What follows belongs to an exercise in optimizing a design on an open flow for small area and a short achievable clock period; a production flow would make more cautious choices.
RTL that was checked went through simulation tests only; none was proved equivalent to the original.
Some runs may be left out. An edit can pass the tests and still lose a function that they never use.
Function not checked in runs 6, 7 and 10 to 19: the RTL went through the layout flow alone.

Run 1, the worst timing path:
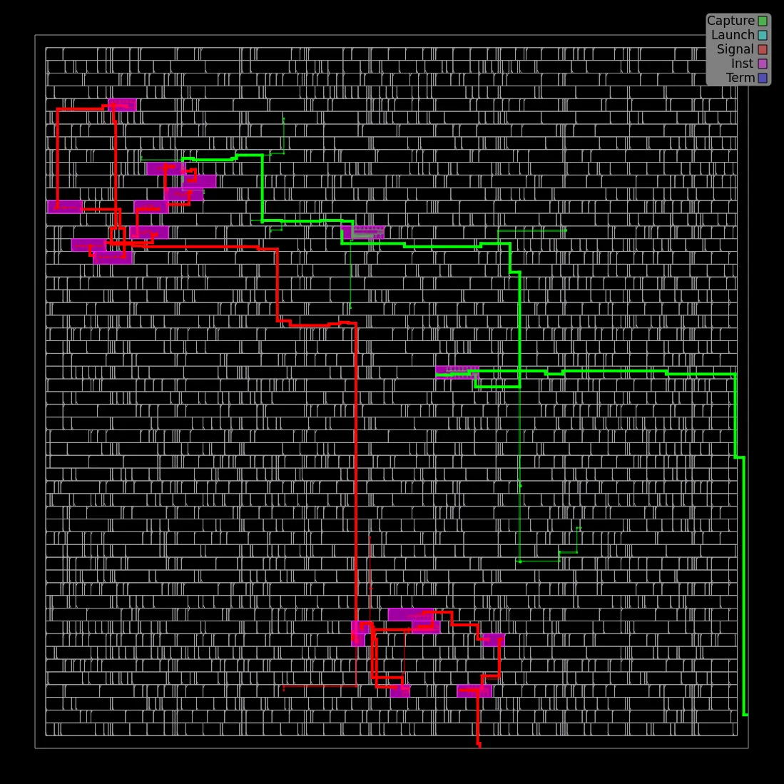
Run 1, signal metal coverage by tile:
The bar under the picture is 50 um long. 30 x 30 tiles, from dark blue (low) to red (high), scaled to the fullest tile. Values are wire area over tile area, all layers added.
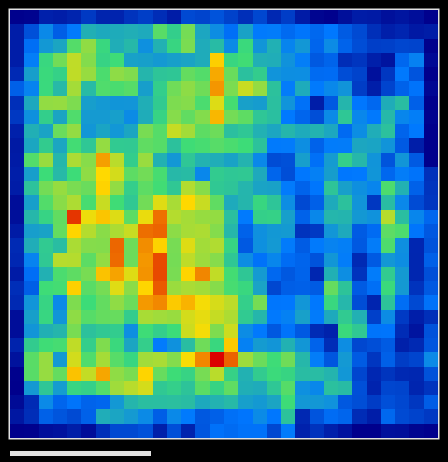
Run 1, clock distribution:
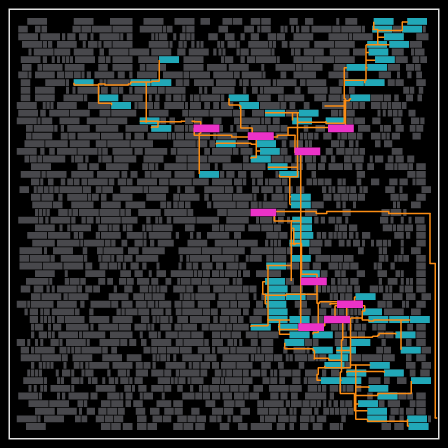
Run 1, port wiring:
The bar under the picture is 50 um long.
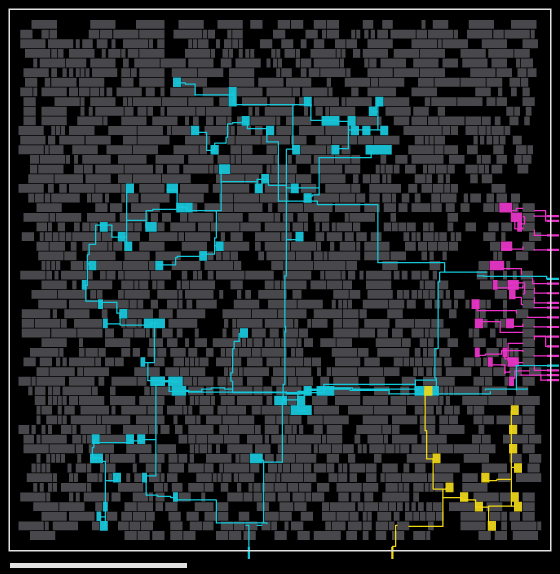
`flow/config.mk`:
```
export PLATFORM = sky130hd
export DESIGN_NAME = SIMD
export DESIGN_NICKNAME = SIMD
export VERILOG_FILES = /design/flow/design.v
export SDC_FILE = /design/flow/constraint.sdc
export NUM_CORES = 4
export LEC_CHECK = 0
export CAP_MARGIN = 20
export CORE_MARGIN = 2
export CORE_UTILIZATION = 60
export SETUP_SLACK_MARGIN = 4
export SLEW_MARGIN = 20
export SYNTH_HIERARCHICAL = 1
export SYNTH_MINIMUM_KEEP_SIZE = 0
```
`flow/constraint.sdc`:
```
create_clock -name core_clock -period 10.6 [get_ports {clk}]
set_input_delay 2.1200 -clock core_clock [delete_from_list [all_inputs] [get_ports {clk}]]
set_output_delay 2.1200 -clock core_clock [all_outputs]
set_load 0.01 [all_outputs]
```
`flow/design.v`:
```
module SIMD(clk,rst,opcode,funct3,funct7,rd_data1,rd_data2,rd_data3,w_add,immed,instrc_add,wr_add,wr_data);
input clk;
input rst;
input [6:0] opcode;
input [2:0] funct3;
input [6:0] funct7;
input [15:0] rd_data1;
input [15:0] rd_data2;
input [15:0] rd_data3;
input [4:0] w_add;
input [11:0] immed;
output [6:0] instrc_add;
output [4:0] wr_add;
output [15:0] wr_data;
wire alu = (opcode == 7'b0111011);
wire mac = (opcode == 7'b1001011);
wire shl = (opcode == 7'b0100011) | (opcode == 7'b1010011);
wire shr = (opcode == 7'b1100011);
wire m16 = (funct3 == 3'b001);
wire m8  = (funct3 == 3'b010);
wire m4  = (funct3 == 3'b100);
wire op_add  = alu & (funct7 == 7'b0000000);
wire op_sub  = alu & (funct7 == 7'b0100000);
wire op_mul  = alu & (funct7 == 7'b1000001);
wire op_mulh = alu & (funct7 == 7'b1000010);
wire op_madd  = mac & (funct7[1:0] == 2'b01);
wire op_maddh = mac & (funct7[1:0] == 2'b10);
wire op_and = alu & (funct7 == 7'b0001000);
wire op_or  = alu & (funct7 == 7'b0010000);
wire op_xor = alu & (funct7 == 7'b0011000);
wire op_not = alu & (funct7 == 7'b0110000);
wire lov = op_add | op_sub | op_mul | op_madd;    
wire hiv = op_mulh | op_maddh;                    
wire [15:0] imm = {{4{immed[10]}}, immed};
wire [3:0] k = imm[3:0];
wire shz = |imm[15:4];                            
wire k0 = (k == 4'd0);
wire lg = op_and | op_or | op_xor | op_not;
wire sel_lo16 = lg | (m16 & lov) | shl | (shr & k0);
wire sel_hi16 = (m16 & hiv) | (shr & ~k0);
wire ar = opcode[3];                   
wire bmul = opcode[6] | funct7[6];     
wire blog = funct7[4] | funct7[3];     
wire addsub = ar & ~bmul & ~blog;
wire sub = addsub & funct7[5];
wire sgn = ar & ~opcode[6] & funct7[6] & funct7[1];    
wire s4 = sgn & funct3[2];
wire s8 = sgn & funct3[1];
wire s16 = sgn & funct3[0];
wire i_16 = s16;
wire i_4 = s4;
wire i_4_8 = s4 | s8;
wire i_4_8_16 = s4 | s8 | s16;
wire i_8 = s8;
wire i_8_16 = s8 | s16;
wire u0 = sub;
wire u8 = sub & funct3[2];
wire u16 = sub & ~funct3[0];
wire [15:0] a = rd_data1;
wire [4:0] sha = shr ? 5'd16 - {1'b0, k} : {1'b0, k};
wire [15:0] bsh = (16'h0001 << sha[3:0]) & {16{~shz & ~ar}};
wire [15:0] lane1 = {3'b000, funct3[2], 3'b000, ~funct3[0], 3'b000, funct3[2], 4'b0001};
wire [15:0] b = ({16{ar & bmul}} & rd_data2) | ({16{addsub}} & lane1) | bsh;
wire [15:0] b8 = b & {16{~funct3[2] | ~ar}};
wire [15:0] b16 = b & {16{funct3[0] | ~ar}};
wire [15:0] csrc = ({16{ar & opcode[6]}} & rd_data3) | ({16{addsub}} & (rd_data2 ^ {16{funct7[5]}}));
wire [31:0] cc = {4'h0,
                  csrc[15:12] & {4{funct3[2]}},
                  csrc[15:12] & {4{funct3[1]}},
                  csrc[11:8] & {4{~funct3[0]}},
                  csrc[15:12] & {4{funct3[0]}},
                  (csrc[11:8] & {4{funct3[0]}}) | (csrc[7:4] & {4{funct3[2]}}),
                  csrc[7:4] & {4{~funct3[2]}},
                  csrc[3:0]};
wire p8 = ~funct3[2];   
wire p16 = funct3[0];   
wire [15:0] lres = ({16{op_and}} & (rd_data1 & rd_data2)) |
                   ({16{op_or}}  & (rd_data1 | rd_data2)) |
                   ({16{op_xor}} & (rd_data1 ^ rd_data2)) |
                   ({16{op_not}} & ~rd_data1);
wire pp1, pp2, pp3, pp4, pp5, pp6, pp7, pp8, pp9, pp10, pp11, pp12, pp13, pp14, pp15, pp16, pp17, pp18, pp19, pp20, pp21, pp22, pp23, pp24, pp25, pp26, pp27, pp28, pp29, pp30, pp31, pp32, pp33, pp34, pp35, pp36, pp37, pp38, pp39, pp40, pp41, pp42, pp43, pp44, pp45, pp46, pp47, pp48, pp49, pp50, pp51, pp52, pp53, pp54, pp55, pp56, pp57, pp58, pp59, pp60, pp61, pp62, pp63, pp64, pp65, pp66, pp67, pp68, pp69, pp70, pp71, pp72, pp73, pp74, pp75, pp76, pp77, pp78, pp79, pp80, pp81, pp82, pp83, pp84, pp85, pp86, pp87, pp88, pp89, pp90, pp91, pp92, pp93, pp94, pp95, pp96, pp97, pp98, pp99, pp100, pp101, pp102, pp103, pp104, pp105, pp106, pp107, pp108, pp109, pp110, pp111, pp112, pp113, pp114, pp115, pp116, pp117, pp118, pp119, pp120, pp121, pp122, pp123, pp124, pp125, pp126, pp127, pp128, pp129, pp130, pp131, pp132, pp133, pp134, pp135, pp136, pp137, pp138, pp139, pp140, pp141, pp142, pp143, pp144, pp145, pp146, pp147, pp148, pp149, pp150, pp151, pp152, pp153, pp154, pp155, pp156, pp157, pp158, pp159, pp160, pp161, pp162, pp163, pp164, pp165, pp166, pp167, pp168, pp169, pp170, pp171, pp172, pp173, pp174, pp175, pp176, pp177, pp178, pp179, pp180, pp181, pp182, pp183, pp184, pp185, pp186, pp187, pp188, pp189, pp190, pp191, pp192, pp193, pp194, pp195, pp196, pp197, pp198, pp199, pp200, pp201, pp202, pp203, pp204, pp205, pp206, pp207, pp208, pp209, pp210, pp211, pp212, pp213, pp214, pp215, pp216, pp217, pp218, pp219, pp220, pp221, pp222, pp223, pp224, pp225, pp226, pp227, pp228, pp229, pp230, pp231, pp232, pp233, pp234, pp235, pp236, pp237, pp238, pp239, pp240, pp241, pp242, pp243, pp244, pp245, pp246, pp247, pp248, pp249, pp250, pp251, pp252, pp253, pp254, pp255, pp256, s257, c258, s259, c260, s261, c262, s263, c264, s265, c266, s267, c268, s269, c270, s271, c272, s273, c274, s275, c276, s277, c278, s279, c280, s281, c282, s283, c284, s285, c286, s287, c288, s289, c290, s291, c292, s293, c294, s295, c296, s297, c298, s299, c300, s301, c302, k303, s304, c305, k306, s307, c308, k309, s310, c311, k312, s313, c314, k315, s316, c317, k318, s319, c320, k321, s322, c323, s324, c325, s326, c327, s328, c329, s330, c331, s332, c333, s334, c335, s336, c337, s338, c339, s340, c341, s342, c343, s344, c345, s346, c347, s348, c349, s350, c351, s352, c353, s354, c355, s356, c357, s358, c359, s360, c361, s362, c363, s364, c365, s366, c367, s368, c369, s370, c371, s372, c373, s374, c375, s376, c377, s378, c379, s380, c381, s382, c383, s384, c385, s386, c387, s388, c389, s390, c391, s392, c393, s394, c395, s396, c397, s398, c399, s400, c401, s402, c403, s404, c405, s406, c407, s408, c409, s410, c411, s412, c413, s414, c415, s416, c417, s418, c419, s420, c421, s422, c423, s424, c425, s426, c427, s428, c429, s430, c431, s432, c433, s434, c435, s436, c437, s438, c439, s440, c441, s442, c443, s444, c445, s446, c447, s448, c449, s450, c451, s452, c453, s454, c455, s456, c457, s458, c459, s460, c461, s462, c463, s464, c465, s466, c467, s468, c469, s470, c471, s472, c473, s474, c475, s476, c477, s478, c479, k480, s481, c482, k483, s484, c485, k486, s487, c488, k489, s490, c491, k492, s493, c494, k495, s496, c497, k498, s499, c500, k501, s502, c503, k504, s505, c506, k507, s508, c509, k510, s511, c512, k513, s514, c515, k516, s517, c518, k519, s520, c521, k522, s523, c524, s525, c526, s527, c528, s529, c530, s531, c532, s533, c534, s535, c536, s537, c538, s539, c540, s541, c542, s543, c544, s545, c546, s547, c548, s549, c550, s551, c552, s553, c554, s555, c556, s557, c558, s559, c560, s561, c562, s563, c564, s565, c566, s567, c568, s569, c570, s571, c572, s573, c574, s575, c576, s577, c578, s579, c580, s581, c582, s583, c584, s585, c586, s587, c588, s589, c590, s591, c592, s593, c594, s595, c596, s597, c598, s599, c600, s601, c602, s603, c604, s605, c606, s607, c608, s609, c610, s611, c612, s613, c614, s615, c616, s617, c618, s619, c620, s621, c622, s623, c624, s625, c626, s627, c628, s629, c630, s631, c632, s633, c634, s635, c636, s637, c638, s639, c640, s641, c642, s643, c644, s645, c646, s647, c648, s649, c650, s651, c652, s653, c654, s655, c656, s657, c658, s659, c660, s661, c662, s663, c664, s665, c666, s667, c668, s669, c670, s671, c672, s673, c674, s675, c676, s677, c678, s679, c680, s681, c682, s683, c684, s685, c686, s687, c688, s689, c690, s691, c692, s693, c694, s695, c696, s697, c698, s699, c700, s701, c702, s703, c704, s705, c706, k707, s708, c709, k710, s711, c712, k713, s714, c715, k716, s717, c718, k719, s720, c721, k722, s723, c724, k725, s726, c727, k728, s729, c730, k731, s732, c733, s734, c735, s736, c737, s738, c739, s740, c741, s742, c743, s744, c745, s746, c747, s748, c749, s750, c751, s752, c753, s754, c755, s756, c757, s758, c759, s760, c761, s762, c763, s764, c765, s766, c767, s768, c769, s770, c771, s772, c773, s774, c775, s776, c777, s778, c779, s780, c781, s782, c783, s784, c785, s786, c787, s788, c789, s790, c791, s792, c793, s794, c795, s796, c797, s798, c799, s800, c801, s802, c803, s804, c805;
assign pp1 = a[0] & b[0];
assign pp2 = a[0] & b[1];
assign pp3 = a[0] & b[2];
assign pp4 = (a[0] & b[3]) ^ i_4;
assign pp5 = a[0] & b8[4];
assign pp6 = a[0] & b8[5];
assign pp7 = a[0] & b8[6];
assign pp8 = (a[0] & b8[7]) ^ i_8;
assign pp9 = a[0] & b16[8];
assign pp10 = a[0] & b16[9];
assign pp11 = a[0] & b16[10];
assign pp12 = a[0] & b16[11];
assign pp13 = a[0] & b16[12];
assign pp14 = a[0] & b16[13];
assign pp15 = a[0] & b16[14];
assign pp16 = (a[0] & b16[15]) ^ i_16;
assign pp17 = a[1] & b[0];
assign pp18 = a[1] & b[1];
assign pp19 = a[1] & b[2];
assign pp20 = (a[1] & b[3]) ^ i_4;
assign pp21 = a[1] & b8[4];
assign pp22 = a[1] & b8[5];
assign pp23 = a[1] & b8[6];
assign pp24 = (a[1] & b8[7]) ^ i_8;
assign pp25 = a[1] & b16[8];
assign pp26 = a[1] & b16[9];
assign pp27 = a[1] & b16[10];
assign pp28 = a[1] & b16[11];
assign pp29 = a[1] & b16[12];
assign pp30 = a[1] & b16[13];
assign pp31 = a[1] & b16[14];
assign pp32 = (a[1] & b16[15]) ^ i_16;
assign pp33 = a[2] & b[0];
assign pp34 = a[2] & b[1];
assign pp35 = a[2] & b[2];
assign pp36 = (a[2] & b[3]) ^ i_4;
assign pp37 = a[2] & b8[4];
assign pp38 = a[2] & b8[5];
assign pp39 = a[2] & b8[6];
assign pp40 = (a[2] & b8[7]) ^ i_8;
assign pp41 = a[2] & b16[8];
assign pp42 = a[2] & b16[9];
assign pp43 = a[2] & b16[10];
assign pp44 = a[2] & b16[11];
assign pp45 = a[2] & b16[12];
assign pp46 = a[2] & b16[13];
assign pp47 = a[2] & b16[14];
assign pp48 = (a[2] & b16[15]) ^ i_16;
assign pp49 = (a[3] & b[0]) ^ i_4;
assign pp50 = (a[3] & b[1]) ^ i_4;
assign pp51 = (a[3] & b[2]) ^ i_4;
assign pp52 = a[3] & b[3];
assign pp53 = a[3] & b8[4];
assign pp54 = a[3] & b8[5];
assign pp55 = a[3] & b8[6];
assign pp56 = (a[3] & b8[7]) ^ i_8;
assign pp57 = a[3] & b16[8];
assign pp58 = a[3] & b16[9];
assign pp59 = a[3] & b16[10];
assign pp60 = a[3] & b16[11];
assign pp61 = a[3] & b16[12];
assign pp62 = a[3] & b16[13];
assign pp63 = a[3] & b16[14];
assign pp64 = (a[3] & b16[15]) ^ i_16;
assign pp65 = a[4] & b8[0];
assign pp66 = a[4] & b8[1];
assign pp67 = a[4] & b8[2];
assign pp68 = a[4] & b8[3];
assign pp69 = a[4] & b[4];
assign pp70 = a[4] & b[5];
assign pp71 = a[4] & b[6];
assign pp72 = (a[4] & b[7]) ^ i_4_8;
assign pp73 = a[4] & b16[8];
assign pp74 = a[4] & b16[9];
assign pp75 = a[4] & b16[10];
assign pp76 = a[4] & b16[11];
assign pp77 = a[4] & b16[12];
assign pp78 = a[4] & b16[13];
assign pp79 = a[4] & b16[14];
assign pp80 = (a[4] & b16[15]) ^ i_16;
assign pp81 = a[5] & b8[0];
assign pp82 = a[5] & b8[1];
assign pp83 = a[5] & b8[2];
assign pp84 = a[5] & b8[3];
assign pp85 = a[5] & b[4];
assign pp86 = a[5] & b[5];
assign pp87 = a[5] & b[6];
assign pp88 = (a[5] & b[7]) ^ i_4_8;
assign pp89 = a[5] & b16[8];
assign pp90 = a[5] & b16[9];
assign pp91 = a[5] & b16[10];
assign pp92 = a[5] & b16[11];
assign pp93 = a[5] & b16[12];
assign pp94 = a[5] & b16[13];
assign pp95 = a[5] & b16[14];
assign pp96 = (a[5] & b16[15]) ^ i_16;
assign pp97 = a[6] & b8[0];
assign pp98 = a[6] & b8[1];
assign pp99 = a[6] & b8[2];
assign pp100 = a[6] & b8[3];
assign pp101 = a[6] & b[4];
assign pp102 = a[6] & b[5];
assign pp103 = a[6] & b[6];
assign pp104 = (a[6] & b[7]) ^ i_4_8;
assign pp105 = a[6] & b16[8];
assign pp106 = a[6] & b16[9];
assign pp107 = a[6] & b16[10];
assign pp108 = a[6] & b16[11];
assign pp109 = a[6] & b16[12];
assign pp110 = a[6] & b16[13];
assign pp111 = a[6] & b16[14];
assign pp112 = (a[6] & b16[15]) ^ i_16;
assign pp113 = (a[7] & b8[0]) ^ i_8;
assign pp114 = (a[7] & b8[1]) ^ i_8;
assign pp115 = (a[7] & b8[2]) ^ i_8;
assign pp116 = (a[7] & b8[3]) ^ i_8;
assign pp117 = (a[7] & b[4]) ^ i_4_8;
assign pp118 = (a[7] & b[5]) ^ i_4_8;
assign pp119 = (a[7] & b[6]) ^ i_4_8;
assign pp120 = a[7] & b[7];
assign pp121 = a[7] & b16[8];
assign pp122 = a[7] & b16[9];
assign pp123 = a[7] & b16[10];
assign pp124 = a[7] & b16[11];
assign pp125 = a[7] & b16[12];
assign pp126 = a[7] & b16[13];
assign pp127 = a[7] & b16[14];
assign pp128 = (a[7] & b16[15]) ^ i_16;
assign pp129 = a[8] & b16[0];
assign pp130 = a[8] & b16[1];
assign pp131 = a[8] & b16[2];
assign pp132 = a[8] & b16[3];
assign pp133 = a[8] & b16[4];
assign pp134 = a[8] & b16[5];
assign pp135 = a[8] & b16[6];
assign pp136 = a[8] & b16[7];
assign pp137 = a[8] & b[8];
assign pp138 = a[8] & b[9];
assign pp139 = a[8] & b[10];
assign pp140 = (a[8] & b[11]) ^ i_4;
assign pp141 = a[8] & b8[12];
assign pp142 = a[8] & b8[13];
assign pp143 = a[8] & b8[14];
assign pp144 = (a[8] & b8[15]) ^ i_8_16;
assign pp145 = a[9] & b16[0];
assign pp146 = a[9] & b16[1];
assign pp147 = a[9] & b16[2];
assign pp148 = a[9] & b16[3];
assign pp149 = a[9] & b16[4];
assign pp150 = a[9] & b16[5];
assign pp151 = a[9] & b16[6];
assign pp152 = a[9] & b16[7];
assign pp153 = a[9] & b[8];
assign pp154 = a[9] & b[9];
assign pp155 = a[9] & b[10];
assign pp156 = (a[9] & b[11]) ^ i_4;
assign pp157 = a[9] & b8[12];
assign pp158 = a[9] & b8[13];
assign pp159 = a[9] & b8[14];
assign pp160 = (a[9] & b8[15]) ^ i_8_16;
assign pp161 = a[10] & b16[0];
assign pp162 = a[10] & b16[1];
assign pp163 = a[10] & b16[2];
assign pp164 = a[10] & b16[3];
assign pp165 = a[10] & b16[4];
assign pp166 = a[10] & b16[5];
assign pp167 = a[10] & b16[6];
assign pp168 = a[10] & b16[7];
assign pp169 = a[10] & b[8];
assign pp170 = a[10] & b[9];
assign pp171 = a[10] & b[10];
assign pp172 = (a[10] & b[11]) ^ i_4;
assign pp173 = a[10] & b8[12];
assign pp174 = a[10] & b8[13];
assign pp175 = a[10] & b8[14];
assign pp176 = (a[10] & b8[15]) ^ i_8_16;
assign pp177 = a[11] & b16[0];
assign pp178 = a[11] & b16[1];
assign pp179 = a[11] & b16[2];
assign pp180 = a[11] & b16[3];
assign pp181 = a[11] & b16[4];
assign pp182 = a[11] & b16[5];
assign pp183 = a[11] & b16[6];
assign pp184 = a[11] & b16[7];
assign pp185 = (a[11] & b[8]) ^ i_4;
assign pp186 = (a[11] & b[9]) ^ i_4;
assign pp187 = (a[11] & b[10]) ^ i_4;
assign pp188 = a[11] & b[11];
assign pp189 = a[11] & b8[12];
assign pp190 = a[11] & b8[13];
assign pp191 = a[11] & b8[14];
assign pp192 = (a[11] & b8[15]) ^ i_8_16;
assign pp193 = a[12] & b16[0];
assign pp194 = a[12] & b16[1];
assign pp195 = a[12] & b16[2];
assign pp196 = a[12] & b16[3];
assign pp197 = a[12] & b16[4];
assign pp198 = a[12] & b16[5];
assign pp199 = a[12] & b16[6];
assign pp200 = a[12] & b16[7];
assign pp201 = a[12] & b8[8];
assign pp202 = a[12] & b8[9];
assign pp203 = a[12] & b8[10];
assign pp204 = a[12] & b8[11];
assign pp205 = a[12] & b[12];
assign pp206 = a[12] & b[13];
assign pp207 = a[12] & b[14];
assign pp208 = (a[12] & b[15]) ^ i_4_8_16;
assign pp209 = a[13] & b16[0];
assign pp210 = a[13] & b16[1];
assign pp211 = a[13] & b16[2];
assign pp212 = a[13] & b16[3];
assign pp213 = a[13] & b16[4];
assign pp214 = a[13] & b16[5];
assign pp215 = a[13] & b16[6];
assign pp216 = a[13] & b16[7];
assign pp217 = a[13] & b8[8];
assign pp218 = a[13] & b8[9];
assign pp219 = a[13] & b8[10];
assign pp220 = a[13] & b8[11];
assign pp221 = a[13] & b[12];
assign pp222 = a[13] & b[13];
assign pp223 = a[13] & b[14];
assign pp224 = (a[13] & b[15]) ^ i_4_8_16;
assign pp225 = a[14] & b16[0];
assign pp226 = a[14] & b16[1];
assign pp227 = a[14] & b16[2];
assign pp228 = a[14] & b16[3];
assign pp229 = a[14] & b16[4];
assign pp230 = a[14] & b16[5];
assign pp231 = a[14] & b16[6];
assign pp232 = a[14] & b16[7];
assign pp233 = a[14] & b8[8];
assign pp234 = a[14] & b8[9];
assign pp235 = a[14] & b8[10];
assign pp236 = a[14] & b8[11];
assign pp237 = a[14] & b[12];
assign pp238 = a[14] & b[13];
assign pp239 = a[14] & b[14];
assign pp240 = (a[14] & b[15]) ^ i_4_8_16;
assign pp241 = (a[15] & b16[0]) ^ i_16;
assign pp242 = (a[15] & b16[1]) ^ i_16;
assign pp243 = (a[15] & b16[2]) ^ i_16;
assign pp244 = (a[15] & b16[3]) ^ i_16;
assign pp245 = (a[15] & b16[4]) ^ i_16;
assign pp246 = (a[15] & b16[5]) ^ i_16;
assign pp247 = (a[15] & b16[6]) ^ i_16;
assign pp248 = (a[15] & b16[7]) ^ i_16;
assign pp249 = (a[15] & b8[8]) ^ i_8_16;
assign pp250 = (a[15] & b8[9]) ^ i_8_16;
assign pp251 = (a[15] & b8[10]) ^ i_8_16;
assign pp252 = (a[15] & b8[11]) ^ i_8_16;
assign pp253 = (a[15] & b[12]) ^ i_4_8_16;
assign pp254 = (a[15] & b[13]) ^ i_4_8_16;
assign pp255 = (a[15] & b[14]) ^ i_4_8_16;
assign pp256 = a[15] & b[15];
SIMD_ha us257 (.a(u0), .b(cc[0]), .s(s257), .co(c258));
SIMD_fa us259 (.a(cc[1]), .b(pp17), .c(pp2), .s(s259), .co(c260));
SIMD_fa us261 (.a(cc[2]), .b(pp18), .c(pp3), .s(s261), .co(c262));
SIMD_ha us263 (.a(pp33), .b(c260), .s(s263), .co(c264));
SIMD_fa us265 (.a(cc[3]), .b(pp19), .c(pp34), .s(s265), .co(c266));
SIMD_fa us267 (.a(pp4), .b(pp49), .c(c262), .s(s267), .co(c268));
SIMD_ha us269 (.a(s265), .b(c264), .s(s269), .co(c270));
SIMD_fa us271 (.a((s4)), .b(cc[4]), .c(pp35), .s(s271), .co(c272));
SIMD_fa us273 (.a(pp5), .b(pp65), .c(pp20), .s(s273), .co(c274));
SIMD_fa us275 (.a(pp50), .b(c266), .c(s271), .s(s275), .co(c276));
SIMD_fa us277 (.a(s273), .b(c268), .c(c270), .s(s277), .co(c278));
SIMD_fa us279 (.a(cc[5]), .b(pp21), .c(pp6), .s(s279), .co(c280));
SIMD_fa us281 (.a(pp66), .b(pp81), .c(pp36), .s(s281), .co(c282));
SIMD_fa us283 (.a(pp51), .b(c272), .c(s279), .s(s283), .co(c284));
SIMD_fa us285 (.a(c274), .b(s281), .c(c276), .s(s285), .co(c286));
SIMD_ha us287 (.a(s283), .b(c278), .s(s287), .co(c288));
SIMD_fa us289 (.a(cc[6]), .b(pp22), .c(pp37), .s(s289), .co(c290));
SIMD_fa us291 (.a(pp52), .b(pp67), .c(pp7), .s(s291), .co(c292));
SIMD_fa us293 (.a(pp82), .b(pp97), .c(c280), .s(s293), .co(c294));
SIMD_fa us295 (.a(s289), .b(s291), .c(c282), .s(s295), .co(c296));
SIMD_fa us297 (.a(c284), .b(s293), .c(s295), .s(s297), .co(c298));
SIMD_ha us299 (.a(c286), .b(c288), .s(s299), .co(c300));
SIMD_fa us301 (.a((s4)), .b(cc[7]), .c(pp23), .s(s301), .co(c302));
assign k303 = c302 & p8;
SIMD_fa us304 (.a(pp38), .b(pp53), .c(pp68), .s(s304), .co(c305));
assign k306 = c305 & p8;
SIMD_fa us307 (.a(pp83), .b(pp98), .c(pp113), .s(s307), .co(c308));
assign k309 = c308 & p8;
SIMD_fa us310 (.a(pp8), .b(c290), .c(c292), .s(s310), .co(c311));
assign k312 = c311 & p8;
SIMD_fa us313 (.a(s301), .b(s304), .c(s307), .s(s313), .co(c314));
assign k315 = c314 & p8;
SIMD_fa us316 (.a(c294), .b(s310), .c(c296), .s(s316), .co(c317));
assign k318 = c317 & p8;
SIMD_fa us319 (.a(s313), .b(c298), .c(s316), .s(s319), .co(c320));
assign k321 = c320 & p8;
SIMD_fa us322 (.a((s8)), .b(u8), .c(cc[8]), .s(s322), .co(c323));
SIMD_fa us324 (.a(pp129), .b(pp39), .c(pp54), .s(s324), .co(c325));
SIMD_fa us326 (.a(pp69), .b(pp84), .c(pp9), .s(s326), .co(c327));
SIMD_fa us328 (.a(pp99), .b(pp114), .c(pp24), .s(s328), .co(c329));
SIMD_fa us330 (.a(s322), .b(s324), .c(s326), .s(s330), .co(c331));
SIMD_fa us332 (.a(k303), .b(k306), .c(s328), .s(s332), .co(c333));
SIMD_fa us334 (.a(k309), .b(k312), .c(s330), .s(s334), .co(c335));
SIMD_fa us336 (.a(s332), .b(k315), .c(s334), .s(s336), .co(c337));
SIMD_ha us338 (.a(k318), .b(s336), .s(s338), .co(c339));
SIMD_fa us340 (.a(cc[9]), .b(pp10), .c(pp100), .s(s340), .co(c341));
SIMD_fa us342 (.a(pp130), .b(pp145), .c(pp25), .s(s342), .co(c343));
SIMD_fa us344 (.a(pp55), .b(pp70), .c(pp85), .s(s344), .co(c345));
SIMD_fa us346 (.a(pp115), .b(pp40), .c(c323), .s(s346), .co(c347));
SIMD_fa us348 (.a(c325), .b(c327), .c(s340), .s(s348), .co(c349));
SIMD_fa us350 (.a(s342), .b(s344), .c(c329), .s(s350), .co(c351));
SIMD_fa us352 (.a(c331), .b(s346), .c(s348), .s(s352), .co(c353));
SIMD_fa us354 (.a(c333), .b(s350), .c(c335), .s(s354), .co(c355));
SIMD_fa us356 (.a(s352), .b(c337), .c(s354), .s(s356), .co(c357));
SIMD_fa us358 (.a(cc[10]), .b(pp101), .c(pp11), .s(s358), .co(c359));
SIMD_fa us360 (.a(pp131), .b(pp146), .c(pp161), .s(s360), .co(c361));
SIMD_fa us362 (.a(pp26), .b(pp41), .c(pp71), .s(s362), .co(c363));
SIMD_fa us364 (.a(pp86), .b(pp116), .c(pp56), .s(s364), .co(c365));
SIMD_fa us366 (.a(c341), .b(c343), .c(c345), .s(s366), .co(c367));
SIMD_fa us368 (.a(s358), .b(s360), .c(s362), .s(s368), .co(c369));
SIMD_fa us370 (.a(s364), .b(c347), .c(c349), .s(s370), .co(c371));
SIMD_fa us372 (.a(s366), .b(c351), .c(s368), .s(s372), .co(c373));
SIMD_fa us374 (.a(c353), .b(s370), .c(s372), .s(s374), .co(c375));
SIMD_ha us376 (.a(c355), .b(s374), .s(s376), .co(c377));
SIMD_fa us378 (.a(cc[11]), .b(pp102), .c(pp12), .s(s378), .co(c379));
SIMD_fa us380 (.a(pp132), .b(pp147), .c(pp162), .s(s380), .co(c381));
SIMD_fa us382 (.a(pp177), .b(pp27), .c(pp42), .s(s382), .co(c383));
SIMD_fa us384 (.a(pp57), .b(pp87), .c(pp117), .s(s384), .co(c385));
SIMD_fa us386 (.a(pp72), .b(c359), .c(c361), .s(s386), .co(c387));
SIMD_fa us388 (.a(c363), .b(s378), .c(s380), .s(s388), .co(c389));
SIMD_fa us390 (.a(s382), .b(c365), .c(s384), .s(s390), .co(c391));
SIMD_fa us392 (.a(c367), .b(c369), .c(s386), .s(s392), .co(c393));
SIMD_fa us394 (.a(s388), .b(s390), .c(c371), .s(s394), .co(c395));
SIMD_fa us396 (.a(c373), .b(s392), .c(s394), .s(s396), .co(c397));
SIMD_ha us398 (.a(c375), .b(c377), .s(s398), .co(c399));
SIMD_fa us400 (.a((s4)), .b(cc[12]), .c(pp103), .s(s400), .co(c401));
SIMD_fa us402 (.a(pp13), .b(pp133), .c(pp148), .s(s402), .co(c403));
SIMD_fa us404 (.a(pp163), .b(pp178), .c(pp193), .s(s404), .co(c405));
SIMD_fa us406 (.a(pp28), .b(pp43), .c(pp58), .s(s406), .co(c407));
SIMD_fa us408 (.a(pp73), .b(pp118), .c(pp88), .s(s408), .co(c409));
SIMD_fa us410 (.a(c379), .b(c381), .c(c383), .s(s410), .co(c411));
SIMD_fa us412 (.a(s400), .b(s402), .c(s404), .s(s412), .co(c413));
SIMD_fa us414 (.a(s406), .b(c385), .c(s408), .s(s414), .co(c415));
SIMD_fa us416 (.a(c387), .b(c389), .c(s410), .s(s416), .co(c417));
SIMD_fa us418 (.a(s412), .b(c391), .c(s414), .s(s418), .co(c419));
SIMD_fa us420 (.a(c393), .b(s416), .c(c395), .s(s420), .co(c421));
SIMD_fa us422 (.a(s418), .b(c397), .c(s420), .s(s422), .co(c423));
SIMD_fa us424 (.a(cc[13]), .b(pp134), .c(pp14), .s(s424), .co(c425));
SIMD_fa us426 (.a(pp149), .b(pp164), .c(pp179), .s(s426), .co(c427));
SIMD_fa us428 (.a(pp194), .b(pp209), .c(pp29), .s(s428), .co(c429));
SIMD_fa us430 (.a(pp44), .b(pp59), .c(pp74), .s(s430), .co(c431));
SIMD_fa us432 (.a(pp89), .b(pp104), .c(pp119), .s(s432), .co(c433));
SIMD_fa us434 (.a(c401), .b(c403), .c(c405), .s(s434), .co(c435));
SIMD_fa us436 (.a(c407), .b(s424), .c(s426), .s(s436), .co(c437));
SIMD_fa us438 (.a(s428), .b(s430), .c(c409), .s(s438), .co(c439));
SIMD_fa us440 (.a(s432), .b(c411), .c(c413), .s(s440), .co(c441));
SIMD_fa us442 (.a(s434), .b(s436), .c(c415), .s(s442), .co(c443));
SIMD_fa us444 (.a(s438), .b(c417), .c(s440), .s(s444), .co(c445));
SIMD_fa us446 (.a(c419), .b(s442), .c(s444), .s(s446), .co(c447));
SIMD_ha us448 (.a(c421), .b(s446), .s(s448), .co(c449));
SIMD_fa us450 (.a(cc[14]), .b(pp105), .c(pp120), .s(s450), .co(c451));
SIMD_fa us452 (.a(pp135), .b(pp15), .c(pp150), .s(s452), .co(c453));
SIMD_fa us454 (.a(pp165), .b(pp180), .c(pp195), .s(s454), .co(c455));
SIMD_fa us456 (.a(pp210), .b(pp225), .c(pp30), .s(s456), .co(c457));
SIMD_fa us458 (.a(pp45), .b(pp60), .c(pp75), .s(s458), .co(c459));
SIMD_fa us460 (.a(pp90), .b(c425), .c(c427), .s(s460), .co(c461));
SIMD_fa us462 (.a(c429), .b(c431), .c(s450), .s(s462), .co(c463));
SIMD_fa us464 (.a(s452), .b(s454), .c(s456), .s(s464), .co(c465));
SIMD_fa us466 (.a(s458), .b(c433), .c(c435), .s(s466), .co(c467));
SIMD_fa us468 (.a(c437), .b(s460), .c(c439), .s(s468), .co(c469));
SIMD_fa us470 (.a(s462), .b(s464), .c(c441), .s(s470), .co(c471));
SIMD_fa us472 (.a(s466), .b(c443), .c(s468), .s(s472), .co(c473));
SIMD_fa us474 (.a(c445), .b(s470), .c(s472), .s(s474), .co(c475));
SIMD_ha us476 (.a(c447), .b(s474), .s(s476), .co(c477));
SIMD_fa us478 (.a((s4 | s8)), .b(cc[15]), .c(pp106), .s(s478), .co(c479));
assign k480 = c479 & p16;
SIMD_fa us481 (.a(pp121), .b(pp136), .c(pp151), .s(s481), .co(c482));
assign k483 = c482 & p16;
SIMD_fa us484 (.a(pp166), .b(pp181), .c(pp196), .s(s484), .co(c485));
assign k486 = c485 & p16;
SIMD_fa us487 (.a(pp211), .b(pp226), .c(pp31), .s(s487), .co(c488));
assign k489 = c488 & p16;
SIMD_fa us490 (.a(pp46), .b(pp61), .c(pp76), .s(s490), .co(c491));
assign k492 = c491 & p16;
SIMD_fa us493 (.a(pp91), .b(pp16), .c(pp241), .s(s493), .co(c494));
assign k495 = c494 & p16;
SIMD_fa us496 (.a(c451), .b(c453), .c(c455), .s(s496), .co(c497));
assign k498 = c497 & p16;
SIMD_fa us499 (.a(c457), .b(c459), .c(s478), .s(s499), .co(c500));
assign k501 = c500 & p16;
SIMD_fa us502 (.a(s481), .b(s484), .c(s487), .s(s502), .co(c503));
assign k504 = c503 & p16;
SIMD_fa us505 (.a(s490), .b(s493), .c(c461), .s(s505), .co(c506));
assign k507 = c506 & p16;
SIMD_fa us508 (.a(c463), .b(c465), .c(s496), .s(s508), .co(c509));
assign k510 = c509 & p16;
SIMD_fa us511 (.a(s499), .b(s502), .c(c467), .s(s511), .co(c512));
assign k513 = c512 & p16;
SIMD_fa us514 (.a(s505), .b(c469), .c(s508), .s(s514), .co(c515));
assign k516 = c515 & p16;
SIMD_fa us517 (.a(c471), .b(s511), .c(c473), .s(s517), .co(c518));
assign k519 = c518 & p16;
SIMD_fa us520 (.a(s514), .b(c475), .c(s517), .s(s520), .co(c521));
assign k522 = c521 & p16;
SIMD_fa us523 (.a((s16)), .b(u16), .c(cc[16]), .s(s523), .co(c524));
SIMD_fa us525 (.a(pp107), .b(pp122), .c(pp137), .s(s525), .co(c526));
SIMD_fa us527 (.a(pp152), .b(pp167), .c(pp182), .s(s527), .co(c528));
SIMD_fa us529 (.a(pp197), .b(pp212), .c(pp227), .s(s529), .co(c530));
SIMD_fa us531 (.a(pp47), .b(pp62), .c(pp77), .s(s531), .co(c532));
SIMD_fa us533 (.a(pp92), .b(pp242), .c(pp32), .s(s533), .co(c534));
SIMD_fa us535 (.a(s523), .b(s525), .c(s527), .s(s535), .co(c536));
SIMD_fa us537 (.a(s529), .b(s531), .c(k480), .s(s537), .co(c538));
SIMD_fa us539 (.a(k483), .b(k486), .c(k489), .s(s539), .co(c540));
SIMD_fa us541 (.a(k492), .b(s533), .c(k495), .s(s541), .co(c542));
SIMD_fa us543 (.a(k498), .b(s535), .c(k501), .s(s543), .co(c544));
SIMD_fa us545 (.a(k504), .b(s537), .c(s539), .s(s545), .co(c546));
SIMD_fa us547 (.a(s541), .b(k507), .c(k510), .s(s547), .co(c548));
SIMD_fa us549 (.a(s543), .b(s545), .c(k513), .s(s549), .co(c550));
SIMD_fa us551 (.a(k516), .b(s547), .c(s549), .s(s551), .co(c552));
SIMD_ha us553 (.a(k519), .b(s551), .s(s553), .co(c554));
SIMD_fa us555 (.a(cc[17]), .b(pp108), .c(pp123), .s(s555), .co(c556));
SIMD_fa us557 (.a(pp138), .b(pp153), .c(pp168), .s(s557), .co(c558));
SIMD_fa us559 (.a(pp183), .b(pp198), .c(pp213), .s(s559), .co(c560));
SIMD_fa us561 (.a(pp228), .b(pp63), .c(pp78), .s(s561), .co(c562));
SIMD_fa us563 (.a(pp93), .b(pp243), .c(pp48), .s(s563), .co(c564));
SIMD_fa us565 (.a(c524), .b(c526), .c(c528), .s(s565), .co(c566));
SIMD_fa us567 (.a(c530), .b(c532), .c(s555), .s(s567), .co(c568));
SIMD_fa us569 (.a(s557), .b(s559), .c(s561), .s(s569), .co(c570));
SIMD_fa us571 (.a(c534), .b(s563), .c(c536), .s(s571), .co(c572));
SIMD_fa us573 (.a(s565), .b(c538), .c(c540), .s(s573), .co(c574));
SIMD_fa us575 (.a(s567), .b(s569), .c(c542), .s(s575), .co(c576));
SIMD_fa us577 (.a(s571), .b(c544), .c(c546), .s(s577), .co(c578));
SIMD_fa us579 (.a(s573), .b(s575), .c(c548), .s(s579), .co(c580));
SIMD_fa us581 (.a(s577), .b(c550), .c(s579), .s(s581), .co(c582));
SIMD_ha us583 (.a(c552), .b(s581), .s(s583), .co(c584));
SIMD_fa us585 (.a(cc[18]), .b(pp109), .c(pp124), .s(s585), .co(c586));
SIMD_fa us587 (.a(pp139), .b(pp154), .c(pp169), .s(s587), .co(c588));
SIMD_fa us589 (.a(pp184), .b(pp199), .c(pp214), .s(s589), .co(c590));
SIMD_fa us591 (.a(pp229), .b(pp79), .c(pp94), .s(s591), .co(c592));
SIMD_fa us593 (.a(pp244), .b(pp64), .c(c556), .s(s593), .co(c594));
SIMD_fa us595 (.a(c558), .b(c560), .c(c562), .s(s595), .co(c596));
SIMD_fa us597 (.a(s585), .b(s587), .c(s589), .s(s597), .co(c598));
SIMD_fa us599 (.a(s591), .b(c564), .c(c566), .s(s599), .co(c600));
SIMD_fa us601 (.a(c568), .b(c570), .c(s593), .s(s601), .co(c602));
SIMD_fa us603 (.a(s595), .b(s597), .c(c572), .s(s603), .co(c604));
SIMD_fa us605 (.a(s599), .b(c574), .c(s601), .s(s605), .co(c606));
SIMD_fa us607 (.a(c576), .b(s603), .c(c578), .s(s607), .co(c608));
SIMD_fa us609 (.a(s605), .b(c580), .c(s607), .s(s609), .co(c610));
SIMD_ha us611 (.a(c582), .b(s609), .s(s611), .co(c612));
SIMD_fa us613 (.a(cc[19]), .b(pp110), .c(pp125), .s(s613), .co(c614));
SIMD_fa us615 (.a(pp155), .b(pp170), .c(pp200), .s(s615), .co(c616));
SIMD_fa us617 (.a(pp215), .b(pp230), .c(pp95), .s(s617), .co(c618));
SIMD_fa us619 (.a(pp140), .b(pp185), .c(pp245), .s(s619), .co(c620));
SIMD_fa us621 (.a(pp80), .b(c586), .c(c588), .s(s621), .co(c622));
SIMD_fa us623 (.a(c590), .b(c592), .c(s613), .s(s623), .co(c624));
SIMD_fa us625 (.a(s615), .b(s617), .c(s619), .s(s625), .co(c626));
SIMD_fa us627 (.a(c594), .b(c596), .c(c598), .s(s627), .co(c628));
SIMD_fa us629 (.a(s621), .b(s623), .c(c600), .s(s629), .co(c630));
SIMD_fa us631 (.a(s625), .b(c602), .c(s627), .s(s631), .co(c632));
SIMD_fa us633 (.a(c604), .b(s629), .c(c606), .s(s633), .co(c634));
SIMD_fa us635 (.a(s631), .b(c608), .c(s633), .s(s635), .co(c636));
SIMD_ha us637 (.a(c610), .b(s635), .s(s637), .co(c638));
SIMD_fa us639 (.a((s4)), .b(cc[20]), .c(pp111), .s(s639), .co(c640));
SIMD_fa us641 (.a(pp126), .b(pp141), .c(pp171), .s(s641), .co(c642));
SIMD_fa us643 (.a(pp201), .b(pp216), .c(pp231), .s(s643), .co(c644));
SIMD_fa us645 (.a(pp156), .b(pp186), .c(pp246), .s(s645), .co(c646));
SIMD_fa us647 (.a(pp96), .b(c614), .c(c616), .s(s647), .co(c648));
SIMD_fa us649 (.a(c618), .b(s639), .c(s641), .s(s649), .co(c650));
SIMD_fa us651 (.a(s643), .b(c620), .c(s645), .s(s651), .co(c652));
SIMD_fa us653 (.a(c622), .b(c624), .c(s647), .s(s653), .co(c654));
SIMD_fa us655 (.a(s649), .b(c626), .c(s651), .s(s655), .co(c656));
SIMD_fa us657 (.a(c628), .b(s653), .c(c630), .s(s657), .co(c658));
SIMD_fa us659 (.a(s655), .b(c632), .c(s657), .s(s659), .co(c660));
SIMD_fa us661 (.a(c634), .b(s659), .c(c636), .s(s661), .co(c662));
SIMD_fa us663 (.a(cc[21]), .b(pp127), .c(pp142), .s(s663), .co(c664));
SIMD_fa us665 (.a(pp157), .b(pp202), .c(pp217), .s(s665), .co(c666));
SIMD_fa us667 (.a(pp232), .b(pp112), .c(pp172), .s(s667), .co(c668));
SIMD_fa us669 (.a(pp187), .b(pp247), .c(c640), .s(s669), .co(c670));
SIMD_fa us671 (.a(c642), .b(c644), .c(s663), .s(s671), .co(c672));
SIMD_fa us673 (.a(s665), .b(c646), .c(s667), .s(s673), .co(c674));
SIMD_fa us675 (.a(c648), .b(c650), .c(s669), .s(s675), .co(c676));
SIMD_fa us677 (.a(s671), .b(c652), .c(s673), .s(s677), .co(c678));
SIMD_fa us679 (.a(c654), .b(s675), .c(c656), .s(s679), .co(c680));
SIMD_fa us681 (.a(s677), .b(c658), .c(s679), .s(s681), .co(c682));
SIMD_ha us683 (.a(c660), .b(s681), .s(s683), .co(c684));
SIMD_fa us685 (.a(cc[22]), .b(pp143), .c(pp158), .s(s685), .co(c686));
SIMD_fa us687 (.a(pp173), .b(pp188), .c(pp203), .s(s687), .co(c688));
SIMD_fa us689 (.a(pp218), .b(pp233), .c(pp128), .s(s689), .co(c690));
SIMD_fa us691 (.a(pp248), .b(c664), .c(c666), .s(s691), .co(c692));
SIMD_fa us693 (.a(s685), .b(s687), .c(c668), .s(s693), .co(c694));
SIMD_fa us695 (.a(s689), .b(c670), .c(c672), .s(s695), .co(c696));
SIMD_fa us697 (.a(s691), .b(c674), .c(s693), .s(s697), .co(c698));
SIMD_fa us699 (.a(c676), .b(s695), .c(c678), .s(s699), .co(c700));
SIMD_fa us701 (.a(s697), .b(c680), .c(s699), .s(s701), .co(c702));
SIMD_ha us703 (.a(c682), .b(s701), .s(s703), .co(c704));
SIMD_fa us705 (.a((s4)), .b(cc[23]), .c(pp159), .s(s705), .co(c706));
assign k707 = c706 & p8;
SIMD_fa us708 (.a(pp174), .b(pp189), .c(pp204), .s(s708), .co(c709));
assign k710 = c709 & p8;
SIMD_fa us711 (.a(pp219), .b(pp234), .c(pp144), .s(s711), .co(c712));
assign k713 = c712 & p8;
SIMD_fa us714 (.a(pp249), .b(c686), .c(c688), .s(s714), .co(c715));
assign k716 = c715 & p8;
SIMD_fa us717 (.a(s705), .b(s708), .c(c690), .s(s717), .co(c718));
assign k719 = c718 & p8;
SIMD_fa us720 (.a(s711), .b(c692), .c(s714), .s(s720), .co(c721));
assign k722 = c721 & p8;
SIMD_fa us723 (.a(c694), .b(s717), .c(c696), .s(s723), .co(c724));
assign k725 = c724 & p8;
SIMD_fa us726 (.a(s720), .b(c698), .c(s723), .s(s726), .co(c727));
assign k728 = c727 & p8;
SIMD_fa us729 (.a(c700), .b(s726), .c(c702), .s(s729), .co(c730));
assign k731 = c730 & p8;
SIMD_fa us732 (.a((s8)), .b(u8), .c(cc[24]), .s(s732), .co(c733));
SIMD_fa us734 (.a(pp175), .b(pp190), .c(pp205), .s(s734), .co(c735));
SIMD_fa us736 (.a(pp220), .b(pp235), .c(pp160), .s(s736), .co(c737));
SIMD_fa us738 (.a(pp250), .b(s732), .c(s734), .s(s738), .co(c739));
SIMD_fa us740 (.a(k707), .b(k710), .c(s736), .s(s740), .co(c741));
SIMD_fa us742 (.a(k713), .b(k716), .c(s738), .s(s742), .co(c743));
SIMD_fa us744 (.a(k719), .b(s740), .c(k722), .s(s744), .co(c745));
SIMD_fa us746 (.a(s742), .b(k725), .c(s744), .s(s746), .co(c747));
SIMD_ha us748 (.a(k728), .b(s746), .s(s748), .co(c749));
SIMD_fa us750 (.a(cc[25]), .b(pp191), .c(pp206), .s(s750), .co(c751));
SIMD_fa us752 (.a(pp221), .b(pp236), .c(pp176), .s(s752), .co(c753));
SIMD_fa us754 (.a(pp251), .b(c733), .c(c735), .s(s754), .co(c755));
SIMD_fa us756 (.a(s750), .b(c737), .c(s752), .s(s756), .co(c757));
SIMD_fa us758 (.a(c739), .b(s754), .c(c741), .s(s758), .co(c759));
SIMD_fa us760 (.a(s756), .b(c743), .c(s758), .s(s760), .co(c761));
SIMD_fa us762 (.a(c745), .b(s760), .c(c747), .s(s762), .co(c763));
SIMD_fa us764 (.a(cc[26]), .b(pp207), .c(pp222), .s(s764), .co(c765));
SIMD_fa us766 (.a(pp237), .b(pp192), .c(pp252), .s(s766), .co(c767));
SIMD_fa us768 (.a(c751), .b(s764), .c(c753), .s(s768), .co(c769));
SIMD_fa us770 (.a(s766), .b(c755), .c(c757), .s(s770), .co(c771));
SIMD_fa us772 (.a(s768), .b(c759), .c(s770), .s(s772), .co(c773));
SIMD_ha us774 (.a(c761), .b(s772), .s(s774), .co(c775));
SIMD_fa us776 (.a(cc[27]), .b(pp223), .c(pp238), .s(s776), .co(c777));
SIMD_fa us778 (.a(pp208), .b(pp253), .c(c765), .s(s778), .co(c779));
SIMD_fa us780 (.a(s776), .b(c767), .c(s778), .s(s780), .co(c781));
SIMD_fa us782 (.a(c769), .b(s780), .c(c771), .s(s782), .co(c783));
SIMD_ha us784 (.a(c773), .b(s782), .s(s784), .co(c785));
SIMD_fa us786 (.a((s4)), .b(cc[28]), .c(pp239), .s(s786), .co(c787));
SIMD_fa us788 (.a(pp224), .b(pp254), .c(c777), .s(s788), .co(c789));
SIMD_fa us790 (.a(s786), .b(c779), .c(s788), .s(s790), .co(c791));
SIMD_fa us792 (.a(c781), .b(s790), .c(c783), .s(s792), .co(c793));
SIMD_fa us794 (.a(cc[29]), .b(pp240), .c(pp255), .s(s794), .co(c795));
SIMD_fa us796 (.a(c787), .b(s794), .c(c789), .s(s796), .co(c797));
SIMD_ha us798 (.a(c791), .b(s796), .s(s798), .co(c799));
SIMD_fa us800 (.a(cc[30]), .b(pp256), .c(c795), .s(s800), .co(c801));
SIMD_ha us802 (.a(s800), .b(c797), .s(s802), .co(c803));
SIMD_fa us804 (.a((s4 | s8 | s16)), .b(cc[31]), .c(c801), .s(s804), .co(c805));
wire [31:0] tx = {c803, c799, c793, c785, c775, c763, c749, k731, c704, c684, c662, c638, c612, c584, c554, k522, c477, c449, c423, c399, s396, c357, c339, k321, c300, s297, s285, s275, s267, s261, c258, pp1};
wire [31:0] ty = {s804, s802, s798, s792, s784, s774, s762, s748, s729, s703, s683, s661, s637, s611, s583, s553, s520, s476, s448, s422, s398, s376, s356, s338, s319, s299, s287, s277, s269, s263, s259, s257};
reg [4:0] pc;
reg [4:0] wr_add_r;
always @(posedge clk) begin
    if (!rst) begin
        pc <= 5'd0;
        wr_add_r <= 5'd0;
    end else begin
        pc <= pc + 5'd1;
        wr_add_r <= w_add;
    end
end
assign instrc_add = {pc, 2'b00};
assign wr_add = wr_add_r;
wire [31:0] nx = tx | {16'h0000, lres};
reg [31:0] rx, ry;
reg r_k8, r_k16;
reg [5:0] rsel;
always @(posedge clk) begin
    rx <= nx;
    ry <= ty;
    r_k8 <= p8;
    r_k16 <= p16;
    if (!rst) rsel <= 6'd0;
    else rsel <= {m4 & hiv, m4 & lov, m8 & hiv, m8 & lov, sel_hi16, sel_lo16};
end
wire [34:0] gx = {rx[31:24], r_k8, rx[23:16], r_k16, rx[15:8], r_k8, rx[7:0]};
wire [34:0] gy = {ry[31:24], 1'b0, ry[23:16], 1'b0, ry[15:8], 1'b0, ry[7:0]};
wire [34:0] gs = gx + gy;
wire [31:0] P = {gs[34:27], gs[25:18], gs[16:9], gs[7:0]};
wire [15:0] res = ({16{rsel[0]}} & P[15:0]) | ({16{rsel[1]}} & P[31:16]) |
                  ({16{rsel[2]}} & {P[23:16], P[7:0]}) | ({16{rsel[3]}} & {P[31:24], P[15:8]}) |
                  ({16{rsel[4]}} & {P[27:24], P[19:16], P[11:8], P[3:0]}) |
                  ({16{rsel[5]}} & {P[31:28], P[23:20], P[15:12], P[7:4]});
assign wr_data = res;
endmodule
module SIMD_fa(input a, input b, input c, output s, output co);
assign s = a ^ b ^ c;
assign co = (a & b) | (c & (a ^ b));
endmodule
module SIMD_ha(input a, input b, output s, output co);
assign s = a ^ b;
assign co = a & b;
endmodule
```
`flow/run.sh`:
```
#!/bin/bash
# synth_recipe.tcl (not shown) runs the flow's synth.tcl, then flattens the netlist and writes it again
# the make line also repeats each setting of config.mk as NAME=value (left out here)
make -C /OpenROAD-flow-scripts/flow DESIGN_CONFIG=/design/flow/config.mk WORK_HOME=/design/flow/orfs CLKGATE_MAP_FILE= SYNTH_SCRIPT=/design/flow/synth_recipe.tcl finish
```
==> reports/results.md, run 1 <==
| Step | Result | Reported |
| --- | --- | --- |
| route | DRC | 0 |
| route | Wire per inst | 26.3 um |
| setup path | Signal arrival time at the worst endpoint | 7.04 ns |
| grt | Residual overflow from global routing | 0 |
| setup path | Worst Setup EP | ry[20]$_DFF_P_ |
| route | DR iter-0 viols | 1,509 |
| sta | Final worst path period share | 63.7% |
| final layout | Area of the multi-input gates | 11,700 sq um |
| route | Via total after detailed routing | 11,878 |
| grt | Global routing met3 resource utilization | 11.7% |
| floorplan | Height of the die | 152 um |
| grt | Busiest metal layer after global routing | met2 |
| grt | Maximum number of pins on one net before global-route repair | 54 |
| logic synthesis | Number of warnings reported in the yosys synthesis log | 7 |
| setup path | Req. time, crit path | 10.89 ns |
| setup path | List of cells traversed by the critical path | buf_12 > and4bb_2 > o311ai_4 > xor2_2 > and4_4 > a222oi_1 > buf_4 > nor3_4 > fa_1 > fa_2 > fa_1 > fa_2 > fa_1 > fa_2 > fa_2 |
| placement | HPWL after detailed placement | 35,000 um |
| clock network | Maximum clock path buffer count | 2 |
| setup path | Critical path startpoint | opcode[3] |
| sta | Top achievable clock speed | 0.148 GHz |
| clock network | CTS H-tree depth | 3 |
| clock network | Clock latency on the worst-skew pair | 0.34 ns |
| sta | Final setup TNS | 0 ns |
| grt | Number of antenna violations at the first check in global routing | 2 |
| route | Number of antenna-violating nets in the routed design | 0 |
| setup path | Reg-to-reg critical path startpoint | pc[0]$_SDFF_PN0_ |
| worst hold path | Class of the tightest hold or removal check | reg2reg |
| final layout | Leading cell types in the layout, fill and taps excluded | sky130_fd_sc_hd__fa_1, sky130_fd_sc_hd__nor2_1, sky130_fd_sc_hd__nand2_1, sky130_fd_sc_hd__clkdlybuf4s50_1, sky130_fd_sc_hd__ha_1 |
| setup path | Worst reg2reg setup slack | 9.54 ns |
| setup path | Critical path's slowest cell | sky130_fd_sc_hd__fa_2 |
| logic synthesis | Top_reg_cell synth | sky130_fd_sc_hd__dfxtp_1 |
| clock network | Clock tree from TritonCTS | done |
| clock network | Count of clock tree sinks | 82 |
| sta | Unrepaired setup endpoints after global routing | true |
| outcome | Status | finished clean |
| setup path | CP most frequent cell | sky130_fd_sc_hd__fa_2 |
| grt | Met2 global-route usage | 63.4% |
| setup path | Endpoint type of the worst setup path | flip-flop |
| floorplan | Starting density of the core | 60.9% |
| floorplan | Total I/O pin count | 112 |
| logic synthesis | Register area share after synthesis | 12.4% |
Notes on 'the worst timing path' above:
utilization after layout: 73.9%
post-route setup slack: 3.84 ns
final cell count without fillers: 1,811
Period minus WS final: 6.76 ns

Notes on 'signal metal coverage by tile' above:
The mean over all tiles is 0.36. 2.4% of the tiles are nearly empty. 28% of the tiles are over half the peak.

Notes on 'clock distribution' above:
Key: flip-flops = cyan [count 82]; clock wires = orange [length 1,120 um]; clock drivers = magenta [count 9]
There are 10 routed clock nets.
Post-Route Skew: 0.000361 ns

Notes on 'port wiring' above:
Key: funct3 = cyan [direction input, end cells 67, wire 1,100 um]; rst = yellow [direction input, end cells 13, wire 127 um]; wr_data = magenta [direction output, end cells 16, wire 213 um]

run 1: flip-flops by register name (all words and copies together) (netlist names):
signal	flops
rx	32
r_k16	1
r_k8	1
ry	32
rsel	6
pc	5
wr_add_r	5
run 1: modules after synthesis (local to each module, per instance):
module   copies in the design  flops+latches
SIMD                        1             82
SIMD_fa                   238              0
SIMD_ha                    21              0
run 1: repair_timing:
item / in CTS / in global routing
cloned: 2 / 0
gates resized for setup: 111 / 79
setup endpoints to repair: 49 / 27
pin swaps: 31 / 33
buffers inserted: 42 / 9
endpoints found under the hold margin: 0 / 0
run 1: per-layer routing:
| metal | part of all wire (%) | routed length, um | vias up |
|---|---|---|---|
| met1 | 37 | 17600 | 5796 |
| met4 | 5.1 | 2420 | 0 |
| met2 | 45 | 21300 | 915 |
| met5 | 0 | 0 | - |
| li1 | - | - | 4982 |
| met3 | 13 | 6220 | 185 |
run 1: per-stage QoR:
stage / cell area, sq um / setup WS, ns
after floorplan: 13400 / 3.68
after global placement: 14600 / 2.47
after detailed placement: 14600 / 2.44
after CTS: 15700 / 3.97
after global routing: 16000 / 3.77
final: 16000 / 3.84
run 1: cell type report:
cell class | count | area share (%)
Tap cell | 280 | 2.19
Timing Repair Buffer | 176 | 11.1
Sequential cell | 82 | 10.2
Inverter | 49 | 1.22
Clock inverter | 7 | 0.577
Clock buffer | 9 | 1.40
Multi-Input combinational cell | 1206 | 73.2
Antenna cell | 2 | 0.0312
run 1: cell usage after synthesis, types with 9 or more instances:
cell,instances
sky130_fd_sc_hd__a22oi_1,13
sky130_fd_sc_hd__fa_1,239
sky130_fd_sc_hd__a21oi_1,25
sky130_fd_sc_hd__and2_1,59
sky130_fd_sc_hd__nor2b_1,44
sky130_fd_sc_hd__a211oi_1,35
sky130_fd_sc_hd__inv_1,47
sky130_fd_sc_hd__nor2_1,184
sky130_fd_sc_hd__a222oi_1,9
sky130_fd_sc_hd__nand2_1,121
sky130_fd_sc_hd__ha_1,87
sky130_fd_sc_hd__a22o_1,15
sky130_fd_sc_hd__nand3_1,21
sky130_fd_sc_hd__o21ai_0,29
sky130_fd_sc_hd__xnor2_1,58
sky130_fd_sc_hd__mux2i_1,12
sky130_fd_sc_hd__and3_1,16
sky130_fd_sc_hd__dfxtp_1,82
sky130_fd_sc_hd__nor3_1,72
sky130_fd_sc_hd__clkbuf_1,60
sky130_fd_sc_hd__xor2_1,36
sky130_fd_sc_hd__a21o_1,13
run 1: critical path: cells and delay by family:
| family | cells | cell delay (ns) |
|---|---|---|
| xor+xnor | 1 | 0.33 |
| simple gates | 3 | 0.91 |
| fa+ha+maj | 7 | 3.11 |
| compound gates | 2 | 0.21 |
| buf+inv | 2 | 0.35 |
run 1: worst min-delay path by stage:
stage	start	endpoint	slack, ns	cells past startpoint
2_1_floorplan	pc[0]$_SDFF_PN0_	pc[0]$_SDFF_PN0_	0.48	1
6_report	pc[0]$_SDFF_PN0_	pc[0]$_SDFF_PN0_	0.49	1
3_3_place_gp	pc[0]$_SDFF_PN0_	pc[0]$_SDFF_PN0_	0.46	1
4_1_cts	pc[0]$_SDFF_PN0_	pc[0]$_SDFF_PN0_	0.49	1
5_1_grt	pc[0]$_SDFF_PN0_	pc[0]$_SDFF_PN0_	0.52	1
3_5_place_dp	pc[0]$_SDFF_PN0_	pc[0]$_SDFF_PN0_	0.48	1
run 1: kinds of logic (layout without fill, tap and decap cells):
family	count (synthesis)	in the layout	synth area share, %
buffers and inverters	125	241	3.85
muxes	13	13	0.995
other	1	8	0.0284
adders and majority gates	326	326	44.5
DFF	82	82	12.4
xor gates and xnor gates	94	94	6.24
AOI/OAI and AO/OA	210	210	12.0
and+or+nand+nor	556	557	19.9
==> run 2, diff against run 1 <==
--- a/flow/config.mk
+++ b/flow/config.mk
@@ -7,2 +7,3 @@
 export LEC_CHECK = 0
+export ABC_AREA = 1
 export CAP_MARGIN = 20
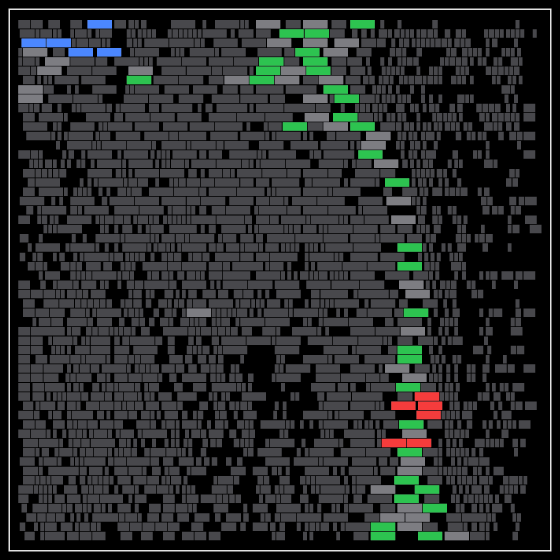
Run 2: register map, names as in the netlist
Other sequential cells in the stronger gray, the rest of the logic in the fainter gray.
Key: wr_add_r = blue [flops 5, where north-west]; rsel = red [flops 6, where south-east]; ry = green [flops 32]
Another 39 sequential cells are not colored.

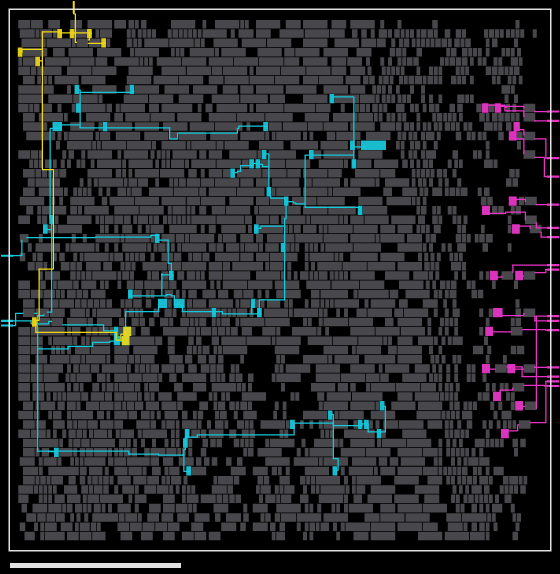
Run 2: port wiring
The bar under the picture is 50 um long.
Key: wr_data = magenta [direction output, end cells 16, wire 235 um]; funct3 = cyan [direction input, end cells 47, wire 739 um]; rst = yellow [direction input, end cells 9, wire 169 um]
IO buf count: 109
total I/O pin count: 112

==> reports/results.md, run 2 <==
| Step | Result | Reported | vs previous |
| --- | --- | --- | --- |
| route | DRC | 0 | unchanged |
| setup path | Endpoint type of the worst setup path | flip-flop | unchanged |
| final layout | Registers with the most flip-flops | rx x32, ry x32, rsel x6 | unchanged |
| worst hold path | Cell depth of the worst min-delay path | 1 | unchanged |
| logic synthesis | Top_reg_cell synth | sky130_fd_sc_hd__dfxtp_1 | unchanged |
| final layout | Leading cell types in the layout, fill and taps excluded | sky130_fd_sc_hd__nand2_1, sky130_fd_sc_hd__nor2_1, sky130_fd_sc_hd__inv_1, sky130_fd_sc_hd__fa_1, sky130_fd_sc_hd__nand3_1 | was sky130_fd_sc_hd__fa_1, sky130_fd_sc_hd__nor2_1, sky130_fd_sc_hd__nand2_1, sky130_fd_sc_hd__clkdlybuf4s50_1, sky130_fd_sc_hd__ha_1 |
| grt | Residual overflow from global routing | 0 | unchanged |
| outcome | Status | finished clean | unchanged |
| final layout | Total inserted antenna cells | 0 | was 2 |
| sta | Post-Route Skew | 0.000259 ns | was 0.000361 ns |
| sta | Top achievable clock speed | 0.151 GHz | was 0.148 GHz |
| logic synthesis | Post-synthesis share of cell area spent on full adders, half adders and majority gates | 41.4% | was 44.5% |
| logic synthesis | Main combinational cell family by area after synthesis | adder cells | unchanged |
| route | Number of antenna-violating nets in the routed design | 0 | unchanged |
| clock network | Maximum clock path buffer count | 2 | unchanged |
| clock network | Clock latency on the worst-skew pair | 0.35 ns | was 0.34 ns |
| logic synthesis | Synth Area in Simple Gates | 31.8% | was 19.9% |
| final layout | Area of the multi-input gates | 12,300 sq um | was 11,700 sq um |
| sta | Unrepaired setup endpoints after global routing | true | unchanged |
| final layout | Final cell count without fillers | 2,366 | was 1,811 |
| setup path | Signal arrival time at the worst endpoint | 6.84 ns | was 7.04 ns |
| clock network | CTS H-tree depth | 3 | unchanged |
| sta | Period minus WS final | 6.61 ns | was 6.76 ns |
| route | Via total after detailed routing | 14,731 | was 11,878 |
| logic synthesis | Cell with the most instances after synthesis | sky130_fd_sc_hd__nand2_1 | was sky130_fd_sc_hd__fa_1 |
| clock network | Count of clock tree sinks | 82 | unchanged |
| logic synthesis | Commonest cells in the netlist | sky130_fd_sc_hd__nand2_1, sky130_fd_sc_hd__nor2_1, sky130_fd_sc_hd__fa_1, sky130_fd_sc_hd__inv_1, sky130_fd_sc_hd__nand3_1 | was sky130_fd_sc_hd__fa_1, sky130_fd_sc_hd__nor2_1, sky130_fd_sc_hd__nand2_1, sky130_fd_sc_hd__ha_1, sky130_fd_sc_hd__dfxtp_1 |
| route | DR iter-0 viols | 1,939 | was 1,509 |
| logic synthesis | Xor-xnor portion of the synthesized cell area | 2.10% | was 6.24% |
| floorplan | Starting density of the core | 60.9% | about the same |
| setup path | Req. time, crit path | 10.83 ns | was 10.89 ns |
| logic synthesis | Mux contribution to synthesized area | 0% | was 0.995% |
[run 2: changes by cell type after synthesis, sizes merged, moves of 57 or more]
cell   change
nand3    +111
and2      -57
nor2     +142
xnor2     -57
inv      +178
nand2    +382
[run 2: through the flow]
| step | setup slack (ns) | area [sq um] | hold WS (ns) | utilization, % |
|---|---|---|---|---|
| after global placement | 2.37 | 15500 | 0.450 | 66.2 |
| final | 3.99 | 17200 | 0.488 | 73.7 |
| after floorplan | 4.08 | 14200 | 0.469 | - |
| after CTS | 4.00 | 16700 | 0.485 | 71.8 |
| after detailed placement | 2.20 | 15500 | 0.474 | 66.3 |
| after global routing | 3.93 | 17200 | 0.520 | 73.7 |
[run 2: repair_timing]
action                     CTS  global route
pin swaps                   60            48
gates cloned                 2             0
setup endpoints to repair   43            27
buffers inserted            42            15
hold endpoints to repair     0             0
resized for setup          197            92
[run 2: critical path, stage by stage]
cell,delay [ns]
sky130_fd_sc_hd__clkdlybuf4s50_1,0.47
sky130_fd_sc_hd__nor2_1,0.19
sky130_fd_sc_hd__nand3_2,0.27
sky130_fd_sc_hd__inv_8,0.23
sky130_fd_sc_hd__a32oi_2,0.24
sky130_fd_sc_hd__nor2_1,0.28
sky130_fd_sc_hd__fa_1,0.50
sky130_fd_sc_hd__fa_1,0.40
sky130_fd_sc_hd__nand2_1,0.08
sky130_fd_sc_hd__inv_1,0.07
sky130_fd_sc_hd__fa_2,0.35
sky130_fd_sc_hd__fa_2,0.36
sky130_fd_sc_hd__fa_2,0.54
sky130_fd_sc_hd__fa_2,0.43
sky130_fd_sc_hd__ha_1,0.31
[run 2: cell families after synthesis]
| family | count (synthesis) |
|---|---|
| flip-flops | 82 |
| AND/OR/NAND/NOR | 1065 |
| other | 1 |
| buffers and inverters | 295 |
| AO/OA/AOI/OAI | 112 |
| adder cells (fa/ha/maj) | 326 |
| XOR/XNOR | 34 |
[run 2: modules after synthesis, one instance, submodules excluded]
module   cell area [sq um]  copies in the design  cells inside
SIMD                  9180                     1          1656
SIMD_fa               20.0                   238             1
SIMD_ha               12.5                    21             1
[run 2: final cells by class]
| type | instances | share of cell area, % |
|---|---|---|
| Multi-Input combinational cell | 1544 | 71.5 |
| Timing Repair Buffer | 174 | 9.60 |
| Sequential cell | 82 | 9.54 |
| Inverter | 230 | 5.33 |
| Tap cell | 319 | 2.32 |
| Clock buffer | 9 | 1.31 |
| Clock inverter | 7 | 0.342 |
| Timing Repair inverter | 1 | 0.0291 |
[run 2: routing by layer]
layer | GRT usage (%) | part of all wire [%]
met5 | 0 | 0
met4 | 28.0 | 9.0
met3 | 11.7 | 13
met2 | 69.1 | 44
met1 | 51.9 | 34
[run 2: worst paths after layout]
kind | from | endpoint | slack [ns]
worst max-delay path | funct7[4] | ry[18]$_DFF_P_ | 3.99
worst min-delay path | pc[0]$_SDFF_PN0_ | pc[0]$_SDFF_PN0_ | 0.49
worst max register to register | pc[0]$_SDFF_PN0_ | pc[4]$_SDFF_PN0_ | 9.58
worst min register to register | pc[0]$_SDFF_PN0_ | pc[0]$_SDFF_PN0_ | 0.49
==> run 3, diff against run 2 <==
--- a/flow/config.mk
+++ b/flow/config.mk
@@ -7,6 +7,5 @@
 export LEC_CHECK = 0
-export ABC_AREA = 1
 export CAP_MARGIN = 20
 export CORE_MARGIN = 2
-export CORE_UTILIZATION = 60
+export CORE_UTILIZATION = 65
 export SETUP_SLACK_MARGIN = 4
==> reports/results.md, run 3 <==
| Step | Result | Reported | vs previous |
| --- | --- | --- | --- |
| outcome | Status | finished clean | unchanged |
| route | Number of antenna-violating nets in the routed design | 0 | unchanged |
| final layout | Total inserted antenna cells | 0 | unchanged |
| floorplan | Total I/O pin count | 112 | unchanged |
| placement | HPWL after detailed placement | 34,500 um | was 39,800 um |
| setup path | Req. time, crit path | 10.83 ns | about the same |
| setup path | Endpoint type of the worst setup path | flip-flop | unchanged |
| final layout | Leading cell types in the layout, fill and taps excluded | sky130_fd_sc_hd__fa_1, sky130_fd_sc_hd__nor2_1, sky130_fd_sc_hd__nand2_1, sky130_fd_sc_hd__clkdlybuf4s50_1, sky130_fd_sc_hd__ha_1 | was sky130_fd_sc_hd__nand2_1, sky130_fd_sc_hd__nor2_1, sky130_fd_sc_hd__inv_1, sky130_fd_sc_hd__fa_1, sky130_fd_sc_hd__nand3_1 |
| clock network | Maximum clock path buffer count | 2 | unchanged |
| setup path | CP most frequent cell | sky130_fd_sc_hd__fa_2 | unchanged |
| sta | Final setup TNS | 0 ns | unchanged |
| route | Via total after detailed routing | 12,203 | was 14,731 |
| grt | Maximum number of pins on one net before global-route repair | 54 | was 46 |
| final layout | Area of the multi-input gates | 11,700 sq um | was 12,300 sq um |
| final layout | Final cell count without fillers | 1,814 | was 2,366 |
| route | DR iter-0 viols | 1,515 | was 1,939 |
| logic synthesis | Number of warnings reported in the yosys synthesis log | 7 | unchanged |
| floorplan | Starting density of the core | 65.6% | was 60.9% |
| route | DRC | 0 | unchanged |
| worst hold path | Class of the tightest hold or removal check | reg2reg | unchanged |
| sta | Top achievable clock speed | 0.147 GHz | was 0.151 GHz |
| setup path | Kind of cell adding the most delay to the critical path | adder cells | unchanged |
| clock network | CTS H-tree depth | 3 | unchanged |
| logic synthesis | Count of different cell masters after synthesis | 76 | was 47 |
| clock network | Clock latency on the worst-skew pair | 0.35 ns | about the same |
| grt | Residual overflow from global routing | 0 | unchanged |
| clock network | Count of clock tree sinks | 82 | unchanged |
| clock network | Clock tree from TritonCTS | done | unchanged |
| placement | IO buf count | 109 | unchanged |
| final layout | Registers with the most flip-flops | rx x32, ry x32, rsel x6 | unchanged |
| setup path | Signal arrival time at the worst endpoint | 7.04 ns | was 6.84 ns |
| sta | Period minus WS final | 6.81 ns | was 6.61 ns |
| floorplan | Height of the die | 146 um | was 158 um |
| setup path | Buffer and inverter count on the worst path | 2 | was 3 |
| logic synthesis | Commonest cells in the netlist | sky130_fd_sc_hd__fa_1, sky130_fd_sc_hd__nor2_1, sky130_fd_sc_hd__nand2_1, sky130_fd_sc_hd__ha_1, sky130_fd_sc_hd__dfxtp_1 | was sky130_fd_sc_hd__nand2_1, sky130_fd_sc_hd__nor2_1, sky130_fd_sc_hd__fa_1, sky130_fd_sc_hd__inv_1, sky130_fd_sc_hd__nand3_1 |
| logic synthesis | Register area share after synthesis | 12.4% | was 11.6% |
| sta | Unrepaired setup endpoints after global routing | true | unchanged |
| logic synthesis | Cell with the most instances after synthesis | sky130_fd_sc_hd__fa_1 | was sky130_fd_sc_hd__nand2_1 |
| setup path | Critical path's slowest cell | sky130_fd_sc_hd__clkdlybuf4s50_1 | was sky130_fd_sc_hd__fa_2 |
| sta | Final worst path period share | 64.2% | was 62.4% |
| grt | Number of antenna violations at the first check in global routing | 0 | unchanged |
| placement | Place WS | 2.47 ns | was 2.20 ns |
| setup path | Critical Path Max Stage Delay | 0.88 ns | was 0.54 ns |
| sta | Post-Route Skew | 0.000486 ns | was 0.000259 ns |
| sta | Post-route setup slack | 3.79 ns | was 3.99 ns |
| logic synthesis | Top_reg_cell synth | sky130_fd_sc_hd__dfxtp_1 | unchanged |
| sta | Worst hold slack after final layout | 0.485 ns | was 0.488 ns |
run 3: cell types whose count changed in the layout (fill, tap and decap cells not counted), sizes merged, moves of 45 or more:
| cell | delta |
|---|---|
| xnor2 | +57 |
| nor3 | +56 |
| nand3 | -111 |
| and2 | +57 |
| nor2b | +45 |
| nand4 | -49 |
| nand2 | -382 |
| inv | -180 |
| nor2 | -142 |
run 3: repair_timing:
item                                    CTS  global route
endpoints found under the setup margin   49            25
pin swaps                                28            37
resized for setup                       118            71
setup buffers                            51            14
gates cloned                              2             1
run 3: cell families (layout without fill, tap and decap cells):
kind of cell    count (synthesis)  after routing  share of synthesized area (%)
mux                            13             13                          0.995
other cells                     1              6                         0.0284
buf+inv                       125            256                           3.85
compound gates                210            210                           12.0
simple gates                  556            557                           19.9
fa+ha+maj                     326            326                           44.5
xor+xnor                       94             94                           6.24
flops                          82             82                           12.4
run 3: path summary, 6_finish.rpt:
path | startpoint | to | slack (ns) | cells past startpoint
max | rd_data1[2] | rx[15]$_DFF_P_ | 3.79 | 11
max reg2reg | pc[0]$_SDFF_PN0_ | pc[4]$_SDFF_PN0_ | 9.56 | 4
min | pc[0]$_SDFF_PN0_ | pc[0]$_SDFF_PN0_ | 0.48 | 1
min reg2reg | pc[0]$_SDFF_PN0_ | pc[0]$_SDFF_PN0_ | 0.48 | 1
run 3: per-stage QoR:
| stage | utilization, % | instance area (sq um) |
|---|---|---|
| finish | 80.2 | 16100 |
| global route | 80.2 | 16100 |
| CTS | 78.2 | 15700 |
| detailed placement | 72.6 | 14600 |
| global placement | 72.6 | 14600 |
| floorplan | - | 13400 |
run 3: worst reg2reg max path, cell delays in order (launching register included):
cell,delay (ns)
sky130_fd_sc_hd__dfxtp_1,0.38
sky130_fd_sc_hd__ha_1,0.20
sky130_fd_sc_hd__nand3_1,0.09
sky130_fd_sc_hd__xnor2_1,0.13
sky130_fd_sc_hd__and2_1,0.15
run 3: final cells by class:
class                   instances  share of cell area [%]
multi-input cells            1206                    72.7
repair buffers                191                    11.9
flip-flops and latches         82                    10.2
well taps                     270                    2.10
clock buffers                   9                    1.40
inverters                      49                    1.26
clock inverters                 7                   0.435
run 3: Yosys stat by module (local to each module, per instance):
module | cells inside | flops+latches
SIMD | 1148 | 82
SIMD_fa | 1 | 0
SIMD_ha | 1 | 0
run 3: layer usage:
metal / routed length [um] / GRT usage (%) / up-vias
met3: 6720 / 13.4 / 283
li1: - / - / 5013
met1: 16900 / 56.2 / 5858
met4: 3630 / 27.0 / 0
met2: 21100 / 68.0 / 1049
met5: 0 / 0 / -
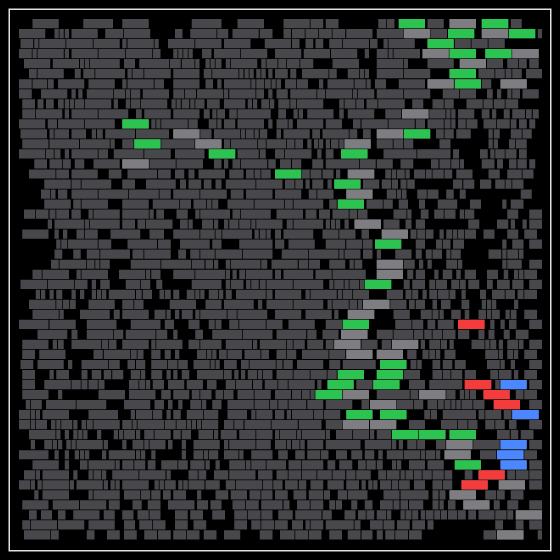
Run 3: register map, names as in the netlist
Other sequential cells in the stronger gray, the rest of the logic in the fainter gray.
Key: ry = green [flops 32]; rsel = red [flops 6, where south-east]; wr_add_r = blue [flops 5, where south-east]
Another 39 sequential cells are not colored.

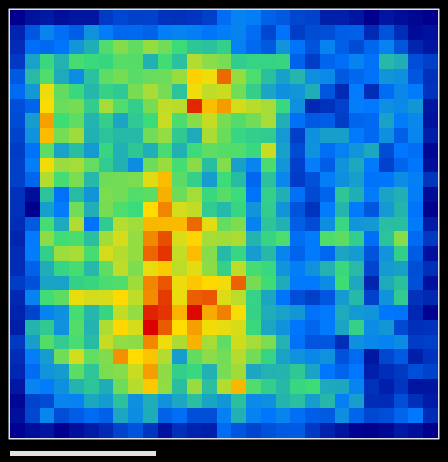
Run 3: signal metal coverage by tile
The bar under the picture is 50 um long. 29 x 29 tiles, from dark blue (low) to red (high), scaled to the fullest tile. Values are wire area over tile area, all layers added.
1.8% of the tiles are nearly empty. 29% of the tiles are over half the peak. The fullest tile reaches 1.1. The densest ninth of the die: center. The mean over all tiles is 0.41.

==> run 4, diff against run 3 <==
--- a/flow/config.mk
+++ b/flow/config.mk
@@ -9,3 +9,3 @@
 export CORE_MARGIN = 2
-export CORE_UTILIZATION = 65
+export CORE_UTILIZATION = 40
 export SETUP_SLACK_MARGIN = 4
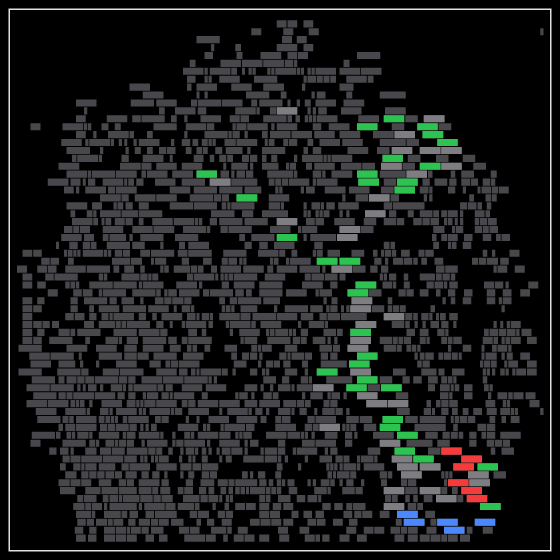
Run 4: register map, names as in the netlist
Other sequential cells in the stronger gray, the rest of the logic in the fainter gray.
Key: wr_add_r = blue [flops 5, where south-east]; ry = green [flops 32]; rsel = red [flops 6, where south-east]
Another 39 sequential cells are not colored.

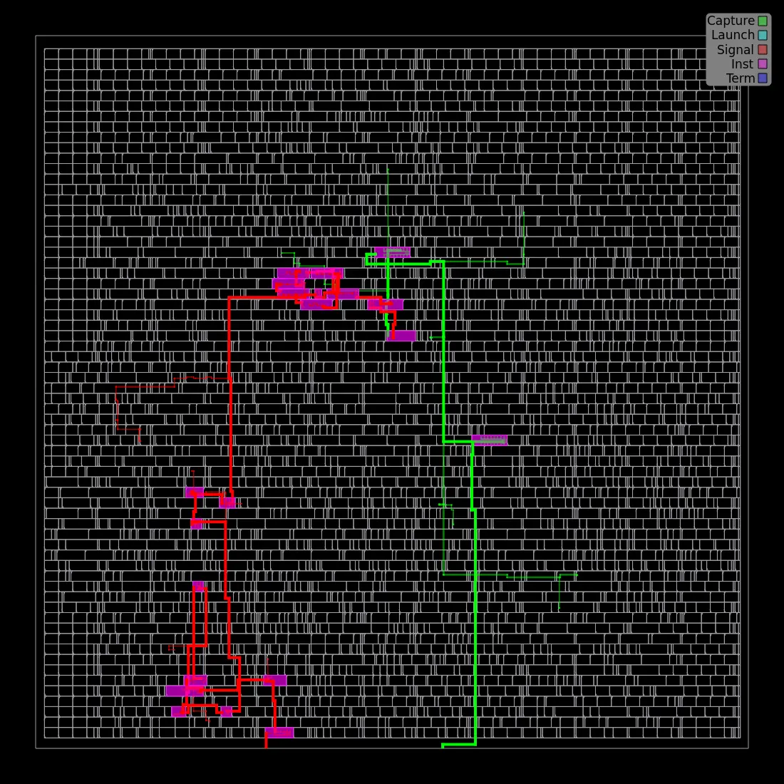
Run 4: the worst timing path
utilization after layout: 51.4%
final setup TNS: 0 ns
Period minus WS final: 6.81 ns
post-route setup slack: 3.79 ns

==> reports/results.md, run 4 <==
| Step | Result | Reported | vs previous |
| --- | --- | --- | --- |
| outcome | Status | finished clean | unchanged |
| logic synthesis | Main combinational cell family by area after synthesis | adder cells | unchanged |
| sta | Post-Route Skew | 0.00477 ns | was 0.000486 ns |
| clock network | Clock latency on the worst-skew pair | 0.35 ns | about the same |
| final layout | Post-route design area | 16,700 sq um | was 16,100 sq um |
| setup path | Reg-to-Reg End | pc[4]$_SDFF_PN0_ | unchanged |
| logic synthesis | Cell with the most instances after synthesis | sky130_fd_sc_hd__fa_1 | unchanged |
| setup path | Endpoint type of the worst setup path | flip-flop | unchanged |
| setup path | Signal arrival time at the worst endpoint | 7.04 ns | about the same |
| route | Number of antenna-violating nets in the routed design | 0 | unchanged |
| logic synthesis | Top_reg_cell synth | sky130_fd_sc_hd__dfxtp_1 | unchanged |
| route | DRC | 0 | unchanged |
| logic synthesis | Number of warnings reported in the yosys synthesis log | 7 | unchanged |
| route | Routed length on met1 | 20,800 um | was 16,900 um |
| logic synthesis | Commonest cells in the netlist | sky130_fd_sc_hd__fa_1, sky130_fd_sc_hd__nor2_1, sky130_fd_sc_hd__nand2_1, sky130_fd_sc_hd__ha_1, sky130_fd_sc_hd__dfxtp_1 | unchanged |
| route | Via total after detailed routing | 11,827 | was 12,203 |
| grt | Maximum number of pins on one net before global-route repair | 54 | unchanged |
| setup path | Critical path startpoint | opcode[3] | was rd_data1[2] |
| logic synthesis | Register area share after synthesis | 12.4% | unchanged |
| final layout | Registers with the most flip-flops | rx x32, ry x32, rsel x6 | unchanged |
| route | DR iter-0 viols | 1,328 | was 1,515 |
| route | Met2 wirelength from detailed routing | 21,500 um | was 21,100 um |
| sta | Final worst path period share | 64.2% | about the same |
| clock network | Count of clock tree sinks | 82 | unchanged |
| floorplan | Total I/O pin count | 112 | unchanged |
| route | Met3 WL post-DR | 5370 um | was 6720 um |
| route | Highest routing layer actually used | met5 | was met4 |
| setup path | Worst reg2reg setup slack | 9.53 ns | was 9.56 ns |
| logic synthesis | Count of different cell masters after synthesis | 76 | unchanged |
| setup path | Worst reg2reg path depth | 4 | unchanged |
| placement | Place WS | 2.44 ns | was 2.47 ns |
| sta | Top achievable clock speed | 0.147 GHz | about the same |
| grt | Number of antenna violations at the first check in global routing | 1 | was 0 |
| clock network | Maximum clock path buffer count | 2 | unchanged |
| setup path | Reg-to-reg critical path startpoint | pc[0]$_SDFF_PN0_ | unchanged |
| worst hold path | Class of the tightest hold or removal check | reg2reg | unchanged |
| final layout | Total inserted antenna cells | 0 | unchanged |
| setup path | Req. time, crit path | 10.84 ns | was 10.83 ns |
| placement | HPWL after detailed placement | 38,100 um | was 34,500 um |
| placement | Placed inst area | 14,800 sq um | was 14,600 sq um |
| logic synthesis | Post-synthesis share of cell area spent on full adders, half adders and majority gates | 44.5% | unchanged |
| floorplan | Height of the die | 186 um | was 146 um |
| final layout | Final cell count without fillers | 2,017 | was 1,814 |
| route | Wire per inst | 25.2 um | was 26.6 um |
| setup path | Type of element launching the critical path | input port | unchanged |
| sta | Unrepaired setup endpoints after global routing | true | unchanged |
## run 4: area by class of cell
| cell class | instances | area [sq um] |
|---|---|---|
| Clock inverter | 7 | 105 |
| Tap cell | 442 | 553 |
| Inverter | 49 | 203 |
| Sequential cell | 82 | 1640 |
| Clock buffer | 9 | 225 |
| Multi-Input combinational cell | 1206 | 11800 |
| Fill cell | 3023 | 15800 |
| Timing Repair Buffer | 222 | 2140 |
## run 4: timing repair
item | 4_1_cts | 5_1_grt
cloned | 4 | 0
gates resized for setup | 142 | 90
buffers inserted | 64 | 30
pin swaps | 36 | 56
endpoints found under the setup margin | 49 | 30
## run 4: critical path, cell delays in order
cell                       delay (ns)
sky130_fd_sc_hd__buf_12          0.10
sky130_fd_sc_hd__and4bb_4        0.36
sky130_fd_sc_hd__o311ai_4        0.11
sky130_fd_sc_hd__xor2_2          0.21
sky130_fd_sc_hd__buf_4           0.17
sky130_fd_sc_hd__nor3_2          0.12
sky130_fd_sc_hd__buf_4           0.18
sky130_fd_sc_hd__buf_4           0.11
sky130_fd_sc_hd__a22oi_2         0.06
sky130_fd_sc_hd__buf_6           0.17
sky130_fd_sc_hd__nor3_1          0.28
sky130_fd_sc_hd__fa_2            0.51
sky130_fd_sc_hd__fa_2            0.36
sky130_fd_sc_hd__fa_2            0.40
sky130_fd_sc_hd__fa_2            0.55
sky130_fd_sc_hd__fa_2            0.45
sky130_fd_sc_hd__fa_2            0.57
sky130_fd_sc_hd__ha_4            0.20
## run 4: metal layers
layer  vias to the layer above  track usage, %
met3                       191            8.02
li1                       5073               -
met5                         -               0
met1                      5838            39.5
met4                         2            15.7
met2                       723            44.5
## run 4: worst min-delay path by stage
stage	from	endpoint	slack [ns]	cells past startpoint
2_1_floorplan	pc[0]$_SDFF_PN0_	pc[0]$_SDFF_PN0_	0.48	1
3_3_place_gp	pc[0]$_SDFF_PN0_	pc[0]$_SDFF_PN0_	0.45	1
3_5_place_dp	pc[0]$_SDFF_PN0_	pc[0]$_SDFF_PN0_	0.47	1
4_1_cts	pc[0]$_SDFF_PN0_	pc[0]$_SDFF_PN0_	0.49	1
5_1_grt	pc[0]$_SDFF_PN0_	pc[0]$_SDFF_PN0_	0.51	1
6_report	pc[0]$_SDFF_PN0_	pc[0]$_SDFF_PN0_	0.49	1
## run 4: cells by family after synthesis
kind of cell / Yosys count
buf+inv: 125
simple gates: 556
flops: 82
other cells: 1
compound gates: 210
mux: 13
xor+xnor: 94
fa+ha+maj: 326
## run 4: modules after synthesis, one instance, submodules excluded
| module | times used | flip-flops and latches | cells |
|---|---|---|---|
| SIMD_fa | 238 | 0 | 1 |
| SIMD_ha | 21 | 0 | 1 |
| SIMD | 1 | 82 | 1148 |
==> run 5, diff against run 4 <==
--- a/flow/config.mk
+++ b/flow/config.mk
@@ -7,3 +7,3 @@
 export LEC_CHECK = 0
-export CAP_MARGIN = 20
+export CAP_MARGIN = 0
 export CORE_MARGIN = 2
@@ -11,3 +11,3 @@
 export SETUP_SLACK_MARGIN = 4
-export SLEW_MARGIN = 20
+export SLEW_MARGIN = 0
 export SYNTH_HIERARCHICAL = 1
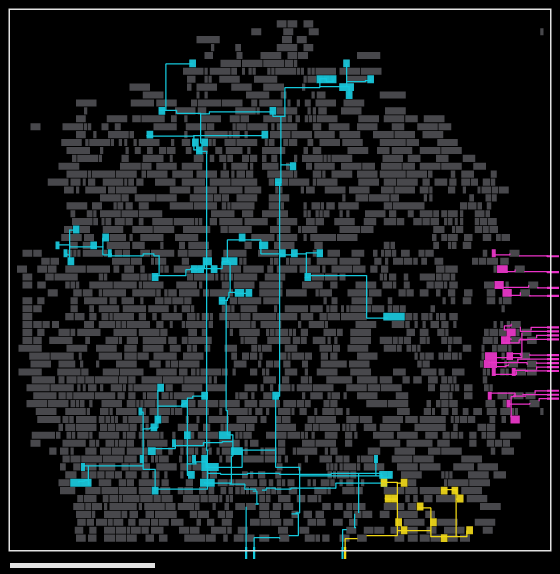
Run 5: port wiring
The bar under the picture is 50 um long.
Key: wr_data = magenta [direction output, end cells 16, wire 245 um]; rst = yellow [direction input, end cells 13, wire 112 um]; funct3 = cyan [direction input, end cells 67, wire 1,210 um]

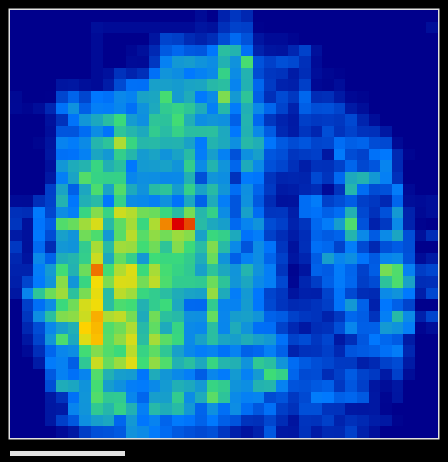
Run 5: signal metal coverage by tile
The bar under the picture is 50 um long. 37 x 37 tiles, from dark blue (low) to red (high), scaled to the fullest tile. Values are wire area over tile area, all layers added.
20% of the tiles are nearly empty. The mean over all tiles is 0.26. The emptiest ninth of the die: north-east. 8.5% of the tiles are over half the peak. The fullest tile reaches 1.2.

==> reports/results.md, run 5 <==
| Step | Result | Reported | vs previous |
| --- | --- | --- | --- |
| outcome | Status | finished clean | unchanged |
| final layout | Area of the multi-input gates | 11,800 sq um | unchanged |
| clock network | Clock tree from TritonCTS | done | unchanged |
| final layout | Post-route design area | 16,700 sq um | unchanged |
| route | DR iter-0 viols | 1,328 | unchanged |
| clock network | Count of clock tree sinks | 82 | unchanged |
| setup path | Type of element launching the critical path | input port | unchanged |
| route | Wire per inst | 25.2 um | unchanged |
| floorplan | Height of the die | 186 um | unchanged |
| final layout | Total inserted antenna cells | 0 | unchanged |
| floorplan | Starting density of the core | 40.6% | unchanged |
| logic synthesis | Top_reg_cell synth | sky130_fd_sc_hd__dfxtp_1 | unchanged |
| setup path | Signal arrival time at the worst endpoint | 7.04 ns | about the same |
| worst hold path | Class of the tightest hold or removal check | reg2reg | unchanged |
| sta | Unrepaired setup endpoints after global routing | true | unchanged |
| setup path | Critical Path Max Stage Delay | 0.57 ns | about the same |
| placement | IO buf count | 109 | unchanged |
| route | DRC | 0 | unchanged |
| final layout | Registers with the most flip-flops | rx x32, ry x32, rsel x6 | unchanged |
| final layout | Utilization after layout | 51.4% | unchanged |
| final layout | Final cell count without fillers | 2,017 | unchanged |
| route | Via total after detailed routing | 11,827 | unchanged |
| final layout | Leading cell types in the layout, fill and taps excluded | sky130_fd_sc_hd__nor2_1, sky130_fd_sc_hd__fa_1, sky130_fd_sc_hd__nand2_1, sky130_fd_sc_hd__clkdlybuf4s50_1, sky130_fd_sc_hd__dfxtp_1 | unchanged |
| sta | Final worst path period share | 64.2% | unchanged |
| sta | Top achievable clock speed | 0.147 GHz | unchanged |
| logic synthesis | Cell with the most instances after synthesis | sky130_fd_sc_hd__fa_1 | unchanged |
| placement | Place WS | 2.44 ns | unchanged |
| sta | Post-Route Skew | 0.00477 ns | unchanged |
| sta | Worst hold slack after final layout | 0.489 ns | unchanged |
==> run 5: worst paths after layout <==
path	start	to	slack (ns)	depth (start not counted)
min	pc[0]$_SDFF_PN0_	pc[0]$_SDFF_PN0_	0.49	1
min reg2reg	pc[0]$_SDFF_PN0_	pc[0]$_SDFF_PN0_	0.49	1
max reg2reg	pc[0]$_SDFF_PN0_	pc[4]$_SDFF_PN0_	9.53	4
max	opcode[3]	ry[18]$_DFF_P_	3.79	18
==> run 5: kinds of logic (layout without fill, tap and decap cells) <==
family / count (synthesis) / in the layout / synth area share, %
compound gates: 210 / 210 / 12.0
other cells: 1 / 6 / 0.0284
xor+xnor: 94 / 94 / 6.24
buf+inv: 125 / 287 / 3.85
fa+ha+maj: 326 / 326 / 44.5
flops: 82 / 82 / 12.4
mux: 13 / 13 / 0.995
simple gates: 556 / 557 / 19.9
==> run 5: per-module statistics from Yosys (local to each module, per instance) <==
module	flops+latches	cell area (sq um)	cells
SIMD_fa	0	20.0	1
SIMD	82	8170	1148
SIMD_ha	0	12.5	1
==> run 5: metal layers <==
layer	part of all wire, %	up-vias	global-route usage, %
li1	-	5073	-
met3	11	191	8.02
met4	6.3	2	15.7
met1	41	5838	39.5
met5	0.027	-	0
met2	42	723	44.5
==> run 5: cell type report <==
class	count	share of cell area, %
multi-input cells	1206	70.9
clock inverters	7	0.629
well taps	442	3.31
flip-flops and latches	82	9.82
repair buffers	222	12.8
clock buffers	9	1.35
inverters	49	1.21
==> run 5: what timing repair did <==
action	CTS	global route
hold buffers	0	0
endpoints found under the setup margin	49	30
gates resized for setup	142	90
buffers inserted	64	30
cloned	4	0
hold endpoints to repair	0	0
pin swaps	36	56
==> run 6, diff against run 5 <==
--- a/flow/design.v
+++ b/flow/design.v
@@ -59,4 +59,6 @@
 wire [15:0] a = rd_data1;
-wire [4:0] sha = shr ? 5'd16 - {1'b0, k} : {1'b0, k};
-wire [15:0] bsh = (16'h0001 << sha[3:0]) & {16{~shz & ~ar}};
+wire [15:0] kd = 16'h0001 << k;
+wire shsel_l = ~ar & ~shz & ~(opcode[6] & opcode[5]);
+wire shsel_r = ~ar & ~shz & opcode[6] & opcode[5];
+wire [15:0] bsh = ({16{shsel_l}} & kd) | ({16{shsel_r}} & {kd[1], kd[2], kd[3], kd[4], kd[5], kd[6], kd[7], kd[8], kd[9], kd[10], kd[11], kd[12], kd[13], kd[14], kd[15], kd[0]});
 wire [15:0] lane1 = {3'b000, funct3[2], 3'b000, ~funct3[0], 3'b000, funct3[2], 4'b0001};
@@ -644,3 +646,2 @@
 reg [31:0] rx, ry;
-reg r_k8, r_k16;
 reg [5:0] rsel;
@@ -649,4 +650,2 @@
     ry <= ty;
-    r_k8 <= p8;
-    r_k16 <= p16;
     if (!rst) rsel <= 6'd0;
@@ -654,2 +653,4 @@
 end
+wire r_k8 = ~(rsel[4] | rsel[5]);    
+wire r_k16 = rsel[0] | rsel[1];      
 wire [34:0] gx = {rx[31:24], r_k8, rx[23:16], r_k16, rx[15:8], r_k8, rx[7:0]};
--- a/flow/config.mk
+++ b/flow/config.mk
@@ -7,7 +7,7 @@
 export LEC_CHECK = 0
-export CAP_MARGIN = 0
+export CAP_MARGIN = 20
 export CORE_MARGIN = 2
-export CORE_UTILIZATION = 40
+export CORE_UTILIZATION = 60
 export SETUP_SLACK_MARGIN = 4
-export SLEW_MARGIN = 0
+export SLEW_MARGIN = 20
 export SYNTH_HIERARCHICAL = 1
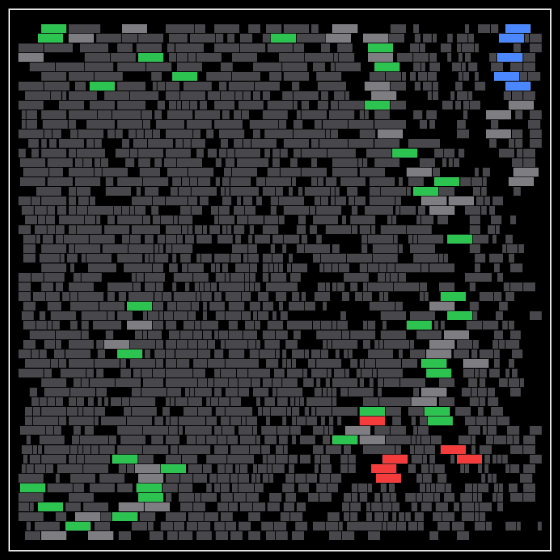
Run 6: register map, names as in the netlist
Other sequential cells in the stronger gray, the rest of the logic in the fainter gray.
Key: wr_add_r = blue [flops 5, where north-east]; rsel = red [flops 6]; ry = green [flops 32, where all over the die]
footprint of the flip-flops and latches: 1600 sq um
sequential share of cell area: 9.96%

==> reports/results.md, run 6 <==
| Step | Result | Reported | vs previous |
| --- | --- | --- | --- |
| outcome | Status | finished clean | unchanged |
| sta | Final worst path period share | 64.7% | was 64.2% |
| floorplan | Height of the die | 154 um | was 186 um |
| route | Wire per inst | 27.2 um | was 25.2 um |
| setup path | Reg-to-Reg End | pc[4]$_SDFF_PN0_ | unchanged |
| placement | IO buf count | 109 | unchanged |
| final layout | Registers with the most flip-flops | rx x32, ry x32, rsel x6 | unchanged |
| grt | Residual overflow from global routing | 0 | unchanged |
| logic synthesis | Commonest cells in the netlist | sky130_fd_sc_hd__fa_1, sky130_fd_sc_hd__and3_1, sky130_fd_sc_hd__nand2_1, sky130_fd_sc_hd__nor2_1, sky130_fd_sc_hd__ha_1 | was sky130_fd_sc_hd__fa_1, sky130_fd_sc_hd__nor2_1, sky130_fd_sc_hd__nand2_1, sky130_fd_sc_hd__ha_1, sky130_fd_sc_hd__dfxtp_1 |
| sta | Post-Route Skew | 0.000981 ns | was 0.00477 ns |
| worst hold path | Class of the tightest hold or removal check | reg2reg | unchanged |
| final layout | Utilization after layout | 73.4% | was 51.4% |
| grt | Number of antenna violations at the first check in global routing | 2 | was 1 |
| logic synthesis | Number of warnings reported in the yosys synthesis log | 7 | unchanged |
| route | DRC | 0 | unchanged |
| route | DR iter-0 viols | 1,779 | was 1,328 |
| setup path | Signal arrival time at the worst endpoint | 7.10 ns | was 7.04 ns |
| placement | Place WS | 2.56 ns | was 2.44 ns |
| setup path | Endpoint type of the worst setup path | flip-flop | unchanged |
| clock network | CTS hold repair buffers | 0 | unchanged |
| grt | Maximum number of pins on one net before global-route repair | 51 | was 54 |
| final layout | Total inserted antenna cells | 0 | unchanged |
| final layout | Leading cell types in the layout, fill and taps excluded | sky130_fd_sc_hd__fa_1, sky130_fd_sc_hd__and3_1, sky130_fd_sc_hd__nor2_1, sky130_fd_sc_hd__nand2_1, sky130_fd_sc_hd__clkdlybuf4s50_1 | was sky130_fd_sc_hd__nor2_1, sky130_fd_sc_hd__fa_1, sky130_fd_sc_hd__nand2_1, sky130_fd_sc_hd__clkdlybuf4s50_1, sky130_fd_sc_hd__dfxtp_1 |
| clock network | Clock latency on the worst-skew pair | 0.35 ns | about the same |
| setup path | Req. time, crit path | 10.84 ns | about the same |
| clock network | Count of clock tree sinks | 80 | was 82 |
| floorplan | Total I/O pin count | 112 | unchanged |
| clock network | Maximum clock path buffer count | 2 | unchanged |
| sta | Final setup TNS | 0 ns | unchanged |
| sta | Post-route setup slack | 3.74 ns | was 3.79 ns |
| sta | Unrepaired setup endpoints after global routing | true | unchanged |
| sta | Period minus WS final | 6.86 ns | was 6.81 ns |
| clock network | CTS H-tree depth | 3 | unchanged |
| sta | Top achievable clock speed | 0.146 GHz | was 0.147 GHz |
| worst hold path | Hold Path End | pc[0]$_SDFF_PN0_ | unchanged |
| route | Via total after detailed routing | 12,408 | was 11,827 |
| logic synthesis | Top_reg_cell synth | sky130_fd_sc_hd__dfxtp_1 | unchanged |
| clock network | Clock tree from TritonCTS | done | unchanged |
| setup path | Worst reg2reg path depth | 4 | unchanged |
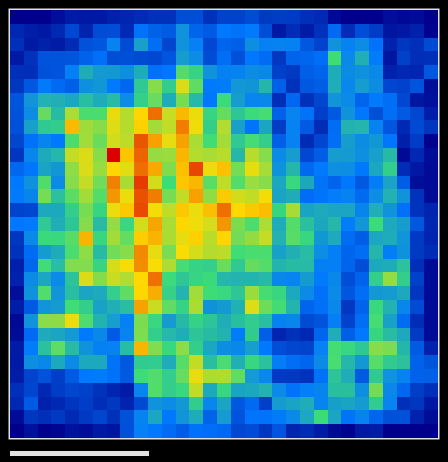
Run 6: signal metal coverage by tile
The bar under the picture is 50 um long. 31 x 31 tiles, from dark blue (low) to red (high), scaled to the fullest tile. Values are wire area over tile area, all layers added.
2.2% of the tiles are nearly empty. The fullest tile reaches 1.1. 23% of the tiles are over half the peak. The mean over all tiles is 0.38. The emptiest ninth of the die: north-east.

-- run 6: changes by cell type after synthesis, moves of 14 or more --
cell / before / now
sky130_fd_sc_hd__nor2_1: 184 / 105
sky130_fd_sc_hd__a21oi_1: 25 / 40
sky130_fd_sc_hd__clkbuf_1: 60 / 78
sky130_fd_sc_hd__nand2_1: 121 / 107
sky130_fd_sc_hd__a211oi_1: 35 / 4
sky130_fd_sc_hd__and2_1: 59 / 80
sky130_fd_sc_hd__nor3_1: 72 / 38
sky130_fd_sc_hd__nand3_1: 21 / 43
sky130_fd_sc_hd__and3_1: 16 / 117
sky130_fd_sc_hd__nor2b_1: 44 / 28
-- run 6: critical path, stage by stage --
cell                            delay, ns
sky130_fd_sc_hd__dlygate4sd2_1       0.25
sky130_fd_sc_hd__or3_4               0.37
sky130_fd_sc_hd__nor3_4              0.29
sky130_fd_sc_hd__buf_6               0.16
sky130_fd_sc_hd__nand4_1             0.27
sky130_fd_sc_hd__a21oi_4             0.30
sky130_fd_sc_hd__nor2_4              0.09
sky130_fd_sc_hd__buf_6               0.15
sky130_fd_sc_hd__nor3_4              0.21
sky130_fd_sc_hd__fa_1                0.48
sky130_fd_sc_hd__fa_2                0.37
sky130_fd_sc_hd__fa_2                0.37
sky130_fd_sc_hd__fa_2                0.36
sky130_fd_sc_hd__fa_1                0.47
sky130_fd_sc_hd__fa_2                0.38
sky130_fd_sc_hd__fa_1                0.44
-- run 6: worst max path at each step --
stage	startpoint	endpoint	slack, ns
2_1_floorplan	immed[10]	ry[18]$_DFF_P_	3.67
3_3_place_gp	opcode[3]	ry[18]$_DFF_P_	2.73
3_5_place_dp	opcode[3]	ry[18]$_DFF_P_	2.56
4_1_cts	immed[9]	ry[20]$_DFF_P_	3.88
5_1_grt	immed[5]	ry[20]$_DFF_P_	3.67
6_report	immed[5]	ry[20]$_DFF_P_	3.74
-- run 6: timing repair --
item / CTS / global route
setup endpoints to repair: 42 / 27
resized for setup: 123 / 56
cloned: 0 / 1
setup buffers: 36 / 16
pin swaps: 36 / 12
-- run 6: metal layers --
layer  up-vias  routed length (um)  global-route usage [%]
met2      1049               21800                    63.3
met3       289                6310                    11.2
met1      5976               17300                    51.8
met4         4                4070                    27.3
met5         -                  28                       0
li1       5090                   -                       -
-- run 6: cell families after synthesis --
group                    synth area share (%)
adder cells (fa/ha/maj)                  43.6
AO/OA/AOI/OAI                            11.1
buffers and inverters                    4.09
flip-flops                               11.9
multiplexers                            0.597
XOR/XNOR                                 6.59
other                                  0.0279
AND/OR/NAND/NOR                          22.1
-- run 6: final cells by class --
class | instances | area (sq um)
Inverter | 53 | 211
Sequential cell | 80 | 1600
Timing Repair Buffer | 177 | 1650
Clock buffer | 11 | 233
Fill cell | 1579 | 5820
Multi-Input combinational cell | 1210 | 12000
Clock inverter | 5 | 33.8
Tap cell | 280 | 350
-- run 6: modules after synthesis, one instance, submodules excluded --
| module | copies in the design | flip-flops and latches | area, sq um | cells inside |
|---|---|---|---|---|
| SIMD_ha | 21 | 0 | 12.5 | 1 |
| SIMD_fa | 238 | 0 | 20.0 | 1 |
| SIMD | 1 | 80 | 8390 | 1166 |
-- run 6: metrics by stage --
| step | area [sq um] | cells | hold WS (ns) |
|---|---|---|---|
| 2_1_floorplan | 13600 | 1430 | 0.476 |
| 3_3_place_gp | 14800 | 1747 | 0.457 |
| 3_5_place_dp | 14800 | 1747 | 0.465 |
| 4_1_cts | 15700 | 1799 | 0.481 |
| 5_1_grt | 16100 | 1816 | 0.519 |
| 6_report | 16100 | 1816 | 0.477 |
==> run 7, diff against run 6 <==
--- a/flow/design.v
+++ b/flow/design.v
@@ -59,6 +59,4 @@
 wire [15:0] a = rd_data1;
-wire [15:0] kd = 16'h0001 << k;
-wire shsel_l = ~ar & ~shz & ~(opcode[6] & opcode[5]);
-wire shsel_r = ~ar & ~shz & opcode[6] & opcode[5];
-wire [15:0] bsh = ({16{shsel_l}} & kd) | ({16{shsel_r}} & {kd[1], kd[2], kd[3], kd[4], kd[5], kd[6], kd[7], kd[8], kd[9], kd[10], kd[11], kd[12], kd[13], kd[14], kd[15], kd[0]});
+wire [4:0] sha = shr ? 5'd16 - {1'b0, k} : {1'b0, k};
+wire [15:0] bsh = (16'h0001 << sha[3:0]) & {16{~shz & ~ar}};
 wire [15:0] lane1 = {3'b000, funct3[2], 3'b000, ~funct3[0], 3'b000, funct3[2], 4'b0001};
@@ -657,3 +655,196 @@
 wire [34:0] gy = {ry[31:24], 1'b0, ry[23:16], 1'b0, ry[15:8], 1'b0, ry[7:0]};
-wire [34:0] gs = gx + gy;
+wire [34:0] gs_g, gs_p;
+assign gs_g[0] = gx[0] & gy[0];
+assign gs_p[0] = gx[0] ^ gy[0];
+assign gs_g[1] = gx[1] & gy[1];
+assign gs_p[1] = gx[1] ^ gy[1];
+assign gs_g[2] = gx[2] & gy[2];
+assign gs_p[2] = gx[2] ^ gy[2];
+assign gs_g[3] = gx[3] & gy[3];
+assign gs_p[3] = gx[3] ^ gy[3];
+assign gs_g[4] = gx[4] & gy[4];
+assign gs_p[4] = gx[4] ^ gy[4];
+assign gs_g[5] = gx[5] & gy[5];
+assign gs_p[5] = gx[5] ^ gy[5];
+assign gs_g[6] = gx[6] & gy[6];
+assign gs_p[6] = gx[6] ^ gy[6];
+assign gs_g[7] = gx[7] & gy[7];
+assign gs_p[7] = gx[7] ^ gy[7];
+assign gs_g[8] = gx[8] & gy[8];
+assign gs_p[8] = gx[8] ^ gy[8];
+assign gs_g[9] = gx[9] & gy[9];
+assign gs_p[9] = gx[9] ^ gy[9];
+assign gs_g[10] = gx[10] & gy[10];
+assign gs_p[10] = gx[10] ^ gy[10];
+assign gs_g[11] = gx[11] & gy[11];
+assign gs_p[11] = gx[11] ^ gy[11];
+assign gs_g[12] = gx[12] & gy[12];
+assign gs_p[12] = gx[12] ^ gy[12];
+assign gs_g[13] = gx[13] & gy[13];
+assign gs_p[13] = gx[13] ^ gy[13];
+assign gs_g[14] = gx[14] & gy[14];
+assign gs_p[14] = gx[14] ^ gy[14];
+assign gs_g[15] = gx[15] & gy[15];
+assign gs_p[15] = gx[15] ^ gy[15];
+assign gs_g[16] = gx[16] & gy[16];
+assign gs_p[16] = gx[16] ^ gy[16];
+assign gs_g[17] = gx[17] & gy[17];
+assign gs_p[17] = gx[17] ^ gy[17];
+assign gs_g[18] = gx[18] & gy[18];
+assign gs_p[18] = gx[18] ^ gy[18];
+assign gs_g[19] = gx[19] & gy[19];
+assign gs_p[19] = gx[19] ^ gy[19];
+assign gs_g[20] = gx[20] & gy[20];
+assign gs_p[20] = gx[20] ^ gy[20];
+assign gs_g[21] = gx[21] & gy[21];
+assign gs_p[21] = gx[21] ^ gy[21];
+assign gs_g[22] = gx[22] & gy[22];
+assign gs_p[22] = gx[22] ^ gy[22];
+assign gs_g[23] = gx[23] & gy[23];
+assign gs_p[23] = gx[23] ^ gy[23];
+assign gs_g[24] = gx[24] & gy[24];
+assign gs_p[24] = gx[24] ^ gy[24];
+assign gs_g[25] = gx[25] & gy[25];
+assign gs_p[25] = gx[25] ^ gy[25];
+assign gs_g[26] = gx[26] & gy[26];
+assign gs_p[26] = gx[26] ^ gy[26];
+assign gs_g[27] = gx[27] & gy[27];
+assign gs_p[27] = gx[27] ^ gy[27];
+assign gs_g[28] = gx[28] & gy[28];
+assign gs_p[28] = gx[28] ^ gy[28];
+assign gs_g[29] = gx[29] & gy[29];
+assign gs_p[29] = gx[29] ^ gy[29];
+assign gs_g[30] = gx[30] & gy[30];
+assign gs_p[30] = gx[30] ^ gy[30];
+assign gs_g[31] = gx[31] & gy[31];
+assign gs_p[31] = gx[31] ^ gy[31];
+assign gs_g[32] = gx[32] & gy[32];
+assign gs_p[32] = gx[32] ^ gy[32];
+assign gs_g[33] = gx[33] & gy[33];
+assign gs_p[33] = gx[33] ^ gy[33];
+assign gs_g[34] = gx[34] & gy[34];
+assign gs_p[34] = gx[34] ^ gy[34];
+wire gs_G1 = gs_g[1] | (gs_p[1] & gs_g[0]);
+wire gs_P1 = gs_p[1] & gs_p[0];
+wire gs_G2 = gs_g[3] | (gs_p[3] & gs_g[2]);
+wire gs_P2 = gs_p[3] & gs_p[2];
+wire gs_G3 = gs_g[5] | (gs_p[5] & gs_g[4]);
+wire gs_P3 = gs_p[5] & gs_p[4];
+wire gs_G4 = gs_g[7] | (gs_p[7] & gs_g[6]);
+wire gs_P4 = gs_p[7] & gs_p[6];
+wire gs_G5 = gs_g[9] | (gs_p[9] & gs_g[8]);
+wire gs_P5 = gs_p[9] & gs_p[8];
+wire gs_G6 = gs_g[11] | (gs_p[11] & gs_g[10]);
+wire gs_P6 = gs_p[11] & gs_p[10];
+wire gs_G7 = gs_g[13] | (gs_p[13] & gs_g[12]);
+wire gs_P7 = gs_p[13] & gs_p[12];
+wire gs_G8 = gs_g[15] | (gs_p[15] & gs_g[14]);
+wire gs_P8 = gs_p[15] & gs_p[14];
+wire gs_G9 = gs_g[17] | (gs_p[17] & gs_g[16]);
+wire gs_P9 = gs_p[17] & gs_p[16];
+wire gs_G10 = gs_g[19] | (gs_p[19] & gs_g[18]);
+wire gs_P10 = gs_p[19] & gs_p[18];
+wire gs_G11 = gs_g[21] | (gs_p[21] & gs_g[20]);
+wire gs_P11 = gs_p[21] & gs_p[20];
+wire gs_G12 = gs_g[23] | (gs_p[23] & gs_g[22]);
+wire gs_P12 = gs_p[23] & gs_p[22];
+wire gs_G13 = gs_g[25] | (gs_p[25] & gs_g[24]);
+wire gs_P13 = gs_p[25] & gs_p[24];
+wire gs_G14 = gs_g[27] | (gs_p[27] & gs_g[26]);
+wire gs_P14 = gs_p[27] & gs_p[26];
+wire gs_G15 = gs_g[29] | (gs_p[29] & gs_g[28]);
+wire gs_P15 = gs_p[29] & gs_p[28];
+wire gs_G16 = gs_g[31] | (gs_p[31] & gs_g[30]);
+wire gs_P16 = gs_p[31] & gs_p[30];
+wire gs_G17 = gs_g[33] | (gs_p[33] & gs_g[32]);
+wire gs_P17 = gs_p[33] & gs_p[32];
+wire gs_G18 = gs_G2 | (gs_P2 & gs_G1);
+wire gs_P18 = gs_P2 & gs_P1;
+wire gs_G19 = gs_G4 | (gs_P4 & gs_G3);
+wire gs_P19 = gs_P4 & gs_P3;
+wire gs_G20 = gs_G6 | (gs_P6 & gs_G5);
+wire gs_P20 = gs_P6 & gs_P5;
+wire gs_G21 = gs_G8 | (gs_P8 & gs_G7);
+wire gs_P21 = gs_P8 & gs_P7;
+wire gs_G22 = gs_G10 | (gs_P10 & gs_G9);
+wire gs_P22 = gs_P10 & gs_P9;
+wire gs_G23 = gs_G12 | (gs_P12 & gs_G11);
+wire gs_P23 = gs_P12 & gs_P11;
+wire gs_G24 = gs_G14 | (gs_P14 & gs_G13);
+wire gs_P24 = gs_P14 & gs_P13;
+wire gs_G25 = gs_G16 | (gs_P16 & gs_G15);
+wire gs_P25 = gs_P16 & gs_P15;
+wire gs_G26 = gs_G19 | (gs_P19 & gs_G18);
+wire gs_P26 = gs_P19 & gs_P18;
+wire gs_G27 = gs_G21 | (gs_P21 & gs_G20);
+wire gs_P27 = gs_P21 & gs_P20;
+wire gs_G28 = gs_G23 | (gs_P23 & gs_G22);
+wire gs_P28 = gs_P23 & gs_P22;
+wire gs_G29 = gs_G25 | (gs_P25 & gs_G24);
+wire gs_P29 = gs_P25 & gs_P24;
+wire gs_G30 = gs_G27 | (gs_P27 & gs_G26);
+wire gs_P30 = gs_P27 & gs_P26;
+wire gs_G31 = gs_G29 | (gs_P29 & gs_G28);
+wire gs_P31 = gs_P29 & gs_P28;
+wire gs_G32 = gs_G31 | (gs_P31 & gs_G30);
+wire gs_P32 = gs_P31 & gs_P30;
+wire gs_G33 = gs_G28 | (gs_P28 & gs_G30);
+wire gs_P33 = gs_P28 & gs_P30;
+wire gs_G34 = gs_G20 | (gs_P20 & gs_G26);
+wire gs_P34 = gs_P20 & gs_P26;
+wire gs_G35 = gs_G22 | (gs_P22 & gs_G30);
+wire gs_P35 = gs_P22 & gs_P30;
+wire gs_G36 = gs_G24 | (gs_P24 & gs_G33);
+wire gs_P36 = gs_P24 & gs_P33;
+wire gs_G37 = gs_G3 | (gs_P3 & gs_G18);
+wire gs_P37 = gs_P3 & gs_P18;
+wire gs_G38 = gs_G5 | (gs_P5 & gs_G26);
+wire gs_P38 = gs_P5 & gs_P26;
+wire gs_G39 = gs_G7 | (gs_P7 & gs_G34);
+wire gs_P39 = gs_P7 & gs_P34;
+wire gs_G40 = gs_G9 | (gs_P9 & gs_G30);
+wire gs_P40 = gs_P9 & gs_P30;
+wire gs_G41 = gs_G11 | (gs_P11 & gs_G35);
+wire gs_P41 = gs_P11 & gs_P35;
+wire gs_G42 = gs_G13 | (gs_P13 & gs_G33);
+wire gs_P42 = gs_P13 & gs_P33;
+wire gs_G43 = gs_G15 | (gs_P15 & gs_G36);
+wire gs_P43 = gs_P15 & gs_P36;
+wire gs_G44 = gs_G17 | (gs_P17 & gs_G32);
+wire gs_P44 = gs_P17 & gs_P32;
+wire gs_G45 = gs_g[2] | (gs_p[2] & gs_G1);
+wire gs_P45 = gs_p[2] & gs_P1;
+wire gs_G46 = gs_g[4] | (gs_p[4] & gs_G18);
+wire gs_P46 = gs_p[4] & gs_P18;
+wire gs_G47 = gs_g[6] | (gs_p[6] & gs_G37);
+wire gs_P47 = gs_p[6] & gs_P37;
+wire gs_G48 = gs_g[8] | (gs_p[8] & gs_G26);
+wire gs_P48 = gs_p[8] & gs_P26;
+wire gs_G49 = gs_g[10] | (gs_p[10] & gs_G38);
+wire gs_P49 = gs_p[10] & gs_P38;
+wire gs_G50 = gs_g[12] | (gs_p[12] & gs_G34);
+wire gs_P50 = gs_p[12] & gs_P34;
+wire gs_G51 = gs_g[14] | (gs_p[14] & gs_G39);
+wire gs_P51 = gs_p[14] & gs_P39;
+wire gs_G52 = gs_g[16] | (gs_p[16] & gs_G30);
+wire gs_P52 = gs_p[16] & gs_P30;
+wire gs_G53 = gs_g[18] | (gs_p[18] & gs_G40);
+wire gs_P53 = gs_p[18] & gs_P40;
+wire gs_G54 = gs_g[20] | (gs_p[20] & gs_G35);
+wire gs_P54 = gs_p[20] & gs_P35;
+wire gs_G55 = gs_g[22] | (gs_p[22] & gs_G41);
+wire gs_P55 = gs_p[22] & gs_P41;
+wire gs_G56 = gs_g[24] | (gs_p[24] & gs_G33);
+wire gs_P56 = gs_p[24] & gs_P33;
+wire gs_G57 = gs_g[26] | (gs_p[26] & gs_G42);
+wire gs_P57 = gs_p[26] & gs_P42;
+wire gs_G58 = gs_g[28] | (gs_p[28] & gs_G36);
+wire gs_P58 = gs_p[28] & gs_P36;
+wire gs_G59 = gs_g[30] | (gs_p[30] & gs_G43);
+wire gs_P59 = gs_p[30] & gs_P43;
+wire gs_G60 = gs_g[32] | (gs_p[32] & gs_G32);
+wire gs_P60 = gs_p[32] & gs_P32;
+wire gs_G61 = gs_g[34] | (gs_p[34] & gs_G44);
+wire gs_P61 = gs_p[34] & gs_P44;
+wire [34:0] gs = {gs_p[34] ^ gs_G44, gs_p[33] ^ gs_G60, gs_p[32] ^ gs_G32, gs_p[31] ^ gs_G59, gs_p[30] ^ gs_G43, gs_p[29] ^ gs_G58, gs_p[28] ^ gs_G36, gs_p[27] ^ gs_G57, gs_p[26] ^ gs_G42, gs_p[25] ^ gs_G56, gs_p[24] ^ gs_G33, gs_p[23] ^ gs_G55, gs_p[22] ^ gs_G41, gs_p[21] ^ gs_G54, gs_p[20] ^ gs_G35, gs_p[19] ^ gs_G53, gs_p[18] ^ gs_G40, gs_p[17] ^ gs_G52, gs_p[16] ^ gs_G30, gs_p[15] ^ gs_G51, gs_p[14] ^ gs_G39, gs_p[13] ^ gs_G50, gs_p[12] ^ gs_G34, gs_p[11] ^ gs_G49, gs_p[10] ^ gs_G38, gs_p[9] ^ gs_G48, gs_p[8] ^ gs_G26, gs_p[7] ^ gs_G47, gs_p[6] ^ gs_G37, gs_p[5] ^ gs_G46, gs_p[4] ^ gs_G18, gs_p[3] ^ gs_G45, gs_p[2] ^ gs_G1, gs_p[1] ^ gs_g[0], gs_p[0]};
 wire [31:0] P = {gs[34:27], gs[25:18], gs[16:9], gs[7:0]};
==> reports/results.md, run 7 <==
| Step | Result | Reported | vs previous |
| --- | --- | --- | --- |
| sta | Unrepaired setup endpoints after global routing | true | unchanged |
| floorplan | Height of the die | 151 um | was 154 um |
| route | Wire per inst | 25.4 um | was 27.2 um |
| sta | Final setup TNS | 0 ns | unchanged |
| placement | Placed inst area | 14,300 sq um | was 14,800 sq um |
| clock network | CTS H-tree depth | 3 | unchanged |
| clock network | Clock tree from TritonCTS | done | unchanged |
| placement | HPWL after detailed placement | 32,700 um | was 37,000 um |
| floorplan | Core Box Area | 21,100 sq um | was 21,900 sq um |
| final layout | Post-route design area | 16,100 sq um | about the same |
| floorplan | # rows | 53 | was 54 |
| sta | Final worst path period share | 63.5% | was 64.7% |
| clock network | Count of clock tree sinks | 80 | unchanged |
| sta | Post-Route Skew | 0.000415 ns | was 0.000981 ns |
| grt | Maximum number of pins on one net before global-route repair | 54 | was 51 |
| sta | Post-route setup slack | 3.87 ns | was 3.74 ns |
| setup path | Req. time, crit path | 10.81 ns | was 10.84 ns |
| route | Via total after detailed routing | 11,456 | was 12,408 |
| outcome | Status | finished clean | unchanged |
| clock network | Clock latency on the worst-skew pair | 0.33 ns | was 0.35 ns |
| logic synthesis | Register area share after synthesis | 12.3% | was 11.9% |
| setup path | Setup Crit Path Kind | in2reg | unchanged |
| logic synthesis | Cell with the most instances after synthesis | sky130_fd_sc_hd__fa_1 | unchanged |
| logic synthesis | Commonest cells in the netlist | sky130_fd_sc_hd__fa_1, sky130_fd_sc_hd__nor2_1, sky130_fd_sc_hd__ha_1, sky130_fd_sc_hd__inv_1, sky130_fd_sc_hd__dfxtp_1 | was sky130_fd_sc_hd__fa_1, sky130_fd_sc_hd__and3_1, sky130_fd_sc_hd__nand2_1, sky130_fd_sc_hd__nor2_1, sky130_fd_sc_hd__ha_1 |
| setup path | Endpoint type of the worst setup path | flip-flop | unchanged |
| final layout | Registers with the most flip-flops | rx x32, ry x32, rsel x6 | unchanged |
| logic synthesis | Top_reg_cell synth | sky130_fd_sc_hd__dfxtp_1 | unchanged |
| grt | Busiest metal layer after global routing | met2 | unchanged |
| route | DR iter-0 viols | 1,362 | was 1,779 |
| setup path | Signal arrival time at the worst endpoint | 6.94 ns | was 7.10 ns |
| final layout | Fill cell instance count of the final layout | 1,470 | was 1,579 |
| floorplan | Total I/O pin count | 112 | unchanged |
| sta | Period minus WS final | 6.73 ns | was 6.86 ns |
| route | DRC | 0 | unchanged |
| grt | Global routing met3 resource utilization | 15.6% | was 11.2% |
| grt | Met1 GRT Util | 51.9% | was 51.8% |
| grt | Number of antenna violations at the first check in global routing | 1 | was 2 |
| placement | Place WS | 2.29 ns | was 2.56 ns |
| grt | Met2 global-route usage | 61.6% | was 63.3% |
run 7: cell count changes in the layout (fill, tap and decap cells not counted), moves of 22 or more:
cell,change
sky130_fd_sc_hd__and2_1,-43
sky130_fd_sc_hd__and3_1,-92
sky130_fd_sc_hd__fa_2,+25
sky130_fd_sc_hd__inv_1,+28
sky130_fd_sc_hd__nand2_1,-31
sky130_fd_sc_hd__nor2_1,+79
sky130_fd_sc_hd__nor3_1,+22
sky130_fd_sc_hd__o21ai_0,+23
sky130_fd_sc_hd__xnor2_1,-24
run 7: final timing paths:
check                           to  slack [ns]              from  cells after the start
setup / recovery    ry[20]$_DFF_P_        3.87         funct7[4]                     13
hold / removal    pc[0]$_SDFF_PN0_        0.47  pc[0]$_SDFF_PN0_                      1
hold reg to reg   pc[0]$_SDFF_PN0_        0.47  pc[0]$_SDFF_PN0_                      1
setup reg to reg  pc[4]$_SDFF_PN0_        9.55  pc[0]$_SDFF_PN0_                      4
run 7: final cells by class:
cell class                 instances  area, sq um  area share (%)
antenna                            1         2.50          0.0156
clock buffer                      10          239            1.49
clock inverter                     6         92.6           0.576
inverter                          87          333            2.07
multi-input combinational       1124        11600            72.2
sequential                        80         1600            9.96
tap                              275          344            2.14
timing repair buffer             188         1860            11.6
run 7: modules after synthesis, one instance, submodules excluded:
module,area [sq um],times used,cells,flops+latches
SIMD,7940,1,1101,80
SIMD_fa,20.0,238,1,0
SIMD_ha,12.5,21,1,0
run 7: through the flow:
step	hold WS, ns	util, %	cells
after detailed placement	0.457	67.8	1687
final	0.471	76.2	1771
after global placement	0.453	67.8	1687
after CTS	0.473	73.8	1758
after global routing	0.514	76.2	1770
after floorplan	0.476	-	1365
run 7: cell families (layout without fill, tap and decap cells):
group                    Yosys count  in the layout  share of synthesized area [%]
adder cells (fa/ha/maj)          338            338                           47.2
multiplexers                      27             27                           2.08
AO/OA/AOI/OAI                    205            205                           11.1
buffers and inverters            162            291                           5.07
flip-flops                        80             80                           12.3
other                              1              7                         0.0289
AND/OR/NAND/NOR                  475            476                           17.3
XOR/XNOR                          72             72                           4.86
run 7: worst max-delay path, cell delays in order:
cell                              delay [ns]
sky130_fd_sc_hd__clkdlybuf4s50_1        0.45
sky130_fd_sc_hd__buf_12                 0.14
sky130_fd_sc_hd__nor2_2                 0.20
sky130_fd_sc_hd__and3_4                 0.39
sky130_fd_sc_hd__a221oi_2               0.12
sky130_fd_sc_hd__buf_6                  0.19
sky130_fd_sc_hd__nor3_1                 0.30
sky130_fd_sc_hd__fa_1                   0.53
sky130_fd_sc_hd__fa_1                   0.41
sky130_fd_sc_hd__fa_1                   0.50
sky130_fd_sc_hd__fa_1                   0.51
sky130_fd_sc_hd__fa_1                   0.61
sky130_fd_sc_hd__fa_2                   0.46
run 7: repair_timing:
action / 4_1_cts / 5_1_grt
cloned: 2 / 1
buffers inserted: 53 / 11
setup endpoints to repair: 49 / 31
pin swaps: 32 / 48
gates resized for setup: 155 / 115
hold buffers: 0 / 0
run 7: per-layer routing:
| metal | up-vias | part of all wire [%] |
|---|---|---|
| met4 | 0 | 5.5 |
| li1 | 4789 | - |
| met3 | 198 | 14 |
| met1 | 5544 | 37 |
| met5 | - | 0 |
| met2 | 925 | 43 |
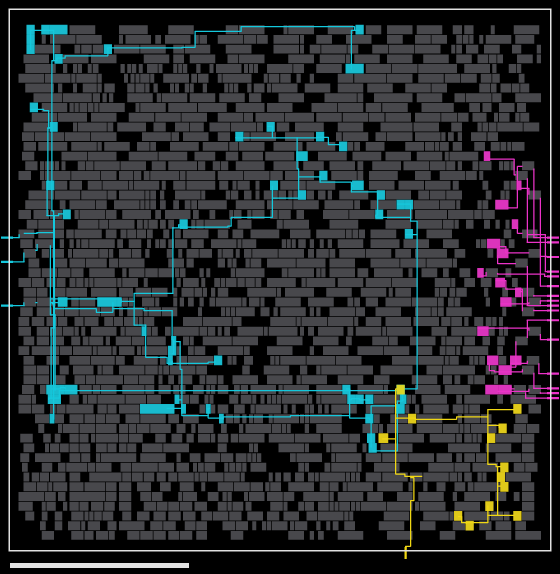
Run 7: port wiring
The bar under the picture is 50 um long.
Key: wr_data = magenta [direction output, end cells 16, wire 305 um]; rst = yellow [direction input, end cells 13, wire 154 um]; funct3 = cyan [direction input, end cells 55, wire 1,000 um]

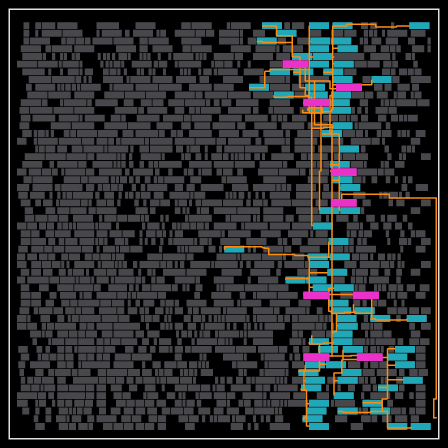
Run 7: clock distribution
Key: clock wires = orange [length 998 um]; clock drivers = magenta [count 9]; flip-flops = cyan [count 80]
There are 10 routed clock nets. Position of the flops: a column on the right.

==> run 8, diff against run 7 <==
--- a/flow/design.v
+++ b/flow/design.v
@@ -59,4 +59,6 @@
 wire [15:0] a = rd_data1;
-wire [4:0] sha = shr ? 5'd16 - {1'b0, k} : {1'b0, k};
-wire [15:0] bsh = (16'h0001 << sha[3:0]) & {16{~shz & ~ar}};
+wire [15:0] kd = 16'h0001 << k;
+wire shsel_l = ~ar & ~shz & ~(opcode[6] & opcode[5]);
+wire shsel_r = ~ar & ~shz & opcode[6] & opcode[5];
+wire [15:0] bsh = ({16{shsel_l}} & kd) | ({16{shsel_r}} & {kd[1], kd[2], kd[3], kd[4], kd[5], kd[6], kd[7], kd[8], kd[9], kd[10], kd[11], kd[12], kd[13], kd[14], kd[15], kd[0]});
 wire [15:0] lane1 = {3'b000, funct3[2], 3'b000, ~funct3[0], 3'b000, funct3[2], 4'b0001};
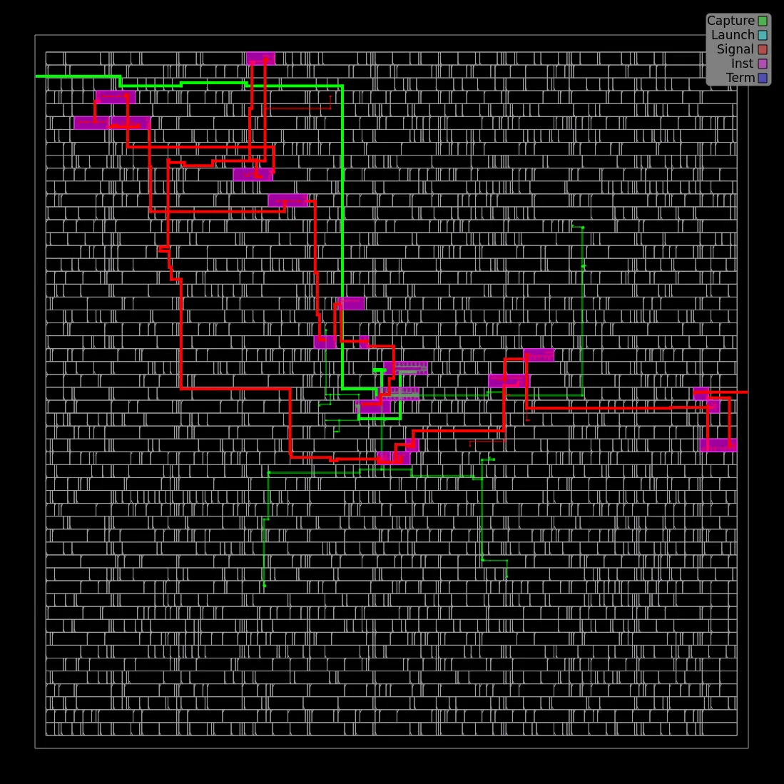
Run 8: the worst timing path
Period minus WS final: 6.59 ns
post-route setup slack: 4.01 ns
utilization after layout: 73.6%
final cell count without fillers: 1,729

==> reports/results.md, run 8 <==
| Step | Result | Reported | vs previous |
| --- | --- | --- | --- |
| grt | Maximum number of pins on one net before global-route repair | 54 | unchanged |
| final layout | Registers with the most flip-flops | rx x32, ry x32, rsel x6 | unchanged |
| route | Via total after detailed routing | 11,374 | was 11,456 |
| clock network | Clock tree from TritonCTS | done | unchanged |
| placement | IO buf count | 109 | unchanged |
| floorplan | # rows | 53 | unchanged |
| setup path | Worst reg2reg setup slack | 9.56 ns | was 9.55 ns |
| placement | HPWL after detailed placement | 34,100 um | was 32,700 um |
| clock network | Maximum clock path buffer count | 2 | unchanged |
| setup path | Req. time, crit path | 10.79 ns | was 10.81 ns |
| setup path | Signal arrival time at the worst endpoint | 6.78 ns | was 6.94 ns |
| outcome | Status | finished clean | unchanged |
| setup path | Endpoint type of the worst setup path | flip-flop | unchanged |
| route | DRC | 0 | unchanged |
| clock network | CTS H-tree depth | 3 | unchanged |
| route | DR iter-0 viols | 1,111 | was 1,362 |
| logic synthesis | Number of warnings reported in the yosys synthesis log | 7 | unchanged |
| grt | Number of antenna violations at the first check in global routing | 1 | unchanged |
| setup path | Setup Crit Path Kind | in2reg | unchanged |
| floorplan | Core Box Area | 21,000 sq um | was 21,100 sq um |
| floorplan | Starting density of the core | 61.3% | was 61.5% |
| floorplan | Total I/O pin count | 112 | unchanged |
| logic synthesis | Commonest cells in the netlist | sky130_fd_sc_hd__fa_1, sky130_fd_sc_hd__nor2_1, sky130_fd_sc_hd__ha_1, sky130_fd_sc_hd__dfxtp_1, sky130_fd_sc_hd__nand2_1 | was sky130_fd_sc_hd__fa_1, sky130_fd_sc_hd__nor2_1, sky130_fd_sc_hd__ha_1, sky130_fd_sc_hd__inv_1, sky130_fd_sc_hd__dfxtp_1 |
| logic synthesis | Cell with the most instances after synthesis | sky130_fd_sc_hd__fa_1 | unchanged |
| setup path | Buffer and inverter count on the worst path | 4 | was 3 |
| logic synthesis | Register area share after synthesis | 12.4% | was 12.3% |
| route | Wire per inst | 26.5 um | was 25.4 um |
| floorplan | Height of the die | 150 um | was 151 um |
| placement | Total instance count after detailed placement | 1,667 | was 1,687 |
| worst hold path | Class of the tightest hold or removal check | reg2reg | unchanged |
| final layout | Footprint of the flip-flops and latches | 1600 sq um | unchanged |
| sta | Top achievable clock speed | 0.152 GHz | was 0.149 GHz |
| route | Number of antenna-violating nets in the routed design | 0 | unchanged |
| clock network | Clock latency on the worst-skew pair | 0.35 ns | was 0.33 ns |
| final layout | Fill cell instance count of the final layout | 1,580 | was 1,470 |
| setup path | CP most frequent cell | sky130_fd_sc_hd__fa_2 | was sky130_fd_sc_hd__fa_1 |
| setup path | List of cells traversed by the critical path | dlygate4sd2_1 > nor4_4 > buf_4 > nand3_4 > nor4b_4 > buf_4 > a222oi_1 > buf_4 > nor3_4 > fa_2 > fa_2 > fa_1 > fa_2 > fa_2 > ha_1 > a221oi_2 > o21ai_1 | was clkdlybuf4s50_1 > buf_12 > nor2_2 > and3_4 > a221oi_2 > buf_6 > nor3_1 > fa_1 > fa_1 > fa_1 > fa_1 > fa_1 > fa_2 |
| setup path | Critical Path Max Stage Delay | 0.60 ns | was 0.61 ns |
| setup path | Critical path's slowest cell | sky130_fd_sc_hd__fa_2 | was sky130_fd_sc_hd__fa_1 |
| logic synthesis | Count of different cell masters after synthesis | 79 | was 74 |
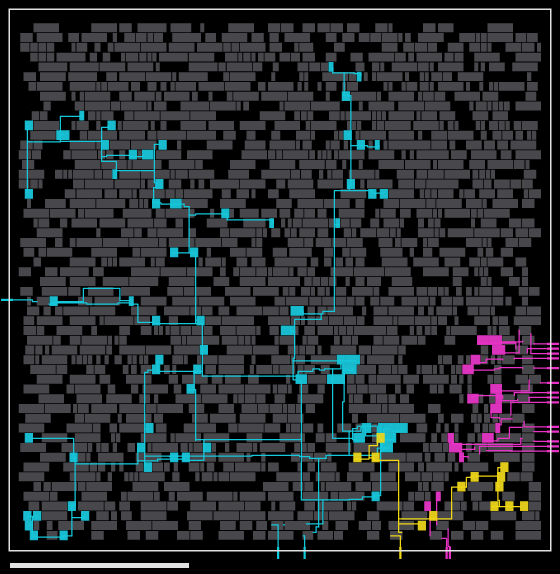
Run 8: port wiring
The bar under the picture is 50 um long.
Key: wr_data = magenta [direction output, end cells 16, wire 286 um]; funct3 = cyan [direction input, end cells 69, wire 1,010 um]; rst = yellow [direction input, end cells 13, wire 115 um]

==> run 8: path summary, 6_finish.rpt <==
path | startpoint | to | depth (start not counted)
max | immed[8] | rx[15]$_DFF_P_ | 17
min | pc[0]$_SDFF_PN0_ | pc[0]$_SDFF_PN0_ | 1
max reg2reg | pc[0]$_SDFF_PN0_ | pc[4]$_SDFF_PN0_ | 4
min reg2reg | pc[0]$_SDFF_PN0_ | pc[0]$_SDFF_PN0_ | 1
==> run 8: kinds of logic (layout without fill, tap and decap cells) <==
| group | count (synthesis) | after routing | synth area share, % |
|---|---|---|---|
| compound gates | 190 | 190 | 10.3 |
| xor+xnor | 92 | 92 | 6.26 |
| fa+ha+maj | 336 | 336 | 47.3 |
| buf+inv | 142 | 266 | 4.44 |
| flops | 80 | 80 | 12.4 |
| mux | 5 | 5 | 0.389 |
| other cells | 1 | 6 | 0.0291 |
| simple gates | 479 | 479 | 18.8 |
==> run 8: final cells by class <==
class,count,share of cell area [%]
inverters,76,2.08
flip-flops and latches,80,10.4
multi-input cells,1108,72.8
clock inverters,4,0.194
clock buffers,11,1.57
repair buffers,175,10.8
well taps,275,2.23
==> run 8: what timing repair did <==
item                                    4_1_cts  5_1_grt
gates resized for setup                     108       84
buffers inserted                             27       19
gates cloned                                  1        0
endpoints found under the setup margin       41       24
hold buffers                                  0        0
pin swaps                                    30       50
==> run 8: worst reg2reg max path: cells and delay by family (launching register included) <==
family / cells / cell delay, ns
AND/OR/NAND/NOR: 2 / 0.23
flip-flops: 1 / 0.38
XOR/XNOR: 1 / 0.12
adder cells (fa/ha/maj): 1 / 0.20
==> run 8: modules after synthesis (local to each module, per instance) <==
module,flops+latches,cells,cell area [sq um]
SIMD_ha,0,1,12.5
SIMD_fa,0,1,20.0
SIMD,80,1066,7850
==> run 8: through the flow <==
stage	setup WS [ns]	util (%)	hold slack (ns)	instance area (sq um)
floorplan	3.99	-	0.476	13000
detailed placement	2.79	67.7	0.473	14200
global placement	2.88	67.7	0.455	14200
finish	4.01	73.6	0.494	15500
global route	3.95	73.6	0.522	15500
CTS	3.99	71.7	0.492	15100
==> run 8: routing by layer <==
metal	up-vias	GRT usage, %	routed length, um
li1	4691	-	-
met1	5538	54.8	16900
met2	911	62.9	20200
met3	232	10.2	5830
met4	2	22.0	2870
met5	-	0	26
==> run 9, diff against run 8 <==
==> flow/flow/run.sh (new file) <==
#!/bin/bash
set -e
export BUFFER_PORTS_ARGS="-buffer_cell sky130_fd_sc_hd__buf_1"
bash standard.sh > standard.log 2>&1
==> flow/standard.sh (new file) <==
#!/bin/bash
# synth_recipe.tcl (not shown) runs the flow's synth.tcl, then flattens the netlist and writes it again
# the make line also repeats each setting of config.mk as NAME=value (left out here)
make -C /OpenROAD-flow-scripts/flow DESIGN_CONFIG=/design/flow/config.mk WORK_HOME=/design/flow/orfs CLKGATE_MAP_FILE= SYNTH_SCRIPT=/design/flow/synth_recipe.tcl "${@:-finish}"
removed: flow/run.sh
==> reports/results.md, run 9 <==
| Step | Result | Reported | vs previous |
| --- | --- | --- | --- |
| floorplan | Starting density of the core | 61.3% | unchanged |
| final layout | Utilization after layout | 68.0% | was 73.6% |
| sta | Period minus WS final | 6.55 ns | was 6.59 ns |
| grt | Number of antenna violations at the first check in global routing | 1 | unchanged |
| placement | IO buf count | 109 | unchanged |
| clock network | Count of clock tree sinks | 80 | unchanged |
| outcome | Status | finished clean | unchanged |
| setup path | Type of element launching the critical path | input port | unchanged |
| setup path | Signal arrival time at the worst endpoint | 6.79 ns | was 6.78 ns |
| sta | Unrepaired setup endpoints after global routing | true | unchanged |
| logic synthesis | Number of warnings reported in the yosys synthesis log | 7 | unchanged |
| clock network | Clock tree from TritonCTS | done | unchanged |
| final layout | Final cell count without fillers | 1,708 | was 1,729 |
| clock network | Clock latency on the worst-skew pair | 0.36 ns | was 0.35 ns |
| sta | Post-Route Skew | 0.000553 ns | was 0.00385 ns |
| clock network | CTS H-tree depth | 3 | unchanged |
| logic synthesis | Commonest cells in the netlist | sky130_fd_sc_hd__fa_1, sky130_fd_sc_hd__nor2_1, sky130_fd_sc_hd__ha_1, sky130_fd_sc_hd__dfxtp_1, sky130_fd_sc_hd__nand2_1 | unchanged |
| grt | Residual overflow from global routing | 0 | unchanged |
| logic synthesis | Register area share after synthesis | 12.4% | unchanged |
| setup path | Req. time, crit path | 10.84 ns | was 10.79 ns |
| sta | Final worst path period share | 61.8% | was 62.2% |
| grt | Maximum number of pins on one net before global-route repair | 56 | was 54 |
| floorplan | Total I/O pin count | 112 | unchanged |
| placement | HPWL after detailed placement | 34,200 um | was 34,100 um |
| floorplan | Height of the die | 150 um | unchanged |
| placement | Total instance count after detailed placement | 1,672 | was 1,667 |
| logic synthesis | Cell with the most instances after synthesis | sky130_fd_sc_hd__fa_1 | unchanged |
| route | Number of antenna-violating nets in the routed design | 0 | unchanged |
| sta | Top achievable clock speed | 0.153 GHz | was 0.152 GHz |
| floorplan | Core Box Area | 21,000 sq um | unchanged |
| clock network | CTS hold repair buffers | 0 | unchanged |
| route | DR iter-0 viols | 1,216 | was 1,111 |
| clock network | Maximum clock path buffer count | 2 | unchanged |
-- run 9: cell count changes in the layout (fill, tap and decap cells not counted), sizes merged, moves of 3 or more --
cell	delta
dlymetal6s2s	-3
buf	+82
clkinvlp	-5
clkbuf	-5
clkdlybuf4s50	-87
inv	+4
clkinv	+3
dlygate4sd2	-10
-- run 9: timing repair --
item                                    CTS  global route
resized for setup                        19            34
pin swaps                                 4             4
hold endpoints to repair                  0             0
setup buffers                            17             2
endpoints found under the setup margin   30            21
-- run 9: metal layers --
layer  wire length, um  vias to the layer above  share of wire, %  global-route usage (%)
met3              5450                      154                12                    11.2
li1                  -                     4640                 -                       -
met4              2150                        0               4.8                    20.6
met2             20500                      801                45                    62.3
met1             17100                     5409                38                    54.4
met5                 0                        -                 0                       0
-- run 9: final timing paths --
| kind | cells after the start | startpoint | to | slack [ns] |
|---|---|---|---|---|
| max | 15 | immed[8] | ry[20]$_DFF_P_ | 4.05 |
| min | 1 | pc[0]$_SDFF_PN0_ | pc[0]$_SDFF_PN0_ | 0.48 |
| max reg2reg | 4 | pc[0]$_SDFF_PN0_ | pc[4]$_SDFF_PN0_ | 9.56 |
| min reg2reg | 1 | pc[0]$_SDFF_PN0_ | pc[0]$_SDFF_PN0_ | 0.48 |
-- run 9: critical path: stages --
cell                       delay [ns]
sky130_fd_sc_hd__buf_1           0.10
sky130_fd_sc_hd__nor4_4          0.35
sky130_fd_sc_hd__nand3_2         0.21
sky130_fd_sc_hd__buf_4           0.18
sky130_fd_sc_hd__nor2_1          0.13
sky130_fd_sc_hd__a222oi_1        0.12
sky130_fd_sc_hd__buf_4           0.24
sky130_fd_sc_hd__nor2_1          0.19
sky130_fd_sc_hd__fa_1            0.48
sky130_fd_sc_hd__fa_1            0.47
sky130_fd_sc_hd__fa_1            0.49
sky130_fd_sc_hd__fa_1            0.41
sky130_fd_sc_hd__fa_1            0.47
sky130_fd_sc_hd__fa_1            0.39
sky130_fd_sc_hd__fa_1            0.43
-- run 9: stage by stage --
step | hold WS [ns] | instance area (sq um)
floorplan | 0.476 | 13000
global placement | 0.452 | 13600
detailed placement | 0.467 | 13600
CTS | 0.482 | 14100
global route | 0.511 | 14300
finish | 0.483 | 14300
-- run 9: final cells by class --
| type | instances | area [sq um] |
|---|---|---|
| sequential | 80 | 1600 |
| timing repair buffer | 152 | 777 |
| tap | 275 | 344 |
| clock buffer | 9 | 225 |
| multi-input combinational | 1108 | 11000 |
| clock inverter | 7 | 85.1 |
| inverter | 76 | 292 |
| fill | 1762 | 6720 |
| antenna | 1 | 2.50 |
-- run 9: Yosys stat by module, one instance, submodules excluded --
module   cell area [sq um]  copies in the design  cells  flops+latches
SIMD                  7850                     1   1066             80
SIMD_ha               12.5                    21      1              0
SIMD_fa               20.0                   238      1              0
-- run 9: kinds of logic (layout without fill, tap and decap cells) --
| family | after synthesis | count (layout) | share of synthesized area, % |
|---|---|---|---|
| buf+inv | 142 | 244 | 4.44 |
| xor+xnor | 92 | 92 | 6.26 |
| simple gates | 479 | 479 | 18.8 |
| other cells | 1 | 7 | 0.0291 |
| compound gates | 190 | 190 | 10.3 |
| fa+ha+maj | 336 | 336 | 47.3 |
| flops | 80 | 80 | 12.4 |
| mux | 5 | 5 | 0.389 |
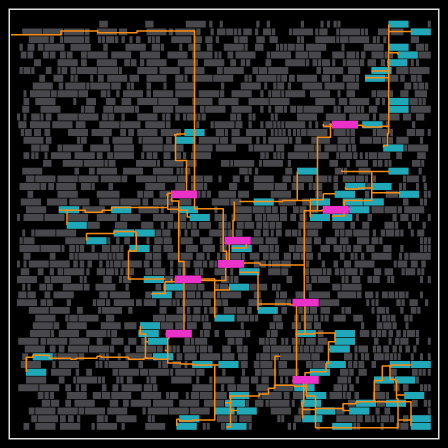
Run 9: clock distribution
Key: clock drivers = magenta [count 9]; flip-flops = cyan [count 80]; clock wires = orange [length 1,310 um]
There are 10 routed clock nets.

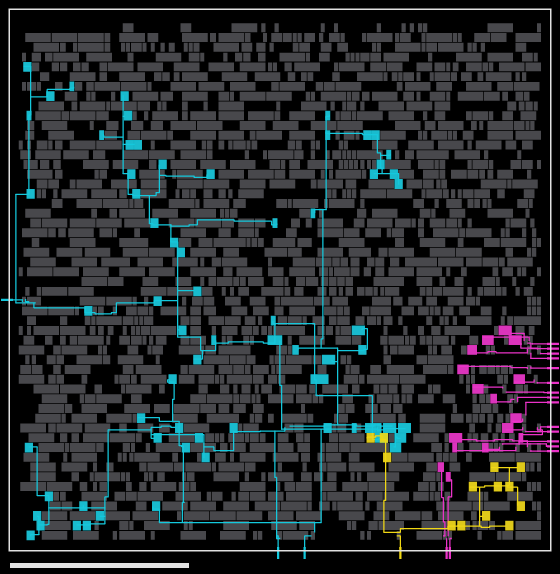
Run 9: port wiring
The bar under the picture is 50 um long.
Key: wr_data = magenta [direction output, end cells 16, wire 287 um]; funct3 = cyan [direction input, end cells 69, wire 1,020 um]; rst = yellow [direction input, end cells 13, wire 119 um]

==> run 10, diff against run 9 <==
--- a/flow/design.v
+++ b/flow/design.v
@@ -38,4 +38,4 @@
 wire lg = op_and | op_or | op_xor | op_not;
-wire sel_lo16 = lg | (m16 & lov) | shl | (shr & k0);
-wire sel_hi16 = (m16 & hiv) | (shr & ~k0);
+wire sel_lo16 = lg | (m16 & lov) | (shl & ~shz) | (shr & k0 & ~shz);
+wire sel_hi16 = (m16 & hiv) | (shr & ~k0 & ~shz);
 wire ar = opcode[3];                   
@@ -60,4 +60,4 @@
 wire [15:0] kd = 16'h0001 << k;
-wire shsel_l = ~ar & ~shz & ~(opcode[6] & opcode[5]);
-wire shsel_r = ~ar & ~shz & opcode[6] & opcode[5];
+wire shsel_l = ~ar & ~(opcode[6] & opcode[5]);
+wire shsel_r = ~ar & opcode[6] & opcode[5];
 wire [15:0] bsh = ({16{shsel_l}} & kd) | ({16{shsel_r}} & {kd[1], kd[2], kd[3], kd[4], kd[5], kd[6], kd[7], kd[8], kd[9], kd[10], kd[11], kd[12], kd[13], kd[14], kd[15], kd[0]});
==> flow/run.sh (new file) <==
#!/bin/bash
# synth_recipe.tcl (not shown) runs the flow's synth.tcl, then flattens the netlist and writes it again
# the make line also repeats each setting of config.mk as NAME=value (left out here)
make -C /OpenROAD-flow-scripts/flow DESIGN_CONFIG=/design/flow/config.mk WORK_HOME=/design/flow/orfs CLKGATE_MAP_FILE= SYNTH_SCRIPT=/design/flow/synth_recipe.tcl finish
removed: flow/flow/run.sh
removed: flow/standard.sh
==> reports/results.md, run 10 <==
| Step | Result | Reported | vs previous |
| --- | --- | --- | --- |
| placement | HPWL after detailed placement | 35,400 um | was 34,200 um |
| logic synthesis | Mux contribution to synthesized area | 0% | was 0.389% |
| route | Via total after detailed routing | 11,252 | was 11,004 |
| grt | Met2 global-route usage | 64.2% | was 62.3% |
| final layout | Post-route design area | 15,100 sq um | was 14,300 sq um |
| logic synthesis | Number of warnings reported in the yosys synthesis log | 7 | unchanged |
| floorplan | Height of the die | 151 um | was 150 um |
| setup path | Reg-to-reg critical path startpoint | pc[0]$_SDFF_PN0_ | unchanged |
| route | DR iter-0 viols | 1,473 | was 1,216 |
| clock network | Clock tree from TritonCTS | done | unchanged |
| setup path | Endpoint type of the worst setup path | flip-flop | unchanged |
| floorplan | Starting density of the core | 61.6% | was 61.3% |
| route | Number of antenna-violating nets in the routed design | 0 | unchanged |
| outcome | Status | finished clean | unchanged |
| clock network | CTS H-tree depth | 3 | unchanged |
| setup path | Worst reg2reg setup slack | 9.55 ns | was 9.56 ns |
| clock network | Count of clock tree sinks | 80 | unchanged |
| sta | Final setup TNS | 0 ns | unchanged |
| setup path | Signal arrival time at the worst endpoint | 6.75 ns | was 6.79 ns |
| logic synthesis | Post-synthesis share of cell area spent on full adders, half adders and majority gates | 46.8% | was 47.3% |
| sta | Top achievable clock speed | 0.153 GHz | about the same |
| grt | Residual overflow from global routing | 0 | unchanged |
| placement | Placed inst area | 14,300 sq um | was 13,600 sq um |
| route | Wire per inst | 27.8 um | was 26.4 um |
| final layout | Registers with the most flip-flops | rx x32, ry x32, rsel x6 | unchanged |
| setup path | Setup Crit Path Kind | in2reg | unchanged |
| logic synthesis | Count of different cell masters after synthesis | 66 | was 79 |
| final layout | Leading cell types in the layout, fill and taps excluded | sky130_fd_sc_hd__fa_1, sky130_fd_sc_hd__and3_1, sky130_fd_sc_hd__clkdlybuf4s50_1, sky130_fd_sc_hd__nand2_1, sky130_fd_sc_hd__ha_1 | was sky130_fd_sc_hd__fa_1, sky130_fd_sc_hd__nor2_1, sky130_fd_sc_hd__buf_1, sky130_fd_sc_hd__ha_1, sky130_fd_sc_hd__dfxtp_1 |
| floorplan | Total I/O pin count | 112 | unchanged |
run 10: worst max-delay path by stage:
stage                          end  depth (start not counted)
floorplan           ry[20]$_DFF_P_                         16
global placement    ry[20]$_DFF_P_                         13
detailed placement  ry[20]$_DFF_P_                         13
CTS                 ry[20]$_DFF_P_                         14
global route        ry[20]$_DFF_P_                         15
finish              rx[14]$_DFF_P_                         14
run 10: worst max-delay path: stages:
cell and delay (ns):
sky130_fd_sc_hd__clkdlybuf4s50_1 0.66, sky130_fd_sc_hd__a22oi_1 0.31, sky130_fd_sc_hd__o21ai_2 0.09, sky130_fd_sc_hd__buf_6 0.17, sky130_fd_sc_hd__buf_4 0.19, sky130_fd_sc_hd__and3_1 0.21, sky130_fd_sc_hd__fa_1 0.44, sky130_fd_sc_hd__fa_1 0.46
sky130_fd_sc_hd__fa_1 0.52, sky130_fd_sc_hd__fa_1 0.57, sky130_fd_sc_hd__fa_1 0.43, sky130_fd_sc_hd__ha_1 0.23, sky130_fd_sc_hd__a221oi_1 0.24, sky130_fd_sc_hd__o21ai_1 0.11
run 10: per-stage QoR:
| stage | worst slack, ns | hold WS, ns | std cells |
|---|---|---|---|
| floorplan | 4.01 | 0.476 | 1351 |
| global placement | 2.64 | 0.451 | 1665 |
| detailed placement | 2.51 | 0.464 | 1665 |
| CTS | 3.95 | 0.481 | 1697 |
| global route | 3.94 | 0.499 | 1707 |
| finish | 4.05 | 0.479 | 1709 |
run 10: timing repair:
item,in CTS,in global routing
gates cloned,1,0
gates resized for setup,64,43
pin swaps,4,5
endpoints found under the setup margin,43,29
setup buffers,15,10
run 10: cell families after synthesis:
group / after synthesis
flip-flops: 80
other: 1
buffers and inverters: 168
AND/OR/NAND/NOR: 483
adder cells (fa/ha/maj): 336
AO/OA/AOI/OAI: 186
XOR/XNOR: 92
run 10: final cells by class:
type | count | area [sq um] | share of cell area (%)
clock inverter | 7 | 108 | 0.714
timing repair buffer | 158 | 1460 | 9.69
antenna | 2 | 5.00 | 0.0332
clock buffer | 9 | 225 | 1.50
tap | 275 | 344 | 2.28
multi-input combinational | 1104 | 11000 | 73.2
sequential | 80 | 1600 | 10.6
inverter | 74 | 289 | 1.92
run 10: layer usage:
metal,wire (um),vias up
li1,-,4656
met1,17500,5515
met2,20500,881
met3,6900,198
met4,2660,2
met5,12,-
run 10: modules after synthesis (local to each module, per instance):
module,times used,cell area (sq um)
SIMD_ha,21,12.5
SIMD,1,8010
SIMD_fa,238,20.0
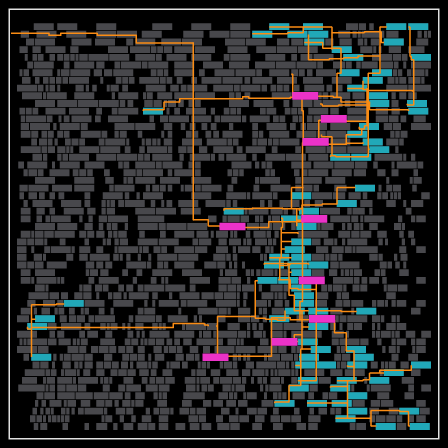
Run 10: clock distribution
Key: clock wires = orange [length 1,370 um]; flip-flops = cyan [count 80]; clock drivers = magenta [count 9]
There are 10 routed clock nets.
clock latency on the worst-skew pair: 0.34 ns
Post-Route Skew: 0.00526 ns

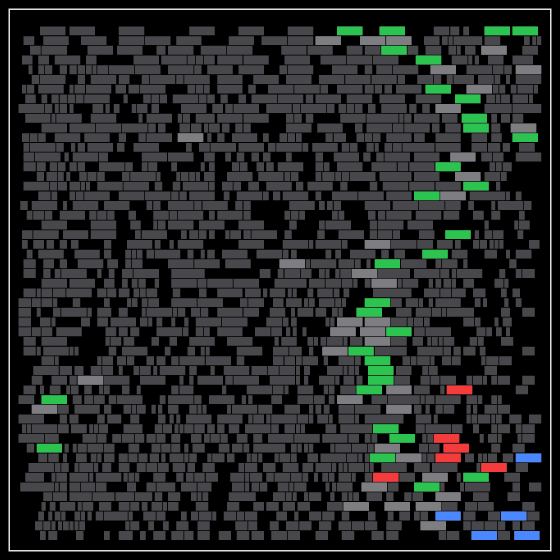
Run 10: register map, names as in the netlist
Other sequential cells in the stronger gray, the rest of the logic in the fainter gray.
Key: wr_add_r = blue [flops 5, where south-east]; rsel = red [flops 6, where south-east]; ry = green [flops 32, where a column on the right]
Another 37 sequential cells are not colored.
utilization after layout: 71.2%
sequential share of cell area: 10.6%

==> run 11, diff against run 10 <==
==> flow/flow/run.sh (new file) <==
#!/bin/bash
# The standard layout, with one change: the port buffers that placement
# inserts start as buf_1 instead of the default delay buffer (the resizer
# still sizes them as timing needs). Synthesis is the standard one, unchanged.
set -e
bash standard.sh synth > synth.log 2>&1
export BUFFER_PORTS_ARGS="-buffer_cell sky130_fd_sc_hd__buf_1"
bash standard.sh > layout.log 2>&1
==> flow/standard.sh (new file) <==
#!/bin/bash
# synth_recipe.tcl (not shown) runs the flow's synth.tcl, then flattens the netlist and writes it again
# the make line also repeats each setting of config.mk as NAME=value (left out here)
make -C /OpenROAD-flow-scripts/flow DESIGN_CONFIG=/design/flow/config.mk WORK_HOME=/design/flow/orfs CLKGATE_MAP_FILE= SYNTH_SCRIPT=/design/flow/synth_recipe.tcl "${@:-finish}"
removed: flow/run.sh
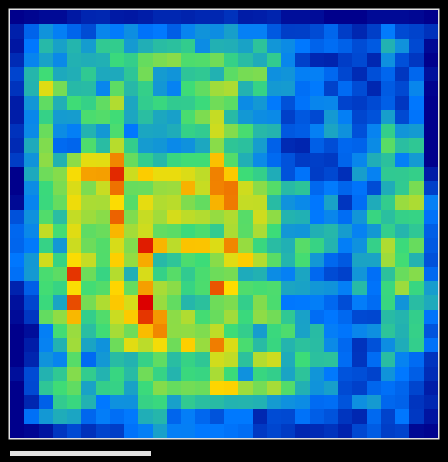
Run 11: signal metal coverage by tile
The bar under the picture is 50 um long. 30 x 30 tiles, from dark blue (low) to red (high), scaled to the fullest tile. Values are wire area over tile area, all layers added.
29% of the tiles are over half the peak. The mean over all tiles is 0.36. The emptiest ninth of the die: north-east.

==> reports/results.md, run 11 <==
| Step | Result | Reported | vs previous |
| --- | --- | --- | --- |
| floorplan | Height of the die | 151 um | unchanged |
| worst hold path | Cell depth of the worst min-delay path | 1 | unchanged |
| clock network | Clock latency on the worst-skew pair | 0.34 ns | about the same |
| final layout | Fill cell instance count of the final layout | 1,696 | was 1,639 |
| final layout | Final cell count without fillers | 1,702 | was 1,709 |
| logic synthesis | Register area share after synthesis | 12.3% | unchanged |
| logic synthesis | Count of different cell masters after synthesis | 66 | unchanged |
| grt | Number of antenna violations at the first check in global routing | 0 | was 1 |
| setup path | Setup Crit Path Kind | in2reg | unchanged |
| setup path | Endpoint type of the worst setup path | flip-flop | unchanged |
| logic synthesis | Mux contribution to synthesized area | 0% | unchanged |
| setup path | Req. time, crit path | 10.82 ns | was 10.80 ns |
| final layout | Registers with the most flip-flops | rx x32, ry x32, rsel x6 | unchanged |
| sta | Unrepaired setup endpoints after global routing | true | unchanged |
| setup path | Signal arrival time at the worst endpoint | 6.77 ns | was 6.75 ns |
| setup path | Reg-to-Reg End | pc[4]$_SDFF_PN0_ | unchanged |
| sta | Period minus WS final | 6.55 ns | about the same |
| sta | Final worst path period share | 61.7% | was 61.8% |
| clock network | CTS hold repair buffers | 0 | unchanged |
| placement | Total instance count after detailed placement | 1,665 | unchanged |
| final layout | Leading cell types in the layout, fill and taps excluded | sky130_fd_sc_hd__fa_1, sky130_fd_sc_hd__and3_1, sky130_fd_sc_hd__buf_1, sky130_fd_sc_hd__nand2_1, sky130_fd_sc_hd__ha_1 | was sky130_fd_sc_hd__fa_1, sky130_fd_sc_hd__and3_1, sky130_fd_sc_hd__clkdlybuf4s50_1, sky130_fd_sc_hd__nand2_1, sky130_fd_sc_hd__ha_1 |
| logic synthesis | Top_reg_cell synth | sky130_fd_sc_hd__dfxtp_1 | unchanged |
| outcome | Status | finished clean | unchanged |
| logic synthesis | Number of warnings reported in the yosys synthesis log | 7 | unchanged |
| floorplan | # rows | 53 | unchanged |
| clock network | Maximum clock path buffer count | 2 | unchanged |
| setup path | Reg-to-reg critical path startpoint | pc[0]$_SDFF_PN0_ | unchanged |
| floorplan | Starting density of the core | 61.6% | unchanged |
| route | Number of antenna-violating nets in the routed design | 0 | unchanged |
| route | Via total after detailed routing | 11,017 | was 11,252 |
| sta | Post-route setup slack | 4.05 ns | about the same |
| floorplan | Total I/O pin count | 112 | unchanged |
| placement | HPWL after detailed placement | 34,700 um | was 35,400 um |
| setup path | Type of element launching the critical path | input port | unchanged |
| placement | IO buf count | 109 | unchanged |
| sta | Final setup TNS | 0 ns | unchanged |
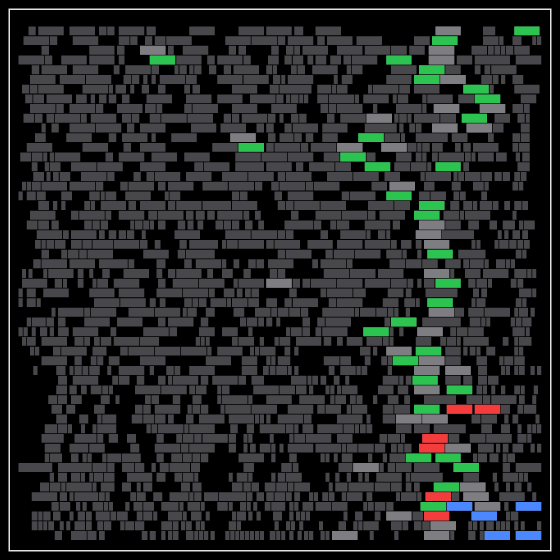
Run 11: register map, names as in the netlist
Other sequential cells in the stronger gray, the rest of the logic in the fainter gray.
Key: rsel = red [flops 6, where south-east]; wr_add_r = blue [flops 5, where south-east]; ry = green [flops 32, where a column on the right]
sequential share of cell area: 11.2%
utilization after layout: 67.9%

run 11: area by class of cell:
type,instances,share of cell area (%)
sequential,80,11.2
clock inverter,7,0.558
inverter,74,1.99
multi-input combinational,1103,76.8
tap,275,2.40
timing repair buffer,154,5.56
clock buffer,9,1.57
run 11: logic make-up after synthesis:
family | count (synthesis)
AO/OA/AOI/OAI | 186
other | 1
XOR/XNOR | 92
adder cells (fa/ha/maj) | 336
buffers and inverters | 168
AND/OR/NAND/NOR | 483
flip-flops | 80
run 11: worst max path at each step:
stage	end	slack, ns	depth (start not counted)
floorplan	ry[20]$_DFF_P_	4.01	16
global placement	ry[20]$_DFF_P_	3.15	12
detailed placement	ry[20]$_DFF_P_	3.08	12
CTS	ry[20]$_DFF_P_	4.02	14
global route	ry[18]$_DFF_P_	3.99	16
finish	rx[24]$_DFF_P_	4.05	15
run 11: critical path, stage by stage:
cell and delay, ns:
sky130_fd_sc_hd__buf_1 0.08, sky130_fd_sc_hd__buf_6 0.27, sky130_fd_sc_hd__clkinvlp_4 0.24, sky130_fd_sc_hd__nand2_8 0.21, sky130_fd_sc_hd__buf_8 0.30, sky130_fd_sc_hd__and2_2 0.36, sky130_fd_sc_hd__nand2_1 0.10, sky130_fd_sc_hd__xnor2_1 0.30
sky130_fd_sc_hd__fa_1 0.48, sky130_fd_sc_hd__fa_1 0.47, sky130_fd_sc_hd__fa_1 0.41, sky130_fd_sc_hd__fa_1 0.46, sky130_fd_sc_hd__fa_1 0.41, sky130_fd_sc_hd__fa_1 0.38, sky130_fd_sc_hd__nor2b_1 0.14
run 11: routing by layer:
metal  track usage (%)  up-vias  share of wire (%)  wire length [um]
met2              60.7      805                 42             19300
li1                  -     4639                  -                 -
met1              56.7     5412                 38             17600
met5                 0        -                  0                 0
met3              13.6      161                 14              6420
met4              21.4        0                5.7              2600
run 11: modules after synthesis, one instance, submodules excluded:
module / cell area (sq um) / cells inside
SIMD_ha: 12.5 / 1
SIMD_fa: 20.0 / 1
SIMD: 8010 / 1087
run 11: repair_timing:
action                                  in CTS  in global routing
pin swaps                                    2                  2
gates cloned                                 0                  0
resized for setup                           33                 32
endpoints found under the setup margin      30                 19
setup buffers                               12                  8
Run 11, port wiring:
The bar under the picture is 50 um long.
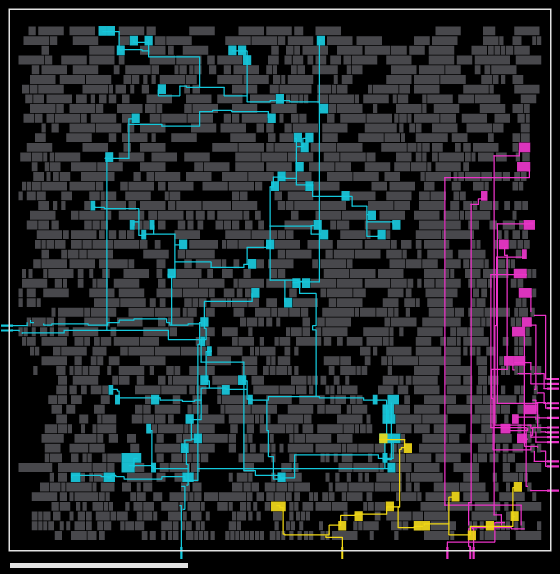

==> run 12, diff against run 11 <==
--- a/flow/flow/run.sh
+++ b/flow/flow/run.sh
@@ -7,2 +7,3 @@
 export BUFFER_PORTS_ARGS="-buffer_cell sky130_fd_sc_hd__buf_1"
+export RECOVER_POWER=100
 bash standard.sh > layout.log 2>&1
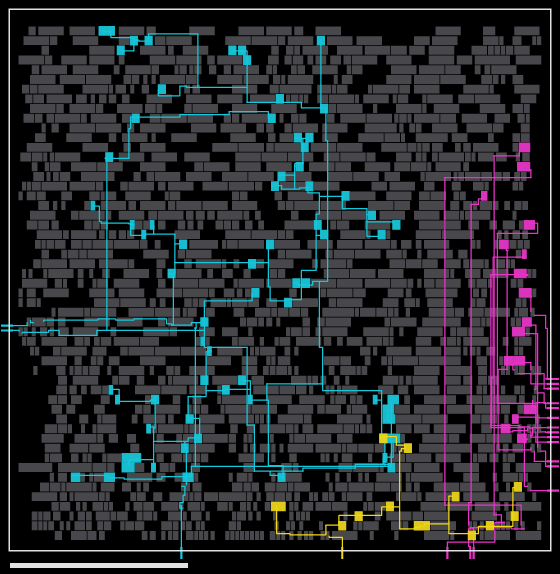
Run 12: port wiring
The bar under the picture is 50 um long.
Key: funct3 = cyan [direction input, end cells 69, wire 1,230 um]; rst = yellow [direction input, end cells 13, wire 150 um]; wr_data = magenta [direction output, end cells 16, wire 891 um]

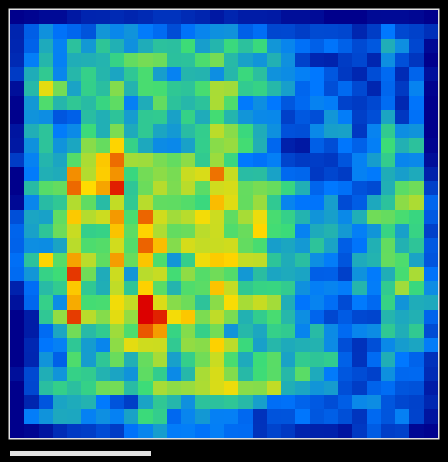
Run 12: signal metal coverage by tile
The bar under the picture is 50 um long. 30 x 30 tiles, from dark blue (low) to red (high), scaled to the fullest tile. Values are wire area over tile area, all layers added.
3.3% of the tiles are nearly empty. The emptiest ninth of the die: north-east. The mean over all tiles is 0.36. The fullest tile reaches 0.96. 27% of the tiles are over half the peak.
wire per inst: 26.9 um
via total after detailed routing: 11,048

==> reports/results.md, run 12 <==
| Step | Result | Reported | vs previous |
| --- | --- | --- | --- |
| outcome | Status | finished with violations | was finished clean |
| outcome | Fail Reasons | max-capacitance violations, max-slew violations |  |
| grt | Number of antenna violations at the first check in global routing | 0 | unchanged |
| sta | Top achievable clock speed | 0.122 GHz | was 0.153 GHz |
| clock network | Maximum clock path buffer count | 2 | unchanged |
| floorplan | # rows | 53 | unchanged |
| sta | Count of final max-slew check failures | 55 | was 0 |
| setup path | CP most frequent cell | sky130_fd_sc_hd__fa_1 | unchanged |
| floorplan | Starting density of the core | 61.6% | unchanged |
| route | Number of antenna-violating nets in the routed design | 0 | unchanged |
| grt | Residual overflow from global routing | 0 | unchanged |
| final layout | Leading cell types in the layout, fill and taps excluded | sky130_fd_sc_hd__fa_1, sky130_fd_sc_hd__and3_1, sky130_fd_sc_hd__buf_1, sky130_fd_sc_hd__nand2_1, sky130_fd_sc_hd__ha_1 | unchanged |
| clock network | Clock tree from TritonCTS | done | unchanged |
| setup path | Critical Path Max Stage Delay | 1.97 ns | was 0.48 ns |
| worst hold path | Cell depth of the worst min-delay path | 1 | unchanged |
| sta | Final setup TNS | 0 ns | unchanged |
| sta | Final worst path period share | 77.0% | was 61.7% |
| flow run | Max-cap violations | 2 | was 0 |
| placement | HPWL after detailed placement | 34,700 um | unchanged |
| logic synthesis | Number of warnings reported in the yosys synthesis log | 7 | unchanged |
| logic synthesis | Top_reg_cell synth | sky130_fd_sc_hd__dfxtp_1 | unchanged |
| setup path | Req. time, crit path | 10.79 ns | was 10.82 ns |
| setup path | Setup Crit Path Kind | in2reg | unchanged |
| setup path | Signal arrival time at the worst endpoint | 8.35 ns | was 6.77 ns |
| worst hold path | Class of the tightest hold or removal check | reg2reg | unchanged |
| setup path | Type of element launching the critical path | input port | unchanged |
| logic synthesis | Commonest cells in the netlist | sky130_fd_sc_hd__fa_1, sky130_fd_sc_hd__and3_1, sky130_fd_sc_hd__nand2_1, sky130_fd_sc_hd__ha_1, sky130_fd_sc_hd__dfxtp_1 | unchanged |
| logic synthesis | Cell with the most instances after synthesis | sky130_fd_sc_hd__fa_1 | unchanged |
| logic synthesis | Count of different cell masters after synthesis | 66 | unchanged |
| setup path | List of cells traversed by the critical path | clkbuf_2 > clkbuf_1 > xnor2_1 > o21ai_0 > and2_0 > fa_1 > fa_2 > fa_1 > fa_1 > fa_1 > ha_1 > a221oi_1 > o21ai_0 | was buf_1 > buf_6 > clkinvlp_4 > nand2_8 > buf_8 > and2_2 > nand2_1 > xnor2_1 > fa_1 > fa_1 > fa_1 > fa_1 > fa_1 > fa_1 > nor2b_1 |
| sta | Period minus WS final | 8.17 ns | was 6.55 ns |
| grt | Maximum number of pins on one net before global-route repair | 63 | unchanged |
| floorplan | Height of the die | 151 um | unchanged |
| setup path | Worst reg2reg path depth | 4 | unchanged |
| setup path | Critical path's slowest cell | sky130_fd_sc_hd__clkbuf_1 | was sky130_fd_sc_hd__fa_1 |
| placement | IO buf count | 109 | unchanged |
| setup path | Endpoint type of the worst setup path | flip-flop | unchanged |
| final layout | Registers with the most flip-flops | rx x32, ry x32, rsel x6 | unchanged |
| clock network | Clock latency on the worst-skew pair | 0.34 ns | about the same |
run 12: cell families after synthesis:
group / count (synthesis) / synth area share (%)
compound gates: 186 / 9.77
xor+xnor: 92 / 6.18
fa+ha+maj: 336 / 46.8
buf+inv: 168 / 5.14
flops: 80 / 12.3
other cells: 1 / 0.0288
simple gates: 483 / 19.8
run 12: layout make-up:
| type | count | area [sq um] |
|---|---|---|
| Antenna cell | 2 | 5.00 |
| Clock buffer | 9 | 225 |
| Clock inverter | 7 | 80.1 |
| Fill cell | 1706 | 6840 |
| Inverter | 74 | 283 |
| Multi-Input combinational cell | 1103 | 11000 |
| Sequential cell | 80 | 1600 |
| Tap cell | 275 | 344 |
| Timing Repair Buffer | 154 | 795 |
run 12: final timing paths:
kind	end	start	slack [ns]
min	pc[0]$_SDFF_PN0_	pc[0]$_SDFF_PN0_	0.48
max	rx[15]$_DFF_P_	funct7[5]	2.43
min reg2reg	pc[0]$_SDFF_PN0_	pc[0]$_SDFF_PN0_	0.48
max reg2reg	pc[4]$_SDFF_PN0_	pc[0]$_SDFF_PN0_	9.54
run 12: what timing repair did:
item	in CTS	in global routing
pin swaps	2	2
buffers inserted	12	8
cloned	0	0
endpoints found under the hold margin	0	0
endpoints found under the setup margin	30	19
resized for setup	33	32
hold buffers	0	0
run 12: through the flow:
| step | hold slack (ns) | instance area, sq um | instances | util (%) | setup WS [ns] |
|---|---|---|---|---|---|
| final | 0.484 | 14300 | 1704 | 67.7 | 2.43 |
| after global routing | 0.495 | 14300 | 1702 | 67.6 | 2.22 |
| after CTS | 0.481 | 14200 | 1693 | 67.0 | 4.02 |
| after detailed placement | 0.462 | 13700 | 1665 | 64.5 | 3.08 |
| after global placement | 0.452 | 13700 | 1665 | 64.5 | 3.15 |
| after floorplan | 0.476 | 13100 | 1351 | - | 4.01 |
run 12: per-module statistics from Yosys, one instance, submodules excluded:
| module | flops+latches | copies in the design | area, sq um |
|---|---|---|---|
| SIMD | 80 | 1 | 8010 |
| SIMD_ha | 0 | 21 | 12.5 |
| SIMD_fa | 0 | 238 | 20.0 |
run 12: worst max-delay path, delay by kind of cell:
kind,cells,cell delay (ns)
buffers and inverters,2,2.05
adder cells (fa/ha/maj),6,2.53
AO/OA/AOI/OAI,3,1.17
AND/OR/NAND/NOR,1,0.27
XOR/XNOR,1,0.19
run 12: routing by layer:
layer,vias up,part of all wire [%],global-route usage (%)
li1,4639,-,-
met3,166,14,13.6
met2,837,42,60.7
met5,-,0,0
met1,5406,38,56.7
met4,0,5.6,21.4
==> run 13, diff against run 12 <==
--- a/flow/flow/run.sh
+++ b/flow/flow/run.sh
@@ -7,3 +7,2 @@
 export BUFFER_PORTS_ARGS="-buffer_cell sky130_fd_sc_hd__buf_1"
-export RECOVER_POWER=100
 bash standard.sh > layout.log 2>&1
--- a/flow/config.mk
+++ b/flow/config.mk
@@ -10,3 +10,3 @@
 export CORE_UTILIZATION = 60
-export SETUP_SLACK_MARGIN = 4
+export SETUP_SLACK_MARGIN = 5
 export SLEW_MARGIN = 20
==> reports/results.md, run 13 <==
| Step | Result | Reported | vs previous |
| --- | --- | --- | --- |
| outcome | Status | finished clean | was finished with violations |
| setup path | Signal arrival time at the worst endpoint | 6.43 ns | was 8.35 ns |
| sta | Post-Route Skew | 0.000941 ns | was 0.00687 ns |
| flow run | Max-cap violations | 0 | was 2 |
| clock network | Clock tree from TritonCTS | done | unchanged |
| route | DR iter-0 viols | 1,510 | was 1,234 |
| clock network | CTS H-tree depth | 3 | unchanged |
| logic synthesis | Number of warnings reported in the yosys synthesis log | 7 | unchanged |
| floorplan | # rows | 53 | unchanged |
| placement | HPWL after detailed placement | 33,800 um | was 34,700 um |
| route | Number of antenna-violating nets in the routed design | 0 | unchanged |
| sta | Unrepaired setup endpoints after global routing | true | unchanged |
| final layout | Registers with the most flip-flops | rx x32, ry x32, rsel x6 | unchanged |
| floorplan | Core Box Area | 21,200 sq um | unchanged |
| final layout | Leading cell types in the layout, fill and taps excluded | sky130_fd_sc_hd__fa_1, sky130_fd_sc_hd__fa_2, sky130_fd_sc_hd__and3_1 | was sky130_fd_sc_hd__fa_1, sky130_fd_sc_hd__and3_1, sky130_fd_sc_hd__buf_1, sky130_fd_sc_hd__nand2_1, sky130_fd_sc_hd__ha_1 |
| logic synthesis | Count of different cell masters after synthesis | 66 | unchanged |
| grt | Number of antenna violations at the first check in global routing | 1 | was 0 |
| sta | Post-route setup slack | 4.40 ns | was 2.43 ns |
| setup path | List of cells traversed by the critical path | buf_12 > nor2b_4 > nor4b_4 > buf_4 > buf_8 > a221oi_4 > buf_6 > buf_16 > nor3_4 > fa_1 > fa_2 > fa_1 > fa_2 > fa_1 > fa_2 > fa_1 | was clkbuf_2 > clkbuf_1 > xnor2_1 > o21ai_0 > and2_0 > fa_1 > fa_2 > fa_1 > fa_1 > fa_1 > ha_1 > a221oi_1 > o21ai_0 |
| sta | Count of final max-slew check failures | 0 | was 55 |
| clock network | Clock latency on the worst-skew pair | 0.34 ns | about the same |
| sta | Worst hold slack after final layout | 0.473 ns | was 0.484 ns |
| logic synthesis | Cell with the most instances after synthesis | sky130_fd_sc_hd__fa_1 | unchanged |
| route | DRC | 0 | unchanged |
run 13: cell counts after synthesis:
Identical to the previous run, type by type.
run 13: path summary, 6_finish.rpt:
path | startpoint | to | slack [ns] | cells past startpoint
worst min register to register | pc[0]$_SDFF_PN0_ | pc[0]$_SDFF_PN0_ | 0.47 | 1
worst min-delay path | pc[0]$_SDFF_PN0_ | pc[0]$_SDFF_PN0_ | 0.47 | 1
worst max register to register | pc[0]$_SDFF_PN0_ | pc[4]$_SDFF_PN0_ | 9.55 | 4
worst max-delay path | opcode[3] | ry[20]$_DFF_P_ | 4.40 | 16
run 13: logic make-up after synthesis:
logic type,after synthesis,synth area share (%)
AO/OA/AOI/OAI,186,9.77
buffers and inverters,168,5.14
other,1,0.0288
AND/OR/NAND/NOR,483,19.8
XOR/XNOR,92,6.18
flip-flops,80,12.3
adder cells (fa/ha/maj),336,46.8
run 13: routing by layer:
layer	routed length (um)	global-route usage [%]
met5	0	0
met4	3690	28.5
met3	6920	16.3
met2	21100	64.6
met1	17300	53.4
run 13: layout make-up:
| class | instances | area (sq um) | area share, % |
|---|---|---|---|
| Timing Repair inverter | 1 | 6.26 | 0.0379 |
| Inverter | 74 | 297 | 1.79 |
| Sequential cell | 80 | 1600 | 9.71 |
| Antenna cell | 1 | 2.50 | 0.0151 |
| Timing Repair Buffer | 234 | 1790 | 10.8 |
| Tap cell | 275 | 344 | 2.08 |
| Clock buffer | 9 | 225 | 1.36 |
| Clock inverter | 7 | 85.1 | 0.515 |
| Multi-Input combinational cell | 1105 | 12200 | 73.7 |
run 13: stage by stage:
stage	utilization (%)	area [sq um]	instances
6_report	78.1	16500	1786
5_1_grt	78.1	16500	1786
4_1_cts	75.9	16100	1770
3_5_place_dp	66.6	14100	1667
3_3_place_gp	66.6	14100	1667
2_1_floorplan	-	13700	1351
run 13: critical path: cells and delay by family:
family | cells | cell delay, ns
AOI/OAI and AO/OA | 1 | 0.08
buffers and inverters | 5 | 0.67
and+or+nand+nor | 3 | 0.58
adders and majority gates | 7 | 2.96
run 13: timing repair:
action	4_1_cts	5_1_grt
hold endpoints to repair	0	0
pin swaps	66	65
gates cloned	7	1
resized for setup	224	89
setup buffers	80	13
endpoints found under the setup margin	66	58
hold buffers	0	0
run 13: modules after synthesis, one instance, submodules excluded:
module / cell area [sq um] / copies in the design / flip-flops and latches / cells
SIMD: 8010 / 1 / 80 / 1087
SIMD_fa: 20.0 / 238 / 0 / 1
SIMD_ha: 12.5 / 21 / 0 / 1
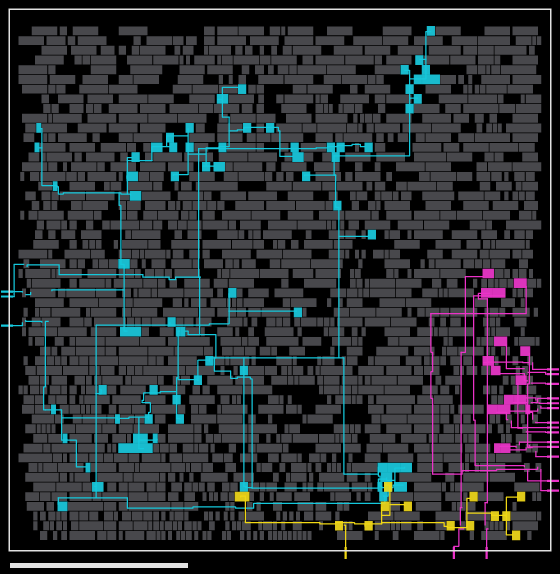
Run 13: port wiring
The bar under the picture is 50 um long.
Key: rst = yellow [direction input, end cells 13, wire 140 um]; funct3 = cyan [direction input, end cells 70, wire 1,190 um]; wr_data = magenta [direction output, end cells 16, wire 547 um]

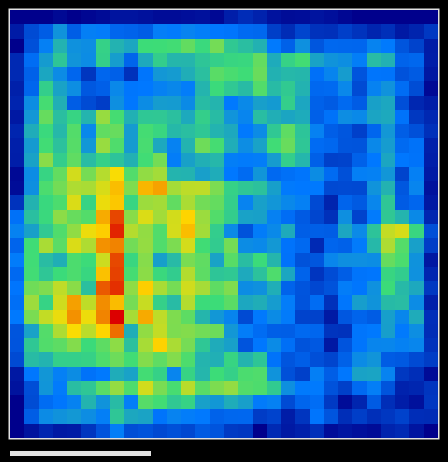
Run 13: signal metal coverage by tile
The bar under the picture is 50 um long. 30 x 30 tiles, from dark blue (low) to red (high), scaled to the fullest tile. Values are wire area over tile area, all layers added.
23% of the tiles are over half the peak. The fullest tile reaches 1.1. The densest ninth of the die: west.
via total after detailed routing: 11,807
Final Routed Wirelength: 48,900 um
Total GRT Usage: 43.6%
wire per inst: 27.4 um

Run 13, clock distribution:
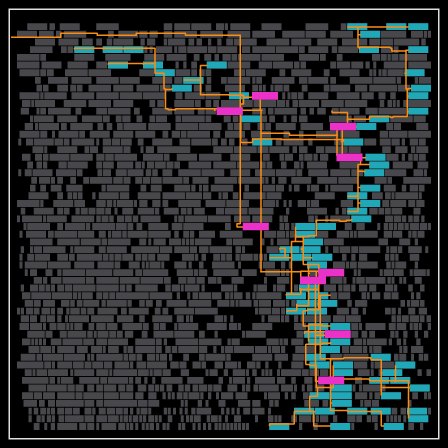

==> run 14, diff against run 13 <==
==> flow/flow/run.sh (replaced) <==
#!/bin/bash
# The standard layout with two changes after synthesis (which is the
# standard one, unchanged): the port buffers that placement inserts start as
# buf_1 instead of the default delay buffer, and the resizer may swap a cell
# for one of another footprint.
set -e
bash standard.sh synth > synth.log 2>&1
export BUFFER_PORTS_ARGS="-buffer_cell sky130_fd_sc_hd__buf_1"
bash standard.sh MATCH_CELL_FOOTPRINT=0 finish > layout.log 2>&1
--- a/flow/config.mk
+++ b/flow/config.mk
@@ -10,3 +10,3 @@
 export CORE_UTILIZATION = 60
-export SETUP_SLACK_MARGIN = 5
+export SETUP_SLACK_MARGIN = 4
 export SLEW_MARGIN = 20
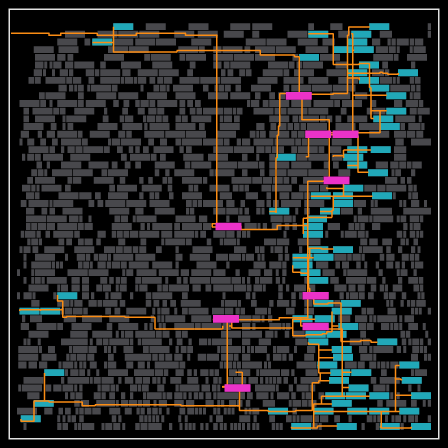
Run 14: clock distribution
Key: clock drivers = magenta [count 9]; clock wires = orange [length 1,410 um]; flip-flops = cyan [count 80]
There are 10 routed clock nets.

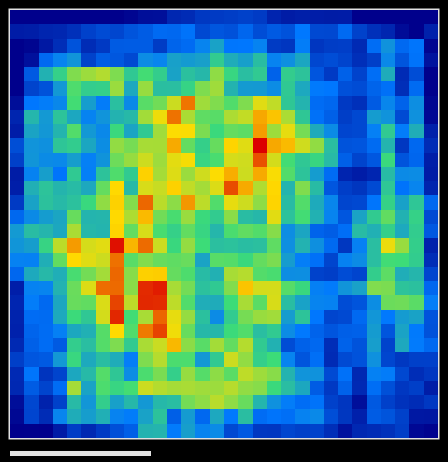
Run 14: signal metal coverage by tile
The bar under the picture is 50 um long. 30 x 30 tiles, from dark blue (low) to red (high), scaled to the fullest tile. Values are wire area over tile area, all layers added.
The mean over all tiles is 0.36. The fullest tile reaches 0.97. 3.6% of the tiles are nearly empty.
Final Routed Wirelength: 45,800 um
via total after detailed routing: 11,050
Total GRT Usage: 41.4%
wire per inst: 26.9 um

==> reports/results.md, run 14 <==
| Step | Result | Reported | vs previous |
| --- | --- | --- | --- |
| final layout | Fill cell instance count of the final layout | 1,732 | was 1,369 |
| final layout | Post-route design area | 14,300 sq um | was 16,500 sq um |
| sta | Final worst path period share | 61.7% | was 58.5% |
| logic synthesis | Cell with the most instances after synthesis | sky130_fd_sc_hd__fa_1 | unchanged |
| sta | Worst hold slack after final layout | 0.485 ns | was 0.473 ns |
| placement | HPWL after detailed placement | 34,300 um | was 33,800 um |
| clock network | Clock latency on the worst-skew pair | 0.36 ns | was 0.34 ns |
| logic synthesis | Commonest cells in the netlist | sky130_fd_sc_hd__fa_1, sky130_fd_sc_hd__and3_1, sky130_fd_sc_hd__nand2_1, sky130_fd_sc_hd__ha_1, sky130_fd_sc_hd__dfxtp_1 | unchanged |
| clock network | Maximum clock path buffer count | 2 | unchanged |
| setup path | Setup Crit Path Kind | in2reg | unchanged |
| grt | Met1 GRT Util | 53.9% | was 53.4% |
| placement | Placed inst area | 13,700 sq um | was 14,100 sq um |
| clock network | Count of clock tree sinks | 80 | unchanged |
| sta | Final setup TNS | 0 ns | unchanged |
| clock network | Clock tree from TritonCTS | done | unchanged |
| sta | Unrepaired setup endpoints after global routing | true | unchanged |
| setup path | Reg-to-reg critical path startpoint | pc[0]$_SDFF_PN0_ | unchanged |
| worst hold path | Cell depth of the worst min-delay path | 1 | unchanged |
| sta | Top achievable clock speed | 0.153 GHz | was 0.161 GHz |
| logic synthesis | Top_reg_cell synth | sky130_fd_sc_hd__dfxtp_1 | unchanged |
| worst hold path | Critical hold path startpoint | pc[0]$_SDFF_PN0_ | unchanged |
| setup path | Signal arrival time at the worst endpoint | 6.79 ns | was 6.43 ns |
| sta | Post-Route Skew | 0.00529 ns | was 0.000941 ns |
| sta | Count of final max-slew check failures | 0 | unchanged |
| outcome | Status | finished clean | unchanged |
| floorplan | Total I/O pin count | 112 | unchanged |
| final layout | Area of the multi-input gates | 11,000 sq um | was 12,200 sq um |
| grt | Global routing met3 resource utilization | 16.5% | was 16.3% |
| grt | Residual overflow from global routing | 0 | unchanged |
| floorplan | Core Box Area | 21,200 sq um | unchanged |
-- run 14: cell count changes in the layout (fill, tap and decap cells not counted), sizes merged, moves of 2 or more --
cell / change
buf: -75
bufbuf: -3
clkbuf: -3
inv: +4
clkinvlp: -4
diode: +2
-- run 14: modules after synthesis, one instance, submodules excluded --
module,times used,area (sq um)
SIMD_fa,238,20.0
SIMD_ha,21,12.5
SIMD,1,8010
-- run 14: how the worst max path moves through the flow --
stage	from	end	slack (ns)	cells past startpoint
final	opcode[3]	ry[20]$_DFF_P_	4.05	15
after global routing	opcode[3]	ry[20]$_DFF_P_	3.90	15
after detailed placement	opcode[3]	ry[20]$_DFF_P_	2.38	15
after floorplan	opcode[5]	ry[20]$_DFF_P_	4.00	15
after global placement	opcode[3]	ry[20]$_DFF_P_	2.58	15
after CTS	opcode[3]	ry[20]$_DFF_P_	3.95	15
-- run 14: cells by family (layout without fill, tap and decap cells) --
family          count (synthesis)  count (layout)  share of synthesized area [%]
compound gates                186             187                           9.77
flops                          80              80                           12.3
other cells                     1               9                         0.0288
buf+inv                       168             243                           5.14
fa+ha+maj                     336             336                           46.8
simple gates                  483             483                           19.8
xor+xnor                       92              92                           6.18
-- run 14: repair_timing --
action	in CTS	in global routing
pin swaps	1	5
gates cloned	0	1
buffers inserted	7	12
endpoints found under the setup margin	43	17
gates resized for setup	21	44
endpoints found under the hold margin	0	0
-- run 14: worst max-delay path, stage by stage --
cell	delay [ns]
sky130_fd_sc_hd__buf_4	0.18
sky130_fd_sc_hd__nor2b_4	0.19
sky130_fd_sc_hd__nor4b_4	0.30
sky130_fd_sc_hd__clkinvlp_4	0.28
sky130_fd_sc_hd__o21ai_2	0.20
sky130_fd_sc_hd__buf_6	0.16
sky130_fd_sc_hd__buf_4	0.16
sky130_fd_sc_hd__and2_1	0.14
sky130_fd_sc_hd__fa_1	0.44
sky130_fd_sc_hd__fa_1	0.46
sky130_fd_sc_hd__fa_1	0.48
sky130_fd_sc_hd__fa_1	0.40
sky130_fd_sc_hd__fa_1	0.46
sky130_fd_sc_hd__fa_1	0.39
sky130_fd_sc_hd__fa_1	0.44
-- run 14: metal layers --
| metal | up-vias | share of wire, % |
|---|---|---|
| li1 | 4650 | - |
| met1 | 5403 | 37 |
| met2 | 818 | 42 |
| met3 | 179 | 14 |
| met4 | 0 | 5.9 |
| met5 | - | 0 |
-- run 14: cell type report --
| cell class | count | area share [%] |
|---|---|---|
| multi-input combinational | 1104 | 76.8 |
| sequential | 80 | 11.2 |
| timing repair buffer | 153 | 5.63 |
| tap | 275 | 2.40 |
| inverter | 74 | 1.96 |
| clock buffer | 9 | 1.57 |
| clock inverter | 7 | 0.462 |
| antenna | 3 | 0.0523 |
-- run 14: metrics by stage --
stage                     setup WS [ns]  cells  util [%]
after global routing               3.90   1702      67.8
after CTS                          3.95   1689      66.7
after global placement             2.58   1666      64.5
final                              4.05   1705      67.8
after floorplan                    4.00   1351         -
after detailed placement           2.38   1666      64.5
==> run 15, diff against run 14 <==
--- a/flow/config.mk
+++ b/flow/config.mk
@@ -10,2 +10,3 @@
 export CORE_UTILIZATION = 60
+export PLACE_DENSITY = 0.75
 export SETUP_SLACK_MARGIN = 4
==> reports/results.md, run 15 <==
| Step | Result | Reported | vs previous |
| --- | --- | --- | --- |
| outcome | Status | finished clean | unchanged |
| sta | Unrepaired setup endpoints after global routing | true | unchanged |
| route | Wire per inst | 25.6 um | was 26.9 um |
| placement | Place WS | 2.75 ns | was 2.38 ns |
| logic synthesis | Commonest cells in the netlist | sky130_fd_sc_hd__fa_1, sky130_fd_sc_hd__and3_1, sky130_fd_sc_hd__nand2_1, sky130_fd_sc_hd__ha_1, sky130_fd_sc_hd__dfxtp_1 | unchanged |
| sta | Post-route setup slack | 4.04 ns | was 4.05 ns |
| clock network | Count of clock tree sinks | 80 | unchanged |
| final layout | Post-route design area | 14,400 sq um | was 14,300 sq um |
| grt | Number of antenna violations at the first check in global routing | 3 | was 1 |
| clock network | Maximum clock path buffer count | 2 | unchanged |
| floorplan | Core Box Area | 21,200 sq um | unchanged |
| logic synthesis | Register area share after synthesis | 12.3% | unchanged |
| placement | Placed inst area | 13,600 sq um | was 13,700 sq um |
| sta | Period minus WS final | 6.56 ns | was 6.55 ns |
| setup path | Req. time, crit path | 10.82 ns | was 10.84 ns |
| sta | Final setup TNS | 0 ns | unchanged |
| setup path | List of cells traversed by the critical path | buf_1 > inv_1 > nor3_1 > fa_1 > fa_1 > fa_1 > fa_1 > fa_1 > fa_1 > fa_1 | was buf_4 > nor2b_4 > nor4b_4 > clkinvlp_4 > o21ai_2 > buf_6 > buf_4 > and2_1 > fa_1 > fa_1 > fa_1 > fa_1 > fa_1 > fa_1 > fa_1 |
| sta | Final worst path period share | 61.9% | was 61.7% |
| clock network | CTS hold repair buffers | 0 | unchanged |
| setup path | CP most frequent cell | sky130_fd_sc_hd__fa_1 | unchanged |
| sta | Top achievable clock speed | 0.152 GHz | was 0.153 GHz |
| logic synthesis | Number of warnings reported in the yosys synthesis log | 7 | unchanged |
| sta | Post-Route Skew | 0.00373 ns | was 0.00529 ns |
| clock network | Clock latency on the worst-skew pair | 0.34 ns | was 0.36 ns |
| setup path | Buffer and inverter count on the worst path | 2 | was 4 |
| sta | Count of final max-slew check failures | 0 | unchanged |
| grt | Residual overflow from global routing | 0 | unchanged |
| setup path | Type of element launching the critical path | input port | unchanged |
| final layout | Leading cell types in the layout, fill and taps excluded | sky130_fd_sc_hd__fa_1, sky130_fd_sc_hd__and3_1, sky130_fd_sc_hd__buf_1, sky130_fd_sc_hd__nand2_1, sky130_fd_sc_hd__ha_1 | unchanged |
| floorplan | Total I/O pin count | 112 | unchanged |
| setup path | Critical Path Max Stage Delay | 0.77 ns | was 0.48 ns |
| clock network | CTS H-tree depth | 3 | unchanged |
| placement | Total instance count after detailed placement | 1,663 | was 1,666 |
| route | Number of antenna-violating nets in the routed design | 0 | unchanged |
| setup path | Signal arrival time at the worst endpoint | 6.78 ns | was 6.79 ns |
| floorplan | # rows | 53 | unchanged |
| setup path | Critical path's slowest cell | sky130_fd_sc_hd__buf_1 | was sky130_fd_sc_hd__fa_1 |
| floorplan | Height of the die | 151 um | unchanged |
| grt | Maximum number of pins on one net before global-route repair | 59 | was 86 |
| setup path | Endpoint type of the worst setup path | flip-flop | unchanged |
| final layout | Final cell count without fillers | 1,706 | was 1,705 |
| logic synthesis | Count of different cell masters after synthesis | 66 | unchanged |
| setup path | Setup Crit Path Kind | in2reg | unchanged |
| final layout | Utilization after layout | 68.2% | was 67.8% |
run 15: cell counts after synthesis:
No cell type changed its count.
run 15: routing by layer:
metal | wire (um) | global-route usage (%) | up-vias
met1 | 16300 | 52.4 | 5451
met4 | 2420 | 18.9 | 4
li1 | - | - | 4652
met3 | 6420 | 15.4 | 195
met5 | 23 | 0 | -
met2 | 18500 | 58.2 | 844
run 15: worst paths after layout:
| path | from | to | slack, ns | cells after the start |
|---|---|---|---|---|
| min reg2reg | pc[0]$_SDFF_PN0_ | pc[0]$_SDFF_PN0_ | 0.48 | 1 |
| max reg2reg | pc[0]$_SDFF_PN0_ | pc[4]$_SDFF_PN0_ | 9.53 | 4 |
| min | pc[0]$_SDFF_PN0_ | pc[0]$_SDFF_PN0_ | 0.48 | 1 |
| max | rd_data1[2] | ry[20]$_DFF_P_ | 4.04 | 10 |
run 15: logic make-up (layout without fill, tap and decap cells):
family | after synthesis | after routing | synth area share (%)
AND/OR/NAND/NOR | 483 | 483 | 19.8
AO/OA/AOI/OAI | 186 | 186 | 9.77
other | 1 | 8 | 0.0288
XOR/XNOR | 92 | 92 | 6.18
buffers and inverters | 168 | 246 | 5.14
adder cells (fa/ha/maj) | 336 | 336 | 46.8
flip-flops | 80 | 80 | 12.3
run 15: cell type report:
type	instances	area, sq um	share of cell area [%]
inverters	74	285	1.98
clock inverters	7	106	0.738
clock buffers	9	225	1.56
multi-input cells	1103	11000	76.3
well taps	275	344	2.39
flip-flops and latches	80	1600	11.1
repair buffers	156	847	5.88
diodes	2	5.00	0.0347
run 15: worst register-to-register path: cells and delay by family (launching register included):
family | cells | cell delay [ns]
and+or+nand+nor | 2 | 0.24
adders and majority gates | 1 | 0.21
DFF | 1 | 0.39
xor gates and xnor gates | 1 | 0.13
run 15: per-module statistics from Yosys, one instance, submodules excluded:
module | cells inside | area, sq um | copies in the design | flops+latches
SIMD | 1087 | 8010 | 1 | 80
SIMD_fa | 1 | 20.0 | 238 | 0
SIMD_ha | 1 | 12.5 | 21 | 0
run 15: timing repair:
| action | in CTS | in global routing |
|---|---|---|
| endpoints found under the setup margin | 35 | 24 |
| buffers inserted | 20 | 5 |
| pin swaps | 4 | 3 |
| resized for setup | 29 | 35 |
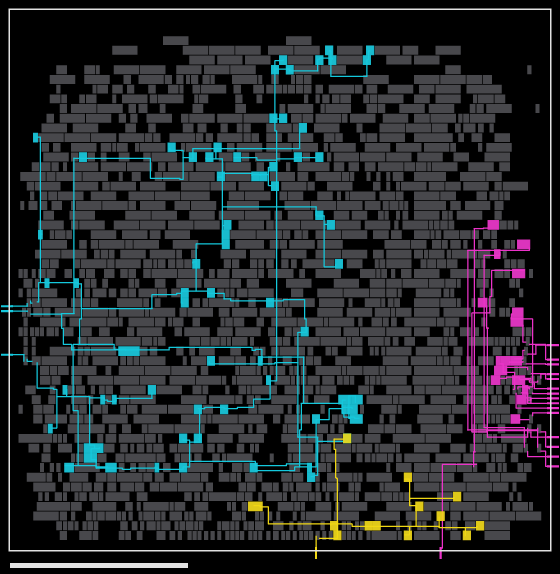
Run 15: port wiring
The bar under the picture is 50 um long.
Key: wr_data = magenta [direction output, end cells 16, wire 592 um]; funct3 = cyan [direction input, end cells 69, wire 1,160 um]; rst = yellow [direction input, end cells 13, wire 149 um]

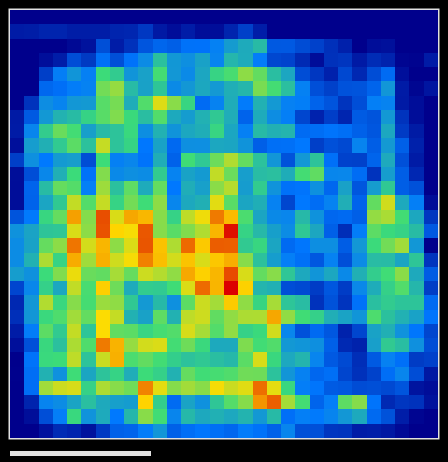
Run 15: signal metal coverage by tile
The bar under the picture is 50 um long. 30 x 30 tiles, from dark blue (low) to red (high), scaled to the fullest tile. Values are wire area over tile area, all layers added.
9.1% of the tiles are nearly empty. The fullest tile reaches 1.0. 25% of the tiles are over half the peak.
Total GRT Usage: 39.9%
via total after detailed routing: 11,146
Final Routed Wirelength: 43,600 um

## Run 16: large edit since run 15, in outline
flow/design.v: 866 -> 672 lines; modules unchanged: 2
  SIMD: edited, 858 -> 664 lines
==> flow/run.sh (new file) <==
#!/bin/bash
# synth_recipe.tcl (not shown) runs the flow's synth.tcl, then flattens the netlist and writes it again
# the make line also repeats each setting of config.mk as NAME=value (left out here)
make -C /OpenROAD-flow-scripts/flow DESIGN_CONFIG=/design/flow/config.mk WORK_HOME=/design/flow/orfs CLKGATE_MAP_FILE= SYNTH_SCRIPT=/design/flow/synth_recipe.tcl finish
--- a/flow/config.mk
+++ b/flow/config.mk
@@ -8,6 +8,5 @@
 export CAP_MARGIN = 20
 export CORE_MARGIN = 2
-export CORE_UTILIZATION = 60
-export PLACE_DENSITY = 0.75
+export CORE_UTILIZATION = 40
 export SETUP_SLACK_MARGIN = 4
 export SLEW_MARGIN = 20
removed: flow/flow/run.sh
removed: flow/standard.sh
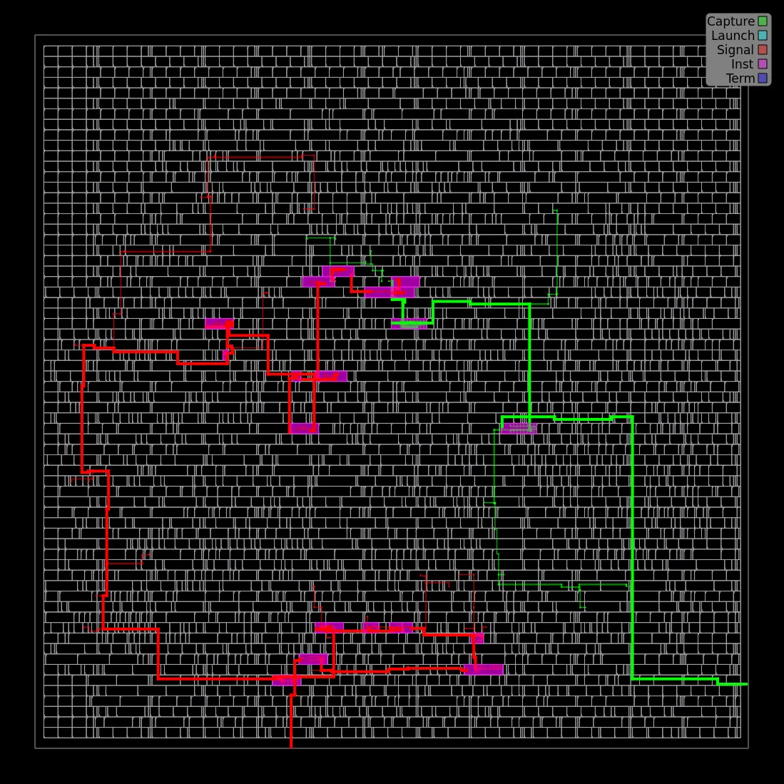
Run 16: the worst timing path
final cell count without fillers: 2,042
Period minus WS final: 6.82 ns
post-route setup slack: 3.78 ns
utilization after layout: 52.4%

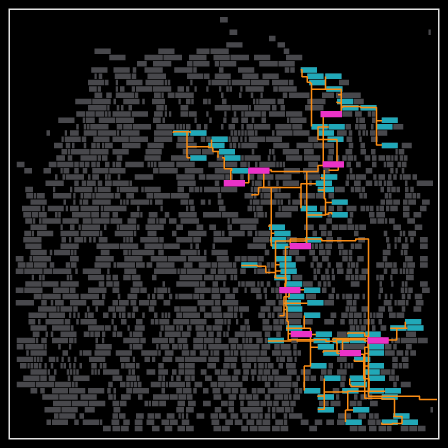
Run 16: clock distribution
Key: flip-flops = cyan [count 82]; clock wires = orange [length 1,060 um]; clock drivers = magenta [count 9]
There are 10 routed clock nets.
Post-Route Skew: 0.00387 ns

==> reports/results.md, run 16 <==
| Step | Result | Reported | vs previous |
| --- | --- | --- | --- |
| worst hold path | Cell depth of the worst min-delay path | 1 | unchanged |
| logic synthesis | Mux contribution to synthesized area | 0.773% | was 0% |
| outcome | Status | finished clean | unchanged |
| logic synthesis | Top_reg_cell synth | sky130_fd_sc_hd__dfxtp_1 | unchanged |
| clock network | Clock latency on the worst-skew pair | 0.34 ns | about the same |
| final layout | Total inserted antenna cells | 0 | was 2 |
| placement | HPWL after detailed placement | 38,600 um | was 32,900 um |
| logic synthesis | Commonest cells in the netlist | sky130_fd_sc_hd__nor2_1, sky130_fd_sc_hd__fa_1, sky130_fd_sc_hd__nand2_1, sky130_fd_sc_hd__ha_1, sky130_fd_sc_hd__dfxtp_1 | was sky130_fd_sc_hd__fa_1, sky130_fd_sc_hd__and3_1, sky130_fd_sc_hd__nand2_1, sky130_fd_sc_hd__ha_1, sky130_fd_sc_hd__dfxtp_1 |
| setup path | Kind of cell adding the most delay to the critical path | adder cells | unchanged |
| setup path | Reg-to-Reg End | pc[4]$_SDFF_PN0_ | unchanged |
| setup path | Req. time, crit path | 10.83 ns | was 10.82 ns |
| sta | Least-Margin Pin Slew | 0.979 ns | was 1.12 ns |
| worst hold path | Class of the tightest hold or removal check | reg2reg | unchanged |
| logic synthesis | Cell with the most instances after synthesis | sky130_fd_sc_hd__nor2_1 | was sky130_fd_sc_hd__fa_1 |
| logic synthesis | Main combinational cell family by area after synthesis | adder cells | unchanged |
| clock network | CTS H-tree depth | 3 | unchanged |
| setup path | Critical Path Max Stage Delay | 0.54 ns | was 0.77 ns |
| grt | Number of antenna violations at the first check in global routing | 0 | was 3 |
| route | Via total after detailed routing | 11,997 | was 11,146 |
| worst hold path | Critical hold path startpoint | pc[0]$_SDFF_PN0_ | unchanged |
| route | DR iter-0 viols | 1,139 | was 1,223 |
| route | Number of antenna-violating nets in the routed design | 0 | unchanged |
| logic synthesis | Count of different cell masters after synthesis | 70 | was 66 |
| logic synthesis | Register area share after synthesis | 12.5% | was 12.3% |
| logic synthesis | Compound-Gate Fraction of Synth Area | 14.1% | was 9.77% |
| setup path | Type of element launching the critical path | input port | unchanged |
| logic synthesis | Number of warnings reported in the yosys synthesis log | 7 | unchanged |
| logic synthesis | Mean area per synthesized cell | 9.13 sq um | was 9.68 sq um |
| logic synthesis | Xor-xnor portion of the synthesized cell area | 5.48% | was 6.18% |
| clock network | Maximum clock path buffer count | 2 | unchanged |
| floorplan | Core Box Area | 32,500 sq um | was 21,200 sq um |
| setup path | Buffer and inverter count on the worst path | 3 | was 2 |
| floorplan | Height of the die | 185 um | was 151 um |
| setup path | List of cells traversed by the critical path | buf_12 > nand4bb_4 > or2_4 > a21o_1 > a21oi_2 > nor2_4 > buf_4 > a22oi_2 > buf_12 > nor2_1 > fa_1 > fa_1 > and2_1 > fa_2 > fa_2 > fa_2 > fa_1 > ha_2 | was buf_1 > inv_1 > nor3_1 > fa_1 > fa_1 > fa_1 > fa_1 > fa_1 > fa_1 > fa_1 |
| final layout | Registers with the most flip-flops | rx x32, ry x32, rsel x6 | unchanged |
| floorplan | Starting density of the core | 40.4% | was 61.6% |
| setup path | Endpoint type of the worst setup path | flip-flop | unchanged |
| grt | Maximum number of pins on one net before global-route repair | 39 | was 59 |
| setup path | Worst reg2reg setup slack | 9.54 ns | was 9.53 ns |
| worst hold path | Hold Path End | pc[0]$_SDFF_PN0_ | unchanged |
| setup path | Critical path's slowest cell | sky130_fd_sc_hd__fa_2 | was sky130_fd_sc_hd__buf_1 |
| sta | Unrepaired setup endpoints after global routing | true | unchanged |
| sta | Final setup TNS | 0 ns | unchanged |
| clock network | Clock tree from TritonCTS | done | unchanged |
| clock network | Count of clock tree sinks | 82 | was 80 |
| placement | IO buf count | 109 | unchanged |
| sta | Final worst path period share | 64.3% | was 61.9% |
| logic synthesis | Synth Area in Simple Gates | 18.5% | was 19.8% |
| setup path | Signal arrival time at the worst endpoint | 7.05 ns | was 6.78 ns |
| clock network | CTS hold repair buffers | 0 | unchanged |
| route | Final Routed Wirelength | 51,700 um | was 43,600 um |
| route | DRC | 0 | unchanged |
| route | Wire per inst | 25.3 um | was 25.6 um |
| setup path | Reg-to-reg critical path startpoint | pc[0]$_SDFF_PN0_ | unchanged |
| setup path | Setup Crit Path Kind | in2reg | unchanged |
## run 16: changes by cell type after synthesis, sizes merged, moves of 13 or more
| cell | delta |
|---|---|
| inv | -31 |
| and2 | -30 |
| a21oi | +30 |
| xnor2 | -24 |
| nand3 | -17 |
| and3 | -94 |
| xor2 | +14 |
| nor2 | +191 |
| a21o | +26 |
| fa | -13 |
## run 16: layout make-up
class,instances,area (sq um),area share (%)
repair buffers,215,2170,12.8
clock inverters,7,128,0.751
well taps,442,553,3.25
flip-flops and latches,82,1640,9.66
inverters,50,201,1.19
clock buffers,9,225,1.33
multi-input cells,1237,12100,71.1
## run 16: logic make-up after synthesis
logic type,count (synthesis)
AO/OA/AOI/OAI,281
XOR/XNOR,82
adder cells (fa/ha/maj),327
buffers and inverters,126
flip-flops,82
multiplexers,10
other,1
AND/OR/NAND/NOR,527
## run 16: per-layer routing
layer / up-vias / track usage, % / part of all wire, % / wire length [um]
li1: 5188 / - / - / -
met1: 5975 / 40.3 / 40 / 20800
met2: 692 / 48.5 / 45 / 23100
met3: 142 / 7.33 / 10 / 5200
met4: 0 / 13.1 / 4.9 / 2550
met5: - / 0 / 0 / 0
## run 16: through the flow
stage | hold WS [ns] | instance area [sq um] | setup WS, ns | instances
2_1_floorplan | 0.476 | 13400 | 3.51 | 1441
3_3_place_gp | 0.454 | 14900 | 2.46 | 1935
3_5_place_dp | 0.467 | 14900 | 2.34 | 1936
4_1_cts | 0.486 | 16600 | 3.91 | 2027
5_1_grt | 0.519 | 17000 | 3.72 | 2042
6_report | 0.484 | 17000 | 3.78 | 2042
## run 16: worst max-delay path by stage
stage,from,end,slack [ns],cells after the start
finish,opcode[3],ry[17]$_DFF_P_,3.78,18
global route,opcode[3],ry[17]$_DFF_P_,3.72,18
CTS,opcode[3],rx[15]$_DFF_P_,3.91,21
detailed placement,opcode[3],ry[17]$_DFF_P_,2.34,16
global placement,opcode[3],ry[17]$_DFF_P_,2.46,16
floorplan,opcode[3],ry[18]$_DFF_P_,3.51,18
## run 16: what timing repair did
item                       CTS  global route
cloned                       7             0
setup endpoints to repair   48            34
gates resized for setup    220            95
buffers inserted            68            15
pin swaps                   86            57
## run 16: Yosys stat by module (local to each module, per instance)
module | area (sq um) | copies in the design | cells | flip-flops and latches
SIMD_fa | 20.0 | 238 | 1 | 0
SIMD | 8090 | 1 | 1177 | 82
SIMD_ha | 12.5 | 21 | 1 | 0
==> run 17, diff against run 16 <==
--- a/flow/config.mk
+++ b/flow/config.mk
@@ -10,3 +10,3 @@
 export CORE_UTILIZATION = 40
-export SETUP_SLACK_MARGIN = 4
+export SETUP_SLACK_MARGIN = 5
 export SLEW_MARGIN = 20
==> reports/results.md, run 17 <==
| Step | Result | Reported | vs previous |
| --- | --- | --- | --- |
| final layout | Area of the multi-input gates | 12,300 sq um | was 12,100 sq um |
| grt | Total GRT Usage | 30.8% | was 30.7% |
| setup path | Setup Crit Path Kind | in2reg | unchanged |
| final layout | Fill cell instance count of the final layout | 2,897 | was 2,915 |
| clock network | Maximum clock path buffer count | 2 | unchanged |
| final layout | Leading cell types in the layout, fill and taps excluded | sky130_fd_sc_hd__nor2_1, sky130_fd_sc_hd__fa_2, sky130_fd_sc_hd__fa_1, sky130_fd_sc_hd__nand2_1, sky130_fd_sc_hd__clkdlybuf4s50_1 | was sky130_fd_sc_hd__nor2_1, sky130_fd_sc_hd__fa_1, sky130_fd_sc_hd__fa_2, sky130_fd_sc_hd__clkdlybuf4s50_1, sky130_fd_sc_hd__dfxtp_1 |
| floorplan | Starting density of the core | 40.4% | unchanged |
| placement | HPWL after detailed placement | 38,200 um | was 38,600 um |
| final layout | Registers with the most flip-flops | rx x32, ry x32, rsel x6 | unchanged |
| logic synthesis | Commonest cells in the netlist | sky130_fd_sc_hd__nor2_1, sky130_fd_sc_hd__fa_1, sky130_fd_sc_hd__nand2_1, sky130_fd_sc_hd__ha_1, sky130_fd_sc_hd__dfxtp_1 | unchanged |
| setup path | Critical path's slowest cell | sky130_fd_sc_hd__clkdlybuf4s50_1 | was sky130_fd_sc_hd__fa_2 |
| floorplan | Total I/O pin count | 112 | unchanged |
| placement | Total instance count after detailed placement | 1,936 | unchanged |
| grt | Number of antenna violations at the first check in global routing | 5 | was 0 |
| clock network | Count of clock tree sinks | 82 | unchanged |
| outcome | Status | finished clean | unchanged |
| sta | Post-Route Skew | 0.00141 ns | was 0.00387 ns |
| setup path | Kind of cell adding the most delay to the critical path | adder cells | unchanged |
| route | Wire per inst | 25.2 um | was 25.3 um |
| sta | Final worst path period share | 64.9% | was 64.3% |
| clock network | CTS hold repair buffers | 0 | unchanged |
| route | Via total after detailed routing | 12,094 | was 11,997 |
| sta | Count of final max-slew check failures | 0 | unchanged |
| clock network | Clock tree from TritonCTS | done | unchanged |
| grt | Residual overflow from global routing | 0 | unchanged |
| setup path | Critical Path Max Stage Delay | 0.83 ns | was 0.54 ns |
| setup path | Req. time, crit path | 10.89 ns | was 10.83 ns |
| floorplan | # rows | 66 | unchanged |
| sta | Top achievable clock speed | 0.145 GHz | was 0.147 GHz |
| setup path | Signal arrival time at the worst endpoint | 7.16 ns | was 7.05 ns |
| placement | IO buf count | 109 | unchanged |
| logic synthesis | Cell with the most instances after synthesis | sky130_fd_sc_hd__nor2_1 | unchanged |
| clock network | CTS H-tree depth | 3 | unchanged |
| setup path | Endpoint type of the worst setup path | flip-flop | unchanged |
-- run 17: cell counts after synthesis --
No cell type changed its count.
-- run 17: kinds of logic after synthesis --
logic type	Yosys count	share of synthesized area, %
xor+xnor	82	5.48
mux	10	0.773
other cells	1	0.0286
flops	82	12.5
compound gates	281	14.1
fa+ha+maj	327	44.9
simple gates	527	18.5
buf+inv	126	3.75
-- run 17: per-layer routing --
| layer | GRT usage (%) | part of all wire (%) | vias to the layer above |
|---|---|---|---|
| li1 | - | - | 5228 |
| met1 | 41.9 | 42 | 6073 |
| met2 | 48.7 | 45 | 674 |
| met3 | 5.78 | 8.9 | 119 |
| met4 | 12.0 | 4.2 | 0 |
| met5 | 0 | 0 | - |
-- run 17: layout make-up --
cell class | count | area share (%)
Timing Repair Buffer | 241 | 13.9
Tap cell | 442 | 3.17
Antenna cell | 2 | 0.0287
Inverter | 50 | 1.14
Sequential cell | 82 | 9.41
Clock inverter | 7 | 0.610
Multi-Input combinational cell | 1234 | 70.4
Clock buffer | 9 | 1.29
-- run 17: modules after synthesis, one instance, submodules excluded --
module   area [sq um]  cells inside
SIMD_ha          12.5             1
SIMD_fa          20.0             1
SIMD             8090          1177
-- run 17: final timing paths --
check,startpoint,endpoint,slack [ns],cells after the start
max reg2reg,pc[0]$_SDFF_PN0_,pc[4]$_SDFF_PN0_,9.54,4
min reg2reg,pc[0]$_SDFF_PN0_,pc[0]$_SDFF_PN0_,0.49,1
min,pc[0]$_SDFF_PN0_,pc[0]$_SDFF_PN0_,0.49,1
max,rd_data1[4],ry[20]$_DFF_P_,3.72,10
-- run 17: metrics by stage --
step	worst slack [ns]	hold WS, ns	instance area (sq um)	util (%)
floorplan	3.51	0.476	13500	-
global placement	2.53	0.460	14900	45.9
detailed placement	2.39	0.469	14900	45.9
CTS	3.89	0.487	17000	52.3
global route	3.66	0.512	17400	53.7
finish	3.72	0.488	17400	53.7
-- run 17: repair_timing --
| action | in CTS | in global routing |
|---|---|---|
| pin swaps | 90 | 73 |
| endpoints found under the setup margin | 74 | 62 |
| buffers inserted | 82 | 24 |
| resized for setup | 318 | 73 |
| cloned | 6 | 1 |
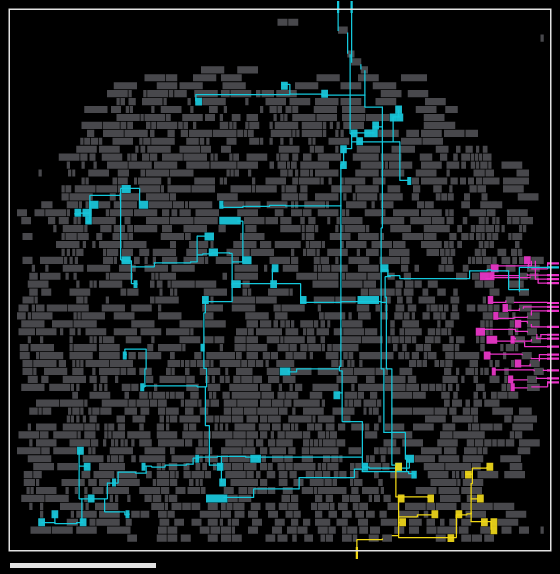
Run 17: port wiring
The bar under the picture is 50 um long.
Key: funct3 = cyan [direction input, end cells 57, wire 1,310 um]; wr_data = magenta [direction output, end cells 16, wire 245 um]; rst = yellow [direction input, end cells 13, wire 135 um]

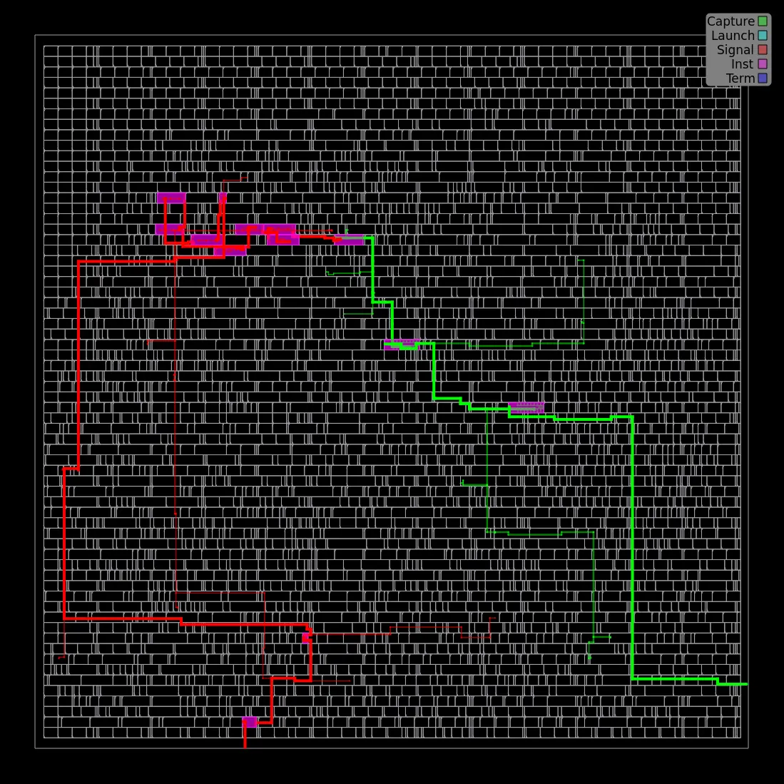
Run 17: the worst timing path
Period minus WS final: 6.88 ns
post-route setup slack: 3.72 ns
utilization after layout: 53.7%
final cell count without fillers: 2,067

==> run 18, diff against run 17 <==
--- a/flow/design.v
+++ b/flow/design.v
@@ -644,3 +644,2 @@
 reg [31:0] rx, ry;
-reg r_k8, r_k16;
 reg [5:0] rsel;
@@ -649,4 +648,2 @@
     ry <= ty;
-    r_k8 <= p8;
-    r_k16 <= p16;
     if (!rst) rsel <= 6'd0;
@@ -654,5 +651,200 @@
 end
+wire r_k8 = ~(rsel[4] | rsel[5]);    
+wire r_k16 = rsel[0] | rsel[1];      
 wire [34:0] gx = {rx[31:24], r_k8, rx[23:16], r_k16, rx[15:8], r_k8, rx[7:0]};
 wire [34:0] gy = {ry[31:24], 1'b0, ry[23:16], 1'b0, ry[15:8], 1'b0, ry[7:0]};
-wire [34:0] gs = gx + gy;
+wire [34:0] gs_g, gs_p;
+assign gs_g[0] = gx[0] & gy[0];
+assign gs_p[0] = gx[0] ^ gy[0];
+assign gs_g[1] = gx[1] & gy[1];
+assign gs_p[1] = gx[1] ^ gy[1];
+assign gs_g[2] = gx[2] & gy[2];
+assign gs_p[2] = gx[2] ^ gy[2];
+assign gs_g[3] = gx[3] & gy[3];
+assign gs_p[3] = gx[3] ^ gy[3];
+assign gs_g[4] = gx[4] & gy[4];
+assign gs_p[4] = gx[4] ^ gy[4];
+assign gs_g[5] = gx[5] & gy[5];
+assign gs_p[5] = gx[5] ^ gy[5];
+assign gs_g[6] = gx[6] & gy[6];
+assign gs_p[6] = gx[6] ^ gy[6];
+assign gs_g[7] = gx[7] & gy[7];
+assign gs_p[7] = gx[7] ^ gy[7];
+assign gs_g[8] = gx[8] & gy[8];
+assign gs_p[8] = gx[8] ^ gy[8];
+assign gs_g[9] = gx[9] & gy[9];
+assign gs_p[9] = gx[9] ^ gy[9];
+assign gs_g[10] = gx[10] & gy[10];
+assign gs_p[10] = gx[10] ^ gy[10];
+assign gs_g[11] = gx[11] & gy[11];
+assign gs_p[11] = gx[11] ^ gy[11];
+assign gs_g[12] = gx[12] & gy[12];
+assign gs_p[12] = gx[12] ^ gy[12];
+assign gs_g[13] = gx[13] & gy[13];
+assign gs_p[13] = gx[13] ^ gy[13];
+assign gs_g[14] = gx[14] & gy[14];
+assign gs_p[14] = gx[14] ^ gy[14];
+assign gs_g[15] = gx[15] & gy[15];
+assign gs_p[15] = gx[15] ^ gy[15];
+assign gs_g[16] = gx[16] & gy[16];
+assign gs_p[16] = gx[16] ^ gy[16];
+assign gs_g[17] = gx[17] & gy[17];
+assign gs_p[17] = gx[17] ^ gy[17];
+assign gs_g[18] = gx[18] & gy[18];
+assign gs_p[18] = gx[18] ^ gy[18];
+assign gs_g[19] = gx[19] & gy[19];
+assign gs_p[19] = gx[19] ^ gy[19];
+assign gs_g[20] = gx[20] & gy[20];
+assign gs_p[20] = gx[20] ^ gy[20];
+assign gs_g[21] = gx[21] & gy[21];
+assign gs_p[21] = gx[21] ^ gy[21];
+assign gs_g[22] = gx[22] & gy[22];
+assign gs_p[22] = gx[22] ^ gy[22];
+assign gs_g[23] = gx[23] & gy[23];
+assign gs_p[23] = gx[23] ^ gy[23];
+assign gs_g[24] = gx[24] & gy[24];
+assign gs_p[24] = gx[24] ^ gy[24];
+assign gs_g[25] = gx[25] & gy[25];
+assign gs_p[25] = gx[25] ^ gy[25];
+assign gs_g[26] = gx[26] & gy[26];
+assign gs_p[26] = gx[26] ^ gy[26];
+assign gs_g[27] = gx[27] & gy[27];
+assign gs_p[27] = gx[27] ^ gy[27];
+assign gs_g[28] = gx[28] & gy[28];
+assign gs_p[28] = gx[28] ^ gy[28];
+assign gs_g[29] = gx[29] & gy[29];
+assign gs_p[29] = gx[29] ^ gy[29];
+assign gs_g[30] = gx[30] & gy[30];
+assign gs_p[30] = gx[30] ^ gy[30];
+assign gs_g[31] = gx[31] & gy[31];
+assign gs_p[31] = gx[31] ^ gy[31];
+assign gs_g[32] = gx[32] & gy[32];
+assign gs_p[32] = gx[32] ^ gy[32];
+assign gs_g[33] = gx[33] & gy[33];
+assign gs_p[33] = gx[33] ^ gy[33];
+assign gs_g[34] = gx[34] & gy[34];
+assign gs_p[34] = gx[34] ^ gy[34];
+wire gs_G1 = gs_g[1] | (gs_p[1] & gs_g[0]);
+wire gs_P1 = gs_p[1] & gs_p[0];
+wire gs_G2 = gs_g[3] | (gs_p[3] & gs_g[2]);
+wire gs_P2 = gs_p[3] & gs_p[2];
+wire gs_G3 = gs_g[5] | (gs_p[5] & gs_g[4]);
+wire gs_P3 = gs_p[5] & gs_p[4];
+wire gs_G4 = gs_g[7] | (gs_p[7] & gs_g[6]);
+wire gs_P4 = gs_p[7] & gs_p[6];
+wire gs_G5 = gs_g[9] | (gs_p[9] & gs_g[8]);
+wire gs_P5 = gs_p[9] & gs_p[8];
+wire gs_G6 = gs_g[11] | (gs_p[11] & gs_g[10]);
+wire gs_P6 = gs_p[11] & gs_p[10];
+wire gs_G7 = gs_g[13] | (gs_p[13] & gs_g[12]);
+wire gs_P7 = gs_p[13] & gs_p[12];
+wire gs_G8 = gs_g[15] | (gs_p[15] & gs_g[14]);
+wire gs_P8 = gs_p[15] & gs_p[14];
+wire gs_G9 = gs_g[17] | (gs_p[17] & gs_g[16]);
+wire gs_P9 = gs_p[17] & gs_p[16];
+wire gs_G10 = gs_g[19] | (gs_p[19] & gs_g[18]);
+wire gs_P10 = gs_p[19] & gs_p[18];
+wire gs_G11 = gs_g[21] | (gs_p[21] & gs_g[20]);
+wire gs_P11 = gs_p[21] & gs_p[20];
+wire gs_G12 = gs_g[23] | (gs_p[23] & gs_g[22]);
+wire gs_P12 = gs_p[23] & gs_p[22];
+wire gs_G13 = gs_g[25] | (gs_p[25] & gs_g[24]);
+wire gs_P13 = gs_p[25] & gs_p[24];
+wire gs_G14 = gs_g[27] | (gs_p[27] & gs_g[26]);
+wire gs_P14 = gs_p[27] & gs_p[26];
+wire gs_G15 = gs_g[29] | (gs_p[29] & gs_g[28]);
+wire gs_P15 = gs_p[29] & gs_p[28];
+wire gs_G16 = gs_g[31] | (gs_p[31] & gs_g[30]);
+wire gs_P16 = gs_p[31] & gs_p[30];
+wire gs_G17 = gs_g[33] | (gs_p[33] & gs_g[32]);
+wire gs_P17 = gs_p[33] & gs_p[32];
+wire gs_G18 = gs_G2 | (gs_P2 & gs_G1);
+wire gs_P18 = gs_P2 & gs_P1;
+wire gs_G19 = gs_G4 | (gs_P4 & gs_G3);
+wire gs_P19 = gs_P4 & gs_P3;
+wire gs_G20 = gs_G6 | (gs_P6 & gs_G5);
+wire gs_P20 = gs_P6 & gs_P5;
+wire gs_G21 = gs_G8 | (gs_P8 & gs_G7);
+wire gs_P21 = gs_P8 & gs_P7;
+wire gs_G22 = gs_G10 | (gs_P10 & gs_G9);
+wire gs_P22 = gs_P10 & gs_P9;
+wire gs_G23 = gs_G12 | (gs_P12 & gs_G11);
+wire gs_P23 = gs_P12 & gs_P11;
+wire gs_G24 = gs_G14 | (gs_P14 & gs_G13);
+wire gs_P24 = gs_P14 & gs_P13;
+wire gs_G25 = gs_G16 | (gs_P16 & gs_G15);
+wire gs_P25 = gs_P16 & gs_P15;
+wire gs_G26 = gs_G19 | (gs_P19 & gs_G18);
+wire gs_P26 = gs_P19 & gs_P18;
+wire gs_G27 = gs_G21 | (gs_P21 & gs_G20);
+wire gs_P27 = gs_P21 & gs_P20;
+wire gs_G28 = gs_G23 | (gs_P23 & gs_G22);
+wire gs_P28 = gs_P23 & gs_P22;
+wire gs_G29 = gs_G25 | (gs_P25 & gs_G24);
+wire gs_P29 = gs_P25 & gs_P24;
+wire gs_G30 = gs_G27 | (gs_P27 & gs_G26);
+wire gs_P30 = gs_P27 & gs_P26;
+wire gs_G31 = gs_G29 | (gs_P29 & gs_G28);
+wire gs_P31 = gs_P29 & gs_P28;
+wire gs_G32 = gs_G31 | (gs_P31 & gs_G30);
+wire gs_P32 = gs_P31 & gs_P30;
+wire gs_G33 = gs_G28 | (gs_P28 & gs_G30);
+wire gs_P33 = gs_P28 & gs_P30;
+wire gs_G34 = gs_G20 | (gs_P20 & gs_G26);
+wire gs_P34 = gs_P20 & gs_P26;
+wire gs_G35 = gs_G22 | (gs_P22 & gs_G30);
+wire gs_P35 = gs_P22 & gs_P30;
+wire gs_G36 = gs_G24 | (gs_P24 & gs_G33);
+wire gs_P36 = gs_P24 & gs_P33;
+wire gs_G37 = gs_G3 | (gs_P3 & gs_G18);
+wire gs_P37 = gs_P3 & gs_P18;
+wire gs_G38 = gs_G5 | (gs_P5 & gs_G26);
+wire gs_P38 = gs_P5 & gs_P26;
+wire gs_G39 = gs_G7 | (gs_P7 & gs_G34);
+wire gs_P39 = gs_P7 & gs_P34;
+wire gs_G40 = gs_G9 | (gs_P9 & gs_G30);
+wire gs_P40 = gs_P9 & gs_P30;
+wire gs_G41 = gs_G11 | (gs_P11 & gs_G35);
+wire gs_P41 = gs_P11 & gs_P35;
+wire gs_G42 = gs_G13 | (gs_P13 & gs_G33);
+wire gs_P42 = gs_P13 & gs_P33;
+wire gs_G43 = gs_G15 | (gs_P15 & gs_G36);
+wire gs_P43 = gs_P15 & gs_P36;
+wire gs_G44 = gs_G17 | (gs_P17 & gs_G32);
+wire gs_P44 = gs_P17 & gs_P32;
+wire gs_G45 = gs_g[2] | (gs_p[2] & gs_G1);
+wire gs_P45 = gs_p[2] & gs_P1;
+wire gs_G46 = gs_g[4] | (gs_p[4] & gs_G18);
+wire gs_P46 = gs_p[4] & gs_P18;
+wire gs_G47 = gs_g[6] | (gs_p[6] & gs_G37);
+wire gs_P47 = gs_p[6] & gs_P37;
+wire gs_G48 = gs_g[8] | (gs_p[8] & gs_G26);
+wire gs_P48 = gs_p[8] & gs_P26;
+wire gs_G49 = gs_g[10] | (gs_p[10] & gs_G38);
+wire gs_P49 = gs_p[10] & gs_P38;
+wire gs_G50 = gs_g[12] | (gs_p[12] & gs_G34);
+wire gs_P50 = gs_p[12] & gs_P34;
+wire gs_G51 = gs_g[14] | (gs_p[14] & gs_G39);
+wire gs_P51 = gs_p[14] & gs_P39;
+wire gs_G52 = gs_g[16] | (gs_p[16] & gs_G30);
+wire gs_P52 = gs_p[16] & gs_P30;
+wire gs_G53 = gs_g[18] | (gs_p[18] & gs_G40);
+wire gs_P53 = gs_p[18] & gs_P40;
+wire gs_G54 = gs_g[20] | (gs_p[20] & gs_G35);
+wire gs_P54 = gs_p[20] & gs_P35;
+wire gs_G55 = gs_g[22] | (gs_p[22] & gs_G41);
+wire gs_P55 = gs_p[22] & gs_P41;
+wire gs_G56 = gs_g[24] | (gs_p[24] & gs_G33);
+wire gs_P56 = gs_p[24] & gs_P33;
+wire gs_G57 = gs_g[26] | (gs_p[26] & gs_G42);
+wire gs_P57 = gs_p[26] & gs_P42;
+wire gs_G58 = gs_g[28] | (gs_p[28] & gs_G36);
+wire gs_P58 = gs_p[28] & gs_P36;
+wire gs_G59 = gs_g[30] | (gs_p[30] & gs_G43);
+wire gs_P59 = gs_p[30] & gs_P43;
+wire gs_G60 = gs_g[32] | (gs_p[32] & gs_G32);
+wire gs_P60 = gs_p[32] & gs_P32;
+wire gs_G61 = gs_g[34] | (gs_p[34] & gs_G44);
+wire gs_P61 = gs_p[34] & gs_P44;
+wire [34:0] gs = {gs_p[34] ^ gs_G44, gs_p[33] ^ gs_G60, gs_p[32] ^ gs_G32, gs_p[31] ^ gs_G59, gs_p[30] ^ gs_G43, gs_p[29] ^ gs_G58, gs_p[28] ^ gs_G36, gs_p[27] ^ gs_G57, gs_p[26] ^ gs_G42, gs_p[25] ^ gs_G56, gs_p[24] ^ gs_G33, gs_p[23] ^ gs_G55, gs_p[22] ^ gs_G41, gs_p[21] ^ gs_G54, gs_p[20] ^ gs_G35, gs_p[19] ^ gs_G53, gs_p[18] ^ gs_G40, gs_p[17] ^ gs_G52, gs_p[16] ^ gs_G30, gs_p[15] ^ gs_G51, gs_p[14] ^ gs_G39, gs_p[13] ^ gs_G50, gs_p[12] ^ gs_G34, gs_p[11] ^ gs_G49, gs_p[10] ^ gs_G38, gs_p[9] ^ gs_G48, gs_p[8] ^ gs_G26, gs_p[7] ^ gs_G47, gs_p[6] ^ gs_G37, gs_p[5] ^ gs_G46, gs_p[4] ^ gs_G18, gs_p[3] ^ gs_G45, gs_p[2] ^ gs_G1, gs_p[1] ^ gs_g[0], gs_p[0]};
 wire [31:0] P = {gs[34:27], gs[25:18], gs[16:9], gs[7:0]};
--- a/flow/config.mk
+++ b/flow/config.mk
@@ -9,4 +9,4 @@
 export CORE_MARGIN = 2
-export CORE_UTILIZATION = 40
-export SETUP_SLACK_MARGIN = 5
+export CORE_UTILIZATION = 60
+export SETUP_SLACK_MARGIN = 4
 export SLEW_MARGIN = 20
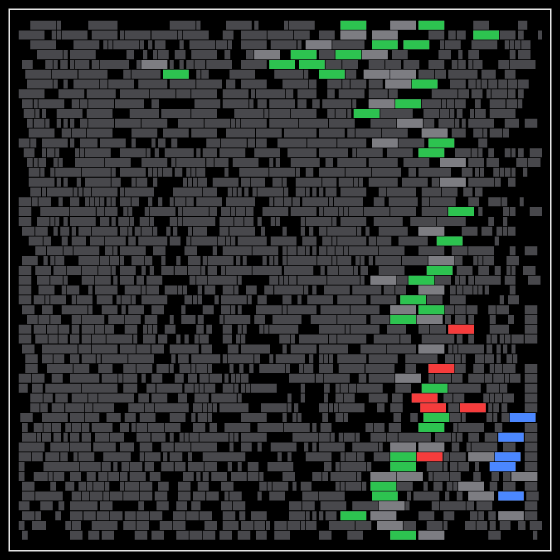
Run 18: register map, names as in the netlist
Other sequential cells in the stronger gray, the rest of the logic in the fainter gray.
Key: rsel = red [flops 6, where south-east]; ry = green [flops 32, where a column on the right]; wr_add_r = blue [flops 5, where south-east]

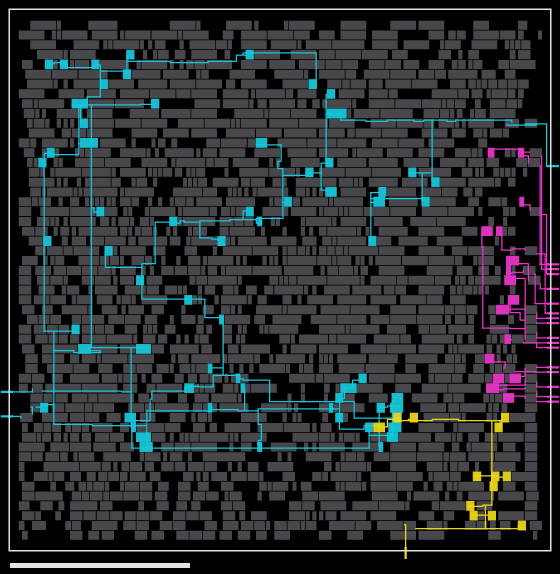
Run 18: port wiring
The bar under the picture is 50 um long.
Key: wr_data = magenta [direction output, end cells 16, wire 325 um]; rst = yellow [direction input, end cells 13, wire 128 um]; funct3 = cyan [direction input, end cells 67, wire 1,130 um]

==> reports/results.md, run 18 <==
| Step | Result | Reported | vs previous |
| --- | --- | --- | --- |
| logic synthesis | Cell with the most instances after synthesis | sky130_fd_sc_hd__nor2_1 | unchanged |
| sta | Unrepaired setup endpoints after global routing | true | unchanged |
| sta | Final worst path period share | 65.3% | was 64.9% |
| route | Met2 wirelength from detailed routing | 19,600 um | was 23,400 um |
| route | Via total after detailed routing | 11,150 | was 12,094 |
| clock network | Count of clock tree sinks | 80 | was 82 |
| sta | Top achievable clock speed | 0.145 GHz | about the same |
| outcome | Status | finished clean | unchanged |
| logic synthesis | Commonest cells in the netlist | sky130_fd_sc_hd__nor2_1, sky130_fd_sc_hd__fa_1, sky130_fd_sc_hd__ha_1, sky130_fd_sc_hd__dfxtp_1 | was sky130_fd_sc_hd__nor2_1, sky130_fd_sc_hd__fa_1, sky130_fd_sc_hd__nand2_1, sky130_fd_sc_hd__ha_1, sky130_fd_sc_hd__dfxtp_1 |
| sta | Post-Route Skew | 0.00192 ns | was 0.00141 ns |
| setup path | Critical path's slowest cell | sky130_fd_sc_hd__fa_1 | was sky130_fd_sc_hd__clkdlybuf4s50_1 |
| route | Final Routed Wirelength | 44,300 um | was 52,100 um |
| setup path | Setup Crit Path Kind | in2reg | unchanged |
| sta | Period minus WS final | 6.92 ns | was 6.88 ns |
| grt | Maximum number of pins on one net before global-route repair | 38 | was 34 |
| clock network | CTS H-tree depth | 3 | unchanged |
| final layout | Registers with the most flip-flops | rx x32, ry x32, rsel x6 | unchanged |
| floorplan | Total I/O pin count | 112 | unchanged |
| sta | Final setup TNS | 0 ns | unchanged |
| route | DRC | 0 | unchanged |
| placement | IO buf count | 109 | unchanged |
| logic synthesis | Count of different cell masters after synthesis | 74 | was 70 |
| setup path | Endpoint type of the worst setup path | flip-flop | unchanged |
| grt | Total GRT Usage | 40.2% | was 30.8% |
| grt | Number of antenna violations at the first check in global routing | 0 | was 5 |
| route | DR iter-0 viols | 1,110 | was 1,276 |
| clock network | CTS hold repair buffers | 0 | unchanged |
| final layout | Fill cell instance count of the final layout | 1,527 | was 2,897 |
| clock network | Maximum clock path buffer count | 2 | unchanged |
| floorplan | Core Box Area | 21,000 sq um | was 32,500 sq um |
| floorplan | # rows | 53 | was 66 |
| setup path | Signal arrival time at the worst endpoint | 7.15 ns | was 7.16 ns |
| route | Wire per inst | 25.3 um | was 25.2 um |
| final layout | Total inserted antenna cells | 0 | was 2 |
| final layout | Leading cell types in the layout, fill and taps excluded | sky130_fd_sc_hd__nor2_1, sky130_fd_sc_hd__fa_1, sky130_fd_sc_hd__clkdlybuf4s50_1, sky130_fd_sc_hd__ha_1, sky130_fd_sc_hd__dfxtp_1 | was sky130_fd_sc_hd__nor2_1, sky130_fd_sc_hd__fa_2, sky130_fd_sc_hd__fa_1, sky130_fd_sc_hd__nand2_1, sky130_fd_sc_hd__clkdlybuf4s50_1 |
| logic synthesis | Mean area per synthesized cell | 9.80 sq um | was 9.13 sq um |
| route | Routed length on met1 | 16,500 um | was 21,900 um |
[run 18: per-module statistics from Yosys (local to each module, per instance)]
module	cell area, sq um	flip-flops and latches	times used	cells
SIMD	7720	80	1	1041
SIMD_fa	20.0	0	238	1
SIMD_ha	12.5	0	21	1
[run 18: timing repair]
item / 4_1_cts / 5_1_grt
pin swaps: 71 / 44
gates cloned: 2 / 2
gates resized for setup: 156 / 79
buffers inserted: 68 / 17
setup endpoints to repair: 55 / 38
[run 18: worst paths after layout]
check,slack (ns),cells past startpoint,end
worst min-delay path,0.49,1,pc[0]$_SDFF_PN0_
worst min register to register,0.49,1,pc[0]$_SDFF_PN0_
worst max register to register,9.54,4,pc[4]$_SDFF_PN0_
worst max-delay path,3.68,18,ry[19]$_DFF_P_
[run 18: cell type report]
cell class / count / area [sq um] / share of cell area, %
Multi-Input combinational cell: 1095 / 11300 / 71.1
Timing Repair Buffer: 209 / 2060 / 12.9
Sequential cell: 80 / 1600 / 10.1
Tap cell: 275 / 344 / 2.16
Inverter: 75 / 294 / 1.85
Clock buffer: 9 / 225 / 1.42
Clock inverter: 7 / 70.1 / 0.441
[run 18: kinds of logic (layout without fill, tap and decap cells)]
group / Yosys count / count (layout) / synth area share, %
fa+ha+maj: 339 / 339 / 48.1
buf+inv: 130 / 300 / 4.14
flops: 80 / 80 / 12.6
mux: 43 / 43 / 3.38
simple gates: 465 / 465 / 16.6
compound gates: 168 / 168 / 10.1
other cells: 1 / 6 / 0.0294
xor+xnor: 74 / 74 / 5.09
[run 18: routing by layer]
| metal | vias up | track usage [%] |
|---|---|---|
| met3 | 184 | 14.8 |
| met1 | 5510 | 50.9 |
| met2 | 823 | 63.1 |
| li1 | 4633 | - |
| met4 | 0 | 15.8 |
| met5 | - | 0 |
[run 18: metrics by stage]
step | setup WS [ns] | std cells | cell area [sq um] | hold slack (ns) | utilization (%)
6_report | 3.68 | 1750 | 15900 | 0.488 | 75.9
5_1_grt | 3.54 | 1750 | 15900 | 0.514 | 75.9
4_1_cts | 3.77 | 1731 | 15500 | 0.494 | 74.0
3_5_place_dp | 2.34 | 1645 | 14300 | 0.476 | 68.2
3_3_place_gp | 2.45 | 1645 | 14300 | 0.460 | 68.2
2_1_floorplan | 3.67 | 1305 | 13100 | 0.476 | -
==> run 19, diff against run 18 <==
--- a/flow/config.mk
+++ b/flow/config.mk
@@ -9,3 +9,3 @@
 export CORE_MARGIN = 2
-export CORE_UTILIZATION = 60
+export CORE_UTILIZATION = 75
 export SETUP_SLACK_MARGIN = 4
==> reports/results.md, run 19 <==
| Step | Result | Reported | vs previous |
| --- | --- | --- | --- |
| logic synthesis | Count of different cell masters after synthesis | 74 | unchanged |
| placement | HPWL after detailed placement | 33,900 um | was 32,500 um |
| clock network | Clock buffer count from CTS | 9 | unchanged |
| logic synthesis | Number of enable-type register cells in the synthesized netlist | 0 | unchanged |
| logic synthesis | Cell with the most instances after synthesis | sky130_fd_sc_hd__nor2_1 | unchanged |
| logic synthesis | Fraction of registers with async set or reset after synthesis | 0% | unchanged |
| grt | Maximum number of pins on one net before global-route repair | 38 |  |
| floorplan | # rows | 47 | was 53 |
| placement | IO buf count | 109 | unchanged |
| logic synthesis | Top_reg_cell synth | sky130_fd_sc_hd__dfxtp_1 | unchanged |
| grt | Residual overflow from global routing | 49 |  |
| clock network | Count of clock tree sinks | 80 | unchanged |
| outcome | Status | stopped before the end | was finished clean |
| clock network | Buffer type at the clock tree root | sky130_fd_sc_hd__clkbuf_16 | unchanged |
| grt | Total GRT Usage | 74.4% |  |
| logic synthesis | Cells taking the most area after synthesis | sky130_fd_sc_hd__fa_1, sky130_fd_sc_hd__dfxtp_1, sky130_fd_sc_hd__ha_1 | unchanged |
| logic synthesis | Dominant cell type by area after synthesis | sky130_fd_sc_hd__fa_1 | unchanged |
| logic synthesis | Top-area cell type share of the netlist area | 39.6% | unchanged |
| outcome | Error that ended the run | [ERROR GRT-0116] Global routing finished with congestion. Check the congestion regions in the DRC Viewer. |  |
| logic synthesis | Netlist area before placement | 12,700 sq um | unchanged |
| logic synthesis | Flip-flop and latch count after synthesis | 80 | unchanged |
| logic synthesis | Post-synthesis cell count | 1,300 | unchanged |
| placement | GPL Wtd Cong | 1.04 | was 1.01 |
| clock network | CTS H-tree depth | 3 | unchanged |
| logic synthesis | Number of warnings reported in the yosys synthesis log | 7 | unchanged |
| floorplan | Starting density of the core | 76.8% | was 60.8% |
| floorplan | Floorplan die width | 134 um | was 150 um |
| logic synthesis | Commonest cells in the netlist | sky130_fd_sc_hd__nor2_1, sky130_fd_sc_hd__fa_1, sky130_fd_sc_hd__ha_1, sky130_fd_sc_hd__dfxtp_1 | unchanged |
| placement | Total instance count after detailed placement | 1,587 | was 1,645 |
| logic synthesis | Mean area per synthesized cell | 9.80 sq um | unchanged |
| outcome | Last stage reached | 5_1_grt |  |
| logic synthesis | Register area share after synthesis | 12.6% | unchanged |
| grt | Wire length of the first global-routing pass | 97,600 um |  |
| floorplan | Height of the die | 134 um | was 150 um |
| clock network | Maximum clock path buffer count | 2 | unchanged |
| grt | Via count of the first global-routing pass | 15,780 |  |
| floorplan | Total I/O pin count | 112 | unchanged |
run 19: cell counts after synthesis:
No cell type changed its count.
run 19: worst max-delay path by stage:
stage / end / slack (ns) / start
CTS: ry[20]$_DFF_P_ / 3.76 / opcode[4]
floorplan: ry[20]$_DFF_P_ / 3.67 / immed[7]
global placement: ry[17]$_DFF_P_ / 2.45 / immed[0]
detailed placement: rx[24]$_DFF_P_ / 2.27 / immed[0]
run 19: routing by layer:
| metal | GRT overflow | GRT usage (%) |
|---|---|---|
| met1 | 0 | 73.7 |
| met2 | 28 | 93.6 |
| met3 | 0 | 57.6 |
| met4 | 21 | 72.3 |
| met5 | 0 | 26.1 |
run 19: repair_timing:
item,CTS
hold buffers,0
pin swaps,61
gates cloned,2
endpoints found under the setup margin,62
endpoints found under the hold margin,0
setup buffers,87
resized for setup,200
run 19: cells by family after synthesis:
family | after synthesis | synth area share (%)
xor+xnor | 74 | 5.09
flops | 80 | 12.6
buf+inv | 130 | 4.14
simple gates | 465 | 16.6
mux | 43 | 3.38
compound gates | 168 | 10.1
other cells | 1 | 0.0294
fa+ha+maj | 339 | 48.1
run 19: stage by stage:
stage / area (sq um) / worst slack [ns] / hold slack [ns]
2_1_floorplan: 13100 / 3.67 / 0.476
3_3_place_gp: 14200 / 2.45 / 0.452
3_5_place_dp: 14200 / 2.27 / 0.513
4_1_cts: 15700 / 3.76 / 0.532
run 19: Yosys stat by module, one instance, submodules excluded:
module | copies in the design | cells inside | flip-flops and latches | area, sq um
SIMD | 1 | 1041 | 80 | 7720
SIMD_fa | 238 | 1 | 0 | 20.0
SIMD_ha | 21 | 1 | 0 | 12.5
## Run 20: large edit since run 19, in outline
flow/design.v: 864 -> 852 lines; modules unchanged: 2
  SIMD: edited, 856 -> 844 lines
==> flow/flow/run.sh (new file) <==
#!/bin/bash
# The standard layout with two changes after synthesis (which is the
# standard one, unchanged): the port buffers that placement inserts start as
# buf_1 instead of the default delay buffer, and the resizer may swap a cell
# for one of another footprint.
set -e
bash standard.sh synth > synth.log 2>&1
export BUFFER_PORTS_ARGS="-buffer_cell sky130_fd_sc_hd__buf_1"
bash standard.sh MATCH_CELL_FOOTPRINT=0 finish > layout.log 2>&1
==> flow/standard.sh (new file) <==
#!/bin/bash
# synth_recipe.tcl (not shown) runs the flow's synth.tcl, then flattens the netlist and writes it again
# the make line also repeats each setting of config.mk as NAME=value (left out here)
make -C /OpenROAD-flow-scripts/flow DESIGN_CONFIG=/design/flow/config.mk WORK_HOME=/design/flow/orfs CLKGATE_MAP_FILE= SYNTH_SCRIPT=/design/flow/synth_recipe.tcl "${@:-finish}"
--- a/flow/config.mk
+++ b/flow/config.mk
@@ -8,6 +8,6 @@
 export CAP_MARGIN = 20
 export CORE_MARGIN = 2
-export CORE_UTILIZATION = 75
-export SETUP_SLACK_MARGIN = 4
+export CORE_UTILIZATION = 60
+export SETUP_SLACK_MARGIN = 3.5
 export SLEW_MARGIN = 20
 export SYNTH_HIERARCHICAL = 1
removed: flow/run.sh
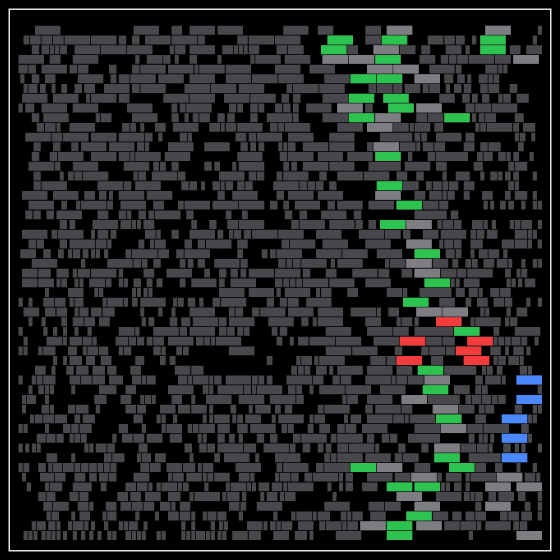
Run 20: register map, names as in the netlist
Other sequential cells in the stronger gray, the rest of the logic in the fainter gray.
Key: wr_add_r = blue [flops 5, where south-east]; ry = green [flops 32, where a column on the right]; rsel = red [flops 6]
Another 37 sequential cells are not colored.
sequential share of cell area: 11.6%
utilization after layout: 65.5%

==> reports/results.md, run 20 <==
| Step | Result | Reported | vs previous |
| --- | --- | --- | --- |
| sta | Post-Route Skew | 0.000132 ns |  |
| logic synthesis | Cells taking the most area after synthesis | sky130_fd_sc_hd__fa_1, sky130_fd_sc_hd__dfxtp_1, sky130_fd_sc_hd__ha_1 | unchanged |
| setup path | List of cells traversed by the critical path | buf_1 > nand3b_1 > nor2_1 > a221o_1 > and3_1 > fa_1 > fa_1 > fa_1 > fa_1 > fa_1 > fa_1 > and2_1 > fa_1 |  |
| route | Number of antenna-violating nets in the routed design | 0 |  |
| sta | Worst hold slack after final layout | 0.492 ns |  |
| clock network | Clock buffer count from CTS | 9 | unchanged |
| route | Final Routed Wirelength | 43,400 um |  |
| route | Wire per inst | 25.9 um |  |
| final layout | Fill cell instance count of the final layout | 1,801 |  |
| setup path | Reg-to-reg critical path startpoint | pc[0]$_SDFF_PN0_ |  |
| final layout | Footprint of the flip-flops and latches | 1600 sq um |  |
| logic synthesis | Flip-flop and latch count after synthesis | 80 | unchanged |
| setup path | Signal arrival time at the worst endpoint | 7.11 ns |  |
| floorplan | Core Box Area | 21,200 sq um |  |
| setup path | Critical path's slowest cell | sky130_fd_sc_hd__a221o_1 |  |
| grt | Wire length of the first global-routing pass | 66,200 um |  |
| logic synthesis | Number of warnings reported in the yosys synthesis log | 7 | unchanged |
| flow run | Max-cap violations | 0 |  |
| route | DRC | 0 |  |
| logic synthesis | Top-area cell type share of the netlist area | 37.0% | was 39.6% |
| clock network | CTS H-tree depth | 3 | unchanged |
| clock network | Clock latency on the worst-skew pair | 0.32 ns |  |
| grt | Total GRT Usage | 39.7% |  |
| outcome | Status | finished clean | was stopped before the end |
| placement | HPWL after detailed placement | 33,100 um | was 33,900 um |
| final layout | Registers with the most flip-flops | rx x32, ry x32, rsel x6 |  |
| setup path | Reg-to-Reg End | pc[4]$_SDFF_PN0_ |  |
| setup path | Endpoint type of the worst setup path | flip-flop |  |
| sta | Top achievable clock speed | 0.145 GHz |  |
| logic synthesis | Top_reg_cell synth | sky130_fd_sc_hd__dfxtp_1 | unchanged |
| setup path | Critical Path Max Stage Delay | 0.71 ns |  |
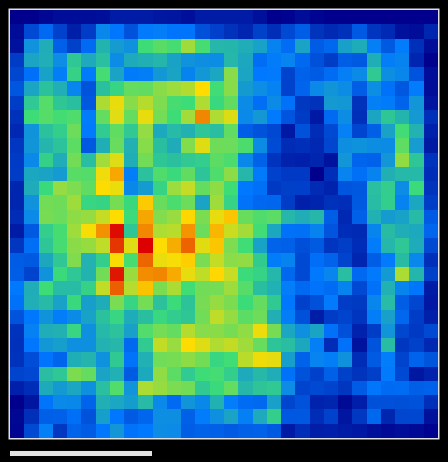
Run 20: signal metal coverage by tile
The bar under the picture is 50 um long. 30 x 30 tiles, from dark blue (low) to red (high), scaled to the fullest tile. Values are wire area over tile area, all layers added.
24% of the tiles are over half the peak. The emptiest ninth of the die: south-east. The fullest tile reaches 0.99.

## run 20: cell count changes after synthesis, sizes merged, moves of 19 or more
| cell | previous run | this run |
|---|---|---|
| nor2 | 273 | 77 |
| and3 | 4 | 88 |
| nor3 | 9 | 88 |
| clkbuf | 31 | 68 |
| xor2 | 31 | 61 |
| mux2i | 43 | 17 |
| o221ai | 0 | 19 |
## run 20: critical path: cells and delay by family
kind,cells,cell delay (ns)
AO/OA/AOI/OAI,1,0.71
AND/OR/NAND/NOR,4,0.97
adder cells (fa/ha/maj),7,2.97
buffers and inverters,1,0.31
## run 20: area by class of cell
cell class              instances  share of cell area (%)
flip-flops and latches         80                    11.6
well taps                     275                    2.48
inverters                      81                    2.19
clock inverters                 5                   0.433
clock buffers                   9                    1.63
repair buffers                130                    4.14
multi-input cells            1100                    77.6
## run 20: modules after synthesis, one instance, submodules excluded
module | area, sq um | times used | cells
SIMD | 8220 | 1 | 1100
SIMD_ha | 12.5 | 20 | 1
SIMD_fa | 20.0 | 226 | 1
## run 20: worst min-delay path by stage
stage | end | depth (start not counted) | slack, ns | from
2_1_floorplan | pc[0]$_SDFF_PN0_ | 1 | 0.48 | pc[0]$_SDFF_PN0_
3_3_place_gp | pc[0]$_SDFF_PN0_ | 1 | 0.46 | pc[0]$_SDFF_PN0_
3_5_place_dp | pc[0]$_SDFF_PN0_ | 1 | 0.49 | pc[0]$_SDFF_PN0_
4_1_cts | pc[0]$_SDFF_PN0_ | 1 | 0.50 | pc[0]$_SDFF_PN0_
5_1_grt | pc[0]$_SDFF_PN0_ | 1 | 0.52 | pc[0]$_SDFF_PN0_
6_report | pc[0]$_SDFF_PN0_ | 1 | 0.49 | pc[0]$_SDFF_PN0_
## run 20: logic make-up (layout without fill, tap and decap cells)
logic type,after synthesis,in the layout,share of synthesized area [%]
xor gates and xnor gates,92,92,6.20
AOI/OAI and AO/OA,178,178,9.96
buffers and inverters,167,225,5.11
muxes,17,17,1.31
adders and majority gates,323,323,45.0
and+or+nand+nor,488,488,20.1
DFF,80,80,12.3
other,1,2,0.0288
## run 20: per-layer routing
metal	global-route usage (%)	share of wire [%]	vias to the layer above
li1	-	-	4699
met1	52.3	39	5256
met2	59.6	43	763
met3	14.9	14	164
met4	15.8	4.8	0
met5	0	0	-
## run 20: metrics by stage
stage | utilization [%] | instance area [sq um] | worst slack, ns
floorplan | - | 13000 | 3.92
global route | 65.5 | 13900 | 3.53
finish | 65.5 | 13900 | 3.69
global placement | 64.1 | 13600 | 3.19
detailed placement | 64.1 | 13600 | 3.11
CTS | 65.5 | 13900 | 3.60
## run 20: timing repair
item,4_1_cts,5_1_grt
resized for setup,1,2
hold buffers,0,0
endpoints found under the setup margin,2,8
hold endpoints to repair,0,0
==> run 21, diff against run 20 <==
--- a/flow/config.mk
+++ b/flow/config.mk
@@ -10,3 +10,3 @@
 export CORE_UTILIZATION = 60
-export SETUP_SLACK_MARGIN = 3.5
+export SETUP_SLACK_MARGIN = 4.5
 export SLEW_MARGIN = 20
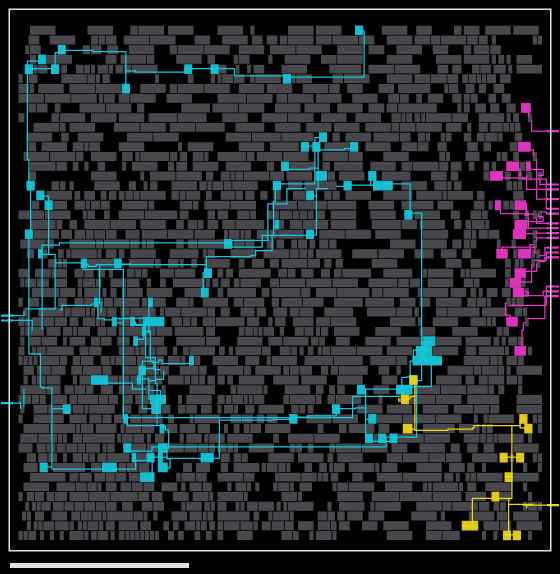
Run 21: port wiring
The bar under the picture is 50 um long.
Key: rst = yellow [direction input, end cells 13, wire 136 um]; wr_data = magenta [direction output, end cells 16, wire 229 um]; funct3 = cyan [direction input, end cells 75, wire 1,420 um]

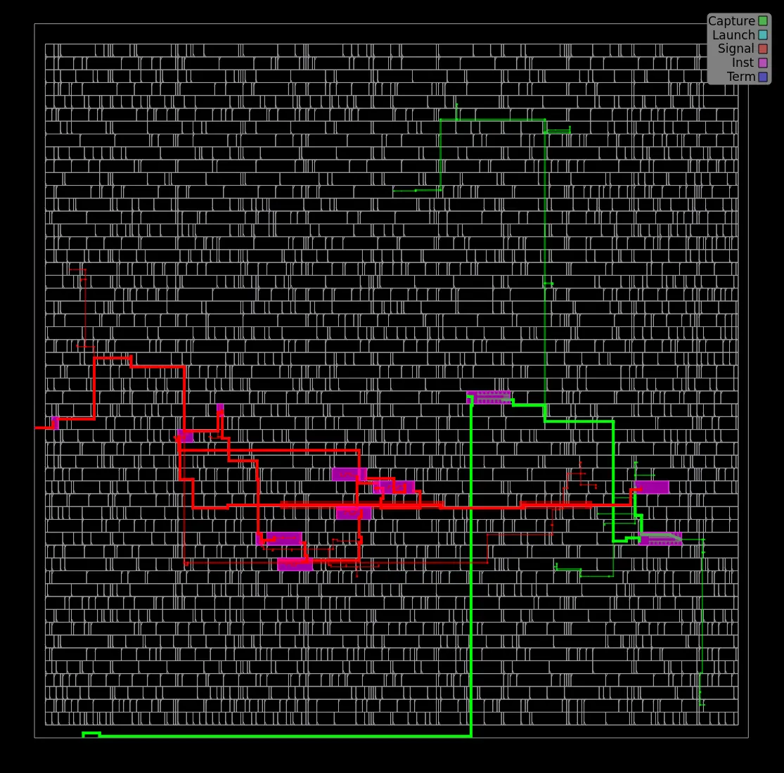
Run 21: the worst timing path
utilization after layout: 74.0%
post-route setup slack: 4.30 ns
Period minus WS final: 6.30 ns
final cell count without fillers: 1,771

==> reports/results.md, run 21 <==
| Step | Result | Reported | vs previous |
| --- | --- | --- | --- |
| logic synthesis | Flip-flop and latch count after synthesis | 80 | unchanged |
| logic synthesis | Post-synthesis cell count | 1,346 | unchanged |
| route | Via total after detailed routing | 11,840 | was 10,882 |
| floorplan | Floorplan die width | 151 um | unchanged |
| sta | Unrepaired setup endpoints after global routing | true | was false |
| route | Wire per inst | 26.9 um | was 25.9 um |
| logic synthesis | Fraction of registers with async set or reset after synthesis | 0% | unchanged |
| grt | Residual overflow from global routing | 0 | unchanged |
| outcome | Status | finished clean | unchanged |
| worst hold path | Class of the tightest hold or removal check | reg2reg | unchanged |
| setup path | Setup Crit Path Kind | in2reg | unchanged |
| clock network | Clock latency on the worst-skew pair | 0.34 ns | was 0.32 ns |
| placement | IO buf count | 109 | unchanged |
| flow run | Max-cap violations | 0 | unchanged |
| sta | Final setup TNS | 0 ns | unchanged |
| grt | Number of antenna violations at the first check in global routing | 1 | was 0 |
| floorplan | Total I/O pin count | 112 | unchanged |
| final layout | Total inserted antenna cells | 0 | unchanged |
| setup path | Type of element launching the critical path | input port | unchanged |
| setup path | Signal arrival time at the worst endpoint | 6.37 ns | was 7.11 ns |
| setup path | Critical Path Max Stage Delay | 0.70 ns | was 0.71 ns |
| setup path | Req. time, crit path | 10.67 ns | was 10.80 ns |
| logic synthesis | Count of different cell masters after synthesis | 70 | unchanged |
| route | Final Routed Wirelength | 47,600 um | was 43,400 um |
| floorplan | Core Box Area | 21,200 sq um | unchanged |
| grt | Wire length of the first global-routing pass | 67,400 um | was 66,200 um |
| logic synthesis | Top-area cell type share of the netlist area | 37.0% | unchanged |
| placement | HPWL after detailed placement | 33,200 um | was 33,100 um |
| grt | Total GRT Usage | 41.1% | was 39.7% |
| logic synthesis | Dominant cell type by area after synthesis | sky130_fd_sc_hd__fa_1 | unchanged |
| logic synthesis | Cells taking the most area after synthesis | sky130_fd_sc_hd__fa_1, sky130_fd_sc_hd__dfxtp_1, sky130_fd_sc_hd__ha_1 | unchanged |
| setup path | List of cells traversed by the critical path | buf_1 > nand2_1 > nand2_1 > fa_1 > fa_1 > fa_1 > fa_1 > fa_1 > inv_1 > o221ai_1 | was buf_1 > nand3b_1 > nor2_1 > a221o_1 > and3_1 > fa_1 > fa_1 > fa_1 > fa_1 > fa_1 > fa_1 > and2_1 > fa_1 |
run 21: cell counts after synthesis:
Identical to the previous run, type by type.
run 21: layout make-up:
class                   count  area, sq um
clock inverters             7          103
well taps                 275          344
inverters                  81          353
flip-flops and latches     80         1600
repair buffers            215         1590
fillers                  1588         5500
repair inverters            1         7.51
multi-input cells        1103        11400
clock buffers               9          225
run 21: cell families after synthesis:
kind of cell / after synthesis / share of synthesized area (%)
AND/OR/NAND/NOR: 488 / 20.1
adder cells (fa/ha/maj): 323 / 45.0
AO/OA/AOI/OAI: 178 / 9.96
buffers and inverters: 167 / 5.11
XOR/XNOR: 92 / 6.20
flip-flops: 80 / 12.3
multiplexers: 17 / 1.31
other: 1 / 0.0288
run 21: modules after synthesis, one instance, submodules excluded:
module / flip-flops and latches / cell area [sq um] / copies in the design
SIMD_fa: 0 / 20.0 / 226
SIMD: 80 / 8220 / 1
SIMD_ha: 0 / 12.5 / 20
run 21: final timing paths:
check	start	end	slack, ns	depth (start not counted)
worst max-delay path	funct3[1]	rx[10]$_DFF_P_	4.30	10
worst min-delay path	pc[0]$_SDFF_PN0_	pc[0]$_SDFF_PN0_	0.49	1
worst max register to register	pc[0]$_SDFF_PN0_	pc[4]$_SDFF_PN0_	9.56	4
worst min register to register	pc[0]$_SDFF_PN0_	pc[0]$_SDFF_PN0_	0.49	1
run 21: stage by stage:
| step | instances | area (sq um) | setup WS, ns |
|---|---|---|---|
| 2_1_floorplan | 1347 | 13100 | 4.08 |
| 3_3_place_gp | 1663 | 13600 | 2.81 |
| 6_report | 1771 | 15700 | 4.30 |
| 5_1_grt | 1771 | 15700 | 4.31 |
| 3_5_place_dp | 1663 | 13600 | 2.67 |
| 4_1_cts | 1721 | 14700 | 4.44 |
run 21: routing by layer:
metal | global-route usage, % | part of all wire [%] | vias up
met5 | 0 | 0.097 | -
met1 | 53.2 | 37 | 5728
met3 | 16.4 | 15 | 222
li1 | - | - | 4889
met2 | 61.3 | 43 | 997
met4 | 17.4 | 5.5 | 4
run 21: what timing repair did:
item,4_1_cts,5_1_grt
resized for setup,107,146
pin swaps,18,57
cloned,6,8
buffers inserted,36,42
endpoints found under the setup margin,43,26
==> run 22, diff against run 21 <==
--- a/flow/config.mk
+++ b/flow/config.mk
@@ -9,4 +9,4 @@
 export CORE_MARGIN = 2
-export CORE_UTILIZATION = 60
-export SETUP_SLACK_MARGIN = 4.5
+export CORE_UTILIZATION = 50
+export SETUP_SLACK_MARGIN = 4
 export SLEW_MARGIN = 20
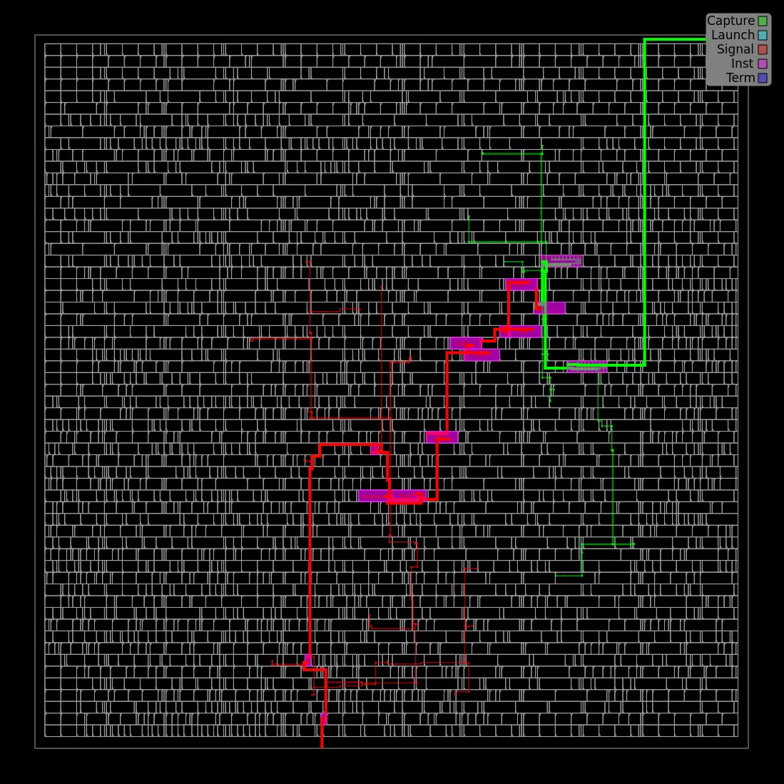
Run 22: the worst timing path
post-route setup slack: 3.96 ns
final cell count without fillers: 1,744

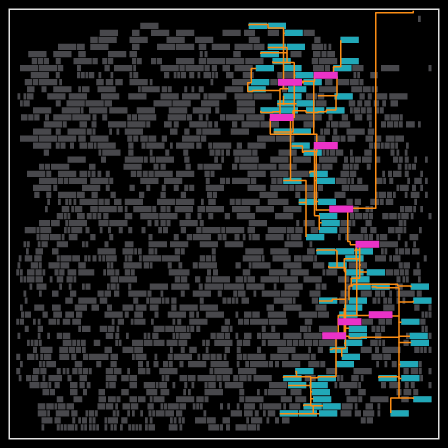
Run 22: clock distribution
Key: clock wires = orange [length 991 um]; clock drivers = magenta [count 9]; flip-flops = cyan [count 80]
There are 10 routed clock nets.

==> reports/results.md, run 22 <==
| Step | Result | Reported | vs previous |
| --- | --- | --- | --- |
| floorplan | Height of the die | 165 um | was 151 um |
| setup path | Buffer and inverter count on the worst path | 2 | unchanged |
| setup path | Cell depth of the worst setup path | 11 | was 10 |
| route | Highest routing layer actually used | met4 | was met5 |
| clock network | Buffer type at the clock tree root | sky130_fd_sc_hd__clkbuf_16 | unchanged |
| setup path | Critical Path Max Stage Delay | 0.63 ns | was 0.70 ns |
| route | DRC | 0 | unchanged |
| logic synthesis | Cell with the most instances after synthesis | sky130_fd_sc_hd__fa_1 | unchanged |
| grt | Total GRT Usage | 34.1% | was 41.1% |
| grt | Via count of the first global-routing pass | 11,187 | was 11,303 |
| logic synthesis | Commonest cells in the netlist | sky130_fd_sc_hd__fa_1, sky130_fd_sc_hd__and3_1, sky130_fd_sc_hd__nor3_1, sky130_fd_sc_hd__ha_1 | unchanged |
| route | Number of antenna-violating nets in the routed design | 0 | unchanged |
| setup path | Kind of cell adding the most delay to the critical path | adder cells | unchanged |
| route | Wire per inst | 25.7 um | was 26.9 um |
| outcome | Status | finished clean | unchanged |
| logic synthesis | Post-synthesis cell count | 1,346 | unchanged |
| setup path | Type of element launching the critical path | input port | unchanged |
| grt | Residual overflow from global routing | 0 | unchanged |
| setup path | Critical path startpoint | rd_data1[2] | was funct3[1] |
| grt | Maximum number of pins on one net before global-route repair | 65 | was 52 |
| route | Via total after detailed routing | 10,949 | was 11,840 |
| setup path | Worst reg2reg path depth | 4 | unchanged |
| floorplan | Starting density of the core | 50.5% | was 61.4% |
| clock network | Clock tree from TritonCTS | done | unchanged |
| sta | Unrepaired setup endpoints after global routing | true | unchanged |
| grt | Wire length of the first global-routing pass | 68,100 um | was 67,400 um |
| clock network | Clock buffer count from CTS | 9 | unchanged |
| placement | Placed inst area | 13,700 sq um | was 13,600 sq um |
| floorplan | Floorplan die width | 165 um | was 151 um |
| route | Final Routed Wirelength | 44,800 um | was 47,600 um |
| final layout | Utilization after layout | 54.6% | was 74.0% |
| setup path | Worst Setup EP | ry[16]$_DFF_P_ | was rx[10]$_DFF_P_ |
| logic synthesis | Register area share after synthesis | 12.3% | unchanged |
| setup path | Setup Crit Path Kind | in2reg | unchanged |
| route | DR iter-0 viols | 1,314 | was 1,235 |
| clock network | Count of clock tree sinks | 80 | unchanged |
| placement | GPL Wtd Cong | 0.963 | was 0.969 |
-- run 22: metrics by stage --
step / setup WS [ns] / hold WS, ns / cells
global placement: 3.28 / 0.461 / 1727
CTS: 4.01 / 0.478 / 1741
detailed placement: 3.25 / 0.463 / 1727
global route: 3.97 / 0.535 / 1743
finish: 3.96 / 0.479 / 1744
floorplan: 4.01 / 0.476 / 1347
-- run 22: cells by family (layout without fill, tap and decap cells) --
kind of cell,after synthesis,count (layout),synth area share (%)
AO/OA/AOI/OAI,178,178,9.96
XOR/XNOR,92,92,6.20
adder cells (fa/ha/maj),323,323,45.0
buffers and inverters,167,228,5.11
flip-flops,80,80,12.3
multiplexers,17,17,1.31
other,1,3,0.0288
AND/OR/NAND/NOR,488,488,20.1
-- run 22: what timing repair did --
item                                    4_1_cts  5_1_grt
setup buffers                                 0        2
endpoints found under the setup margin       17       14
gates resized for setup                      13       22
-- run 22: area by class of cell --
| type | instances | area (sq um) |
|---|---|---|
| Fill cell | 2366 | 11700 |
| Tap cell | 335 | 419 |
| Inverter | 81 | 315 |
| Sequential cell | 80 | 1600 |
| Multi-Input combinational cell | 1100 | 10800 |
| Clock buffer | 9 | 225 |
| Antenna cell | 1 | 2.50 |
| Clock inverter | 5 | 60.1 |
| Timing Repair Buffer | 133 | 628 |
-- run 22: worst min path at each step --
stage,from,endpoint,slack [ns],cells past startpoint
3_3_place_gp,pc[0]$_SDFF_PN0_,pc[0]$_SDFF_PN0_,0.46,1
2_1_floorplan,pc[0]$_SDFF_PN0_,pc[0]$_SDFF_PN0_,0.48,1
5_1_grt,pc[0]$_SDFF_PN0_,pc[0]$_SDFF_PN0_,0.53,1
4_1_cts,pc[0]$_SDFF_PN0_,pc[0]$_SDFF_PN0_,0.48,1
3_5_place_dp,pc[0]$_SDFF_PN0_,pc[0]$_SDFF_PN0_,0.46,1
6_report,pc[0]$_SDFF_PN0_,pc[0]$_SDFF_PN0_,0.48,1
-- run 22: Yosys stat by module, one instance, submodules excluded --
module / flops+latches / cell area [sq um] / copies in the design / cells
SIMD_ha: 0 / 12.5 / 20 / 1
SIMD_fa: 0 / 20.0 / 226 / 1
SIMD: 80 / 8220 / 1 / 1100
-- run 22: metal layers --
metal / GRT usage [%] / vias to the layer above
met1: 46.7 / 5394
met4: 13.0 / 0
li1: - / 4704
met3: 9.64 / 112
met5: 0 / -
met2: 51.6 / 739

[separate check: timing with driven ports]
In the flow no input, the clock included, has a driving cell. The finished layouts below were timed again as built, in two steps.
Step 1 (the two cells are an assumption about what drives the block):
set clk [get_ports {clk}]
set_driving_cell -lib_cell sky130_fd_sc_hd__clkbuf_16 $clk
set_driving_cell -lib_cell sky130_fd_sc_hd__buf_2 [delete_from_list [all_inputs] $clk]
Step 2 times the ports against the registers' clock, not the clock port: input delays grow and output delays shrink by t, the midpoint of the rising clock arrivals with the driver on.
Three values: ideal ports, drivers, drivers and shift; two values: the first two.
run | t, ns | slack for setup (ns) | worst setup path at the end | pins driven straight from the clock port
run 1 | 0.381 | 3.845 / 3.837 / 3.457 | input to register | 1
run 2 | 0.396 | 3.990 / 4.018 / 3.622 | input to register | 1
run 3 | 0.390 | 3.791 / 3.798 / 3.408 | input to register | 1
run 4 | 0.379 | 3.795 / 3.787 / 3.408 | input to register | 1
run 5 | 0.379 | 3.795 / 3.787 / 3.408 | input to register | 1
run 6 | 0.401 | 3.739 / 3.764 / 3.363 | input to register | 1
run 7 | 0.367 | 3.872 / 3.890 / 3.523 | input to register | 1
run 8 | 0.394 | 4.010 / 4.039 / 3.645 | input to register | 1
run 9 | 0.404 | 4.045 / 4.076 / 3.672 | input to register | 1
run 10 | 0.394 | 4.053 / 4.064 / 3.670 | input to register | 1
run 11 | 0.393 | 4.055 / 4.078 / 3.685 | input to register | 1
run 12 | 0.392 | 2.434 / 2.466 / 2.074 | input to register | 1
run 13 | 0.391 | 4.397 / 4.354 / 3.963 | input to register | 1
run 14 | 0.397 | 4.055 / 4.073 / 3.676 | input to register | 1
run 15 | 0.386 | 4.040 / 4.059 / 3.674 | input to register | 1
run 16 | 0.386 | 3.779 / 3.771 / 3.386 | input to register | 1
run 17 | 0.391 | 3.723 / 3.746 / 3.355 | input to register | 1
run 18 | 0.390 | 3.681 / 3.680 / 3.290 | input to register | 1
run 20 | 0.370 | 3.690 / 3.718 / 3.347 | input to register | 1
run 21 | 0.385 | 4.303 / 4.322 / 3.938 | input to register | 1
run 22 | 0.366 | 3.962 / 3.976 / 3.609 | input to register | 1
The setup slack of run 13, which loses most, moves by -0.043 ns with the drivers and by -0.434 ns with both steps.
